Context: an optimization exercise on an open-source flow, tuned for small area. The choices shown serve that exercise and are no tape-out recipe.
In this exercise RTL edits were held to simulation tests only and were not proved equivalent to the original.
Not every run is shown, and edits may drop behaviour that the tests do not exercise.
Power figures rest on the tool's default switching activity, not on a simulated workload.

## flow/design.v

```verilog
module nvme_cmd_top #( 
    parameter  BASE_ADDR_XDMA = 64'h4_0000_0000 ,
    parameter  BASE_ADDR_BRAM = 32'ha010_0000 ,
    parameter  BASE_ADDR_BAR = 32'ha000_0000 ,
    parameter  PRPLIST_HEAP = 64'ha012_0000 ,
    parameter  ADDR_WIDTH = 32'd64 ,
    parameter  DATA_WIDTH = 32'd128 ,
    parameter  BLOCK_SIZE_EXP = 20 ,  
    parameter ASQ_ADDR = 32'ha010_0000 ,
    parameter ACQ_ADDR = 32'ha010_1000 ,
    parameter IO_SIZE = 16'h003f ,
    parameter IOSQ_ADDR = 32'ha010_2000 ,
    parameter IOCQ_ADDR = 32'ha010_3000 ,
    parameter idController_ADDR = 32'ha010_4000 ,
    parameter idNamespace_ADDR = 32'ha010_5000
) (  
    input clk_in ,
    input resetb ,
    input link_up ,  
    input init_start ,   
    output init_finish ,  
    input write_in_start , 
    output write_in_start_ack ,
    input write_done_ack ,
    output write_done ,
    input read_in_start ,  
    output read_in_start_ack ,
    input data_transfer_ready ,
    input [63:0]prp1_addr ,
    input [63:0]destLBA_in ,
    input [63:0]bytesToRead_or_Write ,
    input read_done_ack ,
    output read_done ,
    output                           bus_arvalid,
    input                            bus_arready,
    output [63:0]                    bus_araddr,
    output [1:0]                     bus_arburst,
    output [3:0]                     bus_arcache,
    output [7:0]                     bus_arlen,
    output [2:0]                     bus_arprot,
    output [2:0]                     bus_arsize,
    output [11:0]                    bus_aruser,
    output                             bus_arid,
    input                            bus_rvalid,
    input  [31:0]                    bus_rdata,
    input                            bus_rlast,
    input  [1:0]                     bus_rresp,
    input                            bus_rid,
    output                           bus_rready,
    input                            bus_awready,
    output                           bus_awvalid,
    output [63:0]                    bus_awaddr,
    output [1:0]                     bus_awburst,
    output [3:0]                     bus_awcache,
    output [7:0]                     bus_awlen,
    output [2:0]                     bus_awprot,
    output [2:0]                     bus_awsize,
    output [11:0]                    bus_awuser,
    output                             bus_awid,
    input                            bus_wready,
    output                           bus_wvalid,
    output                           bus_wlast,
    output [31:0]                    bus_wdata,
    output [3:0]                     bus_wstrb,
    input                            bus_bvalid,
    input  [1:0]                     bus_bresp,
    output                           bus_bready,
    input                           bus_bid,
    output                     cmd_awready,
    input                      cmd_awvalid,
    input[ADDR_WIDTH-1:0]      cmd_awaddr,
    input[7:0]                 cmd_awlen,
    input[2:0]                 cmd_awsize,
    input[4:0]                cmd_awid,
    input[3:0]  cmd_wstrb,
    output                     cmd_wready,
    input                      cmd_wvalid,
    input                      cmd_wlast,
    input[31:0]    cmd_wdata,
    output  [1:0]            cmd_bresp,
    output                     cmd_bvalid,
    input                      cmd_bready,
    output[4:0]             cmd_bid,
    output                     cmd_arready,
    input                      cmd_arvalid,
    input[31:0]                cmd_araddr,
    input[7:0]                 cmd_arlen,
    input[2:0]                 cmd_arsize,
    input[4:0]                cmd_arid,
    input                      cmd_rready,
    output                     cmd_rvalid,
    output                     cmd_rlast,
    output[31:0]               cmd_rdata,
    output[1:0]                cmd_rresp,
    output[4:0]               cmd_rid,
    output                    prp_arready,
    input                      prp_arvalid,
    input[ADDR_WIDTH-1:0]      prp_araddr,
    input[7:0]                 prp_arlen,
    input[2:0]                 prp_arsize,
    input[4:0]    prp_arid,
    input                      prp_rready,
    output                     prp_rvalid,
    output                     prp_rlast,
    output[63:0]               prp_rdata,
    output[1:0]                prp_rresp,
    output[4:0]   prp_rid,
    output [15:0] MaxNumTags ,
    output [3:0] PageSize ,
    output [7:0] MDTS ,
    output  [63:0] NS_SIZE ,
    output  [7:0] BlockSize ,
    output  [31:0] MaxTransferSize ,
    output [63:0] speed_cnt ,  
	output [31:0] speed_max ,
	output [31:0] speed_min ,
	output [31:0] speed_cnt_latch ,
	output flag ,
	output [31:0] wait_min ,
	output [31:0] wait_max ,
	output [63:0] block_cnt 
);
reg is_io_queue ;
wire write_axi_start ;
wire write_axi_start_ack ;
wire [63:0] reg_out_addr ;
wire [63:0] reg_out_data ;
wire read_axi_start ;
wire read_axi_start_ack ;
wire [63:0] reg_in_data ;
wire sys_write_master_done ;
wire sys_read_master_done ;
wire ap_done ;
wire seq_tail_done ;
wire seq_tail_done_ack ;
wire acq_head_done ;
wire acq_head_done_ack ;
wire [31:0] config_data ;
wire init_busy ;
wire [63:0] numLBA ;
wire iocq_read_start ;
wire NVMERead_out ;
wire NVMEWrite_out ;
wire [63:0] io_create_queue_cnt ;
wire [63:0] io_complete_queue_cnt ;
wire [7:0] max_completion_out ;
wire [63:0] WritedestLBA_out ;
wire [63:0] ReadsrcLBA_out ;
wire iosq_tail_done_ack ;
wire iosq_tail_done ;
wire iocq_head_done_ack ;
wire iocq_head_done ;
wire [63:0] prp_list_head ;
wire [3:0] MPSMIN ;
wire [15:0] admin_create_queue_cnt ;
wire [15:0] admin_complete_queue_cnt ;
wire write_start_check_phase ;
wire write_start_check_phase_ack ;
wire read_start_check_phase ;
wire read_start_check_phase_ack ;
wire [7:0] admin_opc ;
wire [7:0] PSDT_FUSE ;
wire [15:0] cid ;
wire [31:0] nsid_out ;
wire [63:0] MPTR ;
wire [63:0] PRP1 ;
wire [63:0] PRP2 ;
wire [31:0] CDW10 ;
wire [31:0] CDW11 ;
wire [31:0] CDW12 ;
wire [31:0] CDW13 ;
wire [31:0] CDW14 ;
wire [31:0] CDW15 ;
wire [31:0]bram_cmd_addrb_check_phase ;
wire [3:0] bram_cmd_web_check_phase ;
wire [15:0] seq_tail_local ;
wire [15:0] acq_head_local_out ;
wire [15:0] iosq_tail_local ;
wire [15:0] iocq_head_local_out ;
wire sys_write_req ;  
wire [63:0] sys_write_addr ; 
wire [31:0] sys_write_data ;  
wire sys_write_master_ready ;
wire sys_read_req ;  
wire [63:0] sys_read_addr ; 
wire [31:0] sys_read_data ;
wire sys_read_master_ready ;
wire sys_read_data_valid ;
wire fifo_pop ;
wire [DATA_WIDTH-1:0]data_from_fifo ;
wire fifo_empty ;
wire fifo_underflow ;
wire fifo_full ;
wire [DATA_WIDTH-1:0]data_to_fifo ;
wire fifo_overflow ;
wire fifo_push ;
always @ ( posedge clk_in )
begin
    if ( resetb == 1'b1 )
        is_io_queue <= 1'b0 ;
     else if ( init_finish )
        is_io_queue <= ~ is_io_queue ;
end
xdma_init #(
    .BASE_ADDR_XDMA ( BASE_ADDR_XDMA ) ,
    .BASE_ADDR_BRAM ( BASE_ADDR_BRAM ) ,
    .BASE_ADDR_BAR ( BASE_ADDR_BAR ) ,
    .ASQ_ADDR ( ASQ_ADDR ) ,
    .ACQ_ADDR ( ACQ_ADDR )
)xdma_init(
    .aclk ( clk_in ) ,
    .rst ( resetb ) ,
    .link_up ( link_up ) ,
    .ap_start ( init_start ) ,
    .write_start ( write_axi_start ) ,
    .write_start_ack ( write_axi_start_ack ) ,
    .reg_out_addr ( reg_out_addr ) ,
    .reg_out_data ( reg_out_data ) ,
    .read_start ( read_axi_start ) ,
    .read_start_ack ( read_axi_start_ack ) ,
    .reg_in_data ( reg_in_data ) ,
    .sys_write_master_done ( sys_write_master_done ) ,
    .sys_read_master_done ( sys_read_master_done ) ,
    .ap_done ( ap_done ) ,
    .MaxNumTags ( MaxNumTags ) ,
	.PageSize ( PageSize ) 
) ;
nvme_init nvme_init (
    .clk_in ( clk_in ) ,
    .resetb ( resetb ) ,
    .init_start ( ap_done ) ,
    .seq_tail_done_ack ( seq_tail_done_ack ) ,
    .seq_tail_done ( seq_tail_done ) ,
    .cmd_complete ( acq_head_done ) ,
    .cmd_complete_ack ( acq_head_done_ack ) ,
    .config_data ( config_data ) ,
    .init_finish ( init_finish ) ,
    .init_busy ( init_busy ) 
) ;
nvme_read_write_control #( 
    .PRPLIST_HEAP ( PRPLIST_HEAP ) ,
    .BLOCK_SIZE_EXP ( BLOCK_SIZE_EXP ) ,
    .IO_SIZE ( IO_SIZE ) ,
    .DDR_PAGE_SIZE_EXP ( 12 )
) nvme_read_write_control(
    .clk_in ( clk_in ) ,
    .resetb ( resetb ) ,
    .init_busy ( init_busy ) ,
    .numLBA_out ( numLBA ) ,
    .iocq_read_start ( iocq_read_start ) ,
    .read_start ( read_in_start ) ,
    .read_start_ack ( read_in_start_ack ) ,
    .destLBA_in ( destLBA_in ) ,
    .ReadsrcLBA_out ( ReadsrcLBA_out ) ,
    .bytesToRead_or_Write ( bytesToRead_or_Write ) ,
    .NVMERead_out ( NVMERead_out ) ,
    .read_done_ack ( read_done_ack ) ,
    .read_done ( read_done ) ,
    .write_start ( write_in_start && data_transfer_ready ) ,
    .write_start_ack ( write_in_start_ack ) ,
    .WritedestLBA_out ( WritedestLBA_out ) ,
    .NVMEWrite_out ( NVMEWrite_out ) ,
    .write_done_ack ( write_done_ack ) ,
    .write_done ( write_done ) ,
    .io_create_queue_cnt ( io_create_queue_cnt ) ,
    .io_complete_queue_cnt ( io_complete_queue_cnt ) ,
    .iocq_head_done_ack ( iocq_head_done_ack ) ,
    .iocq_head_done ( iocq_head_done ) ,
    .iosq_tail_done_ack ( iosq_tail_done_ack ) ,
    .iosq_tail_done ( iosq_tail_done ) ,
    .prp_list_head ( prp_list_head ) ,
     .speed_cnt ( speed_cnt ) ,
	 .speed_max ( speed_max ) ,
	 .speed_min ( speed_min ) ,
	 .speed_cnt_latch ( speed_cnt_latch ) ,
	 .flag ( flag ) ,
	 .wait_min ( wait_min ) ,
	 .wait_max ( wait_max ) ,
	 .block_cnt ( block_cnt ) 
) ;
nvme_control # ( 
    .IO_SIZE ( IO_SIZE ) ,
    .IOSQ_ADDR ( IOSQ_ADDR ) ,
    .IOCQ_ADDR ( IOCQ_ADDR ) ,
    .idController_ADDR ( idController_ADDR ) ,
    .idNamespace_ADDR ( idNamespace_ADDR )
) nvme_control (
    .clk_in ( clk_in ) ,
    .resetb ( resetb ) ,
    .IsTrim_in ( 1'b0 ) ,
    .GetSMARTHealth_in ( 1'b0 ) ,
    .IsFlush_in ( 1'b0 ) ,
    .nsid_in ( 32'd1 ) ,
    .numLBA ( numLBA ) ,
    .is_io_queue ( is_io_queue ) ,
    .init_finish ( init_finish ) ,
    .config_data ( config_data ) ,
    .NVMEWrite ( NVMEWrite_out ) ,
    .WRITE_ADDR ( prp1_addr ) ,
    .WritedestLBA ( WritedestLBA_out ) ,
    .NVMERead ( NVMERead_out ) ,
    .READ_ADDR ( prp1_addr ) ,
    .ReadsrcLBA ( ReadsrcLBA_out ) ,
    .PRP_LIST ( prp_list_head ) ,
    .admin_create_queue_cnt ( admin_create_queue_cnt ) ,
    .admin_complete_queue_cnt ( admin_complete_queue_cnt ) ,
    .io_create_queue_cnt ( io_create_queue_cnt ) ,
    .io_complete_queue_cnt ( io_complete_queue_cnt ) ,
    .write_start ( write_start_check_phase ) ,
    .write_start_ack ( write_start_check_phase_ack ) ,
    .read_start ( read_start_check_phase ) ,
    .read_start_ack ( read_start_check_phase_ack ) ,
    .seq_tail_done_ack ( seq_tail_done_ack ) ,
    .seq_tail_done ( seq_tail_done ) ,
    .acq_head_done ( acq_head_done ) ,
    .acq_head_done_ack ( acq_head_done_ack ) ,
    .iocq_head_done_ack ( iocq_head_done_ack ) ,
    .iocq_head_done ( iocq_head_done ) ,
    .iosq_tail_done_ack ( iosq_tail_done_ack ) ,
    .iosq_tail_done ( iosq_tail_done ) ,
    .admin_opc ( admin_opc ) ,
    .PSDT_FUSE ( PSDT_FUSE ) ,
    .cid ( cid ) ,
    .nsid ( nsid_out ) ,
    .MPTR ( MPTR ) ,
    .PRP1 ( PRP1 ) ,
    .PRP2 ( PRP2 ) ,
    .CDW10 ( CDW10 ) ,
    .CDW11 ( CDW11 ) ,
    .CDW12 ( CDW12 ) ,
    .CDW13 ( CDW13 ) ,
    .CDW14 ( CDW14 ) ,
    .CDW15 ( CDW15 ) 
) ;
ipr_nvme_io_cmd_axi #( 
       .BLOCK_SIZE_EXP ( BLOCK_SIZE_EXP ) ,
       .IO_SIZE ( IO_SIZE ) ,
       .ACQ_ADDR ( ACQ_ADDR ) ,
       .IOSQ_ADDR ( IOSQ_ADDR ) ,
       .IOCQ_ADDR ( IOCQ_ADDR ) ,
       .idController_ADDR ( idController_ADDR ) ,
       .idNamespace_ADDR ( idNamespace_ADDR ) 
) ipr_nvme_io_cmd_axi (
    .clk_in ( clk_in ) ,
    .resetb ( resetb ) ,
    .cmd_awready ( cmd_awready ) ,
    .cmd_awvalid ( cmd_awvalid ) ,
    .cmd_awaddr ( cmd_awaddr ) ,
    .cmd_awlen ( cmd_awlen ) ,
    .cmd_awsize ( cmd_awsize ) ,
    .cmd_awid ( cmd_awid ) ,
    .cmd_wstrb ( cmd_wstrb ) ,
    .cmd_wready ( cmd_wready ) ,
    .cmd_wvalid ( cmd_wvalid ) ,
    .cmd_wlast ( cmd_wlast ) ,
    .cmd_wdata ( cmd_wdata ) ,
    .cmd_bresp ( cmd_bresp ) ,
    .cmd_bvalid ( cmd_bvalid ) ,
    .cmd_bready ( cmd_bready ) ,
    .cmd_bid ( cmd_bid ) ,
    .cmd_arready ( cmd_arready ) ,
    .cmd_arvalid ( cmd_arvalid ) ,
    .cmd_araddr ( cmd_araddr ) ,
    .cmd_arlen ( cmd_arlen ) ,
    .cmd_arsize ( cmd_arsize ) ,
    .cmd_arid ( cmd_arid ) ,
    .cmd_rready ( cmd_rready ) ,
    .cmd_rvalid ( cmd_rvalid ) ,
    .cmd_rlast ( cmd_rlast ) ,
    .cmd_rdata ( cmd_rdata ) ,
    .cmd_rresp ( cmd_rresp ) ,
    .cmd_rid ( cmd_rid ) ,
    .prp_arready ( prp_arready ) ,
    .prp_arvalid ( prp_arvalid ) ,
    .prp_araddr ( prp_araddr ) ,
    .prp_arlen ( prp_arlen ) ,
    .prp_arsize ( prp_arsize ) ,
    .prp_arid ( prp_arid ) ,
    .prp_rready ( prp_rready ) ,
    .prp_rvalid ( prp_rvalid ) ,
    .prp_rlast ( prp_rlast ) ,
    .prp_rdata ( prp_rdata ) ,
    .prp_rresp ( prp_rresp ) ,
    .prp_rid ( prp_rid ) ,
    .write_start ( write_start_check_phase ) ,
    .write_start_ack ( write_start_check_phase_ack ) ,
    .read_start ( read_start_check_phase ) ,
    .read_start_ack ( read_start_check_phase_ack ) ,
    .prp1_addr ( prp1_addr ) ,
    .is_io_queue ( is_io_queue ) ,
    .max_completion ( max_completion_out ) ,
    .iocq_read_start ( iocq_read_start ) ,
    .admin_opc ( admin_opc ) ,
    .PSDT_FUSE ( PSDT_FUSE ) ,
    .cid ( cid ) ,
    .nsid ( nsid_out ) ,
    .MPTR ( MPTR ) ,
    .PRP1 ( PRP1 ) ,
    .PRP2 ( PRP2 ) ,
    .CDW10 ( CDW10 ) ,
    .CDW11 ( CDW11 ) ,
    .CDW12 ( CDW12 ) ,
    .CDW13 ( CDW13 ) ,
    .CDW14 ( CDW14 ) ,
    .CDW15 ( CDW15 ) ,
    .admin_create_queue_cnt ( admin_create_queue_cnt ) ,
    .admin_complete_queue_cnt ( admin_complete_queue_cnt ) ,
    .io_create_queue_cnt ( io_create_queue_cnt ) ,
    .io_complete_queue_cnt ( io_complete_queue_cnt ) ,
    .seq_tail_local ( seq_tail_local ) ,
    .seq_tail_done_ack ( seq_tail_done_ack ) ,
    .seq_tail_done ( seq_tail_done ) ,
    .acq_head_done ( acq_head_done ) ,
    .acq_head_done_ack ( acq_head_done_ack ) ,
    .acq_head_local_out ( acq_head_local_out ) ,
    .iocq_head_local_out ( iocq_head_local_out ) ,
    .iocq_head_done ( iocq_head_done ) ,
    .iocq_head_done_ack ( iocq_head_done_ack ) ,
    .iosq_tail_local ( iosq_tail_local ) ,
    .iosq_tail_done ( iosq_tail_done ) ,
    .iosq_tail_done_ack ( iosq_tail_done_ack ) ,
    .PageSize ( PageSize ) ,
    .MDTS ( MDTS ) ,
    .NS_SIZE ( NS_SIZE ) ,
    .BlockSize ( BlockSize ) ,
    .MaxTransferSize ( MaxTransferSize )
) ;
axi_arbit # ( 
    .BASE_ADDR_BAR ( BASE_ADDR_BAR )
) axi_arbit (
    .clk_in ( clk_in ) ,
    .areset_n ( ~ resetb ) ,
    .read_start ( read_axi_start ) ,
    .write_start ( write_axi_start ) ,
    .read_start_ack ( read_axi_start_ack ) ,
    .write_start_ack ( write_axi_start_ack ) ,
    .reg_out_data ( reg_out_data ) ,
    .reg_out_addr ( reg_out_addr ) ,
    .reg_in_addr ( reg_out_addr ) ,
    .reg_in_data ( reg_in_data ) ,
    .sys_write_master_ready ( sys_write_master_ready ) ,
    .sys_write_addr ( sys_write_addr ) ,
    .sys_write_data ( sys_write_data ) ,
    .sys_write_req ( sys_write_req ) ,
    .sys_write_master_done ( sys_write_master_done ) ,
    .sys_read_master_ready ( sys_read_master_ready ) ,
    .sys_read_addr ( sys_read_addr ) ,
    .sys_read_data ( sys_read_data ) ,
    .sys_read_data_valid ( sys_read_data_valid ) ,
    .sys_read_req ( sys_read_req ) ,
    .sys_read_master_done ( sys_read_master_done ) ,
    .seq_tail_local ( seq_tail_local ) ,
    .seq_tail_done ( seq_tail_done ) ,
    .seq_tail_done_ack ( seq_tail_done_ack ) ,
    .acq_head_local ( acq_head_local_out ) ,
    .acq_head_done ( acq_head_done ) ,
    .acq_head_done_ack ( acq_head_done_ack ) ,
    .iosq_tail_done ( iosq_tail_done ) ,
    .iosq_tail_local ( iosq_tail_local ) ,
    .iosq_tail_done_ack ( iosq_tail_done_ack ) ,
    .iocq_head_done ( iocq_head_done ) ,
    .iocq_head_local ( iocq_head_local_out ) ,
    .iocq_head_done_ack ( iocq_head_done_ack ) 
) ;
IP_axi_master IP_axi_master (
    .clock  ( clk_in ) ,
    .reset_n ( ~ resetb ) ,
    .bus_arvalid ( bus_arvalid ),
    .bus_arready ( bus_arready ) ,
    .bus_araddr ( bus_araddr ) ,
    .bus_arburst ( bus_arburst ),
    .bus_arcache ( bus_arcache ),
    .bus_arlen ( bus_arlen ) ,
    .bus_arprot ( bus_arprot ),
    .bus_arsize ( bus_arsize ),
    .bus_aruser ( bus_aruser ),
    .bus_arid ( bus_arid ) ,
    .bus_rvalid ( bus_rvalid ),
    .bus_rdata ( bus_rdata ),
    .bus_rlast ( bus_rlast ),
    .bus_rresp ( bus_rresp ),
    .bus_rid ( bus_rid ) ,
    .bus_rready ( bus_rready ) ,
    .bus_awready ( bus_awready ) , 
    .bus_awvalid ( bus_awvalid ) ,
    .bus_awaddr ( bus_awaddr ) ,
    .bus_awburst ( bus_awburst ) ,
    .bus_awcache ( bus_awcache ) ,
    .bus_awlen ( bus_awlen ),
    .bus_awprot ( bus_awprot ),
    .bus_awsize ( bus_awsize ),
    .bus_awuser ( bus_awuser ),
    .bus_awid ( bus_awid ) ,
    .bus_wready ( bus_wready ),
    .bus_wvalid ( bus_wvalid ),
    .bus_wlast ( bus_wlast ) ,
    .bus_wdata ( bus_wdata ) ,
    .bus_wstrb ( bus_wstrb ) ,
    .bus_bvalid ( bus_bvalid ) ,
    .bus_bresp ( bus_bresp ),
    .bus_bready ( bus_bready ),
    .bus_bid ( bus_bid ) ,
    .sys_read_keyhole_addr ( 1'b0 ) ,
    .sys_read_burst_size ( 16'd1 ) ,
    .sys_read_addr ( sys_read_addr ) ,
    .sys_read_data ( sys_read_data ) ,
    .sys_read_data_valid ( sys_read_data_valid ) ,
    .sys_read_req ( sys_read_req ) ,
    .sys_read_req_id ( 1'b0 ) ,
    .sys_read_master_ready ( sys_read_master_ready ) ,
    .sys_write_keyhole_addr ( 1'b0 ) ,
    .sys_write_burst_size ( 16'd1 ) ,
    .sys_write_addr ( sys_write_addr ) ,
    .sys_write_req ( sys_write_req ) ,
    .sys_write_req_id ( 1'b0 ) ,
    .sys_write_data ( sys_write_data ) ,
    .sys_write_master_ready ( sys_write_master_ready ) ,
    .sys_byte_enable ( 4'hf ) ,
    .sys_write_resp_ready ( 1'b1 ) ,
    .sys_fifo_empty ( 1'b0 ) ,
    .sys_read_err ( sys_read_err ) ,
    .sys_write_err ( sys_write_err ) 
) ;
endmodule
`timescale 1ns / 1ps
module xdma_init # ( 
	parameter BASE_ADDR_BRAM = 64'ha0100000 ,
	parameter BASE_ADDR_XDMA = 64'h4_0000_0000 ,
	parameter BASE_ADDR_BAR = 64'ha0000000 ,
    parameter ASQ_ADDR = 32'ha0100000 ,
	parameter ACQ_ADDR = 32'ha0101000 
) (
	input aclk ,
	input rst ,
	input link_up ,
	input ap_start ,
	output reg ap_done ,
	output reg write_start ,
	output reg read_start ,
	input write_start_ack ,
	input read_start_ack ,
	input sys_write_master_done ,
	input sys_read_master_done ,
	input [31:0] reg_in_data ,
	output reg [63:0] reg_out_addr ,
	output reg [31:0] reg_out_data  ,
	output reg [15:0] MaxNumTags ,
	output reg [3:0] PageSize 
    );
	reg ap_start_d0 ;
	reg ap_start_d1 ;
	reg ap_start_pulse ;
	reg en ;
    reg [31:0] counter ;
	reg [31:0] lut_index ;
    reg [7:0] CAPPtr ;
	reg [7:0] CAPPtr_dev ;
	reg [2:0] MPSS ;
	reg [7:0] PXCAP ;
	reg [7:0] PXCAP_dev ;
	reg [31:0] PXDC_Data ;
    wire [68:0] lut_data ;
    xdma_config_lut #( 
		.BASE_ADDR_BRAM ( BASE_ADDR_BRAM ) ,
		.BASE_ADDR_BAR ( BASE_ADDR_BAR ) ,
		.ASQ_ADDR ( ASQ_ADDR ) ,
		.ACQ_ADDR ( ACQ_ADDR )
	) xdma_config_lut (
        .lut_index ( lut_index ) ,
        .lut_data ( lut_data ) ,
        .CAPPtr ( CAPPtr ) ,
        .CAPPtr_dev ( CAPPtr_dev ) ,
        .MPSS ( MPSS ) ,
        .PXCAP ( PXCAP ) ,
        .PXCAP_dev ( PXCAP_dev ) ,
        .PXDC_Data ( PXDC_Data )
    ) ;
	always @ ( posedge aclk )
	begin
		if ( rst == 1'b1 ) begin
			ap_start_d0 <= 1'b0 ;
			ap_start_d1 <= 1'b0 ;
		end
		else begin
			ap_start_d0 <= ap_start ;
			ap_start_d1 <= ap_start_d0 ;
		end
	end
    always @ ( posedge aclk )
    begin
		if ( rst == 1'b1 )
			ap_start_pulse <= 1'b0 ;
		else if ( ap_start_d0 && ( ~ ap_start_d1 ) )
			ap_start_pulse <= 1'b1 ;
		else	
			ap_start_pulse <= 1'b0 ;
    	if ( rst == 1'b1 )
    		en <= 1'b0 ;
    	else if ( ap_start_pulse ) 
    		en <= 1'b1 ;	
        else if ( read_start || write_start ) 
            en <= 1'b0 ;
        else if ( sys_write_master_done || sys_read_master_done )
            en <= 1'b1 ; 
		if ( rst == 1'b1 )
			read_start <= 1'b0 ;
		else if ( ( lut_data[64] == 1'b1 ) && ( lut_data[66] == 1'b0 ) && ( en ) ) 
			read_start <= 1'b1 ;
		else if ( read_start_ack )
			read_start <= 1'b0 ;
		if ( rst == 1'b1 )
			write_start <= 1'b0 ;
		else if ( ( ( lut_data[64] == 1'b0 ) && ( lut_data[66] == 1'b0 ) ) && ( en ) ) 
			write_start <= 1'b1 ;
		else if ( write_start_ack )
			write_start <= 1'b0 ;	
    	if ( rst == 1'b1 )
    		lut_index <= 32'd0 ;
    	else if ( sys_write_master_done || sys_read_master_done )
    		lut_index <= lut_index + 32'd1 ;
        else if ( ( lut_index == 32'd5 ) && ( link_up ) )
            lut_index <= lut_index + 32'd1 ;
    	if ( rst == 1'b1 )
    		reg_out_addr <= 32'd0 ;
    	else if ( lut_data[65] == 1'b0 )
    		reg_out_addr <= BASE_ADDR_XDMA + { 32'd0 , lut_data[63:32] } ;
		else if ( lut_data[65] == 1'b1 )
			reg_out_addr <= BASE_ADDR_BAR + { 32'd0 , lut_data[63:32] } ;
    	if ( rst == 1'b1 )
    		reg_out_data <= 32'd0 ;
    	else if ( lut_data[68:67] == 2'b00 )
    		reg_out_data <= lut_data[31:0] ;
        else if ( lut_data[68:67] == 2'b01 )
            reg_out_data <= reg_in_data & lut_data[31:0] ;
        else if ( lut_data[68:67] == 2'b10 )
            reg_out_data <= reg_in_data | lut_data[31:0] ;    
        if ( rst == 1'b1 )
            CAPPtr <= 8'd0 ;
        else if ( lut_index == 32'd15 )
            CAPPtr <= reg_in_data[7:0] ;
        if ( rst == 1'b1 )
            PXCAP <= 8'd0 ;
        else if ( ( lut_index == 32'd16 ) && ( reg_in_data[7:0] == 8'h10 ) )
            PXCAP <= reg_in_data[15:8] ;
        if ( rst == 1'b1 )
            CAPPtr_dev <= 8'd0 ;
        else if ( lut_index == 32'd13 ) 
            CAPPtr_dev <= reg_in_data[7:0] ;
         if ( rst === 1'b1 )
            PXCAP_dev <= 8'd0 ;
         else if ( ( lut_index == 32'd14 ) && ( reg_in_data[7:0] == 8'h10 ) )
            PXCAP_dev <= reg_in_data[15:8] ;
        if ( rst == 1'b1 )
            MPSS <= 3'b111 ;
        else if ( lut_index == 32'd15 ) 
            MPSS <= reg_in_data[2:0] ;
        else if ( ( lut_index == 32'd16 ) && ( MPSS > reg_in_data[2:0] ) )
            MPSS <= reg_in_data[2:0] ;
        if ( rst == 1'b1 )
            PXDC_Data <= 32'd0 ;
        else if ( ( lut_index == 32'd17 ) || ( lut_index == 32'd19 ) )
            PXDC_Data <= reg_in_data ;
        if ( rst == 1'b1 ) 
            MaxNumTags <= 16'd0 ;
        else if ( lut_index == 32'd38 )
            MaxNumTags <= reg_in_data[15:0] ;
        if ( rst == 1'b1 )
            PageSize <= 4'h0 ;
        else if ( lut_index == 32'd39 )
            PageSize <= reg_in_data[19:16] ;
		if ( rst == 1'b1 )
			counter <= 32'd0 ;
		else if ( ( lut_index == 32'd41 ) && ( counter < 32'd1_000 ) )
			counter <= counter + 32'd1 ;	
		if ( rst == 1'b1 )
		   ap_done <= 1'b0 ;
	    else if ( counter == 32'd999 )
	       ap_done <= 1'b1 ;	
    end	
endmodule
`timescale 1ns / 1ps
module xdma_config_lut # ( 
	parameter BASE_ADDR_BRAM = 32'ha0100000 ,
	parameter BASE_ADDR_BAR = 32'ha0000000 ,
	parameter ASQ_ADDR = 32'ha0100000 ,
	parameter ACQ_ADDR = 32'ha0101000 
) (
	input [31:0] lut_index ,
	output reg [68:0] lut_data ,
	input [7:0] CAPPtr ,
	input [7:0] CAPPtr_dev ,
	input [2:0] MPSS ,
	input [7:0] PXCAP ,
	input [7:0] PXCAP_dev ,
	input [31:0] PXDC_Data 
     );
     localparam integer XDMAPCIE_IM_OFFSET = 32'h0000013c ;
     localparam integer XDMAPCIE_ID_OFFSET = 32'h00000138 ;
     localparam integer PCIE_CFG_CMD_STATUS_REG = 32'h00000004 ;
     localparam integer PCIE_CFG_PRI_SEC_BUS_REG = 32'h00000018 ;
     localparam integer XDMAPCIE_IM_ENABLE_ALL_MASK = 32'hffffffff ;
	 localparam integer XDMAPCIE_ID_CLEAR_ALL_MASK = 32'hffffffff ;
	 localparam integer PCIE_CFG_CMD_BUSM_EN = 32'h00000004 ;
	 localparam integer PCIE_CFG_CMD_MEM_EN = 32'h00000002 ;
	 localparam integer PCIE_CFG_CMD_IO_EN = 32'h00000001 ;
	 localparam integer PCIE_CFG_CMD_PARITY = 32'h00000040 ;
	 localparam integer PCIE_CFG_CMD_SERR_EN = 32'h00000100 ;
	 localparam integer PCIE_CFG_PRIM_SEC_BUS = 32'h00070100 ;
     localparam integer XDMAPCIE_CFG_CMD_BUSM_EN = 32'h00000004 ;
     localparam integer XDMAPCIE_CFG_CMD_MEM_EN = 32'h00000002 ;
     always @ ( * )
     begin
        lut_data = 69'd0 ;
     	case ( lut_index )
     			32'd0 : lut_data = { 2'b00,3'b001 , XDMAPCIE_IM_OFFSET , 32'h00000000 } ;
     			32'd1 : lut_data = { 2'b01,3'b000 , XDMAPCIE_IM_OFFSET , ( ~ XDMAPCIE_IM_ENABLE_ALL_MASK ) } ;
     			32'd2 : lut_data = { 2'b00,3'b001 , XDMAPCIE_ID_OFFSET , 32'h00000000 } ;
     			32'd3 : lut_data = { 2'b01,3'b000 , XDMAPCIE_ID_OFFSET , XDMAPCIE_ID_CLEAR_ALL_MASK } ;
     			32'd4 : lut_data = { 2'b00,3'b001 , PCIE_CFG_CMD_STATUS_REG , 32'h00000000 } ;
     			32'd5 : lut_data = { 2'b00,3'b100 , 32'h00000000 , 32'h00000000 } ;
     			32'd6 : lut_data = { 2'b10,3'b000 , PCIE_CFG_CMD_STATUS_REG, PCIE_CFG_CMD_BUSM_EN | PCIE_CFG_CMD_MEM_EN | PCIE_CFG_CMD_IO_EN | PCIE_CFG_CMD_PARITY | PCIE_CFG_CMD_SERR_EN } ;
     			32'd7 : lut_data = { 2'b00,3'b000 , PCIE_CFG_PRI_SEC_BUS_REG , PCIE_CFG_PRIM_SEC_BUS } ;
     			32'd8 : lut_data = { 2'b00,3'b000 , 32'h00000018 , 32'h00ff0100 } ;
     		    32'd9 : lut_data = { 2'b00,3'b000 , 32'h00000020 , 32'h00000000 } ;
     		    32'd10 : lut_data = { 2'b00,3'b000 , 32'h00000024 , 32'h0000a000 } ;
     		    32'd11 : lut_data = { 2'b00,3'b000 , 32'h00000028 , 32'h00000000 } ;
     		    32'd12 : lut_data = { 2'b00,3'b000 , 32'h00100004 , 32'h00000007 } ;    
     		    32'd13 : lut_data = { 2'b00,3'b001 , 32'h00100034 , 32'h00000000 } ;    
     		    32'd14 : lut_data = { 2'b00,3'b001 , 32'h00100000 + CAPPtr_dev , 32'h00000000 } ;    
     		    32'd15 : lut_data = { 2'b00,3'b001 , 32'h00100034 , 32'h00000000 } ;    
     		    32'd16 : lut_data = { 2'b00,3'b001 , 32'h00000000 + CAPPtr , 32'h00000000 } ; 
     		    32'd17 : lut_data = { 2'b00,3'b001 , 32'h00000000 + PXCAP_dev + 32'h4 , 32'h00000000 } ; 
     		    32'd18 : lut_data = { 2'b00,3'b001 , 32'h00000000 + PXCAP + 32'h4 , 32'h00000000 } ; 
     		    32'd19 : lut_data = { 2'b00,3'b001 , 32'h00100000 + PXCAP_dev + 32'h8 , 32'h00000000 } ; 
     		    32'd20 : lut_data = { 2'b00,3'b000 , 32'h00100000 + PXCAP_dev + 32'h8 , { PXDC_Data[31:8] , MPSS , PXDC_Data[4:0] } } ; 
     		    32'd21 : lut_data = { 2'b00,3'b001 , 32'h00000000 + PXCAP + 32'h8 , 32'h00000000 } ; 
     		    32'd22 : lut_data = { 2'b00,3'b000 , 32'h00000000 + PXCAP + 32'h8 , { PXDC_Data[31:8] , MPSS , PXDC_Data[4:0] } } ; 
     		    32'd23 : lut_data = { 2'b00,3'b000 , 32'h00100010 , 32'ha0000000 } ;
     		    32'd24 : lut_data = { 2'b00,3'b000 , 32'h00100014 , 32'h00000000 } ;
     		    32'd25 : lut_data = { 2'b00,3'b001 , 32'h00100004 , 32'h00000000 } ;
     		    32'd26 : lut_data = { 2'b10,3'b000 , 32'h00100004 , 32'h00000006 } ;
     		    32'd27 : lut_data = { 2'b00,3'b000 , 32'h00000018 , 32'h00010100 } ;
     		    32'd28 : lut_data = { 2'b00,3'b000 , 32'h00000020 , 32'h00200000 } ;
     		    32'd29 : lut_data = { 2'b00,3'b000 , 32'h00000024 , 32'ha020a000 } ;
     		    32'd30 : lut_data = { 2'b00,3'b000 , 32'h0000002c , 32'h00000000 } ;
     		    32'd31 : lut_data = { 2'b00,3'b001 , 32'h00000004 , 32'h00000000 } ;
     		    32'd32 : lut_data = { 2'b10,3'b000 , 32'h00000004 , 32'h00000006 } ;
     		    32'd33 : lut_data = { 2'b00,3'b001 , 32'h00000148 , 32'h00000000 } ;
     		    32'd34 : lut_data = { 2'b10,3'b000 , 32'h00000148 , 32'h00000001 } ;
				32'd35 : lut_data = { 2'b00,3'b010 , 32'h00000024 , 32'h000f000f } ;
				32'd36 : lut_data = { 2'b00,3'b010 , 32'h00000028 , ASQ_ADDR } ;
				32'd37 : lut_data = { 2'b00,3'b010 , 32'h00000030 , ACQ_ADDR } ;
				32'd38 : lut_data = { 2'b00,3'b011 , 32'h00000000 , 32'h00000000 } ;
				32'd39 : lut_data = { 2'b00,3'b011 , 32'h00000004 , 32'h00000000 } ;
				32'd40 : lut_data = { 2'b00,3'b010 , 32'h00000014 , 32'h00460001 } ;
      		    32'd41 : lut_data = { 2'b00,3'b100 , 32'h00000000 ,  32'h00000000 } ;	
     	endcase
     end
endmodule
`timescale 1ns / 1ps
module nvme_init #(
	parameter IDENTIFY_CONTROLLER = 32'd1 ,
	parameter IDENTIFY_NAMESPACE_0 = 32'd2 ,
	parameter IDENTIFY_NAMESPACE_1 = 32'd3 ,
	parameter CREATE_IO_QUEUES_0 = 32'd4 ,
	parameter CREATE_IO_QUEUES_1 = 32'd5
)(
	input clk_in ,
	input resetb ,
	input init_start ,
	output [31:0] nsid ,
	output reg [31:0] config_data ,
	input seq_tail_done_ack ,
	input seq_tail_done ,
	input cmd_complete ,
	input cmd_complete_ack ,
	output reg init_finish ,	
	output reg init_busy  
    );
    localparam S_IDLE = 5'b00001 ;
    localparam S_IDENTIFY_CONTROLLER = 5'b00010 ;
    localparam S_IDENTIFY_NAMESPACE = 5'b00100 ;
    localparam S_CREATE_IO_QUEUES = 5'b01000 ;
    localparam S_INIT_DONE = 5'b10000 ;
    reg init_start_d0 ;
    reg init_start_d1 ;
    reg keyhole_control_d0 ;
    reg init_start_pulse ;
    reg [4:0] state ;
    reg [4:0] next_state ;
    reg [1:0] namespace_cnt ;
    reg io_cnt ;
	assign nsid = 1'b1 ;
    always @ ( posedge clk_in )
    begin
    	if ( resetb == 1'b1 ) begin
    		init_start_d0 <= 1'b0 ;
    		init_start_d1 <= 1'b0 ;
    	end
    	else begin
    		init_start_d0 <= init_start ;
    		init_start_d1 <= init_start_d0 ;
    	end
    end
    always @ ( posedge clk_in )
    begin
    	if ( resetb == 1'b1 )
    		state <= S_IDLE ;
    	else
    		state <= next_state ;
    end
    always @ ( * )
    begin
        next_state = state ;
    	if ( resetb == 1'b1 )
    		next_state = S_IDLE ;
    	else
    		case ( state )
    			S_IDLE :
    				begin
    					if ( init_start_pulse )
    						next_state = S_IDENTIFY_CONTROLLER ;
    					else
    						next_state = S_IDLE ;
    				end
    			S_IDENTIFY_CONTROLLER :
    				begin
    					if ( cmd_complete && cmd_complete_ack )
    						next_state = S_IDENTIFY_NAMESPACE ;
    					else
    						next_state = S_IDENTIFY_CONTROLLER ;
    				end
    			S_IDENTIFY_NAMESPACE :	
    				begin
    					if ( cmd_complete && cmd_complete_ack ) 
    						next_state = S_CREATE_IO_QUEUES ;
    					else
    						next_state = S_IDENTIFY_NAMESPACE ;
    				end
    		  S_CREATE_IO_QUEUES :
    		  	   begin
    		  	   		if ( ( cmd_complete && cmd_complete_ack ) && ( io_cnt == 1'b1 ) )
    		  	   			next_state = S_INIT_DONE ;
    		  	   		else
    		  	   			next_state = S_CREATE_IO_QUEUES ;
    		  	   end	
    		 S_INIT_DONE :
    		 	begin
    		 		next_state = S_IDLE ;	
    		 	end
    		 default : ;
    	endcase	 
    end
    always @ ( posedge clk_in )
    begin
    	if ( resetb == 1'b1 )
    		init_start_pulse <= 1'b0 ;
    	else if ( ( init_start_d0 == 1'b1 ) && ( init_start_d1 == 1'b0 ) )
    		init_start_pulse <= 1'b1 ;
    	else
    		init_start_pulse <= 1'b0 ;
    	if ( resetb == 1'b1 )
    		io_cnt <= 1'b0 ;
    	else if ( ( state == S_CREATE_IO_QUEUES ) && ( cmd_complete && cmd_complete_ack ) )
    	 	io_cnt <= ~ io_cnt ;	
    	else if ( state != S_CREATE_IO_QUEUES )
    		io_cnt <= 1'b0 ;
    	if ( resetb == 1'b1 )
    		init_finish <= 1'b0 ;
    	else if ( ( next_state == S_IDLE ) && ( state == S_INIT_DONE ) )
    		init_finish <= 1'b1 ;
    	else
    		init_finish <= 1'b0 ;
    	if ( resetb == 1'b1 )
    		init_busy <= 1'b0 ;
    	else if ( state != S_IDLE )
    		init_busy <= 1'b1 ;
    	else
    		init_busy <= 1'b0 ;	
    	if ( resetb == 1'b1 )
    		config_data <= 32'd0 ;
    	else if ( next_state == S_IDENTIFY_CONTROLLER  ) 
    		config_data <= IDENTIFY_CONTROLLER ;
    	else if ( next_state == S_IDENTIFY_NAMESPACE )
    		config_data <= IDENTIFY_NAMESPACE_1 ;
    	else if ( ( next_state == S_CREATE_IO_QUEUES ) && ( io_cnt == 1'b0 ) )
    		config_data <= CREATE_IO_QUEUES_0 ;
    	else if ( ( next_state == S_CREATE_IO_QUEUES ) && ( io_cnt == 1'b1 ) )
    		config_data <= CREATE_IO_QUEUES_1 ;
    end
endmodule
`timescale 1ns / 1ps
module nvme_read_write_control # ( 
    parameter PRPLIST_HEAP = 32'h44a0_4000 ,
    parameter BLOCK_SIZE_EXP = 16 ,
    parameter DDR_PAGE_SIZE_EXP = 12 ,
    parameter IO_SIZE = 16'h003f ,
    parameter LBA_SIZE_EXP = 9
) (
	input clk_in ,
	input resetb ,
	input init_busy ,
	input read_start ,
	output reg read_start_ack ,
	input [63:0] destLBA_in ,
	input [63:0] bytesToRead_or_Write ,
	output reg [63:0] ReadsrcLBA_out ,
	output reg NVMERead_out ,
	output reg read_done ,
	input  read_done_ack ,
	input write_start ,
	output reg write_start_ack ,
	output reg [63:0] WritedestLBA_out ,
	output reg NVMEWrite_out ,
	output reg write_done ,
	input write_done_ack ,
	output reg [63:0] prp_list_head ,
	output reg [63:0] speed_cnt ,
	output reg [31:0] speed_max ,
	output reg [31:0] speed_min ,
	output reg [31:0] speed_cnt_latch ,
	output reg flag ,
	output reg [31:0] wait_min ,
	output reg [31:0] wait_max ,
	output reg [63:0] block_cnt ,
	output reg [63:0] numLBA_out ,	
	input [15:0] io_create_queue_cnt ,
	input [15:0] io_complete_queue_cnt ,
	output reg iocq_read_start ,
	input iocq_head_done_ack ,
	input iocq_head_done ,
	input iosq_tail_done_ack ,
	input iosq_tail_done 
    );
    localparam S_IDLE = 10'b00_0000_0001 ;
    localparam S_REG_CONFIG = 10'b00_0000_0010 ;
    localparam S_GET_PAR = 10'b00_0000_0100 ;
    localparam S_GEN_PRP = 10'b00_0000_1000 ;
    localparam S_SET_PAGE = 10'b00_0001_0000 ;
    localparam S_SET_LBA = 10'b00_0010_0000 ;
    localparam S_TRANSFER_DATA = 10'b00_0100_0000 ;
    localparam S_WAIT = 10'b00_1000_0000 ;
    localparam S_PRP_DONE = 10'b01_0000_0000 ;
    localparam S_DONE = 10'b10_0000_0000 ;
    reg [9:0] next_state ;
    reg [9:0] state ;
    reg start_pulse ;
    reg [31:0] page_cnt ;
    reg  lba_cnt ;
    reg [31:0] ddr_page_num ;
    reg read_start_latch ;
    reg write_start_latch ;
    reg [63:0] numLBA ;
    reg [63:0] lbaPerBlock ;
    reg [31:0] time_cnt ;
    reg [31:0] wait_cnt ;
    reg [31:0] wait_cnt_latch ;
   always @ ( posedge clk_in )
   begin
   	if ( resetb == 1'b1 )
   		state <= S_IDLE ;
   	else
   		state <= next_state ;
   end
   always @ ( * )
   begin
        next_state = state ;
   	if ( resetb == 1'b1 )
   		next_state = S_IDLE ;
   	else
   		case ( state )
   			S_IDLE :
   				begin
   					if ( start_pulse == 1'b1 )
   						next_state = S_REG_CONFIG ;
   					else
   						next_state = S_IDLE ;	
   				end
   			S_REG_CONFIG :
   				begin
   					next_state = S_GET_PAR ;
   				end
   			S_GET_PAR :
   				begin
   				   if ( ( ( bytesToRead_or_Write >> BLOCK_SIZE_EXP ) > 0 ) ) 
   			          next_state = S_TRANSFER_DATA ;
   			      else 
   					  next_state = S_DONE ;   
   				end	
   			S_SET_PAGE :
   			   begin
   			          next_state = S_TRANSFER_DATA ;
   			   end	
   			S_SET_LBA :
   			  begin
                    next_state = S_TRANSFER_DATA ;
              end   
   			S_TRANSFER_DATA :
   				begin
   					if ( ( ( io_create_queue_cnt - io_complete_queue_cnt ) >= 8'h3e ) && ( iosq_tail_done && iosq_tail_done_ack ) )
   						next_state = S_WAIT ;
   					else if ( iosq_tail_done && iosq_tail_done_ack )
   					    next_state = S_DONE ;	
   					else
   						next_state = S_TRANSFER_DATA ;
   				end
   			S_WAIT :
   				begin
   					if ( iocq_head_done && iocq_head_done_ack )
   						next_state = S_DONE ;
   					else 
   						next_state = S_WAIT ;
   				end	
   			S_DONE :
   				begin
   					if ( block_cnt < ( bytesToRead_or_Write >> BLOCK_SIZE_EXP ) )
   						next_state = S_GET_PAR ;
   					else if ( ( page_cnt < ( bytesToRead_or_Write[BLOCK_SIZE_EXP-1:0] >> DDR_PAGE_SIZE_EXP ) ) ) 
   					    next_state = S_SET_PAGE ;
   					else if ( ( bytesToRead_or_Write[DDR_PAGE_SIZE_EXP-1:0] > 0 ) && ( lba_cnt == 1'b0 ) )
   					    next_state = S_SET_LBA ;        
   					else 
   						next_state = S_IDLE ;	
   				end
   			default : ;
   		endcase
   end
   always @ ( posedge clk_in )
   begin
   		if ( resetb == 1'b1 )
   			start_pulse <= 1'b0 ;
   		else if ( ( read_start && read_start_ack ) || ( write_start && write_start_ack ) )
   			start_pulse <= 1'b1 ;
   		else 
   			start_pulse <= 1'b0 ;
   		if ( resetb == 1'b1 )
   			read_start_ack <= 1'b0 ;
   		else if ( read_start && ( next_state == S_IDLE ) && ( ~ init_busy ) )
   			read_start_ack <= 1'b1 ;
   		else
   			read_start_ack <= 1'b0 ;
   		if ( resetb == 1'b1 )
   			write_start_ack <= 1'b0 ;
   		else if ( write_start && ( next_state == S_IDLE ) && ( ~ init_busy ) )	
   			write_start_ack <= 1'b1 ;
   		else
   			write_start_ack <= 1'b0 ;
   		if ( resetb == 1'b1 )
   			write_start_latch <= 1'b0 ;
   		else if ( write_start && write_start_ack )
   			write_start_latch <= 1'b1 ;
   		else if ( ( next_state == S_IDLE ) && ( state == S_DONE ) ) 
   			write_start_latch <= 1'b0 ;	
   		if ( resetb == 1'b1 )
   			read_start_latch <= 1'b0 ;
   		else if ( read_start && read_start_ack )
   			read_start_latch <= 1'b1 ;
   		else if ( ( next_state == S_IDLE ) && ( state == S_DONE ) )  
   			read_start_latch <= 1'b0 ;		
   		if ( resetb == 1'b1 )
   			lbaPerBlock <= 64'd0 ;
   		else if ( next_state == S_GET_PAR )
   			lbaPerBlock <= ( 1 << BLOCK_SIZE_EXP ) >> LBA_SIZE_EXP ;
   		else if ( next_state == S_SET_PAGE )
   			lbaPerBlock <= ( 1 << DDR_PAGE_SIZE_EXP ) >> LBA_SIZE_EXP ; 
   		else if ( next_state == S_SET_LBA )    
   		    lbaPerBlock <= bytesToRead_or_Write[DDR_PAGE_SIZE_EXP-1:LBA_SIZE_EXP] ;	
   		if ( resetb == 1'b1 )
   		   read_done <= 1'b0 ;
   		else if ( ( next_state == S_IDLE ) && ( state == S_DONE ) && read_start_latch )
   		   read_done <= 1'b1 ;
   		else if ( read_done_ack )
   		   read_done <= 1'b0 ;
   	    if ( resetb == 1'b1 )
   		   write_done <= 1'b0 ;
   		else if ( ( next_state == S_IDLE ) && ( state == S_DONE ) && write_start_latch )
   		   write_done <= 1'b1 ;
   		else if ( write_done_ack )
   		   write_done <= 1'b0 ;	   
   		if ( resetb == 1'b1 )
   		   iocq_read_start <= 1'b0 ;
   		else if ( next_state == S_WAIT )
   		   iocq_read_start <= 1'b1 ;
   		else
   		   iocq_read_start <= 1'b0 ;
   		if ( resetb == 1'b1 )
   			block_cnt <= 32'd0 ;
   		else if ( ( next_state == S_DONE ) && ( next_state != state ) )
   			block_cnt <= block_cnt + 32'd1 ;
   		else if ( next_state == S_IDLE )
   			block_cnt <= 32'd0 ;	
   		if ( resetb == 1'b1 )
   		   page_cnt <= 32'd0 ;
   		else if ( ( next_state == S_SET_PAGE ) && ( state == S_DONE ) )
   		   page_cnt <= page_cnt + 32'd1 ;
   		else if ( state == S_IDLE )
   		   page_cnt <= 32'd0 ;
   		if ( resetb == 1'b1 )
   		   lba_cnt <= 1'b0 ;
   		else if ( ( next_state == S_SET_LBA ) && ( state == S_DONE ) )
   		   lba_cnt <= 1'b1 ;
   		else if ( state == S_IDLE )
   		   lba_cnt <= 1'b0 ;
   		if ( resetb == 1'b1 )
   			ReadsrcLBA_out <= 64'd0 ;
   		else if ( read_start && read_start_ack )
   			ReadsrcLBA_out <= destLBA_in ;
   		else if ( ( next_state != state ) && ( state == S_TRANSFER_DATA ) && ( read_start_latch ) )
   			ReadsrcLBA_out <= ReadsrcLBA_out + lbaPerBlock ;
   		if ( resetb == 1'b1 )
   			WritedestLBA_out <= 64'd0 ;
   		else if ( write_start && write_start_ack )
   			WritedestLBA_out <= destLBA_in ;
   		else if ( ( next_state != state ) && ( state == S_TRANSFER_DATA ) &&  ( write_start_latch ) )
   			WritedestLBA_out <= WritedestLBA_out + lbaPerBlock ;
   		if ( resetb == 1'b1 )
   		   numLBA_out <= 64'd0 ;
   		else if ( next_state == S_GET_PAR )
   		   numLBA_out <= ( 1 << BLOCK_SIZE_EXP ) >> LBA_SIZE_EXP ;
   		else if ( next_state == S_SET_PAGE )
   		   numLBA_out <= ( 1 << DDR_PAGE_SIZE_EXP ) >> LBA_SIZE_EXP ;
   		else if ( next_state == S_SET_LBA )
   		   numLBA_out <= bytesToRead_or_Write[DDR_PAGE_SIZE_EXP-1:LBA_SIZE_EXP] ;	            
   		if ( resetb == 1'b1 )
   		   NVMERead_out <= 1'b0 ;
   	   else if ( ( next_state == S_TRANSFER_DATA ) && ( ( state == S_GET_PAR ) || ( state == S_SET_PAGE ) || ( state == S_SET_LBA ) ) && ( read_start_latch ) )
   	      NVMERead_out <= 1'b1 ;
   	   else 
   	      NVMERead_out <= 1'b0 ;  
   	    if ( resetb == 1'b1 )
   		   NVMEWrite_out <= 1'b0 ;
   	   else if ( ( next_state == S_TRANSFER_DATA ) && ( ( state == S_GET_PAR ) || ( state == S_SET_PAGE ) || ( state == S_SET_LBA ) ) && ( write_start_latch ) )
   	      NVMEWrite_out <= 1'b1 ;
   	   else 
   	      NVMEWrite_out <= 1'b0 ;     
   		if ( resetb == 1'b1 )
   		   time_cnt <= 32'd0 ;
   		else if ( time_cnt == 32'd2_047 )
   		   time_cnt <= 32'd0 ;
   		else 
   		   time_cnt <= time_cnt + 32'd1 ;   
   		if ( resetb == 1'b1 )
   		   flag <= 1'b0 ;
   		else if ( time_cnt == 32'd2_047 )
   		   flag <= 1'b1 ;
   		else 
   		   flag <= 1'b0 ;
   		if ( resetb == 1'b1 )
   		   speed_cnt <= 64'd0 ;
   		else if ( write_start && write_start_ack ) 
   		   speed_cnt <= 64'd0 ;
   		else if ( ( next_state == S_IDLE ) && ( state == S_DONE ) )
   		   speed_cnt <= 64'd0 ;
   		else if ( next_state != S_IDLE )
   		   speed_cnt <= speed_cnt + 64'd1 ;       
   		if ( resetb == 1'b1 )
   		   speed_cnt_latch <= 32'd0 ;
   		else if ( flag == 1'b1 )
   		   speed_cnt_latch <= 32'd0 ;
   		else if ( ( next_state == S_DONE ) && ( next_state != state ) )
   		   speed_cnt_latch <= speed_cnt_latch + 32'd1 ;
   		if ( resetb == 1'b1 )
   		   speed_min <= 32'hffff_ffff ;
   		else if ( ( flag ) && ( speed_min > speed_cnt_latch ) && ( speed_cnt_latch > 32'd0 ) )
   		   speed_min <= speed_cnt_latch ;
   		if ( resetb == 1'b1 )
   		   speed_max <= 32'd0 ;
   		else if ( ( speed_max < speed_cnt_latch ) && ( flag ) )
   		   speed_max <= speed_cnt_latch ;
   		if ( resetb == 1'b1 )
   		   wait_cnt <= 32'd0 ;
   		else if ( state == S_WAIT )
   		   wait_cnt <= wait_cnt + 32'd1 ;
   		else 
   		   wait_cnt <= 32'd0 ;
   		if ( resetb == 1'b1 )
   		   wait_cnt_latch <= 32'd0 ;
   		else if ( ( next_state == S_DONE ) && ( state == S_WAIT ) )      
   			wait_cnt_latch <= wait_cnt ;
   		if ( resetb == 1'b1 )
   		   wait_max <= 32'd0 ;
   		else if ( wait_max < wait_cnt_latch )
   		   wait_max <= wait_cnt_latch ;
   		if ( resetb == 1'b1 )
   		   wait_min <= 32'hffff_ffff ;
   		else if ( ( wait_min > wait_cnt_latch ) && ( wait_cnt_latch > 32'd0 ) )
   		   wait_min <= wait_cnt_latch ; 
   		if ( resetb == 1'b1 )
   		   	prp_list_head <= 64'd0 ;
   	    else if ( ( next_state == S_GET_PAR ) && ( BLOCK_SIZE_EXP > DDR_PAGE_SIZE_EXP ) )
   	        prp_list_head <= PRPLIST_HEAP + ( ( io_create_queue_cnt & IO_SIZE ) * ( ( ( 1 << BLOCK_SIZE_EXP ) >> DDR_PAGE_SIZE_EXP ) << 3 ) ) ; 
   end
endmodule
`timescale 1ns / 1ps
module nvme_control # ( 
	parameter IDENTIFY_CONTROLLER = 32'd1 ,
	parameter IDENTIFY_NAMESPACE_0 = 32'd2 ,
	parameter IDENTIFY_NAMESPACE_1 = 32'd3 ,
	parameter CREATE_IO_QUEUES_0 = 32'd4 ,
	parameter CREATE_IO_QUEUES_1 = 32'd5 ,
	parameter IO_SIZE = 16'h003f ,
	parameter IOSQ_ADDR = 32'ha010_2000 ,
	parameter IOCQ_ADDR = 32'ha010_3000 ,
	parameter idController_ADDR = 32'ha010_4000 ,
	parameter idNamespace_ADDR = 32'ha010_5000 
) (
	input clk_in ,
	input resetb ,
	input [31:0] nsid_in ,
	input  IsTrim_in ,
	output reg IsTrim_ack ,
	input  GetSMARTHealth_in ,
	output reg GetSMARTHealth_ack ,
	input  IsFlush_in ,
	output reg IsFlush_ack ,
	input  NVMERead ,
	input  NVMEWrite ,
	input  [63:0]numLBA ,
	input is_io_queue ,
	output reg [7:0] admin_opc ,
	output  [7:0] PSDT_FUSE ,
	output reg [15:0] cid ,
	output reg [31:0] nsid ,
	output  [63:0] MPTR ,
	output reg [63:0] PRP1 ,
	output reg [63:0] PRP2 ,
	output reg [31:0] CDW10 ,
	output reg [31:0] CDW11 ,
	output reg [31:0] CDW12 ,
	output  [31:0] CDW13 ,
	output  [31:0] CDW14 ,
	output  [31:0] CDW15 ,
	input [63:0]WRITE_ADDR ,
	input [63:0]READ_ADDR ,
	input [63:0]PRP_LIST ,
	input [63:0]ReadsrcLBA ,
	input [63:0]WritedestLBA ,
	input [15:0]admin_create_queue_cnt ,
	input [15:0]admin_complete_queue_cnt ,
	input [15:0]io_create_queue_cnt ,
	input [15:0]io_complete_queue_cnt ,
	input write_start_ack ,
	output reg write_start ,
	input read_start_ack ,
	output reg read_start ,
	input init_finish ,
	input [31:0] config_data ,
	input  seq_tail_done_ack ,
	input seq_tail_done ,
	input acq_head_done_ack ,
	input acq_head_done ,
	input iosq_tail_done_ack ,
	input iosq_tail_done ,
	input iocq_head_done_ack ,
	input iocq_head_done
    );
    localparam S_IDLE = 12'b0000_0000_0001 ;
    localparam S_NVME_INIT_WRITE = 12'b0000_0000_0010 ;
    localparam S_NVME_INIT_READ = 12'b0000_0000_0100 ;
    localparam S_WAIT = 12'b0000_0000_1000 ;
    localparam S_IsTrim = 12'b0000_0001_0000 ;
    localparam S_GetSMARTHealth = 12'b0000_0010_0000 ;
    localparam S_IsFlush = 12'b0000_0100_0000 ;
    localparam S_NVME_READ = 12'b0000_1000_0000 ;
    localparam S_NVME_WRITE = 12'b0001_0000_0000 ;
    localparam S_READ_STATUS = 12'b0010_0000_0000 ;
    localparam S_READ_GetSMARTHealth = 12'b0100_0000_0000 ;
    localparam S_BLOCK_STATUS = 12'b1000_0000_0000 ;
    localparam iosq = IOSQ_ADDR ;
    localparam iocq = IOCQ_ADDR ;
    localparam idController = idController_ADDR ;
    localparam idNamespace = idNamespace_ADDR ;
    localparam logSMARTHealth = 32'ha0106000 ;
    localparam dsmRange = 32'h10008000 ;
    reg [11:0] next_state ;
    reg [11:0] state ;
    reg [31:0] config_data_d0 ;
    reg [31:0] config_data_d1 ;
    reg config_data_pulse ;
    reg IsTrim_d0 ;
    reg IsTrim_d1 ;
    reg IsTrim_pulse ;
    reg GetSMARTHealth_d0 ;
    reg GetSMARTHealth_d1 ;
    reg GetSMARTHealth_pulse ;
    reg IsFlush_d0 ;
    reg IsFlush_d1 ;
    reg IsFlush_pulse ;
    reg NVMERead_d0 ;
    reg NVMERead_d1 ;
    reg NVMERead_pulse ;
    reg NVMEWrite_d0 ;
    reg NVMEWrite_d1 ;
    reg NVMEWrite_pulse ;
    assign PSDT_FUSE = 8'd0 ;
    assign MPTR = 64'd0 ;
    assign CDW13 = 32'd0 ;
    assign CDW14 = 32'd0 ;
    assign CDW15 = 32'd0 ;
    always @ ( posedge clk_in )
    begin
    	if ( resetb == 1'b1 ) begin
    		config_data_d0 <= 32'd0 ;
    		config_data_d1 <= 32'd0 ;
    	end
    	else begin 
    		config_data_d0 <= config_data ;
    		config_data_d1 <= config_data_d0 ;	
    	end
    	if ( resetb == 1'b1 ) begin
    		NVMERead_d0 <= 1'b0 ;
    		NVMERead_d1 <= 1'b0 ;
    	end
    	else begin
    		NVMERead_d0 <= NVMERead ;
    		NVMERead_d1 <= NVMERead_d0 ;
    	end
        if ( resetb == 1'b1 ) begin
    		NVMEWrite_d0 <= 1'b0 ;
    		NVMEWrite_d1 <= 1'b0 ;
    	end
    	else begin
    		NVMEWrite_d0 <= NVMEWrite ;
    		NVMEWrite_d1 <= NVMEWrite_d0 ;
    	end
    end
    always @ ( posedge clk_in )
    begin
    	if ( resetb == 1'b1 )
    		state <= S_IDLE ;
    	else 
    		state <= next_state ;
    end
    always @ ( * )
    begin
    	if ( resetb == 1'b1 )
    		next_state = S_IDLE ;
    	else
    		case ( state )
    			S_IDLE :
    				begin
    					if ( init_finish )
    						next_state = S_WAIT ;
    					else if ( config_data_pulse )
    						next_state = S_NVME_INIT_WRITE ;
    					else 
    						next_state = S_IDLE ;
    				end
    			S_NVME_INIT_WRITE :	
    				begin
    					if ( seq_tail_done_ack && seq_tail_done )
    						next_state = S_NVME_INIT_READ ;
    					else
    						next_state = S_NVME_INIT_WRITE ;
    				end
    			S_NVME_INIT_READ :
    				begin
    					if ( acq_head_done_ack && acq_head_done )
    						next_state = S_IDLE ;
    					else 
    						next_state = S_NVME_INIT_READ ;
    				end
    			S_WAIT :
    				begin
    					if ( IsTrim_pulse ) 
    						next_state = S_IsTrim ;
    					else if ( GetSMARTHealth_pulse )
    						next_state = S_GetSMARTHealth ;
    					else if ( IsFlush_pulse )
    						next_state = S_IsFlush ;
    					else if ( NVMERead_pulse )
    						next_state = S_NVME_READ ;
    					else if ( NVMEWrite_pulse )
    						next_state = S_NVME_WRITE ;
    					else
    						next_state = S_WAIT ;
    				end
    			S_IsTrim :
    				begin
    					if ( iosq_tail_done_ack && iosq_tail_done )
    						next_state = S_READ_STATUS ;
    					else
    						next_state = S_IsTrim ;
    				end
    			S_GetSMARTHealth :
    				begin
    					if ( seq_tail_done_ack && seq_tail_done )
    						next_state = S_READ_GetSMARTHealth ;
    					else 
    						next_state = S_GetSMARTHealth ;
    				end	
    			S_READ_GetSMARTHealth :
    		        begin
    					if ( acq_head_done_ack && acq_head_done )
    						next_state = S_WAIT ;
    					else
    						next_state = S_READ_GetSMARTHealth ;
    				end
    			 S_IsFlush :
    				begin
    					if ( iosq_tail_done_ack && iosq_tail_done )
    						next_state = S_READ_STATUS ;
    					else 
    						next_state = S_IsFlush ;
    				end
    			 S_NVME_READ :
    				begin
    					if ( iosq_tail_done && iosq_tail_done_ack )
    					   next_state = S_BLOCK_STATUS ;	
    					else 
    						next_state = S_NVME_READ ;
    				end
    			  S_NVME_WRITE :
    				begin
    					if ( iosq_tail_done && iosq_tail_done_ack )
    					   next_state = S_BLOCK_STATUS ;		
    					else 
    						next_state = S_NVME_WRITE ;
    				end	
    			S_BLOCK_STATUS :
    			     begin
    			         if ( iocq_head_done_ack && iocq_head_done )
    			             next_state = S_WAIT ;
    			         else if ( NVMERead_pulse )
    			             next_state = S_NVME_READ ;
    			         else if ( NVMEWrite_pulse )
    			             next_state = S_NVME_WRITE ;
    			         else
    			             next_state = S_BLOCK_STATUS ;
    			     end	
    			S_READ_STATUS :
    				begin
    					if ( iocq_head_done_ack && iocq_head_done )
    						next_state = S_WAIT ;
    					else
    						next_state = S_READ_STATUS ;
    				end
    			default : next_state = S_IDLE ;
    		endcase
    end
    always @ ( posedge clk_in )
    begin
    	if ( resetb == 1'b1 )
    		config_data_pulse <= 1'b0 ;
    	else if ( config_data_d0 != config_data_d1 )
    		config_data_pulse <= 1'b1 ;
    	else
    		config_data_pulse <= 1'b0 ;
    	if ( resetb == 1'b1 )
    	   IsTrim_ack <= 1'b0 ;
       else if ( ( IsTrim_in == 1'b1 ) && ( next_state == S_WAIT ) )
    	   IsTrim_ack <= 1'b1 ;
       else if ( IsTrim_in == 1'b0 )
          IsTrim_ack <= 1'b0 ; 
    	if ( resetb == 1'b1 )
    		IsTrim_pulse <= 1'b0 ;
    	else if ( ( IsTrim_in == 1'b1 ) && ( IsTrim_ack == 1'b1 ) )
    		IsTrim_pulse <= 1'b1 ;
    	else
    		IsTrim_pulse <= 1'b0 ;
      if ( resetb == 1'b1 )
    	   GetSMARTHealth_ack <= 1'b0 ;
       else if ( ( GetSMARTHealth_in == 1'b1 ) && ( next_state == S_WAIT ) )
    	   GetSMARTHealth_ack <= 1'b1 ;
       else if ( GetSMARTHealth_in == 1'b0 )
          GetSMARTHealth_ack <= 1'b0 ; 	
    	if ( resetb == 1'b1 )
    		GetSMARTHealth_pulse <= 1'b0 ;
    	else if ( ( GetSMARTHealth_in == 1'b1 ) && ( GetSMARTHealth_ack == 1'b1 ) )
    		GetSMARTHealth_pulse <= 1'b1 ;
    	else
    		GetSMARTHealth_pulse <= 1'b0 ;
    	if ( resetb == 1'b1 )
    	   IsFlush_ack <= 1'b0 ;
       else if ( ( IsFlush_in == 1'b1 ) && ( next_state == S_WAIT ) )
    	   IsFlush_ack <= 1'b1 ;
       else if ( IsFlush_in == 1'b0 )
          IsFlush_ack <= 1'b0 ; 	
    	if ( resetb == 1'b1 )
    		IsFlush_pulse <= 1'b0 ;
    	else if ( ( IsFlush_in == 1'b1 ) && ( IsFlush_ack == 1'b1 ) )
    		IsFlush_pulse <= 1'b1 ;
    	else 
    		IsFlush_pulse <= 1'b0 ;
    	if ( resetb == 1'b1 )
    		NVMERead_pulse <= 1'b0 ;
    	else if ( ( NVMERead_d0 == 1'b1 ) && ( NVMERead_d1 == 1'b0 ) )
    		NVMERead_pulse <= 1'b1 ;
    	else
    		NVMERead_pulse <= 1'b0 ;
    	if ( resetb == 1'b1 )
    		NVMEWrite_pulse <= 1'b0 ;
    	else if ( ( NVMEWrite_d0 == 1'b1 ) && ( NVMEWrite_d1 == 1'b0 ) )
    		NVMEWrite_pulse <= 1'b1 ;
    	else
    		NVMEWrite_pulse <= 1'b0 ;				
    end
    always @ ( posedge clk_in )
    begin
    	if ( resetb == 1'b1 )
    		admin_opc <= 8'd0 ;
    	else if ( ( ( config_data == IDENTIFY_CONTROLLER ) || ( config_data == IDENTIFY_NAMESPACE_0 ) || ( config_data == IDENTIFY_NAMESPACE_1 ) ) && ( next_state == S_NVME_INIT_WRITE ) ) 
    		admin_opc <= 8'h06 ;
    	else if ( ( config_data == CREATE_IO_QUEUES_0 ) && ( next_state == S_NVME_INIT_WRITE ) )
    		admin_opc <= 8'h05 ;
    	else if ( ( config_data == CREATE_IO_QUEUES_1 ) && ( next_state == S_NVME_INIT_WRITE ) )
    		admin_opc <= 8'h01 ;
        else if ( next_state == S_GetSMARTHealth ) 
    		admin_opc <= 8'h02 ;
    	else if ( next_state == S_IsFlush ) 
    		admin_opc <= 8'h00 ;	
    	else if ( next_state == S_IsTrim )
    		admin_opc <= 8'h09 ;	
    	else if ( next_state == S_NVME_WRITE ) 
    		admin_opc <= 8'h01 ;
    	else if ( next_state == S_NVME_READ )
    		admin_opc <= 8'h02 ;		
    	else
    		admin_opc <= 8'h00 ;
    	if ( resetb == 1'b1 )
    		cid <= 16'd0 ;
    	else if ( is_io_queue )
    		cid <= io_create_queue_cnt ;
        else
            cid <= admin_create_queue_cnt ;
    	if ( resetb == 1'b1 )
    		PRP1 <= 64'd0 ;
    	else if ( ( config_data == IDENTIFY_CONTROLLER ) && ( next_state == S_NVME_INIT_WRITE ) )
    		PRP1 <= idController ;
    	else if ( ( ( config_data == IDENTIFY_NAMESPACE_0 ) || ( config_data == IDENTIFY_NAMESPACE_1 ) ) && ( next_state == S_NVME_INIT_WRITE ) ) 
    		PRP1 <= idNamespace ;
    	else if ( ( config_data == CREATE_IO_QUEUES_0 ) && ( next_state == S_NVME_INIT_WRITE ) )
    		PRP1 <= iocq ;
    	else if ( ( config_data == CREATE_IO_QUEUES_1 ) && ( next_state == S_NVME_INIT_WRITE ) )
    		PRP1 <= iosq ;	
    	else if ( next_state == S_GetSMARTHealth ) 
    	 	PRP1 <= logSMARTHealth ;
    	else if ( next_state == S_IsTrim ) 
    		PRP1 <= dsmRange ;
    	else if ( next_state == S_NVME_WRITE ) 
    		PRP1 <= WRITE_ADDR ;
    	else if ( next_state == S_NVME_READ ) 
    		PRP1 <= READ_ADDR ; 
    	else
    		PRP1 <= 64'd0 ;
    	if ( resetb == 1'b1 )
    		PRP2 <= 64'd0 ;
    	else if ( ( next_state == S_NVME_WRITE ) || ( next_state == S_NVME_READ ) )
    		PRP2 <= PRP_LIST ;
    	else
    		PRP2 <= 64'd0 ;	
    	if ( resetb == 1'b1 )
    		CDW10 <= 32'd0 ;
    	else if ( ( config_data == IDENTIFY_CONTROLLER ) && ( next_state == S_NVME_INIT_WRITE ) )
    		CDW10 <= 32'd1 ;
    	else if ( ( config_data == IDENTIFY_NAMESPACE_0 ) && ( next_state == S_NVME_INIT_WRITE ) ) 
    		CDW10 <= 32'd2 ; 
    	else if ( ( config_data == IDENTIFY_NAMESPACE_1 ) && ( next_state == S_NVME_INIT_WRITE ) )
    		CDW10 <= 32'd0 ;
    	else if ( ( ( config_data == CREATE_IO_QUEUES_0 ) || ( config_data == CREATE_IO_QUEUES_1 ) ) && ( next_state == S_NVME_INIT_WRITE ) )
    		CDW10 <= ( IO_SIZE << 16) | 32'h0000_0001; 	
    	else if ( next_state == S_GetSMARTHealth ) 
    		CDW10 <= 32'h007F0002 ;
    	else if ( next_state == S_IsTrim ) 
    		CDW10 <= 32'h00000000 ;
    	else if ( next_state == S_NVME_WRITE ) 
    		CDW10 <= WritedestLBA[31:0] ;
    	else if ( next_state == S_NVME_READ ) 
    		CDW10 <= ReadsrcLBA[31:0] ;
    	else 
    		CDW10 <= 32'd0 ;
    	if ( resetb == 1'b1 )
    		CDW11 <= 32'd0 ;
    	else if ( ( config_data == CREATE_IO_QUEUES_0 ) && ( next_state == S_NVME_INIT_WRITE ) )
    		CDW11 <= 32'h00000001 ;
    	else if ( ( config_data == CREATE_IO_QUEUES_1 ) && ( next_state == S_NVME_INIT_WRITE ) )	
    		CDW11 <= 32'h00010001 ;
    	else if ( next_state == S_IsTrim ) 
    		CDW11 <= 32'h00000004 ;
    	else if ( next_state == S_NVME_WRITE )
    		CDW11 <= WritedestLBA[63:32] ;
    	else if ( next_state == S_NVME_READ ) 
    		CDW11 <= ReadsrcLBA[63:32] ;
    	else
    		CDW11 <= 32'd0 ;
    	if ( resetb == 1'b1 )
    		CDW12 <= 32'd0 ;
    	else if ( ( next_state == S_NVME_WRITE ) || ( next_state == S_NVME_READ ) )
    		CDW12 <= numLBA - 32'd1 ;
    	else
    		CDW12 <= 32'd0 ;
    	if ( resetb == 1'b1 )
    		nsid <= 32'd0 ;
    	else if ( ( config_data == IDENTIFY_NAMESPACE_1 ) && ( next_state == S_NVME_INIT_WRITE ) )
    		nsid <= nsid_in ;    		
    	else if ( next_state == S_GetSMARTHealth )
    		nsid <= 32'hffff_ffff ;
    	else if ( next_state == S_IsTrim ) 
    		nsid <= nsid_in ;
    	else if ( next_state == S_IsFlush )
    		nsid <= nsid_in ;
    	else if ( next_state == S_NVME_WRITE ) 
    		nsid <= nsid_in ;
    	else if ( next_state == S_NVME_READ )
    		nsid <= nsid_in ;
    	else 
    		nsid <= 32'd0 ;
    end
    always @ ( posedge clk_in )	
    begin
    	if ( resetb == 1'b1 )
    		read_start <= 1'b0 ;
    	else if ( ( ( next_state == S_READ_STATUS ) || ( next_state == S_NVME_INIT_READ ) ) && ( next_state != state ) )	
    		read_start <= 1'b1 ;	
    	else if ( read_start_ack )
    		read_start <= 1'b0 ;
    	if ( resetb == 1'b1 )
    		write_start <= 1'b0 ;
    	else if ( ( ( next_state != S_READ_STATUS ) && ( next_state != S_NVME_INIT_READ ) && ( next_state != S_BLOCK_STATUS ) && ( next_state != S_WAIT ) && ( next_state != S_IDLE ) ) && ( next_state != state ) )		
    		write_start <= 1'b1 ;
    	else if ( write_start_ack )
    		write_start <= 1'b0 ;
   end
endmodule
module ipr_nvme_io_cmd_axi # ( 
    parameter UNIQUE_ID_SZ    = 3,
    parameter BUS_MULTIPLIER  = 1,
    parameter ADDR_WIDTH      = 32,
    parameter DATA_WIDTH      = 32 ,
    parameter BLOCK_SIZE_EXP = 16 ,
    parameter IO_SIZE = 16'h003f ,
    parameter ACQ_ADDR = 32'ha010_1000 ,
    parameter IOSQ_ADDR = 32'ha010_2000 ,
	parameter IOCQ_ADDR = 32'ha010_3000 ,
	parameter idController_ADDR = 32'ha010_4000 ,
	parameter idNamespace_ADDR = 32'ha010_5000 
) (
	input clk_in ,
	input resetb ,
    output                     cmd_awready,
    input                      cmd_awvalid,
    input[ADDR_WIDTH-1:0]      cmd_awaddr,
    input[7:0]                 cmd_awlen,
    input[2:0]                 cmd_awsize,
    input[UNIQUE_ID_SZ-1:0]    cmd_awid,
    input[(DATA_WIDTH/8)-1:0]  cmd_wstrb,
    output                     cmd_wready,
    input                      cmd_wvalid,
    input                      cmd_wlast,
    input[(DATA_WIDTH-1):0]    cmd_wdata,
    output   [1:0]            cmd_bresp,
    output                     cmd_bvalid,
    input                      cmd_bready,
    output[UNIQUE_ID_SZ-1:0]   cmd_bid,
    output                     cmd_arready,
    input                      cmd_arvalid,
    input[ADDR_WIDTH-1:0]      cmd_araddr,
    input[7:0]                 cmd_arlen,
    input[2:0]                 cmd_arsize,
    input[UNIQUE_ID_SZ-1:0]    cmd_arid,
    input                      cmd_rready,
    output                     cmd_rvalid,
    output                     cmd_rlast,
    output[(DATA_WIDTH-1):0]   cmd_rdata,
    output[1:0]                cmd_rresp,
    output[UNIQUE_ID_SZ-1:0]   cmd_rid,
    output                  prp_arready,
    input                      prp_arvalid,
    input[ADDR_WIDTH-1:0]      prp_araddr,
    input[7:0]                 prp_arlen,
    input[2:0]                 prp_arsize,
    input[UNIQUE_ID_SZ-1:0]    prp_arid,
    input                      prp_rready,
    output                     prp_rvalid,
    output                     prp_rlast,
    output[63:0]           prp_rdata,
    output[1:0]                prp_rresp,
    output[UNIQUE_ID_SZ-1:0]   prp_rid,
	input                      write_start ,
	output                     write_start_ack ,
    input                      read_start ,
    output                     read_start_ack ,
    input                      is_io_queue ,
    input [7:0]                max_completion ,
    input                      iocq_read_start ,
    input [63:0]               prp1_addr ,
	input [7:0]                 admin_opc ,
	input [7:0]                 PSDT_FUSE ,
	input [15:0]                cid ,
	input [31:0]                nsid ,
	input [63:0]                MPTR ,
	input [63:0]                PRP1 ,
	input [63:0]                PRP2 ,
	input [31:0]                CDW10 ,
	input [31:0]                CDW11 ,
	input [31:0]                CDW12 ,
	input [31:0]                CDW13 ,
	input [31:0]                CDW14 ,
	input [31:0]                CDW15 ,
	output [15:0]               admin_create_queue_cnt ,
    output [15:0]               admin_complete_queue_cnt ,
	output [15:0]               io_create_queue_cnt ,
    output [15:0]               io_complete_queue_cnt ,
	output [15:0]               seq_tail_local ,
	input                       seq_tail_done_ack ,
	output                      seq_tail_done ,
    output [15:0]               acq_head_local_out ,
	input                       acq_head_done_ack ,
	output                      acq_head_done ,
	output [15:0]               iosq_tail_local ,
	input                       iosq_tail_done_ack ,
	output                      iosq_tail_done ,
    output [15:0]               iocq_head_local_out ,
	input                       iocq_head_done_ack ,
	output                      iocq_head_done ,
    output                      sq_fifo_wr_en ,
    output [31:0]               sq_data_in ,
    output                      cq_fifo_rd_en ,
    output [31:0]               cq_data_out ,
    output                      ip_slave_write_fifo_push ,
    output [31:0]               ip_slave_write_data_in_fifo ,
    output                      wr_en ,
    output [31:0]               data_in ,
    output [31:0]               addr_latch ,
    input [3:0] PageSize ,
    output [63:0] NS_SIZE ,
    output [7:0] MDTS ,
    output [7:0] BlockSize ,
    output [31:0] MaxTransferSize 
    );
    wire [31:0] ip_slave_read_data_from_fifo ;
    wire           ip_slave_read_fifo_empty ;
    wire           ip_slave_read_fifo_full ;
    wire           ip_slave_read_fifo_pop ;
    wire           ip_slave_read_fifo_underflow ;
    wire           ip_slave_write_fifo_full ;
    wire           ip_slave_write_fifo_empty ;
    wire           ip_slave_write_fifo_overflow ;
    wire        prp_fifo_pop ;
    wire        prp_fifo_empty ;
    wire        prp_fifo_underflow ;
    wire [63:0]  prp_data_from_fifo ;
    sq_fifo_control # ( 
        .DATA_WIDTH ( 32 ) ,
        .DATA_DEPTH ( 64 )
    ) sq_fifo_control_0 (
        .aclk ( clk_in ) ,
        .aresetn ( ~ resetb ) ,
        .prog_full ( ip_slave_read_fifo_full ) ,
        .fifo_pop ( ip_slave_read_fifo_pop ) ,
        .wr_en ( sq_fifo_wr_en ) ,
        .data_in ( sq_data_in ) ,
        .data_from_fifo ( ip_slave_read_data_from_fifo ) ,
        .fifo_empty ( ip_slave_read_fifo_empty ) ,
        .fifo_underflow ( ip_slave_read_fifo_underflow ) 
    ) ;
    IP_axi_slave_read #( 
        .DATA_WIDTH ( DATA_WIDTH )
        ) IP_axi_slave_read (
        .clock ( clk_in ) ,
        .reset_n ( ~ resetb ) ,
        .arready ( cmd_arready ) ,
        .arvalid ( cmd_arvalid ) ,
        .araddr ( cmd_araddr ) ,
        .arlen ( cmd_arlen ) ,
        .arsize ( cmd_arsize ) ,
        .arid ( cmd_arid ) ,
        .rready ( cmd_rready ) ,
        .rvalid ( cmd_rvalid ) ,
        .rlast ( cmd_rlast ) , 
        .rdata ( cmd_rdata ) ,
        .rresp ( cmd_rresp ) ,
        .rid ( cmd_rid ) ,
        .data_from_fifo ( ip_slave_read_data_from_fifo ) ,
        .fifo_empty ( ip_slave_read_fifo_empty ) ,
        .fifo_underflow ( ip_slave_read_fifo_underflow ) ,
        .fifo_pop ( ip_slave_read_fifo_pop )
    ) ;
    ipr_nvme_sq_sm # ( 
        .IO_SIZE ( IO_SIZE ) 
    ) ipr_nvme_sq_sm (
        .clk_in ( clk_in ) ,
        .resetb ( resetb ) ,
        .write_start ( write_start ) ,
        .write_start_ack ( write_start_ack ) ,
        .is_io_queue ( is_io_queue ) ,
        .admin_opc ( admin_opc ) ,
        .PSDT_FUSE ( PSDT_FUSE ) ,
        .cid ( cid ) ,
        .nsid ( nsid ) ,
        .MPTR ( MPTR ) ,
        .PRP1 ( PRP1 ) ,
        .PRP2 ( PRP2 ) ,
        .CDW10 ( CDW10 ) ,
        .CDW11 ( CDW11 ) ,
        .CDW12 ( CDW12 ) ,
        .CDW13 ( CDW13 ) ,
        .CDW14 ( CDW14 ) ,
        .CDW15 ( CDW15 ) ,
        .admin_create_queue_cnt ( admin_create_queue_cnt ) ,
        .io_create_queue_cnt ( io_create_queue_cnt ) ,
        .doutb ( sq_data_in ) ,
        .wr_en ( sq_fifo_wr_en ) ,
        .sq_fifo_full ( ip_slave_read_fifo_full ) ,
        .seq_tail_local ( seq_tail_local ) ,
        .seq_tail_done ( seq_tail_done ) ,
        .seq_tail_done_ack ( seq_tail_done_ack ) ,
        .iosq_tail_local ( iosq_tail_local ) ,
        .iosq_tail_done ( iosq_tail_done ) ,
        .iosq_tail_done_ack ( iosq_tail_done_ack ) 
     ) ;
    prp_fifo_control # ( 
        .DATA_WIDTH ( 64 ) ,
        .BLOCK_SIZE_EXP ( BLOCK_SIZE_EXP ) 
    ) prp_fifo_control (
        .aclk ( clk_in ) ,
        .aresetn ( ~ resetb ) ,
        .prog_full ( prp_fifo_full ) ,
        .fifo_pop ( prp_fifo_pop ) ,
        .prp1_addr ( prp1_addr ) ,
        .data_from_fifo ( prp_data_from_fifo ) ,
        .fifo_empty ( prp_fifo_empty ) ,
        .fifo_underflow ( prp_fifo_underflow ) 
    ) ; 
    IP_axi_slave_read #( 
        .DATA_WIDTH ( 64 )
    ) IP_axi_slave_read_1 (
        .clock ( clk_in ) ,
        .reset_n ( ~ resetb ) ,
        .arready ( prp_arready ) ,
        .arvalid ( prp_arvalid ) ,
        .araddr ( prp_araddr ) ,
        .arlen ( prp_arlen ) ,
        .arsize ( prp_arsize ) ,
        .arid ( prp_arid ) ,
        .rready ( prp_rready ) ,
        .rvalid ( prp_rvalid ) ,
        .rlast ( prp_rlast ) , 
        .rdata ( prp_rdata ) ,
        .rresp ( prp_rresp ) ,
        .rid ( prp_rid ) ,
        .data_from_fifo ( prp_data_from_fifo ) ,
        .fifo_empty ( prp_fifo_empty ) ,
        .fifo_underflow ( prp_fifo_underflow ) ,
        .fifo_pop ( prp_fifo_pop )
    ) ;
    cq_fifo_control # (
        .DATA_WIDTH ( 32 ) ,
        .ACQ_ADDR ( ACQ_ADDR ) ,
        .IOCQ_ADDR ( IOCQ_ADDR ) ,
        .idController_ADDR ( idController_ADDR ) ,
        .idNamespace_ADDR ( idNamespace_ADDR )
    ) cq_fifo_control_0 (
        .aclk ( clk_in ) ,
        .aresetn ( ~ resetb ) ,
        .awready ( cmd_awready ) ,
        .awvalid ( cmd_awvalid ) ,
        .awaddr ( cmd_awaddr ) , 
        .fifo_empty ( ip_slave_write_fifo_empty ) ,
        .fifo_full ( ip_slave_write_fifo_full ) ,
        .fifo_push ( ip_slave_write_fifo_push ) ,
        .fifo_overflow ( ip_slave_write_fifo_overflow ) ,
        .data_in_fifo ( ip_slave_write_data_in_fifo ) ,
        .wr_en ( wr_en ) ,
        .data_in ( data_in ) ,
        .addr_latch ( addr_latch ) ,
        .rd_en ( cq_fifo_rd_en ) ,
        .data_out_fifo ( cq_data_out ) ,
        .PageSize ( PageSize ) ,
        .MDTS ( MDTS ) ,
        .NS_SIZE ( NS_SIZE ) ,
        .BlockSize ( BlockSize ) ,
        .MaxTransferSize ( MaxTransferSize )
    ) ;
    IP_axi_slave_write # ( 
        .DATA_WIDTH ( DATA_WIDTH )
    ) IP_axi_slave_write (
        .clock ( clk_in ) ,
        .reset_n ( ~ resetb ) ,
        .awready ( cmd_awready ) ,
        .awvalid ( cmd_awvalid ) ,
        .awaddr ( cmd_awaddr ) ,
        .awlen ( cmd_awlen ) ,
        .awsize ( cmd_awsize ) ,
        .awid ( cmd_awid ) ,
        .wready ( cmd_wready ) ,
        .wvalid ( cmd_wvalid ) ,
        .wlast ( cmd_wlast ) ,
        .wstrb ( cmd_wstrb ) ,
        .wdata ( cmd_wdata ) ,
        .bresp ( cmd_bresp ) ,
        .bvalid ( cmd_bvalid ) ,
        .bready ( cmd_bready ) ,
        .bid ( cmd_bid ) ,
        .data_to_fifo ( ip_slave_write_data_in_fifo ) ,
        .fifo_full ( ip_slave_write_fifo_full ) ,
        .fifo_overflow (ip_slave_write_fifo_overflow ) ,
        .fifo_push ( ip_slave_write_fifo_push )
    ) ;
    ipr_nvme_cq_sm # (
        .IO_SIZE ( IO_SIZE ) 
     ) ipr_nvme_cq_sm   (
        .clk_in ( clk_in ) ,
        .resetb ( resetb ) ,
        .read_start ( read_start ) ,
        .read_start_ack ( read_start_ack ) ,
        .is_io_queue ( is_io_queue ) ,
        .admin_complete_queue_cnt ( admin_complete_queue_cnt ) ,
        .io_complete_queue_cnt ( io_complete_queue_cnt ) ,
        .cq_fifo_empty ( ip_slave_write_fifo_empty ) ,
        .dinb ( cq_data_out ) ,
        .rd_en ( cq_fifo_rd_en ) ,
        .acq_head_local_out ( acq_head_local_out ) ,
        .acq_head_done ( acq_head_done ) ,
        .acq_head_done_ack ( acq_head_done_ack ) ,
        .iocq_head_local_out ( iocq_head_local_out ) ,
        .iocq_head_done ( iocq_head_done ) ,
        .iocq_head_done_ack ( iocq_head_done_ack )
    ) ;
    endmodule
`timescale 1ns / 1ps
module sq_fifo_control # (
    parameter DATA_WIDTH = 32 ,
    parameter DATA_DEPTH = 4096 
) (
    input aclk ,
    input aresetn ,
    output prog_full ,
    input fifo_pop ,
    output [14:0] data_count ,
	input wr_en ,
	input [DATA_WIDTH-1:0] data_in ,
	input [8:0] length ,
	output [DATA_WIDTH-1:0] data_from_fifo ,
	output fifo_empty ,
	output fifo_underflow 
    );
    wire empty_n ;
    wire full_n ;
    assign fifo_empty = ( DATA_WIDTH == 64 ) ? 1'b0 : ( ~ empty_n ) ;
    assign prog_full = ( data_count > DATA_DEPTH - 17 ) ? 1'b1 : 1'b0 ;
    assign fifo_underflow = ~ full_n ;
	ddr3_hls_write_gmem_m_axi_fifo # ( 
	   .DATA_BITS ( DATA_WIDTH ) ,
	   .DEPTH ( DATA_DEPTH ) ,
	   .DEPTH_BITS ( $clog2(DATA_DEPTH) )
	 ) ddr3_hls_write_gmem_m_axi_fifo_wdata (
	      .sclk ( aclk ) ,
          .reset ( ~ aresetn ),
          .sclk_en ( 1'b1 ) ,
          .empty_n ( empty_n ) ,
          .full_n ( full_n ) ,
          .rdreq ( fifo_pop ) ,
          .wrreq ( wr_en ) ,
          .data_count ( data_count ) ,
          .q ( data_from_fifo ) ,
          .data ( data_in )
	 ) ;
endmodule
`timescale 1ns/1ps
module IP_axi_slave_read #(
parameter UNIQUE_ID_SZ    = 3,
parameter BUS_MULTIPLIER  = 1,
parameter ADDR_WIDTH      = 64,
parameter DATA_WIDTH      = 64,
parameter    FIFO_ADDR_SHIFT = 7 ,
  parameter        FIFO_ADDR_WIDTH = 25,
  parameter        MEM_ADDR_SHIFT  = 7,
  parameter        MEM_ADDR_WIDTH  = 25
)
(
input clock,
input reset_n,
output reg                 arready,
input                      arvalid,
input[ADDR_WIDTH-1:0]      araddr,
input[7:0]                 arlen,
input[2:0]                 arsize,
input[UNIQUE_ID_SZ-1:0]    arid,
input                      rready,
output                     rvalid,
output                     rlast,
output[(DATA_WIDTH-1):0]   rdata,
output[1:0]                rresp,
output[UNIQUE_ID_SZ-1:0]   rid,
output   wire [8:0]  Length,
input [(DATA_WIDTH-1):0]    data_from_fifo,
input                       fifo_empty,
input                       fifo_underflow,
output                      fifo_pop,
output reg [FIFO_ADDR_WIDTH-1:0] read_addr,
output reg [MEM_ADDR_WIDTH-1 :0] read_addr_mem,
output reg [12:0]           read_byte_sz,
output reg                  read_req
);
reg[1:0] cstate_ar, nstate_ar, cstate_r, nstate_r;
reg[UNIQUE_ID_SZ-1:0] IDreg;
localparam[1:0] READ_ADDR_IDLE = 2'b00,
                READ_ADDR_WAIT = 2'b10;
localparam[1:0] READ_DATA_IDLE = 2'b00,
                READ_DATA_WAIT = 2'b01,
                READ_DATA_CHECK = 2'b10;
wire RValidReady;
reg  [8:0]  BytesPerTransfer;
reg  [12:0] DataCnt;
wire [12:0] BeatByteCnt;
reg  [2:0]  Size;
assign rresp = fifo_underflow ? 2'b10 : 2'b00;
always@(posedge clock or negedge reset_n)
  if (!reset_n)
    BytesPerTransfer <= 'b0;
  else if (arready & arvalid)
    BytesPerTransfer <= (arsize == 3'b000) ? 1:
                        (arsize == 3'b001) ? 2:
                        (arsize == 3'b010) ? 4:
                        (arsize == 3'b011) ? 8:
                        (arsize == 3'b100) ? 16:
                        (arsize == 3'b101) ? 32:
                        (arsize == 3'b110) ? 64:
                        (arsize == 3'b111) ? 128: 0;
  else
    BytesPerTransfer <= BytesPerTransfer;
always@(posedge clock or negedge reset_n)
  if (!reset_n)
    cstate_ar <= READ_ADDR_IDLE;
  else
    cstate_ar <= nstate_ar;
always@(posedge clock or negedge reset_n)
  if (!reset_n)
    cstate_r <= READ_DATA_IDLE;
  else
    cstate_r <= nstate_r;
always@(posedge clock or negedge reset_n)
  if (!reset_n)
    Size <= 'b0;
  else if (arready & arvalid)
    Size <= arsize;
  else
    Size <= Size;
always@(posedge clock or negedge reset_n)
  if (!reset_n)
    IDreg <= 8'b00;
  else if (arvalid & arready)
    IDreg <= arid;
  else
    IDreg <= IDreg;
assign Length = arlen + 1;
assign transfer_done =  (cstate_r != READ_DATA_IDLE) ? (DataCnt == BytesPerTransfer) : 1'b0;
always@(posedge clock or negedge reset_n)
  if (!reset_n)
    arready <= 1'b1;
  else if (arvalid & arready)
    arready <= 1'b0;
  else if (cstate_ar == READ_ADDR_IDLE)
    arready <= 1'b1;
  else
    arready <= arready;
always@(posedge clock or negedge reset_n) begin
  if (!reset_n)
    read_addr <= 'b0;
  else if (arvalid & arready)
    read_addr <= araddr >> FIFO_ADDR_SHIFT;
  else
    read_addr <= read_addr;
end
always@(posedge clock or negedge reset_n) begin
  if (!reset_n)
    read_addr_mem <= 'b0;
  else if (arvalid & arready)
    read_addr_mem <= araddr >> MEM_ADDR_SHIFT;
  else if (rvalid & rready)
    read_addr_mem <= read_addr_mem + 1;
  else
    read_addr_mem <= read_addr_mem;
end
always @(posedge clock) begin
    if (!reset_n)
        read_byte_sz <= 13'b0;
    else if (arvalid & arready)
        read_byte_sz <= BeatByteCnt;
    else
        read_byte_sz <= read_byte_sz;
end
always @(posedge clock) begin
    if (arvalid & arready)
        read_req <= 1'b1;
    else
        read_req <= 1'b0;
end
always@(*)
  case(cstate_ar)
    READ_ADDR_IDLE:
      if (arvalid & arready)
        nstate_ar = READ_ADDR_WAIT;
      else
        nstate_ar = READ_ADDR_IDLE;
    READ_ADDR_WAIT:
      if (|DataCnt)
        nstate_ar = READ_ADDR_WAIT;
      else
        nstate_ar = READ_ADDR_IDLE;
    default:
        nstate_ar = cstate_ar;
  endcase
assign BeatByteCnt = Length << arsize;
always@(posedge clock or negedge reset_n)
  if (!reset_n)
    DataCnt <= 'h0;
  else if (arvalid & arready)
    DataCnt <= (Length << arsize);
  else if (rvalid & rready)
    DataCnt <= (DataCnt - BytesPerTransfer);
  else if (cstate_ar == READ_ADDR_IDLE & cstate_r == READ_DATA_IDLE)
    DataCnt <= 'h0;
  else
    DataCnt <= DataCnt;
assign rdata = data_from_fifo;
assign fifo_pop = (rvalid & rready) & !fifo_empty;
assign rlast = (cstate_r != READ_DATA_IDLE) ? (DataCnt == BytesPerTransfer) : 1'b0;
assign rvalid = (cstate_r == READ_DATA_WAIT)? ( !fifo_empty ) : 1'b0;
assign RValidReady = (cstate_ar == READ_ADDR_WAIT) ? !rlast : 1'b0;
assign rid = IDreg;
always@(*)
  case(cstate_r)
    READ_DATA_IDLE:
      if (RValidReady & !fifo_empty)
        nstate_r = READ_DATA_WAIT;
      else
        nstate_r = READ_DATA_IDLE;
    READ_DATA_WAIT:
      if (rlast & rvalid & rready)
        nstate_r = READ_DATA_CHECK;
      else
        nstate_r = READ_DATA_WAIT;
    READ_DATA_CHECK:
      if (!(|DataCnt))
        nstate_r = READ_DATA_IDLE;
      else
        nstate_r = READ_DATA_WAIT;
    default:
      nstate_r = cstate_r;
  endcase
function integer onehot2dec(input integer oneHotVal);
  begin: ONE_HOT_2_DEC
    if ((oneHotVal & (oneHotVal -1)) != 0) begin  
      oneHotVal = 0;
    end else begin
      for (onehot2dec = -1; oneHotVal > 0; onehot2dec = onehot2dec + 1) begin
        oneHotVal = oneHotVal >> 1;
      end
    end
  end
endfunction
function integer clogb2(input [511:0] depth);
  reg [511:0] depth_m1;
  begin: CLOGB2_FUNC
    if (depth <= 1) begin
      clogb2 = 1;
    end else begin
      depth_m1 = depth - 1'b1;
      for (clogb2 = 0; depth_m1 > 0; clogb2 = clogb2 + 1) begin
        depth_m1 = depth_m1 >> 1;
      end
    end
  end
endfunction
endmodule
`timescale 1ns / 1ps
module ipr_nvme_sq_sm # ( 
    parameter IO_SIZE = 16'h003f 
) (
	input clk_in ,
	input resetb ,
	input write_start ,
	output reg write_start_ack ,
    input is_io_queue ,
	input [7:0] admin_opc ,
	input [7:0] PSDT_FUSE ,
	input [15:0] cid ,
	input [31:0] nsid ,
	input [63:0] MPTR ,
	input [63:0] PRP1 ,
	input [63:0] PRP2 ,
	input [31:0] CDW10 ,
	input [31:0] CDW11 ,
	input [31:0] CDW12 ,
	input [31:0] CDW13 ,
	input [31:0] CDW14 ,
	input [31:0] CDW15 ,
	output reg [15:0] admin_create_queue_cnt ,
	output reg [31:0] io_create_queue_cnt ,
  	output reg [31:0] doutb ,
	output wr_en ,
	input  sq_fifo_full ,
	output reg [15:0] seq_tail_local ,
	input     seq_tail_done_ack ,
	output reg seq_tail_done ,
	output reg [15:0] iosq_tail_local ,
	input     iosq_tail_done_ack ,
	output reg iosq_tail_done 
    );
    localparam  S_IDLE = 4'b0001 ;
	localparam  S_PACK_HEAD = 4'b0010 ;
	localparam  S_RESERVE_MODE = 4'b0100 ;
	localparam  S_CDW = 4'b1000 ;
	reg [3:0] state ;
	reg [3:0] next_state ;
    reg [1:0] idle_cnt ;
	reg write_start_d0 ;
	reg write_start_d1 ;
	reg write_start_pulse ;
	reg [3:0] counter ;	  
	reg [7:0] seq_tail_local_d0 ;
	reg [7:0] iosq_tail_local_d0 ;
	assign wr_en = ( state != S_IDLE ) ? 1'b1 : 1'b0 ;
	always @ ( posedge clk_in )
	begin
		if ( resetb == 1'b1 )
			doutb <= 32'd0 ;
		else
		case ( { state , counter } )
		    8'b00010001 : doutb <= { cid , PSDT_FUSE , admin_opc } ;
		    8'b00100001 : doutb <= nsid ;
			8'b00100010 : doutb <= 32'd0 ;
			8'b01000001 : doutb <= 32'd0;
			8'b01000010 : doutb <= MPTR[31:0] ;
			8'b01000011 : doutb <= MPTR[63:32] ;
			8'b01000100 : doutb <= PRP1[31:0] ;
			8'b01000101 : doutb <= PRP1[63:32] ;
			8'b01000110 : doutb <= PRP2[31:0] ;
			8'b01000111 : doutb <= PRP2[63:32] ;
			8'b01001000 : doutb <= CDW10 ;
			8'b10000001 : doutb <= CDW11 ;
			8'b10000010 : doutb <= CDW12 ;
			8'b10000011 : doutb <= CDW13 ;
			8'b10000100 : doutb <= CDW14 ;
			8'b10000101 : doutb <= CDW15 ;
			default : ;
		endcase
	end
	always @ ( posedge clk_in )
	begin
		if ( resetb == 1'b1 ) begin
			write_start_d0 <= 1'b0 ;
			write_start_d1 <= 1'b0 ;
		end
		else begin
			write_start_d0 <= write_start ;
			write_start_d1 <= write_start_d0 ;
		end
	end
	always @ ( posedge clk_in )
	begin
		if ( resetb == 1'b1 ) 
			state <= S_IDLE ;
		else	
			state <= next_state ;
	end
	always @ ( * )
	begin
		next_state = state ;
		if ( resetb == 1'b1 ) begin
			next_state = S_IDLE ;
		end
		else begin
			case ( state )
				S_IDLE :
					begin
						if ( write_start_pulse == 1'b1 )
							next_state = S_PACK_HEAD ;
						else
							next_state = S_IDLE ;
					end
				S_PACK_HEAD :
					begin
						if ( counter == 4'd2 )
							next_state = S_RESERVE_MODE ;
						else
							next_state = S_PACK_HEAD ;
					end
				S_RESERVE_MODE :
					begin
						if ( counter == 4'd8 )
							next_state = S_CDW ;
						else
							next_state = S_RESERVE_MODE ;
					end
				S_CDW :
					begin
						if ( counter == 4'd6 )
							next_state = S_IDLE ;
						else 
							next_state = S_CDW ;	
					end
				default : ;
			endcase
		end
	end
	always @ ( posedge clk_in )
	begin
		if ( resetb == 1'b1 )
			write_start_pulse <= 1'b0 ;
		else if ( ( write_start == 1'b1 ) && ( write_start_ack == 1'b1 ) )
			write_start_pulse <= 1'b1 ;
		else	
			write_start_pulse <= 1'b0 ;
        if ( resetb == 1'b1 )
            write_start_ack <= 1'b0 ;
        else if ( ( write_start == 1'b1 ) && ( next_state == S_IDLE ) && ( ~ sq_fifo_full ) )
            write_start_ack <= 1'b1 ;
        else if ( write_start == 1'b0 )
            write_start_ack <= 1'b0 ;
		if ( resetb == 1'b1 )
			counter <= 4'd1 ;
		else if ( next_state != state )
			counter <= 4'd1 ;
		else if ( next_state != S_IDLE )
			counter <= counter + 4'd1 ; 
		if ( resetb == 1'b1 )
			seq_tail_local <= 4'h0 ;
		else if ( ( next_state == S_IDLE ) && ( state == S_CDW ) && ( ~ is_io_queue ) )
			if ( seq_tail_local == 8'h0f )
				seq_tail_local <= 8'h0 ;
			else
				seq_tail_local <= seq_tail_local + 8'h1 ;
		if ( resetb == 1'b1 )
			seq_tail_local_d0 <= 4'h0 ;
		else 
			seq_tail_local_d0 <= seq_tail_local ;
       if ( resetb == 1'b1 )
			iosq_tail_local <= 4'h0 ;
		else if ( ( next_state == S_IDLE ) && ( state == S_CDW ) && ( is_io_queue ) )
			if ( iosq_tail_local == IO_SIZE )
				iosq_tail_local <= 8'h0 ;
			else
				iosq_tail_local <= iosq_tail_local + 8'h1 ;
		if ( resetb == 1'b1 )
			iosq_tail_local_d0 <= 4'h0 ;
		else 
			iosq_tail_local_d0 <= iosq_tail_local ;
	  if ( resetb == 1'b1 )
	       admin_create_queue_cnt <= 16'd0 ;
	  else if ( seq_tail_done_ack && seq_tail_done )
	       admin_create_queue_cnt <= admin_create_queue_cnt + 16'd1 ;	
	  if ( resetb == 1'b1 )
	       io_create_queue_cnt <= 32'd0 ;
	  else if ( iosq_tail_done_ack && iosq_tail_done )
	       io_create_queue_cnt <= io_create_queue_cnt + 32'd1 ;	    
	   if ( resetb == 1'b1 )
	       seq_tail_done <= 1'b0 ;	  
	   else if ( ( next_state == S_IDLE ) && ( state == S_CDW ) && ( ~ is_io_queue ) )		
	       seq_tail_done <= 1'b1 ;
	   else  if ( seq_tail_done_ack )
	       seq_tail_done <= 1'b0 ;
	   	if ( resetb == 1'b1 )
	       iosq_tail_done <= 1'b0 ;	  
	   else if ( ( next_state == S_IDLE ) && ( state == S_CDW ) && ( is_io_queue ) )		
	       iosq_tail_done <= 1'b1 ;
	   else  if ( iosq_tail_done_ack )
	       iosq_tail_done <= 1'b0 ;   
	end
endmodule
`timescale 1ns / 1ps
module prp_fifo_control # (
    parameter DATA_WIDTH = 64 ,
    parameter DDR_BASE_ADDR = 64'h10_0000_0000 ,
    parameter BLOCK_SIZE_EXP = 16 ,
    parameter DDR_PAGE_SIZE_EXP = 12
) (
    input aclk ,
    input aresetn ,
    output prog_full ,
    input fifo_pop ,
    output [14:0] data_count ,
	input [63:0] prp1_addr ,
	input [8:0] length ,
	output [DATA_WIDTH-1:0] data_from_fifo ,
	output fifo_empty ,
	output fifo_underflow 
    );
    reg [63:0] prp_list_data ;
    reg [31:0] prp_cnt ;
    wire empty_n ;
    wire full_n ;
    assign fifo_empty = 1'b0 ;
    assign prog_full = 1'b0 ;
    assign fifo_underflow = 1'b0 ;
    assign data_from_fifo = prp_list_data ;
    always @ ( posedge aclk )
    begin
        if ( aresetn == 1'b0 )
            prp_cnt <= 32'd1 ;
        else if ( fifo_pop )
            if ( prp_cnt == ( ( ( ( 1 << BLOCK_SIZE_EXP ) >> DDR_PAGE_SIZE_EXP ) - 1 ) ) )
                prp_cnt <= 32'd1 ;
            else
                prp_cnt <= prp_cnt + 32'd1 ;    
        if ( aresetn == 1'b0 )
            prp_list_data <= prp1_addr ;
        else if ( fifo_pop )   
            if ( prp_cnt == ( ( ( ( 1 << BLOCK_SIZE_EXP ) >> DDR_PAGE_SIZE_EXP ) - 1 ) ) )
                prp_list_data <= prp1_addr + 64'h1000 ;
            else 
                prp_list_data <= prp_list_data + 64'h1000 ;   
    end
endmodule
`timescale 1ns / 1ps
module cq_fifo_control# (
    parameter ADDR_WIDTH = 32 ,
    parameter DATA_WIDTH = 32 ,
    parameter idController_ADDR = 32'ha010_4000 ,
	parameter idNamespace_ADDR = 32'ha010_5000 ,
	parameter ACQ_ADDR = 32'ha010_1000 ,
	parameter IOCQ_ADDR = 32'ha010_3000
) (
    input aclk ,
    input aresetn ,
    input awvalid ,
    input awready ,
    input [ADDR_WIDTH-1:0] awaddr ,
    input [DATA_WIDTH-1:0] data_in_fifo ,
    output fifo_empty ,
    output fifo_full ,
    input fifo_push ,
    output fifo_overflow ,
    input [3:0] PageSize ,
    output reg [63:0] NS_SIZE ,
    output reg [7:0] BlockSize ,
    output reg [7:0] MDTS ,
    output reg [31:0] MaxTransferSize ,
    output reg [ADDR_WIDTH-1:0] addr_latch ,
    output reg [DATA_WIDTH-1:0] data_in ,
    output reg wr_en ,
    input rd_en ,
    output wire [DATA_WIDTH-1:0] data_out_fifo  
    );
    reg [7:0] cur_lbaf ;
    wire [3:0] data_count ;
    wire empty_n ;
    wire full_n ;
    wire [DATA_WIDTH-1:0] data_out ;
    assign fifo_empty = ~ empty_n ;
    assign fifo_full = ( data_count > 4'd12) ? 1'b1 : 1'b0 ;
    assign fifo_overflow = ~ full_n ;
    always @ ( posedge aclk )
    begin
        if ( aresetn == 1'b0 )
            addr_latch <= {DATA_WIDTH{1'b0}} ;
        else if ( awvalid && awready )
            addr_latch <= awaddr ;
        else if ( fifo_push )
            addr_latch <= addr_latch + ( DATA_WIDTH/8 ) ;
        if ( aresetn == 1'b0 )
            data_in <= {DATA_WIDTH{1'b0}} ; 
        else if ( fifo_push && ( addr_latch[3:0] == 4'hc ) && ( ( addr_latch[15:12] == ACQ_ADDR[15:12] ) || ( addr_latch[15:12] == IOCQ_ADDR[15:12] ) ) )
            data_in <= data_in_fifo ;
        if ( aresetn == 1'b0 )
           MDTS <= 8'd0 ;
        else if ( fifo_push && ( addr_latch[15:0] == ( idController_ADDR[15:0] + 16'd76 ) ) )
           MDTS <= data_in_fifo[15:8] ;
       if ( aresetn == 1'b0 )
           NS_SIZE <= 64'd0 ;
       else if ( fifo_push && ( addr_latch[15:0] == idNamespace_ADDR[15:0] ) )
          NS_SIZE[31:0] = data_in_fifo ;
       else if ( fifo_push && ( addr_latch[15:0] == idNamespace_ADDR[15:0] + 16'd4 ) )
          NS_SIZE[63:32] = data_in_fifo ;   
      if ( aresetn == 1'b0 )
         cur_lbaf <= 8'd0 ;
      else if ( fifo_push && ( addr_latch[15:0] == idNamespace_ADDR[15:0] + 16'd24 ) )
         cur_lbaf <= data_in_fifo[19:16] ;    
      if ( aresetn == 1'b0 )
          BlockSize <= 4'h0 ;
      else if ( fifo_push && ( addr_latch[15:0] == idNamespace_ADDR[15:0] + 16'd128 + ( cur_lbaf << 2 ) ) )    
          BlockSize <= data_in_fifo[19:16] - 4'h9 ;  
      if ( aresetn == 1'b0 )
         MaxTransferSize <= 13'h0 ;
       else 
         MaxTransferSize <= 1 << ( MDTS + 12 ) ;    
       if ( aresetn == 1'b0 )
            wr_en <= 1'b0 ;
       else if ( fifo_push && ( addr_latch[3:0] == 4'hc ) && ( ( addr_latch[15:12] == ACQ_ADDR[15:12] ) || ( addr_latch[15:12] == IOCQ_ADDR[15:12] ) ) )
            wr_en <= 1'b1 ;
       else
            wr_en <= 1'b0 ;                     
    end
	ddr3_hls_write_gmem_m_axi_fifo # ( 
	   .DATA_BITS ( DATA_WIDTH ) ,
	   .DEPTH ( 16 ) ,
	   .DEPTH_BITS ( 4 )
	 ) ddr3_hls_write_gmem_m_axi_fifo_wdata (
	      .sclk ( aclk ) ,
          .reset ( ~ aresetn ),
          .sclk_en ( 1'b1 ) ,
          .empty_n ( empty_n ) ,
          .full_n ( full_n ) ,
          .rdreq ( rd_en ) ,
          .wrreq ( wr_en ) ,
          .data_count ( data_count ) ,
          .q ( data_out_fifo ) ,
          .data ( data_in )
	 ) ;
endmodule
`timescale 1ns / 1ps
module ddr3_hls_write_gmem_m_axi_fifo
#(parameter
    DATA_BITS  = 8,
    DEPTH      = 16,
    DEPTH_BITS = 4
)(
    input  wire                 sclk,
    input  wire                 reset,
    input  wire                 sclk_en,
    output reg                  empty_n,
    output reg                  full_n,
    input  wire                 rdreq,
    input  wire                 wrreq,
    output wire [DEPTH_BITS-1:0] data_count ,
    output reg  [DATA_BITS-1:0] q,
    input  wire [DATA_BITS-1:0] data
);
wire                  push;
wire                  pop;
wire                  full_cond;
reg                   data_vld;
reg  [DEPTH_BITS-1:0] rd_pout;
reg  [DEPTH_BITS-1:0] wr_pout;
reg  [DEPTH_BITS-1:0] pout;
reg  [DATA_BITS-1:0]  mem[0:DEPTH-1];
assign data_count = pout ;
assign push = full_n & wrreq;
assign pop  = data_vld & (~(empty_n & ~rdreq));
generate
if (DEPTH >= 2) begin
assign full_cond = push && ~pop && pout == DEPTH - 2 && data_vld;
end else begin
assign full_cond = push && ~pop;
end
endgenerate
always @(posedge sclk)
begin
    if (reset) begin
        q <= 0;  
    end
    else if (~(empty_n & ~rdreq)) begin
            q <= mem[rd_pout];
    end
end
always @(posedge sclk)
begin
    if (reset)
        empty_n <= 1'b0;
    else if (~(empty_n & ~rdreq))
            empty_n <= data_vld;
end
always @(posedge sclk)
begin
    if (reset)
        data_vld <= 1'b0;
     else if (push)
         data_vld <= 1'b1;
     else if (~push && pop && pout == 1'b0)
            data_vld <= 1'b0;
end
always @(posedge sclk)
begin
    if (reset)
        full_n <= 1'b1;
     else if (pop)
         full_n <= 1'b1;
      else if (full_cond)
            full_n <= 1'b0;
end
always @ ( posedge sclk )
begin
    if ( reset )
        wr_pout <= 1'b0 ;
    else if ( push )
        wr_pout <= wr_pout + 1'b1 ;
end
always @ ( posedge sclk )
begin
    if ( reset )
        rd_pout <= 1'b0 ;
    else if ( pop )
        rd_pout <= rd_pout + 1'b1 ;
end
always @(posedge sclk)
begin
    if (reset)
        pout <= 1'b0;
    else  if (push & ~pop & data_vld)
         pout <= pout + 1'b1;
     else if (~push && pop && pout != 1'b0)
            pout <= pout - 1'b1;
end
integer i;
always @(posedge sclk)
begin
      if (push) begin
        mem[wr_pout] <= data;
      end
end
endmodule
`timescale 1ns/1ps
module IP_axi_slave_write #(
parameter UNIQUE_ID_SZ    = 3,
parameter BUS_MULTIPLIER  = 1,
parameter ADDR_WIDTH      = 64,
parameter DATA_WIDTH      = 64,
parameter    FIFO_ADDR_SHIFT = 7 ,
  parameter        FIFO_ADDR_WIDTH = 25,
  parameter        MEM_ADDR_SHIFT  = 7,
  parameter        MEM_ADDR_WIDTH  = 25
)
(
input clock,
input reset_n,
output reg                 awready,
input                      awvalid,
input[ADDR_WIDTH-1:0]      awaddr,
input[7:0]                 awlen,
input[2:0]                 awsize,
input[UNIQUE_ID_SZ-1:0]    awid,
input[(DATA_WIDTH/8)-1:0]  wstrb,
output                     wready,
input                      wvalid,
input                      wlast,
input[(DATA_WIDTH-1):0]    wdata,
output reg[1:0]            bresp,
output                     bvalid,
input                      bready,
output[UNIQUE_ID_SZ-1:0]   bid,
input                                 fifo_full,
input                                 fifo_overflow,
output wire [(DATA_WIDTH-1):0]        data_to_fifo,
output wire                           fifo_push,
output reg  [FIFO_ADDR_WIDTH-1:0]     write_addr,
output reg  [MEM_ADDR_WIDTH-1:0]      write_addr_mem,
output reg  [12:0]                    write_byte_sz,
output reg                            write_req
);
reg[1:0] cstate_aw, nstate_aw, cstate_w, nstate_w, cstate_b, nstate_b;
reg[UNIQUE_ID_SZ-1:0] IDreg;
localparam[1:0] WRITE_ADDR_IDLE = 2'b00,
                WRITE_ADDR_WAIT = 2'b01;
localparam[1:0] WRITE_DATA_IDLE = 2'b00,
                WRITE_DATA_WAIT = 2'b01,
                WRITE_DATA_CHECK = 2'b10;
localparam[1:0] WRITE_RESP_IDLE = 2'b00,
                WRITE_RESP_WAIT = 2'b01,
                WRITE_RESP_VALID = 2'b10;
reg  [ 8:0] BytesPerTransfer;
reg  [12:0] DataCnt;
wire [12:0] BeatByteCnt;
reg  [ 2:0] Size;
wire [ 8:0] Length;
assign Length = (awready) ? awlen + 1 : 8'h01;
always@(posedge clock or negedge reset_n)
  if (!reset_n)
    BytesPerTransfer <= 'b0;
  else if (awready & awvalid)
    BytesPerTransfer <= (awsize == 3'b000) ? 1:
                        (awsize == 3'b001) ? 2:
                        (awsize == 3'b010) ? 4:
                        (awsize == 3'b011) ? 8:
                        (awsize == 3'b100) ? 16:
                        (awsize == 3'b101) ? 32:
                        (awsize == 3'b110) ? 64:
                        (awsize == 3'b111) ? 128: 0;
  else
    BytesPerTransfer <= BytesPerTransfer;
always@(posedge clock or negedge reset_n)
  if (!reset_n)
    cstate_aw <= WRITE_ADDR_IDLE;
  else
    cstate_aw <= nstate_aw;
always@(posedge clock or negedge reset_n)
  if (!reset_n)
    cstate_w <= WRITE_DATA_IDLE;
  else
    cstate_w <= nstate_w;
always@(posedge clock or negedge reset_n)
  if (!reset_n)
    cstate_b <= WRITE_RESP_IDLE;
  else
    cstate_b <= nstate_b;
always@(posedge clock or negedge reset_n)
  if (!reset_n)
    Size <= 'b0;
  else if (awready & awvalid)
    Size <= awsize;
  else
    Size <= Size;
always@(posedge clock or negedge reset_n)
  if (!reset_n)
    awready <= 1'b1;
  else if (awvalid & awready)
      awready <= 1'b0;
  else if (cstate_aw == WRITE_ADDR_WAIT)
      awready <= 1'b0;
  else
      awready <= 1'b1;
always@(posedge clock) begin
    if (awvalid & awready)
        write_req <= 1'b1;
    else
        write_req <= 1'b0;
end
always@(posedge clock) begin
    if (!reset_n)
        write_byte_sz <= 8'b0;
    else if (awvalid & awready)
        write_byte_sz <= BeatByteCnt;
    else
        write_byte_sz <= write_byte_sz;
end
always@(posedge clock or negedge reset_n)
  if (!reset_n)
    IDreg <= 8'b00;
  else if (awvalid & awready)
    IDreg <= awid;
  else
    IDreg <= IDreg;
always@(posedge clock or negedge reset_n) begin
  if (!reset_n)
    write_addr <= 'b0;
  else if (awvalid & awready)
    write_addr <= awaddr >> FIFO_ADDR_SHIFT;
  else
    write_addr <= write_addr;
end
always@(posedge clock or negedge reset_n) begin
  if (!reset_n)
    write_addr_mem <= 'b0;
  else if (awvalid & awready)
    write_addr_mem <= awaddr >> MEM_ADDR_SHIFT;
  else if (wvalid & wready)
    write_addr_mem <= write_addr_mem + 1;
  else
    write_addr_mem <= write_addr_mem;
end
always@(*)
  case(cstate_aw)
    WRITE_ADDR_IDLE:
      if (awvalid & awready)
        nstate_aw = WRITE_ADDR_WAIT;
      else
        nstate_aw = WRITE_ADDR_IDLE;
    WRITE_ADDR_WAIT:
      if (|DataCnt | (cstate_b == WRITE_RESP_IDLE))  
        nstate_aw = WRITE_ADDR_WAIT;
      else
        nstate_aw = WRITE_ADDR_IDLE;
    default:
        nstate_aw = cstate_aw;
  endcase
assign BeatByteCnt = Length << awsize;
always@(posedge clock or negedge reset_n)
  if (!reset_n)
    DataCnt <= 'h0;
  else if (awvalid & awready)
    DataCnt <= BeatByteCnt;
  else if (wvalid & wready)
    DataCnt <= (DataCnt - BytesPerTransfer);
  else if (cstate_aw == WRITE_ADDR_IDLE & cstate_w == WRITE_DATA_IDLE)
    DataCnt <= 'h0;
  else
    DataCnt <= DataCnt;
assign fifo_push  = (wvalid & wready) & !fifo_full & (|wstrb);
assign data_to_fifo = wdata;
assign wready = ((cstate_w == WRITE_DATA_WAIT) & (|DataCnt)) ? (!fifo_full) : 1'b0;
always@(*)
  case(cstate_w)
    WRITE_DATA_IDLE:
      if ( !fifo_full &
          (cstate_aw == WRITE_ADDR_WAIT) &
          (cstate_b == WRITE_RESP_IDLE))  
         nstate_w = WRITE_DATA_WAIT;
      else
         nstate_w = WRITE_DATA_IDLE;
    WRITE_DATA_WAIT:
      if (|DataCnt)
         nstate_w = WRITE_DATA_WAIT;
      else
         nstate_w = WRITE_DATA_IDLE;
    default:
        nstate_w = cstate_w;
  endcase
wire BValidReady;
assign BValidReady = (cstate_w == WRITE_DATA_WAIT) ? 1'b1 : 1'b0;
always@(posedge clock or negedge reset_n)
  if (!reset_n)
    bresp <= 2'b00;
  else if (cstate_b == WRITE_RESP_WAIT)
    bresp <= (!fifo_overflow) ? 2'b00 : 2'b11;
  else
    bresp <= bresp;
assign bid =   IDreg  ;
assign bvalid = (cstate_b == WRITE_RESP_VALID);
always@(*)
  case(cstate_b)
    WRITE_RESP_IDLE:
      if (BValidReady & wlast & wvalid & wready)  
        nstate_b = WRITE_RESP_VALID;
      else if (BValidReady)
        nstate_b = WRITE_RESP_WAIT;
      else
        nstate_b = WRITE_RESP_IDLE;
    WRITE_RESP_WAIT:     
      if (wlast & wvalid & wready)
        nstate_b = WRITE_RESP_VALID;
      else
        nstate_b = WRITE_RESP_WAIT;
    WRITE_RESP_VALID:
      if (bready)
       nstate_b = WRITE_RESP_IDLE;
      else
       nstate_b = WRITE_RESP_VALID;
    default:
      nstate_b = cstate_b;
  endcase
function integer onehot2dec(input integer oneHotVal);
  begin: ONE_HOT_2_DEC
    if ((oneHotVal & (oneHotVal -1)) != 0) begin  
      oneHotVal = 0;
    end else begin
      for (onehot2dec = -1; oneHotVal > 0; onehot2dec = onehot2dec + 1) begin
        oneHotVal = oneHotVal >> 1;
      end
    end
  end
endfunction
function integer clogb2(input [511:0] depth);
  reg [511:0] depth_m1;
  begin: CLOGB2_FUNC
    if (depth <= 1) begin
      clogb2 = 1;
    end else begin
      depth_m1 = depth - 1'b1;
      for (clogb2 = 0; depth_m1 > 0; clogb2 = clogb2 + 1) begin
        depth_m1 = depth_m1 >> 1;
      end
    end
  end
endfunction
endmodule
`timescale 1ns / 1ps
module ipr_nvme_cq_sm # ( 
    parameter IO_SIZE = 16'h003f
) (
	input clk_in ,
	input resetb ,
	input read_start ,
	output reg read_start_ack ,
    input is_io_queue ,
	output reg [15:0] admin_complete_queue_cnt ,
	output reg [31:0] io_complete_queue_cnt ,
    input       cq_fifo_empty ,
	input [31:0] dinb ,
	output reg rd_en ,
	output reg [15:0] acq_head_local_out ,
	input      acq_head_done_ack ,
	output reg acq_head_done ,
	output reg [15:0] iocq_head_local_out ,
	input      iocq_head_done_ack ,
	output reg iocq_head_done 
    );
    localparam  S_IDLE = 4'b0001 ;
	localparam S_READ_STATUS = 4'b0010 ;
	localparam S_REV = 4'b0100 ;
	localparam S_ERR = 4'b1000 ;
	reg [3:0] state ;
	reg [3:0] next_state ;
    reg [31:0] cnt ;
    reg read_start_pulse ;
    reg [1:0] idle_cnt ;
	reg acq_head_done_tmp ;  
    reg iocq_head_done_tmp ;  	  
	reg rec_flag ;
	reg finish_flag ;
	reg [7:0] iocq_head_cnt ;
    reg [15:0] io_cid_last_complete ;
	reg [7:0] acq_head_local ;
    reg [7:0] acq_head_local_d0 ;
    reg [7:0] iocq_head_local ;
    reg [7:0] iocq_head_local_d0 ;
    reg [15:0] dinb_tmp ;
    reg acq_phase ;
    reg io_phase ;
	always @ ( posedge clk_in )
	begin
		if ( resetb == 1'b1 ) 
			state <= S_IDLE ;
		else	
			state <= next_state ;
	end
	always @ ( * )
	begin
		next_state = state ;
		if ( resetb == 1'b1 ) begin
			next_state = S_IDLE ;
		end
		else begin
			case ( state )
				S_IDLE :
					begin
                    if ( is_io_queue && ( idle_cnt == 2'd3 ) && ( ~ cq_fifo_empty ) )
					   		next_state = S_READ_STATUS ;
					   else if ( read_start_pulse == 1'b1 ) 
					       next_state = S_READ_STATUS ;
						else
							next_state = S_IDLE ;
					end
			   S_READ_STATUS :
			      begin
			          if ( rec_flag && is_io_queue )
			             next_state = S_REV ;
			          else if ( rec_flag )
			             next_state = S_IDLE ;   
			          else if ( cnt == 32'd5 ) 
			             next_state = S_ERR ;
			          else
			             next_state = S_READ_STATUS ;
			      end
			   S_REV :
			     begin
			         if ( iocq_head_done && iocq_head_done_ack )
			             next_state = S_IDLE ;
			         else
			             next_state = S_REV ;
			     end   
			   S_ERR :
			     begin
			         next_state = S_ERR ;
			     end 
				default : ;
			endcase
		end
	end
    always @ ( posedge clk_in )
    begin
        if ( resetb == 1'b1 )
            read_start_pulse <= 1'b0 ;
       else if ( ( read_start == 1'b1 ) && ( read_start_ack == 1'b1 ) )
            read_start_pulse <= 1'b1 ;
       else
            read_start_pulse <= 1'b0 ; 
        if ( resetb == 1'b1 )
            read_start_ack <= 1'b0 ;
        else if ( ( read_start == 1'b1 ) && ( next_state == S_IDLE ) && ( ~ cq_fifo_empty ) && ( ~ is_io_queue ) )
            read_start_ack <= 1'b1 ;
         else 
            read_start_ack <= 1'b0 ;    
    	if ( resetb == 1'b1 )
    		acq_head_local <= 8'd0 ;
    	else if ( ( rec_flag ) && ( state == S_READ_STATUS ) && ( ~ is_io_queue ) )
			if ( acq_head_local == 8'h0f )
				acq_head_local <= 8'd0 ;
			else
    			acq_head_local <= acq_head_local + 8'd1 ;
    	if ( resetb == 1'b1 )
    	   acq_head_local_d0 <= 4'd0 ;
    	else 
    	   acq_head_local_d0 <= acq_head_local ;	
        if ( resetb == 1'b1 )
            idle_cnt <= 2'b00 ;
        else if ( ( state == S_IDLE  ) && ( idle_cnt < 2'b11) )
            idle_cnt <= idle_cnt + 2'b01 ;
        else 
            idle_cnt <= 2'b00 ;    
        if ( resetb == 1'b1 )
            cnt <= 32'd0 ;
        else if ( next_state == S_READ_STATUS )
            cnt <= cnt + 32'd1 ;
        else
            cnt <= 32'd0 ;
    	if ( resetb == 1'b1 )
    		iocq_head_local <= 8'd0 ;
    	else if ( ( rec_flag ) && ( state == S_READ_STATUS ) && is_io_queue )
			if ( iocq_head_local == IO_SIZE )
				iocq_head_local <= 8'd0 ;
			else
    			iocq_head_local <= iocq_head_local + 8'd1 ;
    	if ( resetb == 1'b1 )
    	   iocq_head_local_d0 <= 4'd0 ;
    	else 
    	   iocq_head_local_d0 <= iocq_head_local ;   
    	if ( resetb == 1'b1 )
    	   rd_en <= 1'b0 ;
        else if ( ( state == S_IDLE ) && ( next_state == S_READ_STATUS ) )
    	   rd_en <= 1'b1 ;
        else 
           rd_en <= 1'b0 ;
    	if ( resetb == 1'b1 )
    	   dinb_tmp <= 16'd0 ;
    	else if ( rd_en )
    	   dinb_tmp <= dinb[31:16] ;
    	else if ( ~ is_io_queue )
    	   dinb_tmp <= {15'd0,acq_phase} ;
       else 
           dinb_tmp <= {15'd0,io_phase} ;
    	if ( resetb == 1'b1 )
    	   rec_flag <= 1'b0 ;
    	else if ( ( state == S_READ_STATUS ) && ( dinb_tmp == { 15'd0, ( ~ io_phase ) } ) && ( is_io_queue ) && ( rec_flag == 1'b0 ) )
    	   rec_flag <= 1'b1 ;
    	else if ( ( state == S_READ_STATUS ) && ( dinb_tmp == { 15'd0, ( ~ acq_phase ) } ) && ( ~ is_io_queue ) && ( rec_flag == 1'b0 ) )
    	   rec_flag <= 1'b1 ;   
    	else if ( state != S_READ_STATUS ) 
    	   rec_flag <= 1'b0 ;   
    	if ( resetb == 1'b1 )
    	   acq_phase <= 1'b0 ;
    	else if ( ( acq_head_local == 8'h0 ) && ( acq_head_local_d0 == 8'h0f ) && ( ~ is_io_queue ) )
    	   acq_phase <= ~ acq_phase ;	   
        if ( resetb == 1'b1 )
    	   io_phase <= 1'b0 ;
    	else if ( ( iocq_head_local == 8'h0 ) && ( iocq_head_local_d0 == IO_SIZE ) && ( is_io_queue ) )
    	   io_phase <= ~ io_phase ;	   	   
    	if ( resetb == 1'b1 )
    	   admin_complete_queue_cnt <= 16'd0 ;
    	else if ( acq_head_done_ack && acq_head_done )
    	   admin_complete_queue_cnt <= admin_complete_queue_cnt + 16'd1 ;
    	if ( resetb == 1'b1 )
    		acq_head_done_tmp <= 1'b0 ;
    	else if ( rec_flag && ( state == S_READ_STATUS ) && ( ~ is_io_queue ) )
    		acq_head_done_tmp <= 1'b1 ;
    	else 
    		acq_head_done_tmp <= 1'b0 ;	
    	if ( resetb == 1'b1 )
    	   	io_cid_last_complete <= 16'd0 ;
    	else if ( rec_flag && ( state == S_READ_STATUS ) && is_io_queue )  
    	   	io_cid_last_complete <= dinb[15:0] ;
        if ( resetb == 1'b1 )
            acq_head_done <= 1'b0 ;
        else if ( acq_head_done_tmp == 1'b1 )
            acq_head_done <= 1'b1 ;
        else if ( acq_head_done_ack == 1'b1 )
            acq_head_done <= 1'b0 ;
        if ( resetb == 1'b1 )
            acq_head_local_out <= 4'h0 ;
        else if ( acq_head_done_tmp )
            acq_head_local_out <= acq_head_local ;   	
        if ( resetb == 1'b1 )
    	   io_complete_queue_cnt <= 32'd0 ;
    	else if ( iocq_head_done_tmp == 1'b1 )
    	   io_complete_queue_cnt <= io_complete_queue_cnt + 32'd1 ;
    	if ( resetb == 1'b1 )
    		iocq_head_done_tmp <= 1'b0 ;
    	else if ( ( next_state == S_REV ) && ( state == S_READ_STATUS ) )
    		iocq_head_done_tmp <= 1'b1 ;
    	else 
    		iocq_head_done_tmp <= 1'b0 ;		
        if ( resetb == 1'b1 )
            iocq_head_done <= 1'b0 ;
        else if ( iocq_head_done_tmp == 1'b1 )
            iocq_head_done <= 1'b1 ;
        else if ( iocq_head_done_ack == 1'b1 )
            iocq_head_done <= 1'b0 ;
        if ( resetb == 1'b1 )
            iocq_head_local_out <= 4'h0 ;
        else if ( iocq_head_done_tmp == 1'b1 )
            iocq_head_local_out <= iocq_head_local ;   	     	
    end
endmodule
`timescale 1ns / 1ps
module axi_arbit#( 
	parameter BASE_ADDR_BAR = 32'h0000_0000 
) (
	input clk_in ,
	input areset_n ,
	input read_start ,
	input write_start ,
	output reg write_start_ack ,
	output reg read_start_ack ,
	output reg [31:0] reg_in_data ,
	input  [31:0] reg_out_data ,
	input  [63:0] reg_out_addr ,
	input  [63:0] reg_in_addr ,
	input sys_write_master_ready ,
	output reg sys_write_req ,
	output reg [63:0]sys_write_addr ,
	output reg [31:0]sys_write_data ,
    output reg sys_write_master_done ,
	input sys_read_master_ready ,
	output reg sys_read_req ,
	output reg [63:0] sys_read_addr ,
	input [31:0] sys_read_data , 
	input     sys_read_data_valid ,
	output reg sys_read_master_done ,
	input [15:0] seq_tail_local ,
	output reg seq_tail_done_ack ,
	input seq_tail_done ,
	input [15:0] acq_head_local ,
	output reg acq_head_done_ack ,
	input acq_head_done ,
	input [15:0] iosq_tail_local ,
	output  reg    iosq_tail_done_ack ,
	input       iosq_tail_done ,
	input [15:0] iocq_head_local ,
	output  reg      iocq_head_done_ack ,
	input  iocq_head_done 
    );
    localparam S_IDLE = 4'b0001 ;
    localparam S_WRITE = 4'b0010 ;
    localparam S_READ = 4'b0100 ;
    localparam S_DONE = 4'b1000 ;
    reg write_start_d0 ;
    reg write_start_d1 ;
    reg read_start_d0 ;
    reg read_start_d1 ;
    reg sys_write_master_ready_d0 ;
    reg sys_write_master_ready_d1 ;
    reg sys_read_master_ready_d0 ;
    reg sys_read_master_ready_d1 ;
    reg sys_write_data_idle ;
    reg [3:0] state ;
    reg [3:0] next_state ;
    always @ ( posedge clk_in )
    begin
    	if ( areset_n == 1'b0 ) begin
    		write_start_d0 <= 1'b0 ;
    		write_start_d1 <= 1'b0 ;
    	end
    	else begin
    		write_start_d0 <= write_start ;
    		write_start_d1 <= write_start_d0 ;
    	end
    	if ( areset_n == 1'b0 ) begin
    		read_start_d0 <= 1'b0 ;
    		read_start_d1 <= 1'b0 ;
    	end
    	else begin
    		read_start_d0 <= read_start ;
    		read_start_d1 <= read_start_d1 ;
    	end
    	if ( areset_n == 1'b0 ) begin
    		sys_write_master_ready_d0 <= 1'b0 ;
    		sys_write_master_ready_d1 <= 1'b0 ;
    	end	
    	else begin
    		sys_write_master_ready_d0 <= sys_write_master_ready ;	
    		sys_write_master_ready_d1 <= sys_write_master_ready_d0 ;
    	end
    	if ( areset_n == 1'b0 ) begin
    		sys_read_master_ready_d0 <= 1'b0 ;
    		sys_read_master_ready_d1 <= 1'b0 ;
    	end
    	else begin
    		sys_read_master_ready_d0 <= sys_read_master_ready ;
    		sys_read_master_ready_d1 <= sys_read_master_ready_d0 ;
    	end
    end
    always @ ( posedge clk_in )
    begin
    	if ( areset_n == 1'b0 )
    		state <= S_IDLE ;
    	else
    		state <= next_state ;
    end
    always @ ( * )
    begin
        next_state = state ;
    	if ( areset_n == 1'b0 )
    		next_state = S_IDLE ;
    	else
    		case ( state )
    			S_IDLE :
    				begin
    					if ( write_start && write_start_ack )
    						next_state = S_WRITE ;
    					else if ( read_start && read_start_ack )
    						next_state = S_READ ;
    					else
    						next_state = S_IDLE ;
    				end
    			S_WRITE :
    				begin
    					if ( sys_write_master_done )
    						next_state = S_DONE ;
    					else 
    						next_state = S_WRITE ;
    				end	
    			S_READ :
    				begin
    					if ( sys_read_master_done )
    						next_state = S_DONE ;
    					else
    						next_state = S_READ ;
    				end
    			S_DONE :	
    				begin
    					next_state = S_IDLE ;
    				end
    			default : ;
    		endcase
    end
    always @ ( posedge clk_in )
    begin
    	if ( areset_n == 1'b0 )
    		write_start_ack <= 1'b0 ;
    	else if ( write_start && sys_write_master_ready )
    		write_start_ack <= 1'b1 ;
    	else if ( write_start == 1'b0 )
    		write_start_ack <= 1'b0 ;
    	if ( areset_n == 1'b0 )
    		read_start_ack <= 1'b0 ;
    	else if ( read_start && sys_read_master_ready )
    		read_start_ack <= 1'b1 ;
    	else if ( read_start == 1'b0 )
    		read_start_ack <= 1'b0 ;
    	if ( areset_n == 1'b0 )
    		sys_write_master_done <= 1'b0 ;
    	else if ( sys_write_master_ready_d0 && ( ~ sys_write_master_ready_d1 ) && ( next_state == S_WRITE ) )	
    		sys_write_master_done <= 1'b1 ;
    	else
    		sys_write_master_done <= 1'b0 ;
    	if ( areset_n == 1'b0 )
    	   sys_write_data_idle <= 1'b1 ;
       else if ( sys_write_master_ready_d0 && ( ~ sys_write_master_ready_d1 ) )
           sys_write_data_idle <= 1'b1 ;	   
       else if ( sys_write_master_ready && ( seq_tail_done || acq_head_done || iosq_tail_done || iocq_head_done ) )
           sys_write_data_idle <= 1'b0 ;
    	if ( areset_n == 1'b0 )
    		sys_read_master_done <= 1'b0 ;
    	else if ( sys_read_master_ready_d0 && ( ~ sys_read_master_ready_d1 ) && ( next_state == S_READ ) )
    		sys_read_master_done <= 1'b1 ;
    	else
    		sys_read_master_done <= 1'b0 ;				 
    end
    always @ ( posedge clk_in )
    begin
    	if ( areset_n == 1'b0 )
    		seq_tail_done_ack <= 1'b0 ;
    	else if ( sys_write_data_idle && seq_tail_done )
    		seq_tail_done_ack <= 1'b1 ;
    	else if ( seq_tail_done == 1'b0 )
    		seq_tail_done_ack <= 1'b0 ;
    	if ( areset_n == 1'b0 )
    		acq_head_done_ack <= 1'b0 ;
    	else if ( sys_write_data_idle && acq_head_done && ( ~ seq_tail_done ) )
    		acq_head_done_ack <= 1'b1 ;
    	else if ( acq_head_done == 1'b0 )
    		acq_head_done_ack <= 1'b0 ;
    	if ( areset_n == 1'b0 )
    		iosq_tail_done_ack <= 1'b0 ;
    	else if ( sys_write_data_idle && iosq_tail_done )
    		iosq_tail_done_ack <= 1'b1 ;
    	else if ( iosq_tail_done == 1'b0 )
    		iosq_tail_done_ack <= 1'b0 ;
    	if ( areset_n == 1'b0 )
    		iocq_head_done_ack <= 1'b0 ;
    	else if ( sys_write_data_idle && iocq_head_done && ( ~ iosq_tail_done ) )
    		iocq_head_done_ack <= 1'b1 ;			
    	else if ( iocq_head_done == 1'b0 )
    		iocq_head_done_ack <= 1'b0 ;	
    end
    always @ ( posedge clk_in )
    begin
    	if ( areset_n == 1'b0 )
    		sys_write_req <= 1'b0 ;
    	else if ( write_start_ack && ( ~ write_start ) )
    		sys_write_req <= 1'b1 ;
    	else if ( seq_tail_done_ack && ( ~ seq_tail_done ) )
    		sys_write_req <= 1'b1 ;
    	else if ( acq_head_done_ack && ( ~ acq_head_done ) )
    		sys_write_req <= 1'b1 ;
    	else if ( iosq_tail_done_ack && ( ~ iosq_tail_done ) )
    		sys_write_req <= 1'b1 ;
    	else if ( iocq_head_done_ack && ( ~ iocq_head_done ) )
    		sys_write_req <= 1'b1 ;
    	else
    		sys_write_req <= 1'b0 ;
    	if ( areset_n == 1'b0 )
    		sys_write_data <= 32'd0 ;
    	else if ( write_start && write_start_ack )
    		sys_write_data <= reg_out_data ;
    	else if ( sys_write_data_idle && seq_tail_done )
    		sys_write_data <= { 16'd0 , seq_tail_local } ;
    	else if ( sys_write_data_idle && acq_head_done )
    		sys_write_data <= { 16'd0 , acq_head_local } ; 
    	else if ( sys_write_data_idle && iosq_tail_done )
    		sys_write_data <= { 16'd0 , iosq_tail_local } ;
    	else if ( sys_write_data_idle && iocq_head_done )
    		sys_write_data <= { 16'd0 , iocq_head_local } ;
    	if ( areset_n == 1'b0 )
    		sys_write_addr <= 32'd0 ;
    	else if ( write_start && write_start_ack )
    		sys_write_addr <= reg_out_addr ;
    	else if ( sys_write_data_idle && seq_tail_done )
    		sys_write_addr <= BASE_ADDR_BAR + 32'h00001000 ;
    	else if ( sys_write_data_idle && acq_head_done )
    		sys_write_addr <= BASE_ADDR_BAR + 32'h00001004 ;
    	else if ( sys_write_data_idle && iosq_tail_done )
    		sys_write_addr <= BASE_ADDR_BAR + 32'h00001008 ;
    	else if ( sys_write_data_idle && iocq_head_done )
    		sys_write_addr <= BASE_ADDR_BAR + 32'h0000100c ;		
    	if ( areset_n == 1'b0 )
    		sys_read_req <= 1'b0 ;
    	else if ( ( ~ read_start ) && read_start_ack )
    		sys_read_req <= 1'b1 ;
    	else
    		sys_read_req <= 1'b0 ;
    	if ( areset_n == 1'b0 )
    		sys_read_addr <= 32'd0 ;
    	else if ( read_start && read_start_ack )
    		sys_read_addr <= reg_in_addr ;
    	if ( areset_n == 1'b0 )
    		reg_in_data <= 32'd0 ;
    	else if ( sys_read_data_valid )
    		reg_in_data <= sys_read_data ;				
    end
endmodule
`timescale 1ns/1ps
module IP_axi_master #(
   parameter BUS_MULTIPLIER        = 1,
   parameter ALLOW_DATA_PAUSING    = "FALSE",
   parameter ALLOW_RD_DATA_PAUSING = "FALSE",
   parameter ALLOW_BYTE_ACCESS     = "FALSE",
   parameter BYTE_EN_PASSTHROUGH   = "FALSE",
   parameter ALLOW_ERR_INTR        = "FALSE",
   parameter ENFORCE_4K_BOUND      = "FALSE",
   parameter ALLOW_AWCACHE_CTL     = "FALSE",
   parameter ALLOW_ARCACHE_CTL     = "FALSE",
   parameter MAX_ACTIVE_REQS       = 1,
   parameter MAX_BURST_REQ_SIZE    = 32768,
   parameter NUM_IDS               = 1,
   parameter ADDR_WIDTH            = 64,
   parameter ENABLE_STATISTICS     = 0,
   parameter ENABLE_STATISTICS_REG = 1
 )
 (
    input clock,
    input reset_n,
    output                           bus_arvalid,
    input                            bus_arready,
    output [ADDR_WIDTH-1:0]          bus_araddr,
    output [1:0]                     bus_arburst,
    output [3:0]                     bus_arcache,
    output [7:0]                     bus_arlen,
    output [2:0]                     bus_arprot,
    output [2:0]                     bus_arsize,
    output [11:0]                    bus_aruser,
    output                             bus_arid,
    input                            bus_rvalid,
    input  [32*BUS_MULTIPLIER-1:0]   bus_rdata,
    input                            bus_rlast,
    input  [1:0]                     bus_rresp,
    input                            bus_rid,
    output                           bus_rready,
    input                            bus_awready,
    output                           bus_awvalid,
    output [ADDR_WIDTH-1:0]          bus_awaddr,
    output [1:0]                     bus_awburst,
    output [3:0]                     bus_awcache,
    output [7:0]                     bus_awlen,
    output [2:0]                     bus_awprot,
    output [2:0]                     bus_awsize,
    output [11:0]                    bus_awuser,
    output                             bus_awid,
    input                            bus_wready,
    output                           bus_wvalid,
    output                           bus_wlast,
    output [32*BUS_MULTIPLIER-1:0]   bus_wdata,
    output [ 4*BUS_MULTIPLIER-1:0]   bus_wstrb,
    input                            bus_bvalid,
    input  [1:0]                     bus_bresp,
    output                           bus_bready,
    input                           bus_bid,
    input                                      sys_read_keyhole_addr,
    input  [15:0]  sys_read_burst_size,
    input  [ADDR_WIDTH-1:0]                    sys_read_addr,
    input                                      sys_read_req,
    input                                       sys_read_req_id,
    input  [3:0]                               sys_read_modifiable,
    output [32*BUS_MULTIPLIER-1:0]             sys_read_data,
    output                                     sys_read_data_valid,
    output                                     sys_read_data_last,
    input                                      sys_read_throttle,
    output                                     sys_read_master_ready,
    output                                     sys_read_resp_id,
    output [1:0]                               sys_read_resp,
    output                                     sys_read_err,
    input                                      sys_write_keyhole_addr,
    input                                      sys_write_req,
    input                                    sys_write_req_id,
    input  [15:0]  sys_write_burst_size,  
    input  [3:0]      sys_write_byte_size,
    input  [ADDR_WIDTH-1:0]                    sys_write_addr,
    input  [32*BUS_MULTIPLIER-1:0]             sys_write_data,
    input  [ 4*BUS_MULTIPLIER-1:0]             sys_byte_enable,
    input  [3:0]                               sys_write_modifiable,
    output                                     sys_write_master_ready,
    input                                      sys_write_resp_ready,
    output                                     sys_write_resp_valid,
    output [1:0]                               sys_write_resp,
    output                                     sys_write_resp_id,
    output                                     sys_write_err,
    output                                sys_fifo_read,
    input                                 sys_fifo_warn,
    input                                 sys_fifo_empty,
    output wire [63:0]                        IP_RdData_rd,
    input  wire [3:0]                         IP_WrEn_rd,
    input  wire [3:0]                         IP_Addr_rd,
    input  wire [31:0]                        IP_WrData_rd,
    output wire                               rap_thresh_intr,
    output wire                               rdp_thresh_intr,
    output wire [63:0]                        IP_RdData_wr,
    input  wire [3:0]                         IP_WrEn_wr,
    input  wire [3:0]                         IP_Addr_wr,
    input  wire [31:0]                        IP_WrData_wr,
    output wire                               wap_thresh_intr,
    output wire                               wdp_thresh_intr,
    output wire                               wrp_thresh_intr,
    output [4:0]                          c_state_wap,
    output [4:0]                          c_state_wdp,
    output [4:0]                          c_state_rap,
    output [4:0]                          c_state_rdp
 );
  IP_axi_master_write #(
    .BUS_MULTIPLIER       (BUS_MULTIPLIER),
    .ADDR_WIDTH           (ADDR_WIDTH),
    .ALLOW_DATA_PAUSING   (ALLOW_DATA_PAUSING),
    .ALLOW_BYTE_ACCESS    (ALLOW_BYTE_ACCESS),
    .ALLOW_ERR_INTR       (ALLOW_ERR_INTR),
    .ENFORCE_4K_BOUND     (ENFORCE_4K_BOUND),
    .BYTE_EN_PASSTHROUGH  (BYTE_EN_PASSTHROUGH),
    .MAX_ACTIVE_REQS      (MAX_ACTIVE_REQS),
    .MAX_BURST_REQ_SIZE   (MAX_BURST_REQ_SIZE),
    .ALLOW_AWCACHE_CTL    (ALLOW_AWCACHE_CTL),
    .NUM_IDS              (NUM_IDS),
    .ENABLE_STATISTICS    (ENABLE_STATISTICS),
    .ENABLE_STATISTICS_REG(ENABLE_STATISTICS_REG)
  ) i_wr_channel (
    .clock                          (clock),
    .reset_n                        (reset_n),
    .sys_fifo_empty                 (sys_fifo_empty),
    .sys_fifo_warn                  (sys_fifo_warn),
    .sys_write_data                 (sys_write_data),
    .sys_fifo_read                  (sys_fifo_read),
    .sys_byte_enable                (sys_byte_enable),
    .sys_write_addr                 (sys_write_addr),
    .sys_write_keyhole_addr         (sys_write_keyhole_addr),
    .sys_write_modifiable           (sys_write_modifiable),
    .sys_write_burst_size           (sys_write_burst_size),
    .sys_write_byte_size            (sys_write_byte_size),
    .sys_write_req                  (sys_write_req),
    .sys_write_req_id               (sys_write_req_id),
    .sys_write_master_ready         (sys_write_master_ready),
    .sys_write_resp_ready           (sys_write_resp_ready),
    .sys_write_resp_valid           (sys_write_resp_valid),
    .sys_write_resp                 (sys_write_resp),
    .sys_write_resp_id              (sys_write_resp_id),
    .sys_write_err                  (sys_write_err),
    .bus_awready                    (bus_awready),
    .bus_awvalid                    (bus_awvalid),
    .bus_awaddr                     (bus_awaddr),
    .bus_awburst                    (bus_awburst),
    .bus_awcache                    (bus_awcache),
    .bus_awlen                      (bus_awlen),
    .bus_awprot                     (bus_awprot),
    .bus_awsize                     (bus_awsize),
    .bus_awuser                     (bus_awuser),
    .bus_awid                       (bus_awid),
    .bus_wready                     (bus_wready),
    .bus_wvalid                     (bus_wvalid),
    .bus_wlast                      (bus_wlast),
    .bus_wdata                      (bus_wdata),
    .bus_wstrb                      (bus_wstrb),
    .bus_bvalid                     (bus_bvalid),
    .bus_bresp                      (bus_bresp),
    .bus_bready                     (bus_bready),
    .bus_bid                        (bus_bid),
    .IP_RdData                      (IP_RdData_wr),
    .IP_WrEn                        (IP_WrEn_wr),
    .IP_Addr                        (IP_Addr_wr),
    .IP_WrData                      (IP_WrData_wr),
    .wap_thresh_intr                (wap_thresh_intr),
    .wdp_thresh_intr                (wdp_thresh_intr),
    .wrp_thresh_intr                (wrp_thresh_intr),
    .c_state_wap                    (c_state_wap),
    .c_state_wdp                    (c_state_wdp)
  );
  IP_axi_master_read #(
    .BUS_MULTIPLIER       (BUS_MULTIPLIER),
    .ADDR_WIDTH           (ADDR_WIDTH),
    .ALLOW_RD_DATA_PAUSING(ALLOW_RD_DATA_PAUSING),
    .ALLOW_ERR_INTR       (ALLOW_ERR_INTR),
    .ENFORCE_4K_BOUND     (ENFORCE_4K_BOUND),
    .MAX_BURST_REQ_SIZE   (MAX_BURST_REQ_SIZE),
    .MAX_ACTIVE_REQS      (MAX_ACTIVE_REQS),
    .ALLOW_ARCACHE_CTL    (ALLOW_ARCACHE_CTL),
    .NUM_IDS              (NUM_IDS),
    .ENABLE_STATISTICS    (ENABLE_STATISTICS),
    .ENABLE_STATISTICS_REG(ENABLE_STATISTICS_REG)
  ) i_rd_channel (
    .clock                        (clock),
    .reset_n                      (reset_n),
    .sys_read_throttle            (sys_read_throttle),
    .sys_read_data                (sys_read_data),
    .sys_read_data_valid          (sys_read_data_valid),
    .sys_read_resp                (sys_read_resp),
    .sys_read_resp_id             (sys_read_resp_id),
    .sys_read_data_last           (sys_read_data_last),
    .sys_read_addr                (sys_read_addr),
    .sys_read_keyhole_addr        (sys_read_keyhole_addr),
    .sys_read_modifiable          (sys_read_modifiable),
    .sys_read_burst_size          (sys_read_burst_size),
    .sys_read_req                 (sys_read_req),
    .sys_read_req_id              (sys_read_req_id),
    .sys_read_master_ready        (sys_read_master_ready),
    .sys_read_err                 (sys_read_err),
    .bus_arvalid                  (bus_arvalid),
    .bus_arready                  (bus_arready),
    .bus_araddr                   (bus_araddr),
    .bus_arburst                  (bus_arburst),
    .bus_arcache                  (bus_arcache),
    .bus_arlen                    (bus_arlen),
    .bus_arprot                   (bus_arprot),
    .bus_arsize                   (bus_arsize),
    .bus_aruser                   (bus_aruser),
    .bus_arid                     (bus_arid),
    .bus_rvalid                   (bus_rvalid),
    .bus_rdata                    (bus_rdata),
    .bus_rlast                    (bus_rlast),
    .bus_rresp                    (bus_rresp),
    .bus_rid                      (bus_rid),
    .bus_rready                   (bus_rready),
    .IP_RdData                      (IP_RdData_rd),
    .IP_WrEn                        (IP_WrEn_rd),
    .IP_Addr                        (IP_Addr_rd),
    .IP_WrData                      (IP_WrData_rd),
    .rap_thresh_intr                (rap_thresh_intr),
    .rdp_thresh_intr                (rdp_thresh_intr),
    .c_state_rap                  (c_state_rap),
    .c_state_rdp                  (c_state_rdp)
  );
function integer onehot2dec(input integer oneHotVal);
  begin: ONE_HOT_2_DEC
    if ((oneHotVal & (oneHotVal -1)) != 0) begin  
      oneHotVal = 0;
    end else begin
      for (onehot2dec = -1; oneHotVal > 0; onehot2dec = onehot2dec + 1) begin
        oneHotVal = oneHotVal >> 1;
      end
    end
  end
endfunction
function integer clogb2(input [511:0] depth);
  reg [511:0] depth_m1;
  begin: CLOGB2_FUNC
    if (depth <= 1) begin
      clogb2 = 1;
    end else begin
      depth_m1 = depth - 1'b1;
      for (clogb2 = 0; depth_m1 > 0; clogb2 = clogb2 + 1) begin
        depth_m1 = depth_m1 >> 1;
      end
    end
  end
endfunction
endmodule
`timescale 1ns/1ps
module IP_axi_master_read #(
   parameter BUS_MULTIPLIER     = 4,
   parameter ADDR_WIDTH         = 32,
   parameter ALLOW_RD_DATA_PAUSING = "FALSE",
   parameter ALLOW_ERR_INTR     = "FALSE",
   parameter ENFORCE_4K_BOUND   = "FALSE",
   parameter MAX_BURST_REQ_SIZE = 32768,  
   parameter MAX_ACTIVE_REQS    = 1,    
   parameter ALLOW_ARCACHE_CTL  = "FALSE",
   parameter NUM_IDS            = 1,
   parameter ENABLE_STATISTICS     = 0,
   parameter ENABLE_STATISTICS_REG = 0
 )
 (
    input clock,
    input reset_n,
    input                                          sys_read_throttle,  
    output reg [32*BUS_MULTIPLIER-1:0]             sys_read_data,
    output reg                                     sys_read_data_valid,
    output reg [1:0]                               sys_read_resp,
    output reg [clogb2(NUM_IDS)-1:0]               sys_read_resp_id,
    output reg                                     sys_read_data_last,
    input wire [ADDR_WIDTH-1:0]                    sys_read_addr,
    input wire                                     sys_read_keyhole_addr,
    input wire [3:0]                               sys_read_modifiable,
    input wire [clogb2(MAX_BURST_REQ_SIZE+1)-1:0]  sys_read_burst_size,
    input wire                                     sys_read_req,
    input wire [clogb2(NUM_IDS)-1:0]               sys_read_req_id,
    input wire                                     sys_fifo_full,  
    output wire                                    sys_read_master_ready,
    output wire                                    sys_read_err,
    output reg                                bus_arvalid,
    input                                     bus_arready,
    output reg [ADDR_WIDTH-1:0]               bus_araddr,
    output reg [1:0]                          bus_arburst,
    output reg [3:0]                          bus_arcache,
    output reg [7:0]                          bus_arlen,
    output reg [2:0]                          bus_arprot,
    output reg [2:0]                          bus_arsize,
    output reg [11:0]                         bus_aruser,
    output reg [clogb2(NUM_IDS)-1:0]          bus_arid,
    input                                     bus_rvalid,
    input      [32*BUS_MULTIPLIER-1:0]        bus_rdata,
    input                                     bus_rlast,
    input [1:0]                               bus_rresp,
    input [clogb2(NUM_IDS)-1:0]               bus_rid,
    output reg                                bus_rready,
    output wire [63:0]                        IP_RdData,
    input  wire [3:0]                         IP_WrEn,
    input  wire [3:0]                         IP_Addr,
    input  wire [31:0]                        IP_WrData,
    output wire                               rap_thresh_intr,
    output wire                               rdp_thresh_intr,
    output reg [4:0]                          c_state_rap,
    output reg [4:0]                          c_state_rdp
    );
  localparam [1:0] BURST_FIXED = 2'b00; 
  localparam [1:0] BURST_INCR  = 2'b01; 
  localparam [1:0] BURST_WRAP  = 2'b10; 
  localparam [1:0] RESP_OKAY = 2'b00;  
  localparam [1:0] RESP_EXOK = 2'b01;  
  localparam [1:0] RESP_SLAVE_ERR  = 2'b10;  
  localparam [1:0] RESP_DECODE_ERR = 2'b11;  
 localparam [4:0] READ_ADDR_IDLE = 5'h00,
                  READ_ADDR_REQ  = 5'h01,
                  READ_ADDR_CALC_REQ = 5'h02;
 localparam [4:0] READ_DATA_IDLE = 5'h00,
                  READ_DATA_WAIT = 5'h01;
 localparam       M_BURST_BYTES     = 4*BUS_MULTIPLIER*MAX_BURST_REQ_SIZE;
 localparam       M_ACT_BURST_BYTES = (          M_BURST_BYTES           )*MAX_ACTIVE_REQS;
 localparam       ENABLE_STATS_FOR_RUN =
                                         ENABLE_STATISTICS ? ENABLE_STATISTICS :
                                         ENABLE_STATISTICS_REG;
 reg [4:0] n_state_rap;
 reg [4:0] n_state_rdp;
 reg [ADDR_WIDTH-1:0]                  ReadSysAddr_r;
 reg [1:0]                             ReadBurstType_r;
 reg [3:0]                             ReadCacheType_r;
 reg [clogb2(M_ACT_BURST_BYTES+1)-1:0] RRemainingBurstDataByteCount;
 reg [clogb2(M_BURST_BYTES+1)-1:0]     RRemainingBurstReqByteCount;
 reg [2:0]                             ReadBurstSize_r;
 reg [clogb2(NUM_IDS)-1:0]             ReadID_r;
 reg [8:0]                             cur_read_burst_length_d;
 wire [8:0] read_max_burst_length  = (ReadBurstType_r  == BURST_FIXED) ? 16 :
                                     (ENFORCE_4K_BOUND == "TRUE" &
                                      ((4096-ReadSysAddr_r[11:0]) <
                                       256*(4*BUS_MULTIPLIER)))        ? ((4096-ReadSysAddr_r[11:0]) >>
                                                                         clogb2(4*BUS_MULTIPLIER)) :
                                                                         256;
 wire [8:0] cur_read_burst_length = (RRemainingBurstReqByteCount<(4*BUS_MULTIPLIER)) ? 1 :
        ((RRemainingBurstReqByteCount/(4*BUS_MULTIPLIER)) < {4'h0,read_max_burst_length}) ?
         (RRemainingBurstReqByteCount/(4*BUS_MULTIPLIER)) : read_max_burst_length;
 wire [ADDR_WIDTH-1:0]   sys_read_addr_aligned;
 assign sys_read_addr_aligned = {sys_read_addr[ADDR_WIDTH-1 : clogb2(BUS_MULTIPLIER*4)],
                                 {clogb2(BUS_MULTIPLIER*4){1'b0}}};
  assign sys_read_master_ready = (MAX_ACTIVE_REQS == 1) ?
                                 ((c_state_rap == READ_ADDR_IDLE) & (c_state_rdp == READ_DATA_IDLE)) :
                                  (c_state_rap == READ_ADDR_IDLE);
     assign IP_RdData       = 64'h0;
     assign rap_thresh_intr = 1'b0;
     assign rdp_thresh_intr = 1'b0;
 always@(posedge clock or negedge reset_n)
  if (!reset_n)
   c_state_rap <= READ_ADDR_IDLE;
  else
   c_state_rap <= n_state_rap;
 always@(posedge clock or negedge reset_n)
  if (!reset_n)
   c_state_rdp <= READ_DATA_IDLE;
  else
   c_state_rdp <= n_state_rdp;
  always @(posedge clock or negedge reset_n)
   if(!reset_n)
     cur_read_burst_length_d <= 9'b0;
   else
     cur_read_burst_length_d <= cur_read_burst_length;
  always@(posedge clock or negedge reset_n)
   if(!reset_n)
     RRemainingBurstReqByteCount <=  {clogb2(M_BURST_BYTES+1){1'b0}};
   else if ((c_state_rap == READ_ADDR_IDLE) & sys_read_req)
     RRemainingBurstReqByteCount <=  sys_read_burst_size*4*BUS_MULTIPLIER;
   else if ((c_state_rap == READ_ADDR_REQ) & bus_arready)
     RRemainingBurstReqByteCount <= (RRemainingBurstReqByteCount >= (cur_read_burst_length<<ReadBurstSize_r)) ?
                                    (RRemainingBurstReqByteCount - (cur_read_burst_length<<ReadBurstSize_r)) :
                                    {clogb2(M_BURST_BYTES+1){1'b0}};
   else
     RRemainingBurstReqByteCount <=  RRemainingBurstReqByteCount;
  always@(posedge clock or negedge reset_n)
   if(!reset_n)
     RRemainingBurstDataByteCount <= 'h0;
   else if (sys_read_req & (MAX_ACTIVE_REQS > 1) & (c_state_rdp == READ_DATA_WAIT) & bus_rvalid & bus_rready)
     RRemainingBurstDataByteCount <= RRemainingBurstDataByteCount + sys_read_burst_size*4*BUS_MULTIPLIER - 4*BUS_MULTIPLIER;
   else if (sys_read_req & ((MAX_ACTIVE_REQS > 1) | (c_state_rdp == READ_DATA_IDLE)))
     RRemainingBurstDataByteCount <= RRemainingBurstDataByteCount + sys_read_burst_size*4*BUS_MULTIPLIER;
   else if ((c_state_rdp == READ_DATA_WAIT) & bus_rvalid & bus_rready)
     RRemainingBurstDataByteCount <= (RRemainingBurstDataByteCount >= 4*BUS_MULTIPLIER) ?
                                     (RRemainingBurstDataByteCount - 4*BUS_MULTIPLIER) :
                                     'h0;
   else
     RRemainingBurstDataByteCount <= RRemainingBurstDataByteCount;
 wire [2:0] arsize_wire = (BUS_MULTIPLIER ==  1) ? 3'b010 :  
                          (BUS_MULTIPLIER ==  2) ? 3'b011 :  
                          (BUS_MULTIPLIER ==  4) ? 3'b100 :  
                          (BUS_MULTIPLIER ==  8) ? 3'b101 :  
                          (BUS_MULTIPLIER == 16) ? 3'b110 :  
                          (BUS_MULTIPLIER == 32) ? 3'b111 :  
                                                   3'b000;   
 wire [ADDR_WIDTH-1:0] IncrReadSysAddr = (ReadBurstType_r == BURST_FIXED) ?
                                          ReadSysAddr_r :
                                          (ReadSysAddr_r + ({8'h00,cur_read_burst_length_d}<<ReadBurstSize_r));
    always@(posedge clock or negedge reset_n)
     if(!reset_n) begin
       ReadSysAddr_r   <= 32'h0;
       ReadBurstType_r <=  2'b0;
       ReadCacheType_r <=  4'b0;
       ReadBurstSize_r <=  3'b0;
       ReadID_r        <= {clogb2(NUM_IDS){1'b0}};
     end
     else if ((c_state_rap == READ_ADDR_IDLE) & sys_read_req) begin
       ReadSysAddr_r   <= sys_read_keyhole_addr ? sys_read_addr : sys_read_addr_aligned;
       ReadBurstType_r <= sys_read_keyhole_addr ? BURST_FIXED : BURST_INCR;
       ReadCacheType_r <= (ALLOW_ARCACHE_CTL == "TRUE") ? sys_read_modifiable : 4'b0;  
       ReadBurstSize_r <= arsize_wire;
       ReadID_r        <= sys_read_req_id;
     end
     else if (c_state_rap == READ_ADDR_CALC_REQ) begin
       ReadSysAddr_r   <= IncrReadSysAddr;
       ReadBurstType_r <= ReadBurstType_r;
       ReadCacheType_r <= ReadCacheType_r;
       ReadBurstSize_r <= arsize_wire;
       ReadID_r        <= ReadID_r;
     end
     else begin
       ReadSysAddr_r   <= ReadSysAddr_r;
       ReadBurstType_r <= ReadBurstType_r;
       ReadCacheType_r <= ReadCacheType_r;
       ReadBurstSize_r <= ReadBurstSize_r;
       ReadID_r        <= ReadID_r;
     end
    always@(*)
     case(c_state_rap)
       READ_ADDR_IDLE: begin
        bus_arvalid = 1'b0;
        bus_araddr  = ReadSysAddr_r;
        bus_arburst = ReadBurstType_r;
        bus_arcache = ReadCacheType_r;
        bus_arlen   = 8'h0;
        bus_arprot  = 3'h0;  
        bus_arsize  = ReadBurstSize_r;
        bus_aruser  = 12'h0;
        bus_arid    = {clogb2(NUM_IDS){1'b0}};
       end
       READ_ADDR_REQ: begin
        bus_arvalid = 1'b1;
        bus_araddr  = ReadSysAddr_r;
        bus_arburst = ReadBurstType_r;
        bus_arcache = ReadCacheType_r;
        bus_arlen   = cur_read_burst_length-1;
        bus_arprot  = 3'h0;  
        bus_arsize  = ReadBurstSize_r;
        bus_aruser  = cur_read_burst_length*4*BUS_MULTIPLIER;  
        bus_arid    = ReadID_r;
       end
       READ_ADDR_CALC_REQ: begin
        bus_arvalid = 1'b0;
        bus_araddr  = ReadSysAddr_r;
        bus_arburst = ReadBurstType_r;
        bus_arcache = ReadCacheType_r;
        bus_arlen   = cur_read_burst_length-1;
        bus_arprot  = 3'h0;  
        bus_arsize  = ReadBurstSize_r;
        bus_aruser  = 12'h0;
        bus_arid    = ReadID_r;
       end
      default: begin
        bus_arvalid = 1'b0;
        bus_araddr  = ReadSysAddr_r;
        bus_arburst = ReadBurstType_r;
        bus_arcache = ReadCacheType_r;
        bus_arlen   = cur_read_burst_length-1;
        bus_arprot  = 3'h0;  
        bus_arsize  = ReadBurstSize_r;
        bus_aruser  = 12'h0;
        bus_arid    = {clogb2(NUM_IDS){1'b0}};
      end
      endcase
    always@(*)
     case(c_state_rap)
       READ_ADDR_IDLE:
        if(sys_read_req)
          n_state_rap = READ_ADDR_REQ;
        else
          n_state_rap = READ_ADDR_IDLE;
       READ_ADDR_REQ:
        if(bus_arready & (RRemainingBurstReqByteCount <= (cur_read_burst_length*4*BUS_MULTIPLIER)))
          n_state_rap = READ_ADDR_IDLE;
        else if (bus_arready)
          n_state_rap = READ_ADDR_CALC_REQ;
        else
          n_state_rap = READ_ADDR_REQ;
       READ_ADDR_CALC_REQ:
          n_state_rap = READ_ADDR_REQ;
      default:
       n_state_rap = c_state_rap;
     endcase
    always@(posedge clock or negedge reset_n)
     if(!reset_n) begin
      sys_read_data       <= {BUS_MULTIPLIER{32'h0}};
      sys_read_data_valid <= 1'b0;
      sys_read_resp       <= 2'b00;
      sys_read_resp_id    <= {clogb2(NUM_IDS){1'b0}};
     end
     else if (bus_rvalid & bus_rready) begin
      sys_read_data       <= bus_rdata;
      sys_read_data_valid <= 1'b1;
      sys_read_resp       <= bus_rresp;
      sys_read_resp_id    <= bus_rid;
     end
     else begin
      sys_read_data       <= sys_read_data;
      sys_read_data_valid <= 1'b0;
      sys_read_resp       <= sys_read_resp;
      sys_read_resp_id    <= sys_read_resp_id;
     end
    always@(posedge clock) begin
      sys_read_data_last     <= bus_rlast;
    end
  generate
   if (ALLOW_ERR_INTR == "TRUE") begin: READ_ERR_DETECT
    reg ReadErrOccurrence_r;
    assign sys_read_err = ReadErrOccurrence_r;
    always@(posedge clock or negedge reset_n)
     if(!reset_n)
       ReadErrOccurrence_r <= 1'b0;
     else case (c_state_rdp)
       READ_DATA_IDLE:
         ReadErrOccurrence_r <= (bus_rvalid & bus_rready) | ReadErrOccurrence_r;
       READ_DATA_WAIT:
         ReadErrOccurrence_r <= (bus_rvalid & bus_rready & (bus_rresp != RESP_OKAY)) | ReadErrOccurrence_r;
       default:
         ReadErrOccurrence_r <= (bus_rvalid & bus_rready) | ReadErrOccurrence_r;
     endcase
   end  
   else begin: NO_READ_ERR_DETECT
     assign sys_read_err = 1'b0;
   end  
  endgenerate
    wire rready_pause = (ALLOW_RD_DATA_PAUSING == "TRUE") ? sys_read_throttle : 1'b0;
    always@(posedge clock or negedge reset_n)
     if(!reset_n)
                      bus_rready <= 1'b0;
     else if (bus_rready & bus_rvalid & bus_rlast &
              ((MAX_ACTIVE_REQS > 1) ? (RRemainingBurstDataByteCount <= 4*BUS_MULTIPLIER) : 1'b1))
                      bus_rready <= 1'b0;
     else case (c_state_rdp)
      READ_DATA_IDLE: bus_rready <= 1'b0;
      READ_DATA_WAIT: bus_rready <= ~rready_pause;
      default:        bus_rready <= 1'b0;
     endcase
    always@(*)
     case(c_state_rdp)
      READ_DATA_IDLE:
       if(sys_read_req)
        n_state_rdp = READ_DATA_WAIT;
       else
        n_state_rdp = READ_DATA_IDLE;
      READ_DATA_WAIT:
       if((bus_rlast & bus_rvalid & bus_rready) & (RRemainingBurstDataByteCount <= 4*BUS_MULTIPLIER) & ~sys_read_req)
        n_state_rdp = READ_DATA_IDLE;
       else
        n_state_rdp = READ_DATA_WAIT;
      default:
       n_state_rdp = c_state_rdp;
     endcase
function integer onehot2dec(input integer oneHotVal);
  begin: ONE_HOT_2_DEC
    if ((oneHotVal & (oneHotVal -1)) != 0) begin  
      oneHotVal = 0;
    end else begin
      for (onehot2dec = -1; oneHotVal > 0; onehot2dec = onehot2dec + 1) begin
        oneHotVal = oneHotVal >> 1;
      end
    end
  end
endfunction
function integer clogb2(input [511:0] depth);
  reg [511:0] depth_m1;
  begin: CLOGB2_FUNC
    if (depth <= 1) begin
      clogb2 = 1;
    end else begin
      depth_m1 = depth - 1'b1;
      for (clogb2 = 0; depth_m1 > 0; clogb2 = clogb2 + 1) begin
        depth_m1 = depth_m1 >> 1;
      end
    end
  end
endfunction
endmodule
`timescale 1ns/1ps
module IP_axi_master_write #(
   parameter BUS_MULTIPLIER                 = 4,
   parameter ADDR_WIDTH                     = 32,
   parameter ALLOW_DATA_PAUSING             = "TRUE",
   parameter ALLOW_BYTE_ACCESS              = "FALSE",
   parameter ALLOW_ERR_INTR                 = "FALSE",
   parameter ENFORCE_4K_BOUND               = "FALSE",
   parameter BYTE_EN_PASSTHROUGH            = "FALSE",
   parameter MAX_ACTIVE_REQS                = 1,
   parameter MAX_BURST_REQ_SIZE             = 32768,  
   parameter ALLOW_AWCACHE_CTL              = "FALSE",
   parameter NUM_IDS                        = 1,
   parameter ENABLE_STATISTICS     = 0,
   parameter ENABLE_STATISTICS_REG = 0
 )
 (
    input clock,
    input reset_n,
    input                         sys_fifo_empty,
    input                         sys_fifo_warn,
    input [32*BUS_MULTIPLIER-1:0] sys_write_data,
    output                        sys_fifo_read,
    input [4*BUS_MULTIPLIER-1:0]  sys_byte_enable,
    input wire [ADDR_WIDTH-1:0]                    sys_write_addr,
    input wire                                     sys_write_keyhole_addr,
    input wire [3:0]                               sys_write_modifiable,
    input wire [clogb2(MAX_BURST_REQ_SIZE+1)-1:0]  sys_write_burst_size,  
    input wire [clogb2(BUS_MULTIPLIER*4)-1:0]      sys_write_byte_size,
    input wire                                     sys_write_req,
    input wire [clogb2(NUM_IDS)-1:0]               sys_write_req_id,
    output wire                                    sys_write_master_ready,
    input wire                                     sys_write_resp_ready,
    output wire                                    sys_write_resp_valid,
    output wire [1:0]                              sys_write_resp,
    output wire [clogb2(NUM_IDS)-1:0]              sys_write_resp_id,
    output wire                                    sys_write_err,
    input                                  bus_awready,
    output reg                             bus_awvalid,
    output reg [ADDR_WIDTH-1:0]            bus_awaddr,
    output reg [1:0]                       bus_awburst,
    output reg [3:0]                       bus_awcache,
    output reg [7:0]                       bus_awlen,
    output reg [2:0]                       bus_awprot,
    output reg [2:0]                       bus_awsize,
    output reg [11:0]                      bus_awuser,
    output reg [clogb2(NUM_IDS)-1:0]       bus_awid,
    input                                  bus_wready,
    output reg                             bus_wvalid,
    output                                 bus_wlast,
    output   [32*BUS_MULTIPLIER-1:0] bus_wdata,  
    output reg [ 4*BUS_MULTIPLIER-1:0]     bus_wstrb,
    input                                  bus_bvalid,
    input                      [1:0]       bus_bresp,
    input   [clogb2(NUM_IDS)-1:0]          bus_bid,
    output reg                             bus_bready,
    output wire [63:0]                        IP_RdData,
    input  wire [3:0]                         IP_WrEn,
    input  wire [3:0]                         IP_Addr,
    input  wire [31:0]                        IP_WrData,
    output wire                               wap_thresh_intr,
    output wire                               wdp_thresh_intr,
    output wire                               wrp_thresh_intr,
    output reg [4:0] c_state_wap,
    output reg [4:0] c_state_wdp
    );
  localparam [1:0] BURST_FIXED = 2'b00; 
  localparam [1:0] BURST_INCR  = 2'b01; 
  localparam [1:0] BURST_WRAP  = 2'b10; 
  localparam [1:0] RESP_OKAY = 2'b00;  
  localparam [1:0] RESP_EXOK = 2'b01;  
  localparam [1:0] RESP_SLAVE_ERR  = 2'b10;  
  localparam [1:0] RESP_DECODE_ERR = 2'b11;  
 localparam [4:0] WRITE_ADDR_IDLE     = 5'h00,
                  WRITE_ADDR_REQ      = 5'h01,
                  WRITE_ADDR_CALC_REQ = 5'h02;
 localparam [4:0] WRITE_DATA_IDLE = 5'h00,
                  WRITE_DATA_WAIT = 5'h01,
                  WRITE_DATA_CALC_BURST = 5'h02;
 localparam [4:0] WRITE_RESP_IDLE = 5'h00,
                  WRITE_RESP_WAIT = 5'h01;
 localparam       M_ACT_BYTES_WIDTH = clogb2(4*BUS_MULTIPLIER*MAX_BURST_REQ_SIZE+1);
 localparam       ENABLE_STATS_FOR_RUN =
                                         ENABLE_STATISTICS ? ENABLE_STATISTICS :
                                         ENABLE_STATISTICS_REG;
 reg [4:0] n_state_wap;
 reg [4:0] n_state_wdp;
 reg [4:0] c_state_wrp, n_state_wrp;
 reg [ADDR_WIDTH-1:0]        WriteSysAddr_r;
 reg [1:0]                   WriteBurstType_r;
 reg [3:0]                   WriteCacheType_r;
 reg [M_ACT_BYTES_WIDTH-1:0] WRemainingBurstDataByteCount;
 reg [M_ACT_BYTES_WIDTH-1:0] WRemainingBurstReqByteCount;
 reg [7:0]                   WBurstWordCount;
 reg [2:0]                   WriteBurstSize_r;
 reg [clogb2(NUM_IDS)-1:0]   WriteID_r;
 reg [4*BUS_MULTIPLIER-1:0]  WriteSteadyByteEn_r;
 reg [7:0]                   OutstandingWriteReq;
 wire                        last_resp_active;
 reg [8:0]                   cur_write_burst_length_d;
 wire [8:0] write_max_burst_length = (WriteBurstType_r == BURST_FIXED) ? 16 :
                                     (ENFORCE_4K_BOUND == "TRUE" &
                                      ((4096-WriteSysAddr_r[11:0]) <
                                       256*(4*BUS_MULTIPLIER)))        ? ((4096-WriteSysAddr_r[11:0]) >>
                                                                         clogb2(4*BUS_MULTIPLIER)) :
                                                                         256;
 reg  [8:0] checkpoint;
 wire [M_ACT_BYTES_WIDTH-1:0] WRemainingBurstReq = WRemainingBurstReqByteCount/(4*BUS_MULTIPLIER);
 wire [8:0] cur_write_burst_length = (WRemainingBurstReqByteCount<(4*BUS_MULTIPLIER))       ? 1                  :
                                     (WRemainingBurstReq <
                                      {{M_ACT_BYTES_WIDTH-9{1'b0}},write_max_burst_length}) ? WRemainingBurstReq :
                                                                                              write_max_burst_length;
     assign IP_RdData       = 64'h0;
     assign wap_thresh_intr = 1'b0;
     assign wdp_thresh_intr = 1'b0;
     assign wrp_thresh_intr = 1'b0;
 wire wbeat_complete = bus_wlast & bus_wready & bus_wvalid;
 generate
   if (ENFORCE_4K_BOUND == "TRUE") begin: CHECKPOINT_4K
     reg first_req_not_made;
     always@(posedge clock or negedge reset_n)
       if (!reset_n)
         first_req_not_made <= 1'b1;
       else if ((c_state_wap == WRITE_ADDR_IDLE) & sys_write_req)
         first_req_not_made <= 1'b1;
       else if ((c_state_wap == WRITE_ADDR_REQ) & bus_awvalid & bus_awready)
         first_req_not_made <= 1'b0;
       else
         first_req_not_made <= first_req_not_made;
     always@(posedge clock or negedge reset_n)
       if (!reset_n)
         checkpoint <= 9'h000;
       else if (((c_state_wap == WRITE_ADDR_REQ) & bus_awvalid & bus_awready & first_req_not_made) |
           wbeat_complete |
           (c_state_wdp == WRITE_DATA_IDLE))
         checkpoint <= write_max_burst_length;
       else if ((checkpoint == 1) & (c_state_wap == WRITE_ADDR_REQ) & bus_awvalid & first_req_not_made)
         checkpoint <= 9'h000;
       else
         checkpoint <= checkpoint;
   end  
   else begin: CHECKPOINT_DEFAULT
     always@(*) checkpoint = write_max_burst_length;
   end  
 endgenerate
 assign bus_wlast = ((WBurstWordCount+8'h1) == checkpoint) |
                    (WRemainingBurstDataByteCount <= 4*BUS_MULTIPLIER);
 wire wap_idle = (c_state_wap == WRITE_ADDR_IDLE);
 wire wdp_idle = (c_state_wdp == WRITE_DATA_IDLE);
 wire wrp_idle = (MAX_ACTIVE_REQS == 1) ? ((c_state_wrp == WRITE_RESP_IDLE) |
                                          ((c_state_wrp == WRITE_RESP_WAIT) & last_resp_active)) :
                                          1'b1;
 assign sys_write_master_ready = wap_idle &
                                 wdp_idle &
                                 wrp_idle;
 always@(posedge clock or negedge reset_n)
  if (!reset_n)
   c_state_wdp <= WRITE_DATA_IDLE;
  else
   c_state_wdp <= n_state_wdp;
 always@(posedge clock or negedge reset_n)
  if (!reset_n)
   c_state_wap <= WRITE_ADDR_IDLE;
  else
   c_state_wap <= n_state_wap;
 always@(posedge clock or negedge reset_n)
  if (!reset_n)
   c_state_wrp <= WRITE_ADDR_IDLE;
  else
   c_state_wrp <= n_state_wrp;
  always @(posedge clock or negedge reset_n)
   if(!reset_n)
     cur_write_burst_length_d <= 9'b0;
   else
     cur_write_burst_length_d <= cur_write_burst_length;
  always@(posedge clock or negedge reset_n)
   if(!reset_n)
     WRemainingBurstReqByteCount <=  'h0;
   else if ((c_state_wap == WRITE_ADDR_IDLE) & sys_write_req)
     WRemainingBurstReqByteCount <=  sys_write_burst_size*4*BUS_MULTIPLIER +
                                     (((ALLOW_BYTE_ACCESS == "TRUE") && |sys_write_byte_size) ?
                                      4*BUS_MULTIPLIER : 'h0);  
   else if ((c_state_wap == WRITE_ADDR_REQ) & bus_awready)
     WRemainingBurstReqByteCount <= (WRemainingBurstReqByteCount >= ({8'h00,cur_write_burst_length}<<WriteBurstSize_r)) ?
                                    WRemainingBurstReqByteCount - ({8'h00,cur_write_burst_length}<<WriteBurstSize_r) :
                                    'h0;
   else
     WRemainingBurstReqByteCount <=  WRemainingBurstReqByteCount;
   generate
     if (MAX_ACTIVE_REQS == 1) begin
       always@(posedge clock or negedge reset_n)
        if(!reset_n)
         OutstandingWriteReq <= 8'h0;
        else case ({(bus_awvalid&bus_awready),(bus_bvalid&bus_bready)})
          2'b00: OutstandingWriteReq <= OutstandingWriteReq;
          2'b01: OutstandingWriteReq <= OutstandingWriteReq - 8'h1;
          2'b10: OutstandingWriteReq <= OutstandingWriteReq + 8'h1;
          2'b11: OutstandingWriteReq <= OutstandingWriteReq;
         endcase
     end else begin
       always@(*) OutstandingWriteReq = 8'h0;
     end
   endgenerate
  always@(posedge clock or negedge reset_n)
   if(!reset_n)
     WRemainingBurstDataByteCount <= 'h0;
   else if ((c_state_wdp == WRITE_DATA_IDLE) & sys_write_req)
     WRemainingBurstDataByteCount <=  sys_write_burst_size*4*BUS_MULTIPLIER +
                                      ((ALLOW_BYTE_ACCESS == "TRUE") ? sys_write_byte_size : 'h0);
   else if ((c_state_wdp == WRITE_DATA_WAIT) & bus_wready & bus_wvalid)
     WRemainingBurstDataByteCount <= (WRemainingBurstDataByteCount >= 4*BUS_MULTIPLIER) ?
                                     (WRemainingBurstDataByteCount - 4*BUS_MULTIPLIER) :
                                     'h0;
   else
     WRemainingBurstDataByteCount <=  WRemainingBurstDataByteCount;
   always@(posedge clock or negedge reset_n)
    if(!reset_n)
     WBurstWordCount <= 8'h0;
    else if (wbeat_complete)
     WBurstWordCount <= 8'h0;
    else if ((c_state_wdp == WRITE_DATA_WAIT) & bus_wready & bus_wvalid)
     WBurstWordCount <= WBurstWordCount + 8'h1;
    else
     WBurstWordCount <= WBurstWordCount;
 wire [2:0] awsize_wire = (BUS_MULTIPLIER ==  1) ? 3'b010 :  
                          (BUS_MULTIPLIER ==  2) ? 3'b011 :  
                          (BUS_MULTIPLIER ==  4) ? 3'b100 :  
                          (BUS_MULTIPLIER ==  8) ? 3'b101 :  
                          (BUS_MULTIPLIER == 16) ? 3'b110 :  
                          (BUS_MULTIPLIER == 32) ? 3'b111 :  
                                                   3'b000;   
wire [ADDR_WIDTH-1:0] sys_write_addr_aligned = {sys_write_addr[ADDR_WIDTH-1:clogb2(4*BUS_MULTIPLIER)],
                                                {(clogb2(4*BUS_MULTIPLIER)){1'b0}}};
wire [ADDR_WIDTH-1:0] IncrWriteSysAddr = (WriteBurstType_r == BURST_FIXED) ?
                                         WriteSysAddr_r :
                                         (WriteSysAddr_r + ({8'h00,cur_write_burst_length_d}<<WriteBurstSize_r));
    always@(posedge clock or negedge reset_n)
     if(!reset_n) begin
       WriteSysAddr_r    <= 32'h0;
       WriteBurstType_r  <=  2'b0;
       WriteCacheType_r  <=  4'b0;
       WriteBurstSize_r  <=  3'b0;
       WriteID_r         <= {clogb2(NUM_IDS){1'b0}};
     end
     else if ((c_state_wap == WRITE_ADDR_IDLE) & sys_write_req) begin
       WriteSysAddr_r    <= sys_write_keyhole_addr ?
                            sys_write_addr :
                            sys_write_addr_aligned;
       WriteBurstType_r  <= sys_write_keyhole_addr ? BURST_FIXED : BURST_INCR;
       WriteCacheType_r  <=  (ALLOW_AWCACHE_CTL == "TRUE") ? sys_write_modifiable : 4'b0;  
       WriteBurstSize_r  <=  awsize_wire;
       WriteID_r         <= sys_write_req_id;
     end
     else if (c_state_wap == WRITE_ADDR_CALC_REQ) begin
       WriteSysAddr_r    <= IncrWriteSysAddr;
       WriteBurstType_r  <= WriteBurstType_r;
       WriteCacheType_r  <= WriteCacheType_r;
       WriteBurstSize_r  <=  awsize_wire;
       WriteID_r         <= WriteID_r;
     end
     else begin
       WriteSysAddr_r    <= WriteSysAddr_r;
       WriteBurstType_r  <= WriteBurstType_r;
       WriteCacheType_r  <= WriteCacheType_r;
       WriteBurstSize_r  <= WriteBurstSize_r;
       WriteID_r         <= WriteID_r;
     end
    always@(*)
     case(c_state_wap)
      WRITE_ADDR_IDLE: begin
       bus_awvalid = 1'b0;
       bus_awaddr  = WriteSysAddr_r;
       bus_awburst = WriteBurstType_r;
       bus_awcache = WriteCacheType_r;
       bus_awlen   = 8'h0;
       bus_awprot  = 3'h0;  
       bus_awsize  = WriteBurstSize_r;
       bus_awuser  = 12'h0;
       bus_awid    = {clogb2(NUM_IDS){1'b0}};
      end
      WRITE_ADDR_REQ: begin
       bus_awvalid = 1'b1;
       bus_awaddr  = WriteSysAddr_r;
       bus_awburst = WriteBurstType_r;
       bus_awcache = WriteCacheType_r;
       bus_awlen   = cur_write_burst_length-8'h1;
       bus_awprot  = 3'h0;  
       bus_awsize  = WriteBurstSize_r;
       bus_awuser  = cur_write_burst_length*4*BUS_MULTIPLIER;  
       bus_awid    = WriteID_r;
      end
      WRITE_ADDR_CALC_REQ: begin
       bus_awvalid = 1'b0;
       bus_awaddr  = WriteSysAddr_r;
       bus_awburst = WriteBurstType_r;
       bus_awcache = WriteCacheType_r;
       bus_awlen   = 8'h0;
       bus_awprot  = 3'h0;  
       bus_awsize  = WriteBurstSize_r;
       bus_awuser  = 12'h0;
       bus_awid    = {clogb2(NUM_IDS){1'b0}};
      end
      default: begin
       bus_awvalid = 1'b0;
       bus_awaddr  = WriteSysAddr_r;
       bus_awburst = WriteBurstType_r;
       bus_awcache = WriteCacheType_r;
       bus_awlen   = 8'h0;
       bus_awprot  = 3'h0;  
       bus_awsize  = WriteBurstSize_r;
       bus_awuser  = 12'h0;
       bus_awid    = {clogb2(NUM_IDS){1'b0}};
      end
     endcase
    always@(*)
     case(c_state_wap)
       WRITE_ADDR_IDLE:
        if(sys_write_req)
          n_state_wap = WRITE_ADDR_REQ;
        else
          n_state_wap = WRITE_ADDR_IDLE;
       WRITE_ADDR_REQ:
        if(bus_awready & (WRemainingBurstReqByteCount <= (cur_write_burst_length*4*BUS_MULTIPLIER)))  
          n_state_wap = WRITE_ADDR_IDLE;
        else if (bus_awready)
          n_state_wap = WRITE_ADDR_CALC_REQ;
        else
          n_state_wap = WRITE_ADDR_REQ;
       WRITE_ADDR_CALC_REQ:
          n_state_wap = WRITE_ADDR_REQ;
      default:
       n_state_wap = c_state_wap;
     endcase
    always@(posedge clock or negedge reset_n)
     if(!reset_n)
       WriteSteadyByteEn_r <= {BUS_MULTIPLIER{4'h0}};
     else if (sys_write_req)
       WriteSteadyByteEn_r <= sys_byte_enable;
     else
       WriteSteadyByteEn_r <= WriteSteadyByteEn_r;
  generate
  if (BYTE_EN_PASSTHROUGH == "TRUE") begin
    always@(*)
      bus_wstrb = sys_byte_enable;
  end
  else begin
    always@(posedge clock or negedge reset_n)
      if(!reset_n)
         bus_wstrb <= {BUS_MULTIPLIER{4'b0}};
      else case(c_state_wdp)
        WRITE_DATA_IDLE:
         bus_wstrb <= {BUS_MULTIPLIER{4'b0}};
        WRITE_DATA_WAIT:
         if(wbeat_complete)
           bus_wstrb  <= {BUS_MULTIPLIER{4'b0}};
         else
           bus_wstrb  <= WriteSteadyByteEn_r;  
        default:
         bus_wstrb <= {BUS_MULTIPLIER{4'b0}};
      endcase
  end
  endgenerate
    always@(posedge clock or negedge reset_n)
     if(!reset_n) begin
        bus_wvalid <= 1'b0;
     end
     else case(c_state_wdp)
       WRITE_DATA_IDLE: begin
        bus_wvalid <= 1'b0;
       end
       WRITE_DATA_WAIT:
        if(wbeat_complete) begin
          bus_wvalid <= 1'b0;
        end
        else begin
          bus_wvalid <= ((ALLOW_DATA_PAUSING == "TRUE") & (WRemainingBurstDataByteCount > (4*BUS_MULTIPLIER))) ?
                        (!sys_fifo_empty & !sys_fifo_warn) :
                        (!sys_fifo_empty);
        end
       default: begin
        bus_wvalid <= 1'b0;
       end
      endcase
     assign bus_wdata = sys_write_data;
    assign sys_fifo_read = !sys_fifo_empty & (bus_wvalid & bus_wready);
    always@(*)
     case(c_state_wdp)
      WRITE_DATA_IDLE:
       if(sys_write_req)
        n_state_wdp = WRITE_DATA_WAIT;
       else
        n_state_wdp = WRITE_DATA_IDLE;
      WRITE_DATA_WAIT:
       if(wbeat_complete)
        n_state_wdp = WRITE_DATA_CALC_BURST;
       else
        n_state_wdp = WRITE_DATA_WAIT;
      WRITE_DATA_CALC_BURST:
       if(|WRemainingBurstDataByteCount)
        n_state_wdp = WRITE_DATA_WAIT;
       else
        n_state_wdp = WRITE_DATA_IDLE;
      default:
       n_state_wdp = c_state_wdp;
     endcase
   generate
     if (MAX_ACTIVE_REQS == 1) begin
       always@(posedge clock or negedge reset_n)
        if(!reset_n)  begin
         bus_bready <= 1'b0;
        end
        else case(c_state_wrp)
          WRITE_RESP_IDLE: begin
           bus_bready <= 1'b0;
          end
          WRITE_RESP_WAIT: begin
           bus_bready <= 1'b1;
          end
          default: begin
           bus_bready <= 1'b0;
          end
        endcase
     end else begin
       always@(*) bus_bready = sys_write_resp_ready;
     end
   endgenerate
    assign sys_write_resp_valid = bus_bvalid;
    assign sys_write_resp       = bus_bresp;
    assign sys_write_resp_id    = bus_bid;
  generate
   if (ALLOW_ERR_INTR == "TRUE") begin: WRITE_ERR_DETECT
    reg WriteErrOccurrence_r;
    assign sys_write_err = WriteErrOccurrence_r;
    always@(posedge clock or negedge reset_n)
     if(!reset_n) begin
       WriteErrOccurrence_r <= 1'b0;
     end else if (((c_state_wrp == WRITE_RESP_WAIT)|(MAX_ACTIVE_REQS > 1)) & bus_bvalid & bus_bready & (bus_bresp != RESP_OKAY)) begin
       WriteErrOccurrence_r <= 1'b1;
     end else begin
       WriteErrOccurrence_r <= WriteErrOccurrence_r;
     end
   end  
   else begin: NO_WRITE_ERR_DETECT
     assign sys_write_err = 1'b0;
   end  
  endgenerate
assign last_resp_active = (OutstandingWriteReq == 1) & (bus_bready & bus_bvalid) & !(bus_awready & bus_awvalid);
    always@(*)
     case(c_state_wrp)
      WRITE_RESP_IDLE:
       if(bus_awvalid&bus_awready & (MAX_ACTIVE_REQS == 1))
        n_state_wrp = WRITE_RESP_WAIT;
       else
        n_state_wrp = WRITE_RESP_IDLE;
      WRITE_RESP_WAIT:
       if(last_resp_active)
        n_state_wrp = WRITE_RESP_IDLE;
       else
        n_state_wrp = WRITE_RESP_WAIT;
      default:
       n_state_wrp = c_state_wrp;
     endcase
function integer onehot2dec(input integer oneHotVal);
  begin: ONE_HOT_2_DEC
    if ((oneHotVal & (oneHotVal -1)) != 0) begin  
      oneHotVal = 0;
    end else begin
      for (onehot2dec = -1; oneHotVal > 0; onehot2dec = onehot2dec + 1) begin
        oneHotVal = oneHotVal >> 1;
      end
    end
  end
endfunction
function integer clogb2(input [511:0] depth);
  reg [511:0] depth_m1;
  begin: CLOGB2_FUNC
    if (depth <= 1) begin
      clogb2 = 1;
    end else begin
      depth_m1 = depth - 1'b1;
      for (clogb2 = 0; depth_m1 > 0; clogb2 = clogb2 + 1) begin
        depth_m1 = depth_m1 >> 1;
      end
    end
  end
endfunction
endmodule
function integer onehot2dec(input integer oneHotVal);
  begin: ONE_HOT_2_DEC
    if ((oneHotVal & (oneHotVal -1)) != 0) begin  
      oneHotVal = 0;
    end else begin
      for (onehot2dec = -1; oneHotVal > 0; onehot2dec = onehot2dec + 1) begin
        oneHotVal = oneHotVal >> 1;
      end
    end
  end
endfunction
function integer clogb2(input [511:0] depth);
  reg [511:0] depth_m1;
  begin: CLOGB2_FUNC
    if (depth <= 1) begin
      clogb2 = 1;
    end else begin
      depth_m1 = depth - 1'b1;
      for (clogb2 = 0; depth_m1 > 0; clogb2 = clogb2 + 1) begin
        depth_m1 = depth_m1 >> 1;
      end
    end
  end
endfunction
```

## flow/run.sh

```bash
#!/bin/bash
# synth_recipe.tcl (not shown) runs the flow's synth.tcl, then flattens the netlist and writes it again
# the make line also repeats each setting of config.mk as NAME=value (left out here)
make -C /OpenROAD-flow-scripts/flow DESIGN_CONFIG=/design/flow/config.mk WORK_HOME=/design/flow/orfs CLKGATE_MAP_FILE= SYNTH_SCRIPT=/design/flow/synth_recipe.tcl finish
```

## flow/config.mk

```make
export PLATFORM = sky130hd
export DESIGN_NAME = nvme_cmd_top
export DESIGN_NICKNAME = nvme_cmd_top
export VERILOG_FILES = /design/flow/design.v
export SDC_FILE = /design/flow/constraint.sdc
export NUM_CORES = 4
export LEC_CHECK = 0
export CAP_MARGIN = 20
export CORE_MARGIN = 2
export CORE_UTILIZATION = 40
export PLACE_DENSITY = 0.6
export SLEW_MARGIN = 20
```

## flow/constraint.sdc

```tcl
create_clock -name core_clock -period 10.0 [get_ports {clk_in}]
set_input_delay 2.0000 -clock core_clock [delete_from_list [all_inputs] [get_ports {clk_in}]]
set_output_delay 2.0000 -clock core_clock [all_outputs]
set_load 0.01 [all_outputs]
```

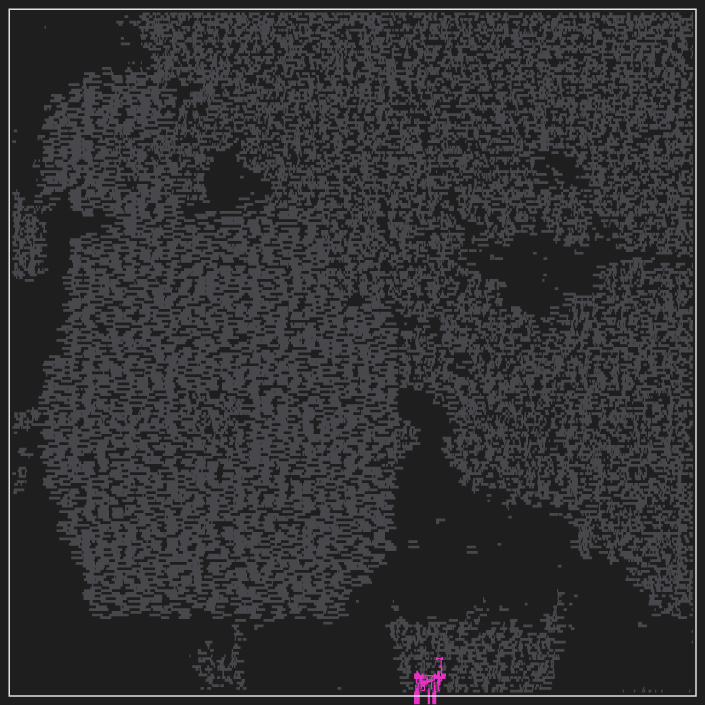
run_1/port_trees.png
(1 px per um)
port	color	bits	direction	end cells	wire
cmd_arlen	magenta	8	input	28	326 um

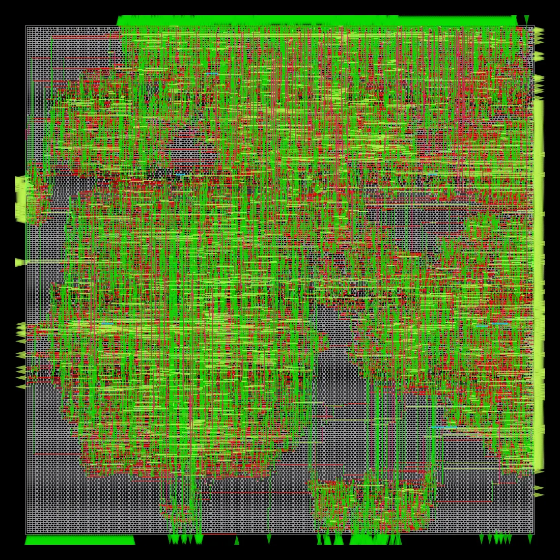
run_1/routed.png
Max Used Layer: met5
routed wire length on met2: 261000 um
GRT Total Usage: 22.9%
Routed WL: 555000 um

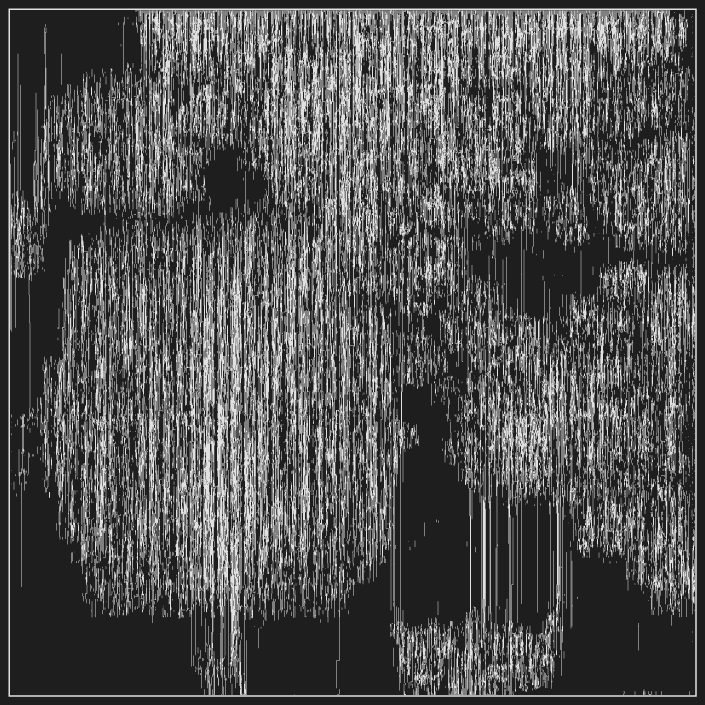
run_1/m2.png
(1 px per um)
wire length on this layer	261 mm
longest straight run	225 um
share of all routed wire	47%
main direction	vertical
nets with wire on the layer	13700

==> summary.txt, run 1 <==
Run
  • Max Cap Violations: 0

Die
  • Initial Utilization: 40.1%
  • Die Area: 470000 um2
  • Die H: 685 um
  • Die extent in x: 685 um
  • IO Pins: 1285
  • Core Footprint: 463000 um2
  • Std cell rows: 250

STA
  • Max_slew headroom: 19.8%
  • Fmax: 138 MHz
  • Slew @ Worst Pin: 1.20 ns
  • RSZ-0062 raised after global routing: false
  • Fin. max-slew vios: 0
  • Final Skew: 0.0900 ns
  • # setup viols final: 0
  • Fin. Hold Viols: 0
  • Final worst path period share: 72.2%
  • Setup TNS: 0 ns
  • Final min period: 7.22 ns

Global routing
  • Largest net degree at the start of global routing: 175
  • First-pass GRT wire length: 810000 um
  • Grt ovf: 0
  • Initial antenna violation count: 72
  • Number of global-route vias before repair: 118630

Yosys
  • Post-Syn Area: 186000 um2
  • Ys Warns: 48
  • Ys async rst share: 8.49%
  • Synthesized flop and latch total: 4310
  • Ys flop type: edfxtp_1
  • Largest area contributor in the netlist: edfxtp_1
  • Mean Syn Cell Area: 12.5 um2
  • Top cells by area, synth: edfxtp_1 38%, dfxtp_1 17%, mux4_2 9.0%
  • Mapped Cells: 14845
  • Count leader, synth: edfxtp_1
  • Seq/Total Area, Yosys: 60.2%
  • Post-synth EDFFs: 2368
  • Top-area cell type share of the netlist area: 38.3%
  • Synth cell count leaders: 2368 x edfxtp_1, 1576 x dfxtp_1, 1533 x nor2_1, 1291 x nand2_1, 853 x a21oi_1
  • Distinct cells, synth: 121

Hold path
  • Min-delay src: xdma_init.ap_start_d1
  • WHS Endpoint: xdma_init.ap_start_pulse
  • Hold Crit Class: flop to flop
  • Hold Path Stages: 1

Clock network
  • CTS sink cnt: 4310
  • Worst-skew pair later-pin latency: 1.05 ns
  • Reg clk slew, reported paths: 0.07 ns
  • H-Tree Depth: 5
  • # Post-CTS Setup Buffers: 0
  • Number of buffers created by CTS: 455
  • Root Driver: clkbuf_16
  • Clk buf depth: 4
  • TritonCTS clock tree: done
  • Post-cts hold buffer count: 0
  • Resize count post-CTS: 0

Power
  • VDD IR max: 0.000156 V
  • LEAKAGE: 76.5 nW
  • Sequential share of power: 47.7%
  • Internal Dissipation: 31.3 mW
  • Sw Share: 25.2%
  • Pwr Total: 41.8 mW
  • NetSw: 10.6 mW
  • Power share of the combinational group: 10.6%
  • Power per Cell Area: 191 nW/um2
  • Clock group share of total power: 41.7%

Detailed routing
  • DR iter-0 viols: 12044
  • Post-route DRC: 0
  • Detailed Routing Iterations Pass 1: 7
  • Per-cell routed wire length: 24.7 um
  • Vias: 124582
  • Antenna Nets Post-Route: 0
  • Post-DR vias/cell: 5.54

Placement
  • Placer Congestion: 0.894
  • Placed inst area: 204000 um2
  • PortBufs: 1091
  • Final HPWL DP: 365000 um

Cells and area
  • Fraction of layout cells with a size suffix above 1: 12.2%
  • Layout area overhead: 18.2%
  • Final instance area: 219000 um2
  • Core Util, Final: 47.4%
  • # fillers: 41130
  • Final #Nets: 16753

Setup path
  • R2R Setup Slk: 4.02 ns
  • CP max FO: 16
  • CP Capture Type: primary output
  • Data arrival time of the critical path: 5.22 ns
  • CP required: 8.00 ns
  • Worst Setup EP: bus_awlen[6]
  • Crit start category: flop
  • Reg2reg path depth: 21
  • Worst Path Class, Setup: flop to primary output

Status
  • Status: complete, no violations
run 1: worst max-delay path, stage by stage, from the launching register on:
cell	delay, ns
dfrtp_1	0.45
or4_1	0.61
nor4_1	0.22
buf_4	0.19
nand2_1	0.05
nor2_1	0.75
a21oi_1	0.52
ha_1	0.36
nand3_1	0.11
nor3_1	0.08
xnor2_1	0.23
and2_1	0.15
clkdlybuf4s50_1	0.53
run 1: power by group through the flow:
stage,Combinational [mW],Clock [mW],Sequential [mW]
2_1_floorplan,2.60,0,20.4
3_5_place_dp,4.43,0,20.3
6_report,4.44,17.4,20.0
5_1_grt,4.83,18.5,20.0
3_3_place_gp,4.38,0,20.3
4_1_cts,4.45,17.8,20.0
run 1: metrics by stage:
step	hold slack, ns	worst slack, ns	cells
detailed placement	0.380	2.88	21575
CTS	0.389	2.72	22433
global route	0.408	2.50	22459
global placement	0.375	2.90	21575
floorplan	0.367	1.86	14881
finish	0.384	2.78	22472
run 1: layout by cell type, fill, tap and decap left out, types with 415 or more instances in the layout:
cell type and n:
nand3_1 415, clkdlybuf4s50_1 1090, nand2_1 1287, dfxtp_1 1535, a21oi_1 850, clkbuf_16 466
nor2_1 1465, mux4_2 745, edfxtp_1 2368, o21ai_0 480
run 1: per-layer routing:
layer | vias up | wire length (um) | global-route usage, %
met2 | 4139 | 261000 | 36.9
met4 | 16 | 20100 | 7.96
met1 | 62606 | 235000 | 31.1
met3 | 867 | 39200 | 4.04
met5 | - | 109 | 0
li1 | 56954 | - | -
run 1: final cells by class:
type / count / area, um2 / share of cell area (%)
diodes: 39 / 97.6 / 0.0445
clock buffers: 634 / 13000 / 5.91
flip-flops and latches: 4310 / 112000 / 51.0
clock inverters: 224 / 2540 / 1.16
well taps: 6174 / 7720 / 3.52
multi-input cells: 9343 / 69800 / 31.8
repair buffers: 1333 / 12900 / 5.86
inverters: 415 / 1570 / 0.713
run 1: cells by family after synthesis:
| kind of cell | share of synthesized area [%] |
|---|---|
| AO/OA/AOI/OAI | 7.66 |
| adder cells (fa/ha/maj) | 2.74 |
| multiplexers | 11.0 |
| other | 0.00202 |
| buffers and inverters | 2.62 |
| AND/OR/NAND/NOR | 12.1 |
| XOR/XNOR | 3.63 |
| flip-flops | 60.2 |
## Run 2: large edit since run 1, in outline
flow/design.v: 4411 -> 4191 lines; modules unchanged: 11
  nvme_cmd_top: edited, 524 -> 496 lines
  nvme_init: edited, 131 -> 131 lines
  nvme_read_write_control: edited, 301 -> 300 lines
  nvme_control: edited, 430 -> 237 lines
  ipr_nvme_io_cmd_axi: edited, 296 -> 267 lines
  ipr_nvme_sq_sm: edited, 194 -> 236 lines
  cq_fifo_control: edited, 95 -> 94 lines
  ipr_nvme_cq_sm: edited, 216 -> 206 lines
==> module nvme_control as of run 2 <==
module nvme_control # (
	parameter IDENTIFY_CONTROLLER = 32'd1 ,
	parameter IDENTIFY_NAMESPACE_0 = 32'd2 ,
	parameter IDENTIFY_NAMESPACE_1 = 32'd3 ,
	parameter CREATE_IO_QUEUES_0 = 32'd4 ,
	parameter CREATE_IO_QUEUES_1 = 32'd5 ,
	parameter IO_SIZE = 16'h003f ,
	parameter IOSQ_ADDR = 32'ha010_2000 ,
	parameter IOCQ_ADDR = 32'ha010_3000 ,
	parameter idController_ADDR = 32'ha010_4000 ,
	parameter idNamespace_ADDR = 32'ha010_5000
) (
	input clk_in ,
	input resetb ,
	input  NVMERead ,
	input  NVMEWrite ,
	input  [11:0] numLBA ,
	input is_io_queue ,
	output [18:0] f0_d ,
	output        f1_d ,
	output reg [63:0] prp1_d ,
	output [6:0]  prp2_d ,
	output reg [63:0] lba_d ,
	output [4:0]  cdw12_d ,
	input [63:0] prp1_addr ,
	input [6:0]  PRP_LIST ,
	input [63:0]ReadsrcLBA ,
	input [63:0]WritedestLBA ,
	input [15:0]admin_create_queue_cnt ,
	input [15:0]io_create_queue_cnt ,
	input write_start_ack ,
	output reg write_start ,
	input read_start_ack ,
	output reg read_start ,
	input init_finish ,
	input [2:0] config_data ,
	input  seq_tail_done_ack ,
	input seq_tail_done ,
	input acq_head_done_ack ,
	input acq_head_done ,
	input iosq_tail_done_ack ,
	input iosq_tail_done ,
	input iocq_head_done_ack ,
	input iocq_head_done
    );
    localparam [2:0] S_IDLE = 3'd0 ;
    localparam [2:0] S_NVME_INIT_WRITE = 3'd1 ;
    localparam [2:0] S_NVME_INIT_READ = 3'd2 ;
    localparam [2:0] S_WAIT = 3'd3 ;
    localparam [2:0] S_NVME_READ = 3'd4 ;
    localparam [2:0] S_NVME_WRITE = 3'd5 ;
    localparam [2:0] S_BLOCK_STATUS = 3'd6 ;
    reg [2:0] next_state ;
    reg [2:0] state ;
    reg [2:0] config_data_d0 ;
    reg [2:0] config_data_d1 ;
    reg config_data_pulse ;
    reg NVMERead_d0 ;
    reg NVMERead_d1 ;
    reg NVMERead_pulse ;
    reg NVMEWrite_d0 ;
    reg NVMEWrite_d1 ;
    reg NVMEWrite_pulse ;
    always @ ( posedge clk_in )
    begin
    	if ( resetb == 1'b1 ) begin
    		config_data_d0 <= 3'd0 ;
    		config_data_d1 <= 3'd0 ;
    		NVMERead_d0 <= 1'b0 ;
    		NVMERead_d1 <= 1'b0 ;
    		NVMEWrite_d0 <= 1'b0 ;
    		NVMEWrite_d1 <= 1'b0 ;
    	end
    	else begin
    		config_data_d0 <= config_data ;
    		config_data_d1 <= config_data_d0 ;
    		NVMERead_d0 <= NVMERead ;
    		NVMERead_d1 <= NVMERead_d0 ;
    		NVMEWrite_d0 <= NVMEWrite ;
    		NVMEWrite_d1 <= NVMEWrite_d0 ;
    	end
    end
    always @ ( posedge clk_in )
    begin
    	if ( resetb == 1'b1 )
    		state <= S_IDLE ;
    	else
    		state <= next_state ;
    end
    always @ ( * )
    begin
    	next_state = state ;
    	if ( resetb == 1'b1 )
    		next_state = S_IDLE ;
    	else
    		case ( state )
    			S_IDLE :
    					if ( init_finish )
    						next_state = S_WAIT ;
    					else if ( config_data_pulse )
    						next_state = S_NVME_INIT_WRITE ;
    			S_NVME_INIT_WRITE :
    					if ( seq_tail_done_ack && seq_tail_done )
    						next_state = S_NVME_INIT_READ ;
    			S_NVME_INIT_READ :
    					if ( acq_head_done_ack && acq_head_done )
    						next_state = S_IDLE ;
    			S_WAIT :
    					if ( NVMERead_pulse )
    						next_state = S_NVME_READ ;
    					else if ( NVMEWrite_pulse )
    						next_state = S_NVME_WRITE ;
    			S_NVME_READ , S_NVME_WRITE :
    					if ( iosq_tail_done && iosq_tail_done_ack )
    					   next_state = S_BLOCK_STATUS ;
    			S_BLOCK_STATUS :
    			         if ( iocq_head_done_ack && iocq_head_done )
    			             next_state = S_WAIT ;
    			         else if ( NVMERead_pulse )
    			             next_state = S_NVME_READ ;
    			         else if ( NVMEWrite_pulse )
    			             next_state = S_NVME_WRITE ;
    			default : next_state = S_IDLE ;
    		endcase
    end
    always @ ( posedge clk_in )
    begin
    	if ( resetb == 1'b1 )
    		config_data_pulse <= 1'b0 ;
    	else
    		config_data_pulse <= ( config_data_d0 != config_data_d1 ) ;
    	if ( resetb == 1'b1 )
    		NVMERead_pulse <= 1'b0 ;
    	else
    		NVMERead_pulse <= NVMERead_d0 & ~ NVMERead_d1 ;
    	if ( resetb == 1'b1 )
    		NVMEWrite_pulse <= 1'b0 ;
    	else
    		NVMEWrite_pulse <= NVMEWrite_d0 & ~ NVMEWrite_d1 ;
    end
    wire n_iw = ( next_state == S_NVME_INIT_WRITE ) ;
    wire n_wr = ( next_state == S_NVME_WRITE ) ;
    wire n_rd = ( next_state == S_NVME_READ ) ;
    wire n_io = n_wr | n_rd ;
    wire cd1 = ( config_data == 3'd1 ) ;
    wire cd2 = ( config_data == 3'd2 ) ;
    wire cd3 = ( config_data == 3'd3 ) ;
    wire cd4 = ( config_data == 3'd4 ) ;
    wire cd5 = ( config_data == 3'd5 ) ;
    reg [2:0] opc ;
    always @ ( * )
    begin
    	if ( resetb == 1'b1 )
    		opc = 3'd0 ;
    	else if ( ( cd1 || cd2 || cd3 ) && n_iw )
    		opc = 3'h6 ;
    	else if ( cd4 && n_iw )
    		opc = 3'h5 ;
    	else if ( cd5 && n_iw )
    		opc = 3'h1 ;
    	else if ( n_wr )
    		opc = 3'h1 ;
    	else if ( n_rd )
    		opc = 3'h2 ;
    	else
    		opc = 3'h0 ;
    end
    wire [15:0] cid = resetb ? 16'd0 : is_io_queue ? io_create_queue_cnt : admin_create_queue_cnt ;
    assign f0_d = { cid , opc } ;
    assign f1_d = ~ resetb & ( ( cd3 & n_iw ) | n_io ) ;
    always @ ( * )
    begin
    	if ( resetb == 1'b1 )
    		prp1_d = 64'd0 ;
    	else if ( cd1 && n_iw )
    		prp1_d = idController_ADDR ;
    	else if ( ( cd2 || cd3 ) && n_iw )
    		prp1_d = idNamespace_ADDR ;
    	else if ( cd4 && n_iw )
    		prp1_d = IOCQ_ADDR ;
    	else if ( cd5 && n_iw )
    		prp1_d = IOSQ_ADDR ;
    	else if ( n_io )
    		prp1_d = prp1_addr ;
    	else
    		prp1_d = 64'd0 ;
    end
    assign prp2_d = ( ~ resetb & n_io ) ? PRP_LIST : 7'd0 ;
    always @ ( * )
    begin
    	if ( resetb == 1'b1 )
    		lba_d[31:0] = 32'd0 ;
    	else if ( cd1 && n_iw )
    		lba_d[31:0] = 32'd1 ;
    	else if ( cd2 && n_iw )
    		lba_d[31:0] = 32'd2 ;
    	else if ( cd3 && n_iw )
    		lba_d[31:0] = 32'd0 ;
    	else if ( ( cd4 || cd5 ) && n_iw )
    		lba_d[31:0] = ( IO_SIZE << 16 ) | 32'h0000_0001 ;
    	else if ( n_wr )
    		lba_d[31:0] = WritedestLBA[31:0] ;
    	else if ( n_rd )
    		lba_d[31:0] = ReadsrcLBA[31:0] ;
    	else
    		lba_d[31:0] = 32'd0 ;
    	if ( resetb == 1'b1 )
    		lba_d[63:32] = 32'd0 ;
    	else if ( cd4 && n_iw )
    		lba_d[63:32] = 32'h00000001 ;
    	else if ( cd5 && n_iw )
    		lba_d[63:32] = 32'h00010001 ;
    	else if ( n_wr )
    		lba_d[63:32] = WritedestLBA[63:32] ;
    	else if ( n_rd )
    		lba_d[63:32] = ReadsrcLBA[63:32] ;
    	else
    		lba_d[63:32] = 32'd0 ;
    end
    wire [11:0] nlm1 = numLBA - 12'd1 ;
    assign cdw12_d = ( ~ resetb & n_io ) ? { ( numLBA == 12'd0 ) , numLBA[11] , nlm1[2:0] } : 5'd0 ;
    always @ ( posedge clk_in )
    begin
    	if ( resetb == 1'b1 )
    		read_start <= 1'b0 ;
    	else if ( ( next_state == S_NVME_INIT_READ ) && ( next_state != state ) )
    		read_start <= 1'b1 ;
    	else if ( read_start_ack )
    		read_start <= 1'b0 ;
    	if ( resetb == 1'b1 )
    		write_start <= 1'b0 ;
    	else if ( ( n_iw || n_io ) && ( next_state != state ) )
    		write_start <= 1'b1 ;
    	else if ( write_start_ack )
    		write_start <= 1'b0 ;
   end
endmodule
==> module ipr_nvme_cq_sm as of run 2 <==
module ipr_nvme_cq_sm # ( 
    parameter IO_SIZE = 16'h003f
) (
	input clk_in ,
	input resetb ,
	input read_start ,
	output reg read_start_ack ,
    input is_io_queue ,
	output reg [15:0] admin_complete_queue_cnt ,
	output reg [15:0] io_complete_queue_cnt ,
    input       cq_fifo_empty ,
	input [1:0] dinb ,    
	output reg rd_en ,
	output reg [3:0] acq_head_local_out ,
	input      acq_head_done_ack ,
	output reg acq_head_done ,
	output reg [5:0] iocq_head_local_out ,
	input      iocq_head_done_ack ,
	output reg iocq_head_done 
    );
    localparam  S_IDLE = 4'b0001 ;
	localparam S_READ_STATUS = 4'b0010 ;
	localparam S_REV = 4'b0100 ;
	localparam S_ERR = 4'b1000 ;
	reg [3:0] state ;
	reg [3:0] next_state ;
    reg [2:0] cnt ;
    reg read_start_pulse ;
    reg [1:0] idle_cnt ;
	reg acq_head_done_tmp ;  
    reg iocq_head_done_tmp ;  	  
	reg rec_flag ;
	reg finish_flag ;
	reg [7:0] iocq_head_cnt ;
    reg [15:0] io_cid_last_complete ;
	reg [3:0] acq_head_local ;
    reg [3:0] acq_head_local_d0 ;
    reg [5:0] iocq_head_local ;
    reg [5:0] iocq_head_local_d0 ;
    reg [1:0] dinb_tmp ;
    reg acq_phase ;
    reg io_phase ;
	always @ ( posedge clk_in )
	begin
		if ( resetb == 1'b1 ) 
			state <= S_IDLE ;
		else	
			state <= next_state ;
	end
	always @ ( * )
	begin
		next_state = state ;
		if ( resetb == 1'b1 ) begin
			next_state = S_IDLE ;
		end
		else begin
			case ( state )
				S_IDLE :
					begin
                    if ( is_io_queue && ( idle_cnt == 2'd3 ) && ( ~ cq_fifo_empty ) )
					   		next_state = S_READ_STATUS ;
					   else if ( read_start_pulse == 1'b1 ) 
					       next_state = S_READ_STATUS ;
						else
							next_state = S_IDLE ;
					end
			   S_READ_STATUS :
			      begin
			          if ( rec_flag && is_io_queue )
			             next_state = S_REV ;
			          else if ( rec_flag )
			             next_state = S_IDLE ;   
			          else if ( cnt == 3'd5 ) 
			             next_state = S_ERR ;
			          else
			             next_state = S_READ_STATUS ;
			      end
			   S_REV :
			     begin
			         if ( iocq_head_done && iocq_head_done_ack )
			             next_state = S_IDLE ;
			         else
			             next_state = S_REV ;
			     end   
			   S_ERR :
			     begin
			         next_state = S_ERR ;
			     end 
				default : ;
			endcase
		end
	end
    always @ ( posedge clk_in )
    begin
        if ( resetb == 1'b1 )
            read_start_pulse <= 1'b0 ;
       else if ( ( read_start == 1'b1 ) && ( read_start_ack == 1'b1 ) )
            read_start_pulse <= 1'b1 ;
       else
            read_start_pulse <= 1'b0 ; 
        if ( resetb == 1'b1 )
            read_start_ack <= 1'b0 ;
        else if ( ( read_start == 1'b1 ) && ( next_state == S_IDLE ) && ( ~ cq_fifo_empty ) && ( ~ is_io_queue ) )
            read_start_ack <= 1'b1 ;
         else 
            read_start_ack <= 1'b0 ;    
    	if ( resetb == 1'b1 )
    		acq_head_local <= 8'd0 ;
    	else if ( ( rec_flag ) && ( state == S_READ_STATUS ) && ( ~ is_io_queue ) )
    			acq_head_local <= acq_head_local + 4'd1 ;
    	if ( resetb == 1'b1 )
    	   acq_head_local_d0 <= 4'd0 ;
    	else 
    	   acq_head_local_d0 <= acq_head_local ;	
        if ( resetb == 1'b1 )
            idle_cnt <= 2'b00 ;
        else if ( ( state == S_IDLE  ) && ( idle_cnt < 2'b11) )
            idle_cnt <= idle_cnt + 2'b01 ;
        else 
            idle_cnt <= 2'b00 ;    
        if ( resetb == 1'b1 )
            cnt <= 3'd0 ;
        else if ( next_state == S_READ_STATUS )
            cnt <= cnt + 3'd1 ;
        else
            cnt <= 3'd0 ;
    	if ( resetb == 1'b1 )
    		iocq_head_local <= 8'd0 ;
    	else if ( ( rec_flag ) && ( state == S_READ_STATUS ) && is_io_queue )
    			iocq_head_local <= iocq_head_local + 6'd1 ;
    	if ( resetb == 1'b1 )
    	   iocq_head_local_d0 <= 4'd0 ;
    	else 
    	   iocq_head_local_d0 <= iocq_head_local ;   
    	if ( resetb == 1'b1 )
    	   rd_en <= 1'b0 ;
        else if ( ( state == S_IDLE ) && ( next_state == S_READ_STATUS ) )
    	   rd_en <= 1'b1 ;
        else 
           rd_en <= 1'b0 ;
    	if ( resetb == 1'b1 )
    	   dinb_tmp <= 2'd0 ;
    	else if ( rd_en )
    	   dinb_tmp <= dinb ;
    	else if ( ~ is_io_queue )
    	   dinb_tmp <= {1'b0,acq_phase} ;
       else 
           dinb_tmp <= {1'b0,io_phase} ;
    	if ( resetb == 1'b1 )
    	   rec_flag <= 1'b0 ;
    	else if ( ( state == S_READ_STATUS ) && ( dinb_tmp == { 1'b0, ( ~ io_phase ) } ) && ( is_io_queue ) && ( rec_flag == 1'b0 ) )
    	   rec_flag <= 1'b1 ;
    	else if ( ( state == S_READ_STATUS ) && ( dinb_tmp == { 1'b0, ( ~ acq_phase ) } ) && ( ~ is_io_queue ) && ( rec_flag == 1'b0 ) )
    	   rec_flag <= 1'b1 ;   
    	else if ( state != S_READ_STATUS ) 
    	   rec_flag <= 1'b0 ;   
    	if ( resetb == 1'b1 )
    	   acq_phase <= 1'b0 ;
    	else if ( ( acq_head_local == 4'h0 ) && ( acq_head_local_d0 == 4'hf ) && ( ~ is_io_queue ) )
    	   acq_phase <= ~ acq_phase ;	   
        if ( resetb == 1'b1 )
    	   io_phase <= 1'b0 ;
    	else if ( ( iocq_head_local == 6'h0 ) && ( iocq_head_local_d0 == 6'h3f ) && ( is_io_queue ) )
    	   io_phase <= ~ io_phase ;	   	   
    	if ( resetb == 1'b1 )
    	   admin_complete_queue_cnt <= 16'd0 ;
    	else if ( acq_head_done_ack && acq_head_done )
    	   admin_complete_queue_cnt <= admin_complete_queue_cnt + 16'd1 ;
    	if ( resetb == 1'b1 )
    		acq_head_done_tmp <= 1'b0 ;
    	else if ( rec_flag && ( state == S_READ_STATUS ) && ( ~ is_io_queue ) )
    		acq_head_done_tmp <= 1'b1 ;
    	else 
    		acq_head_done_tmp <= 1'b0 ;	
        if ( resetb == 1'b1 )
            acq_head_done <= 1'b0 ;
        else if ( acq_head_done_tmp == 1'b1 )
            acq_head_done <= 1'b1 ;
        else if ( acq_head_done_ack == 1'b1 )
            acq_head_done <= 1'b0 ;
        if ( resetb == 1'b1 )
            acq_head_local_out <= 4'h0 ;
        else if ( acq_head_done_tmp )
            acq_head_local_out <= acq_head_local ;   	
        if ( resetb == 1'b1 )
    	   io_complete_queue_cnt <= 16'd0 ;
    	else if ( iocq_head_done_tmp == 1'b1 )
    	   io_complete_queue_cnt <= io_complete_queue_cnt + 16'd1 ;
    	if ( resetb == 1'b1 )
    		iocq_head_done_tmp <= 1'b0 ;
    	else if ( ( next_state == S_REV ) && ( state == S_READ_STATUS ) )
    		iocq_head_done_tmp <= 1'b1 ;
    	else 
    		iocq_head_done_tmp <= 1'b0 ;		
        if ( resetb == 1'b1 )
            iocq_head_done <= 1'b0 ;
        else if ( iocq_head_done_tmp == 1'b1 )
            iocq_head_done <= 1'b1 ;
        else if ( iocq_head_done_ack == 1'b1 )
            iocq_head_done <= 1'b0 ;
        if ( resetb == 1'b1 )
            iocq_head_local_out <= 4'h0 ;
        else if ( iocq_head_done_tmp == 1'b1 )
            iocq_head_local_out <= iocq_head_local ;   	     	
    end
endmodule
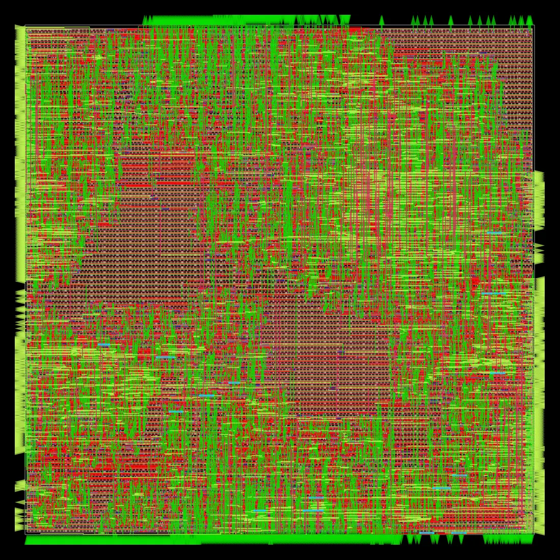
run_2/routed.png
per-cell routed wire length: 24.3 um
routed wl met3: 35500 um
routed wire length on met2: 182000 um
Routed WL: 406000 um
Vias: 95678

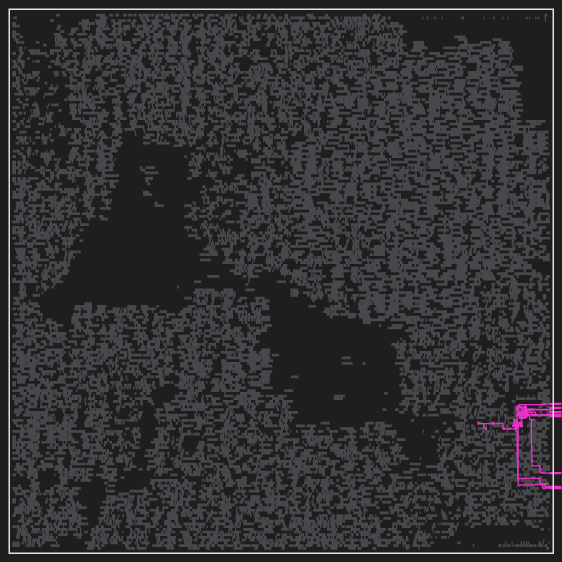
run_2/port_trees.png
(1 px per um)
IO Pins: 1285
PortBufs: 1051

==> summary.txt, run 2 <==
Status
  • Status: complete, no violations (unchanged)

Die
  • Die extent in x: 542 um (was 685 um)
  • Std cell rows: 197 (was 250)
  • Initial Utilization: 40.2% (was 40.1%)
  • Core Footprint: 288000 um2 (was 463000 um2)

Yosys
  • Post-synth EDFFs: 901 (was 2368)
  • Mapped Cells: 11844 (was 14845)
  • Ys Warns: 42 (was 48)
  • Ys flop type: dfxtp_1 (was edfxtp_1)
  • Count leader, synth: nand2_1 (was edfxtp_1)
  • Largest area contributor in the netlist: edfxtp_1 (unchanged)
  • Synthesized flop and latch total: 2422 (was 4310)
  • Synth cell count leaders: 1455 x nand2_1, 1206 x nor2_1, 1155 x dfxtp_1, 901 x edfxtp_1, 804 x a21oi_1 (was 2368 x edfxtp_1, 1576 x dfxtp_1, 1533 x nor2_1, 1291 x nand2_1, 853 x a21oi_1)
  • Top cells by area, synth: edfxtp_1 23%, dfxtp_1 20%, dfrtp_1 7.8% (was edfxtp_1 38%, dfxtp_1 17%, mux4_2 9.0%)
  • Seq/Total Area, Yosys: 51.2% (was 60.2%)
  • Distinct cells, synth: 94 (was 121)
  • Top-area cell type share of the netlist area: 23.3% (was 38.3%)

Power
  • LEAKAGE: 52.2 nW (was 76.5 nW)

Detailed routing
  • Post-route DRC: 0 (unchanged)
  • Post-DR vias/cell: 5.73 (was 5.54)
  • DR iter-0 viols: 9158 (was 12044)
  • Antenna Nets Post-Route: 0 (unchanged)
  • Detailed Routing Iterations Pass 1: 6 (was 7)

Global routing
  • GRT Total Usage: 26.5% (was 22.9%)
  • Largest net degree at the start of global routing: 168 (was 175)
  • Initial antenna violation count: 60 (was 72)
  • Met1 GRT Util: 35.7% (was 31.1%)
  • Met3 GRT Util: 6.07% (was 4.04%)
  • Met2 usage: 41.3% (was 36.9%)
  • Most Crowded Layer GR: met2 (unchanged)
  • Grt ovf: 0 (unchanged)

Setup path
  • CP Capture Type: flop (was primary output)
  • CP required: 10.71 ns (was 8.00 ns)
  • Crit start category: input port (was flop)
  • Data arrival time of the critical path: 7.58 ns (was 5.22 ns)

Clock network
  • Number of buffers created by CTS: 277 (was 455)
  • Worst-skew pair later-pin latency: 0.91 ns (was 1.05 ns)
  • Root Driver: clkbuf_16 (unchanged)
  • Resize count post-CTS: 0 (unchanged)
  • # Post-CTS Setup Buffers: 0 (unchanged)
  • Post-cts hold buffer count: 0 (unchanged)
  • TritonCTS clock tree: done (unchanged)
  • Clk buf depth: 4 (unchanged)
  • CTS sink cnt: 2422 (was 4310)

Placement
  • Placer Congestion: 0.933 (was 0.894)
  • Pre-CTS setup slack: 2.30 ns (was 2.88 ns)

STA
  • Fin. max-slew vios: 0 (unchanged)
  • Setup TNS: 0 ns (unchanged)
  • Max_slew headroom: 14.8% (was 19.8%)
  • Final min period: 6.87 ns (was 7.22 ns)
  • Fmax: 146 MHz (was 138 MHz)
  • Slew @ Worst Pin: 1.27 ns (was 1.20 ns)
  • RSZ-0062 raised after global routing: false (unchanged)
  • Fin. Hold Viols: 0 (unchanged)

Hold path
  • Hold Crit Class: flop to flop (unchanged)
  • Min-delay src: nvme_init.init_start_d1 (was xdma_init.ap_start_d1)
  • Hold Path Stages: 1 (unchanged)

Cells and area
  • Core Util, Final: 48.3% (was 47.4%)
  • # fillers: 26275 (was 41130)
  • Fraction of layout cells with a size suffix above 1: 6.63% (was 12.2%)
  • Layout area overhead: 20.0% (was 18.2%)

Run
  • Max Cap Violations: 0 (unchanged)
[run 2: kinds of logic (layout without fill, tap and decap cells)]
logic type | Yosys count | count (layout) | synth area share (%)
DFF | 2422 | 2422 | 51.2
buffers and inverters | 1086 | 2061 | 3.93
muxes | 489 | 489 | 5.15
and+or+nand+nor | 4521 | 4521 | 18.3
other | 1 | 110 | 0.00323
xor gates and xnor gates | 577 | 577 | 4.36
adders and majority gates | 361 | 361 | 3.97
AOI/OAI and AO/OA | 2387 | 2387 | 13.1
[run 2: worst max-delay path, delay by kind of cell]
family / cells / cell delay [ns]
buffers and inverters: 4 / 1.31
AND/OR/NAND/NOR: 3 / 1.41
AO/OA/AOI/OAI: 7 / 2.50
adder cells (fa/ha/maj): 1 / 0.32
[run 2: layer usage]
metal | share of wire (%) | up-vias
met1 | 43 | 46951
met2 | 45 | 3800
met5 | 0.054 | -
li1 | - | 44260
met4 | 3.9 | 32
met3 | 8.8 | 635
[run 2: power by group]
group          switching [mW]  internal [mW]  total [mW]
sequential              0.413           10.5        11.0
combinational            2.17           1.44        3.62
clock                    4.36           5.94        10.3
[run 2: layout make-up]
type | count | area (um2) | area share (%)
timing repair buffer | 1195 | 11700 | 8.39
inverter | 365 | 1380 | 0.990
clock inverter | 128 | 1370 | 0.981
multi-input combinational | 8412 | 52700 | 37.9
sequential | 2422 | 59300 | 42.7
clock buffer | 373 | 7840 | 5.64
tap | 3781 | 4730 | 3.40
antenna | 33 | 82.6 | 0.0594
[run 2: through the flow]
stage | area (um2) | power [mW] | cells
3_5_place_dp | 130000 | 14.7 | 16175
6_report | 139000 | 24.9 | 16709
4_1_cts | 139000 | 25.0 | 16676
3_3_place_gp | 130000 | 14.6 | 16175
2_1_floorplan | 116000 | 13.5 | 11920
5_1_grt | 139000 | 25.9 | 16684
[run 2: path summary, 6_finish.rpt]
| kind | slack [ns] | end |
|---|---|---|
| min in group asynchronous | 2.19 | IP_axi_master.i_rd_channel.sys_read_data[7] |
| hold / removal | 0.37 | nvme_init.init_start_pulse |
| hold reg to reg | 0.37 | nvme_init.init_start_pulse |
| setup / recovery | 3.13 | nvme_read_write_control.speed_cnt[54] |
| max in group asynchronous | 6.51 | async pin |
| setup reg to reg | 3.87 | flop |

re-timing with driven ports:
In the flow no input, the clock included, has a driving cell. The finished layouts below were timed again as built, in two steps. Step 1 sets driving cells, clkbuf_16 on the clock port and buf_2 on the other inputs (assumed; they add their load-dependent delay and slew). Step 2 also shifts input and output timing later by t, the mid clock arrival at the registers, as if the neighbouring blocks saw the same clock. Slacks: no drivers / after step 1 / after step 2; pairs: no drivers / after step 1.
run | t, ns | setup slack, ns | latest minus earliest clock arrival (ns) | worst data-port slew with drivers (ns)
run 1 | 1.137 | 2.780 / 2.647 / 2.743 | 0.102 / 0.102 | 0.41
run 2 | 0.968 | 3.128 / 3.164 / 2.223 | 0.083 / 0.083 | 0.35
After both steps every run listed still meets setup and hold. The setup slack of run 2, which loses most, moves by +0.036 ns with the drivers and by -0.905 ns with both steps.
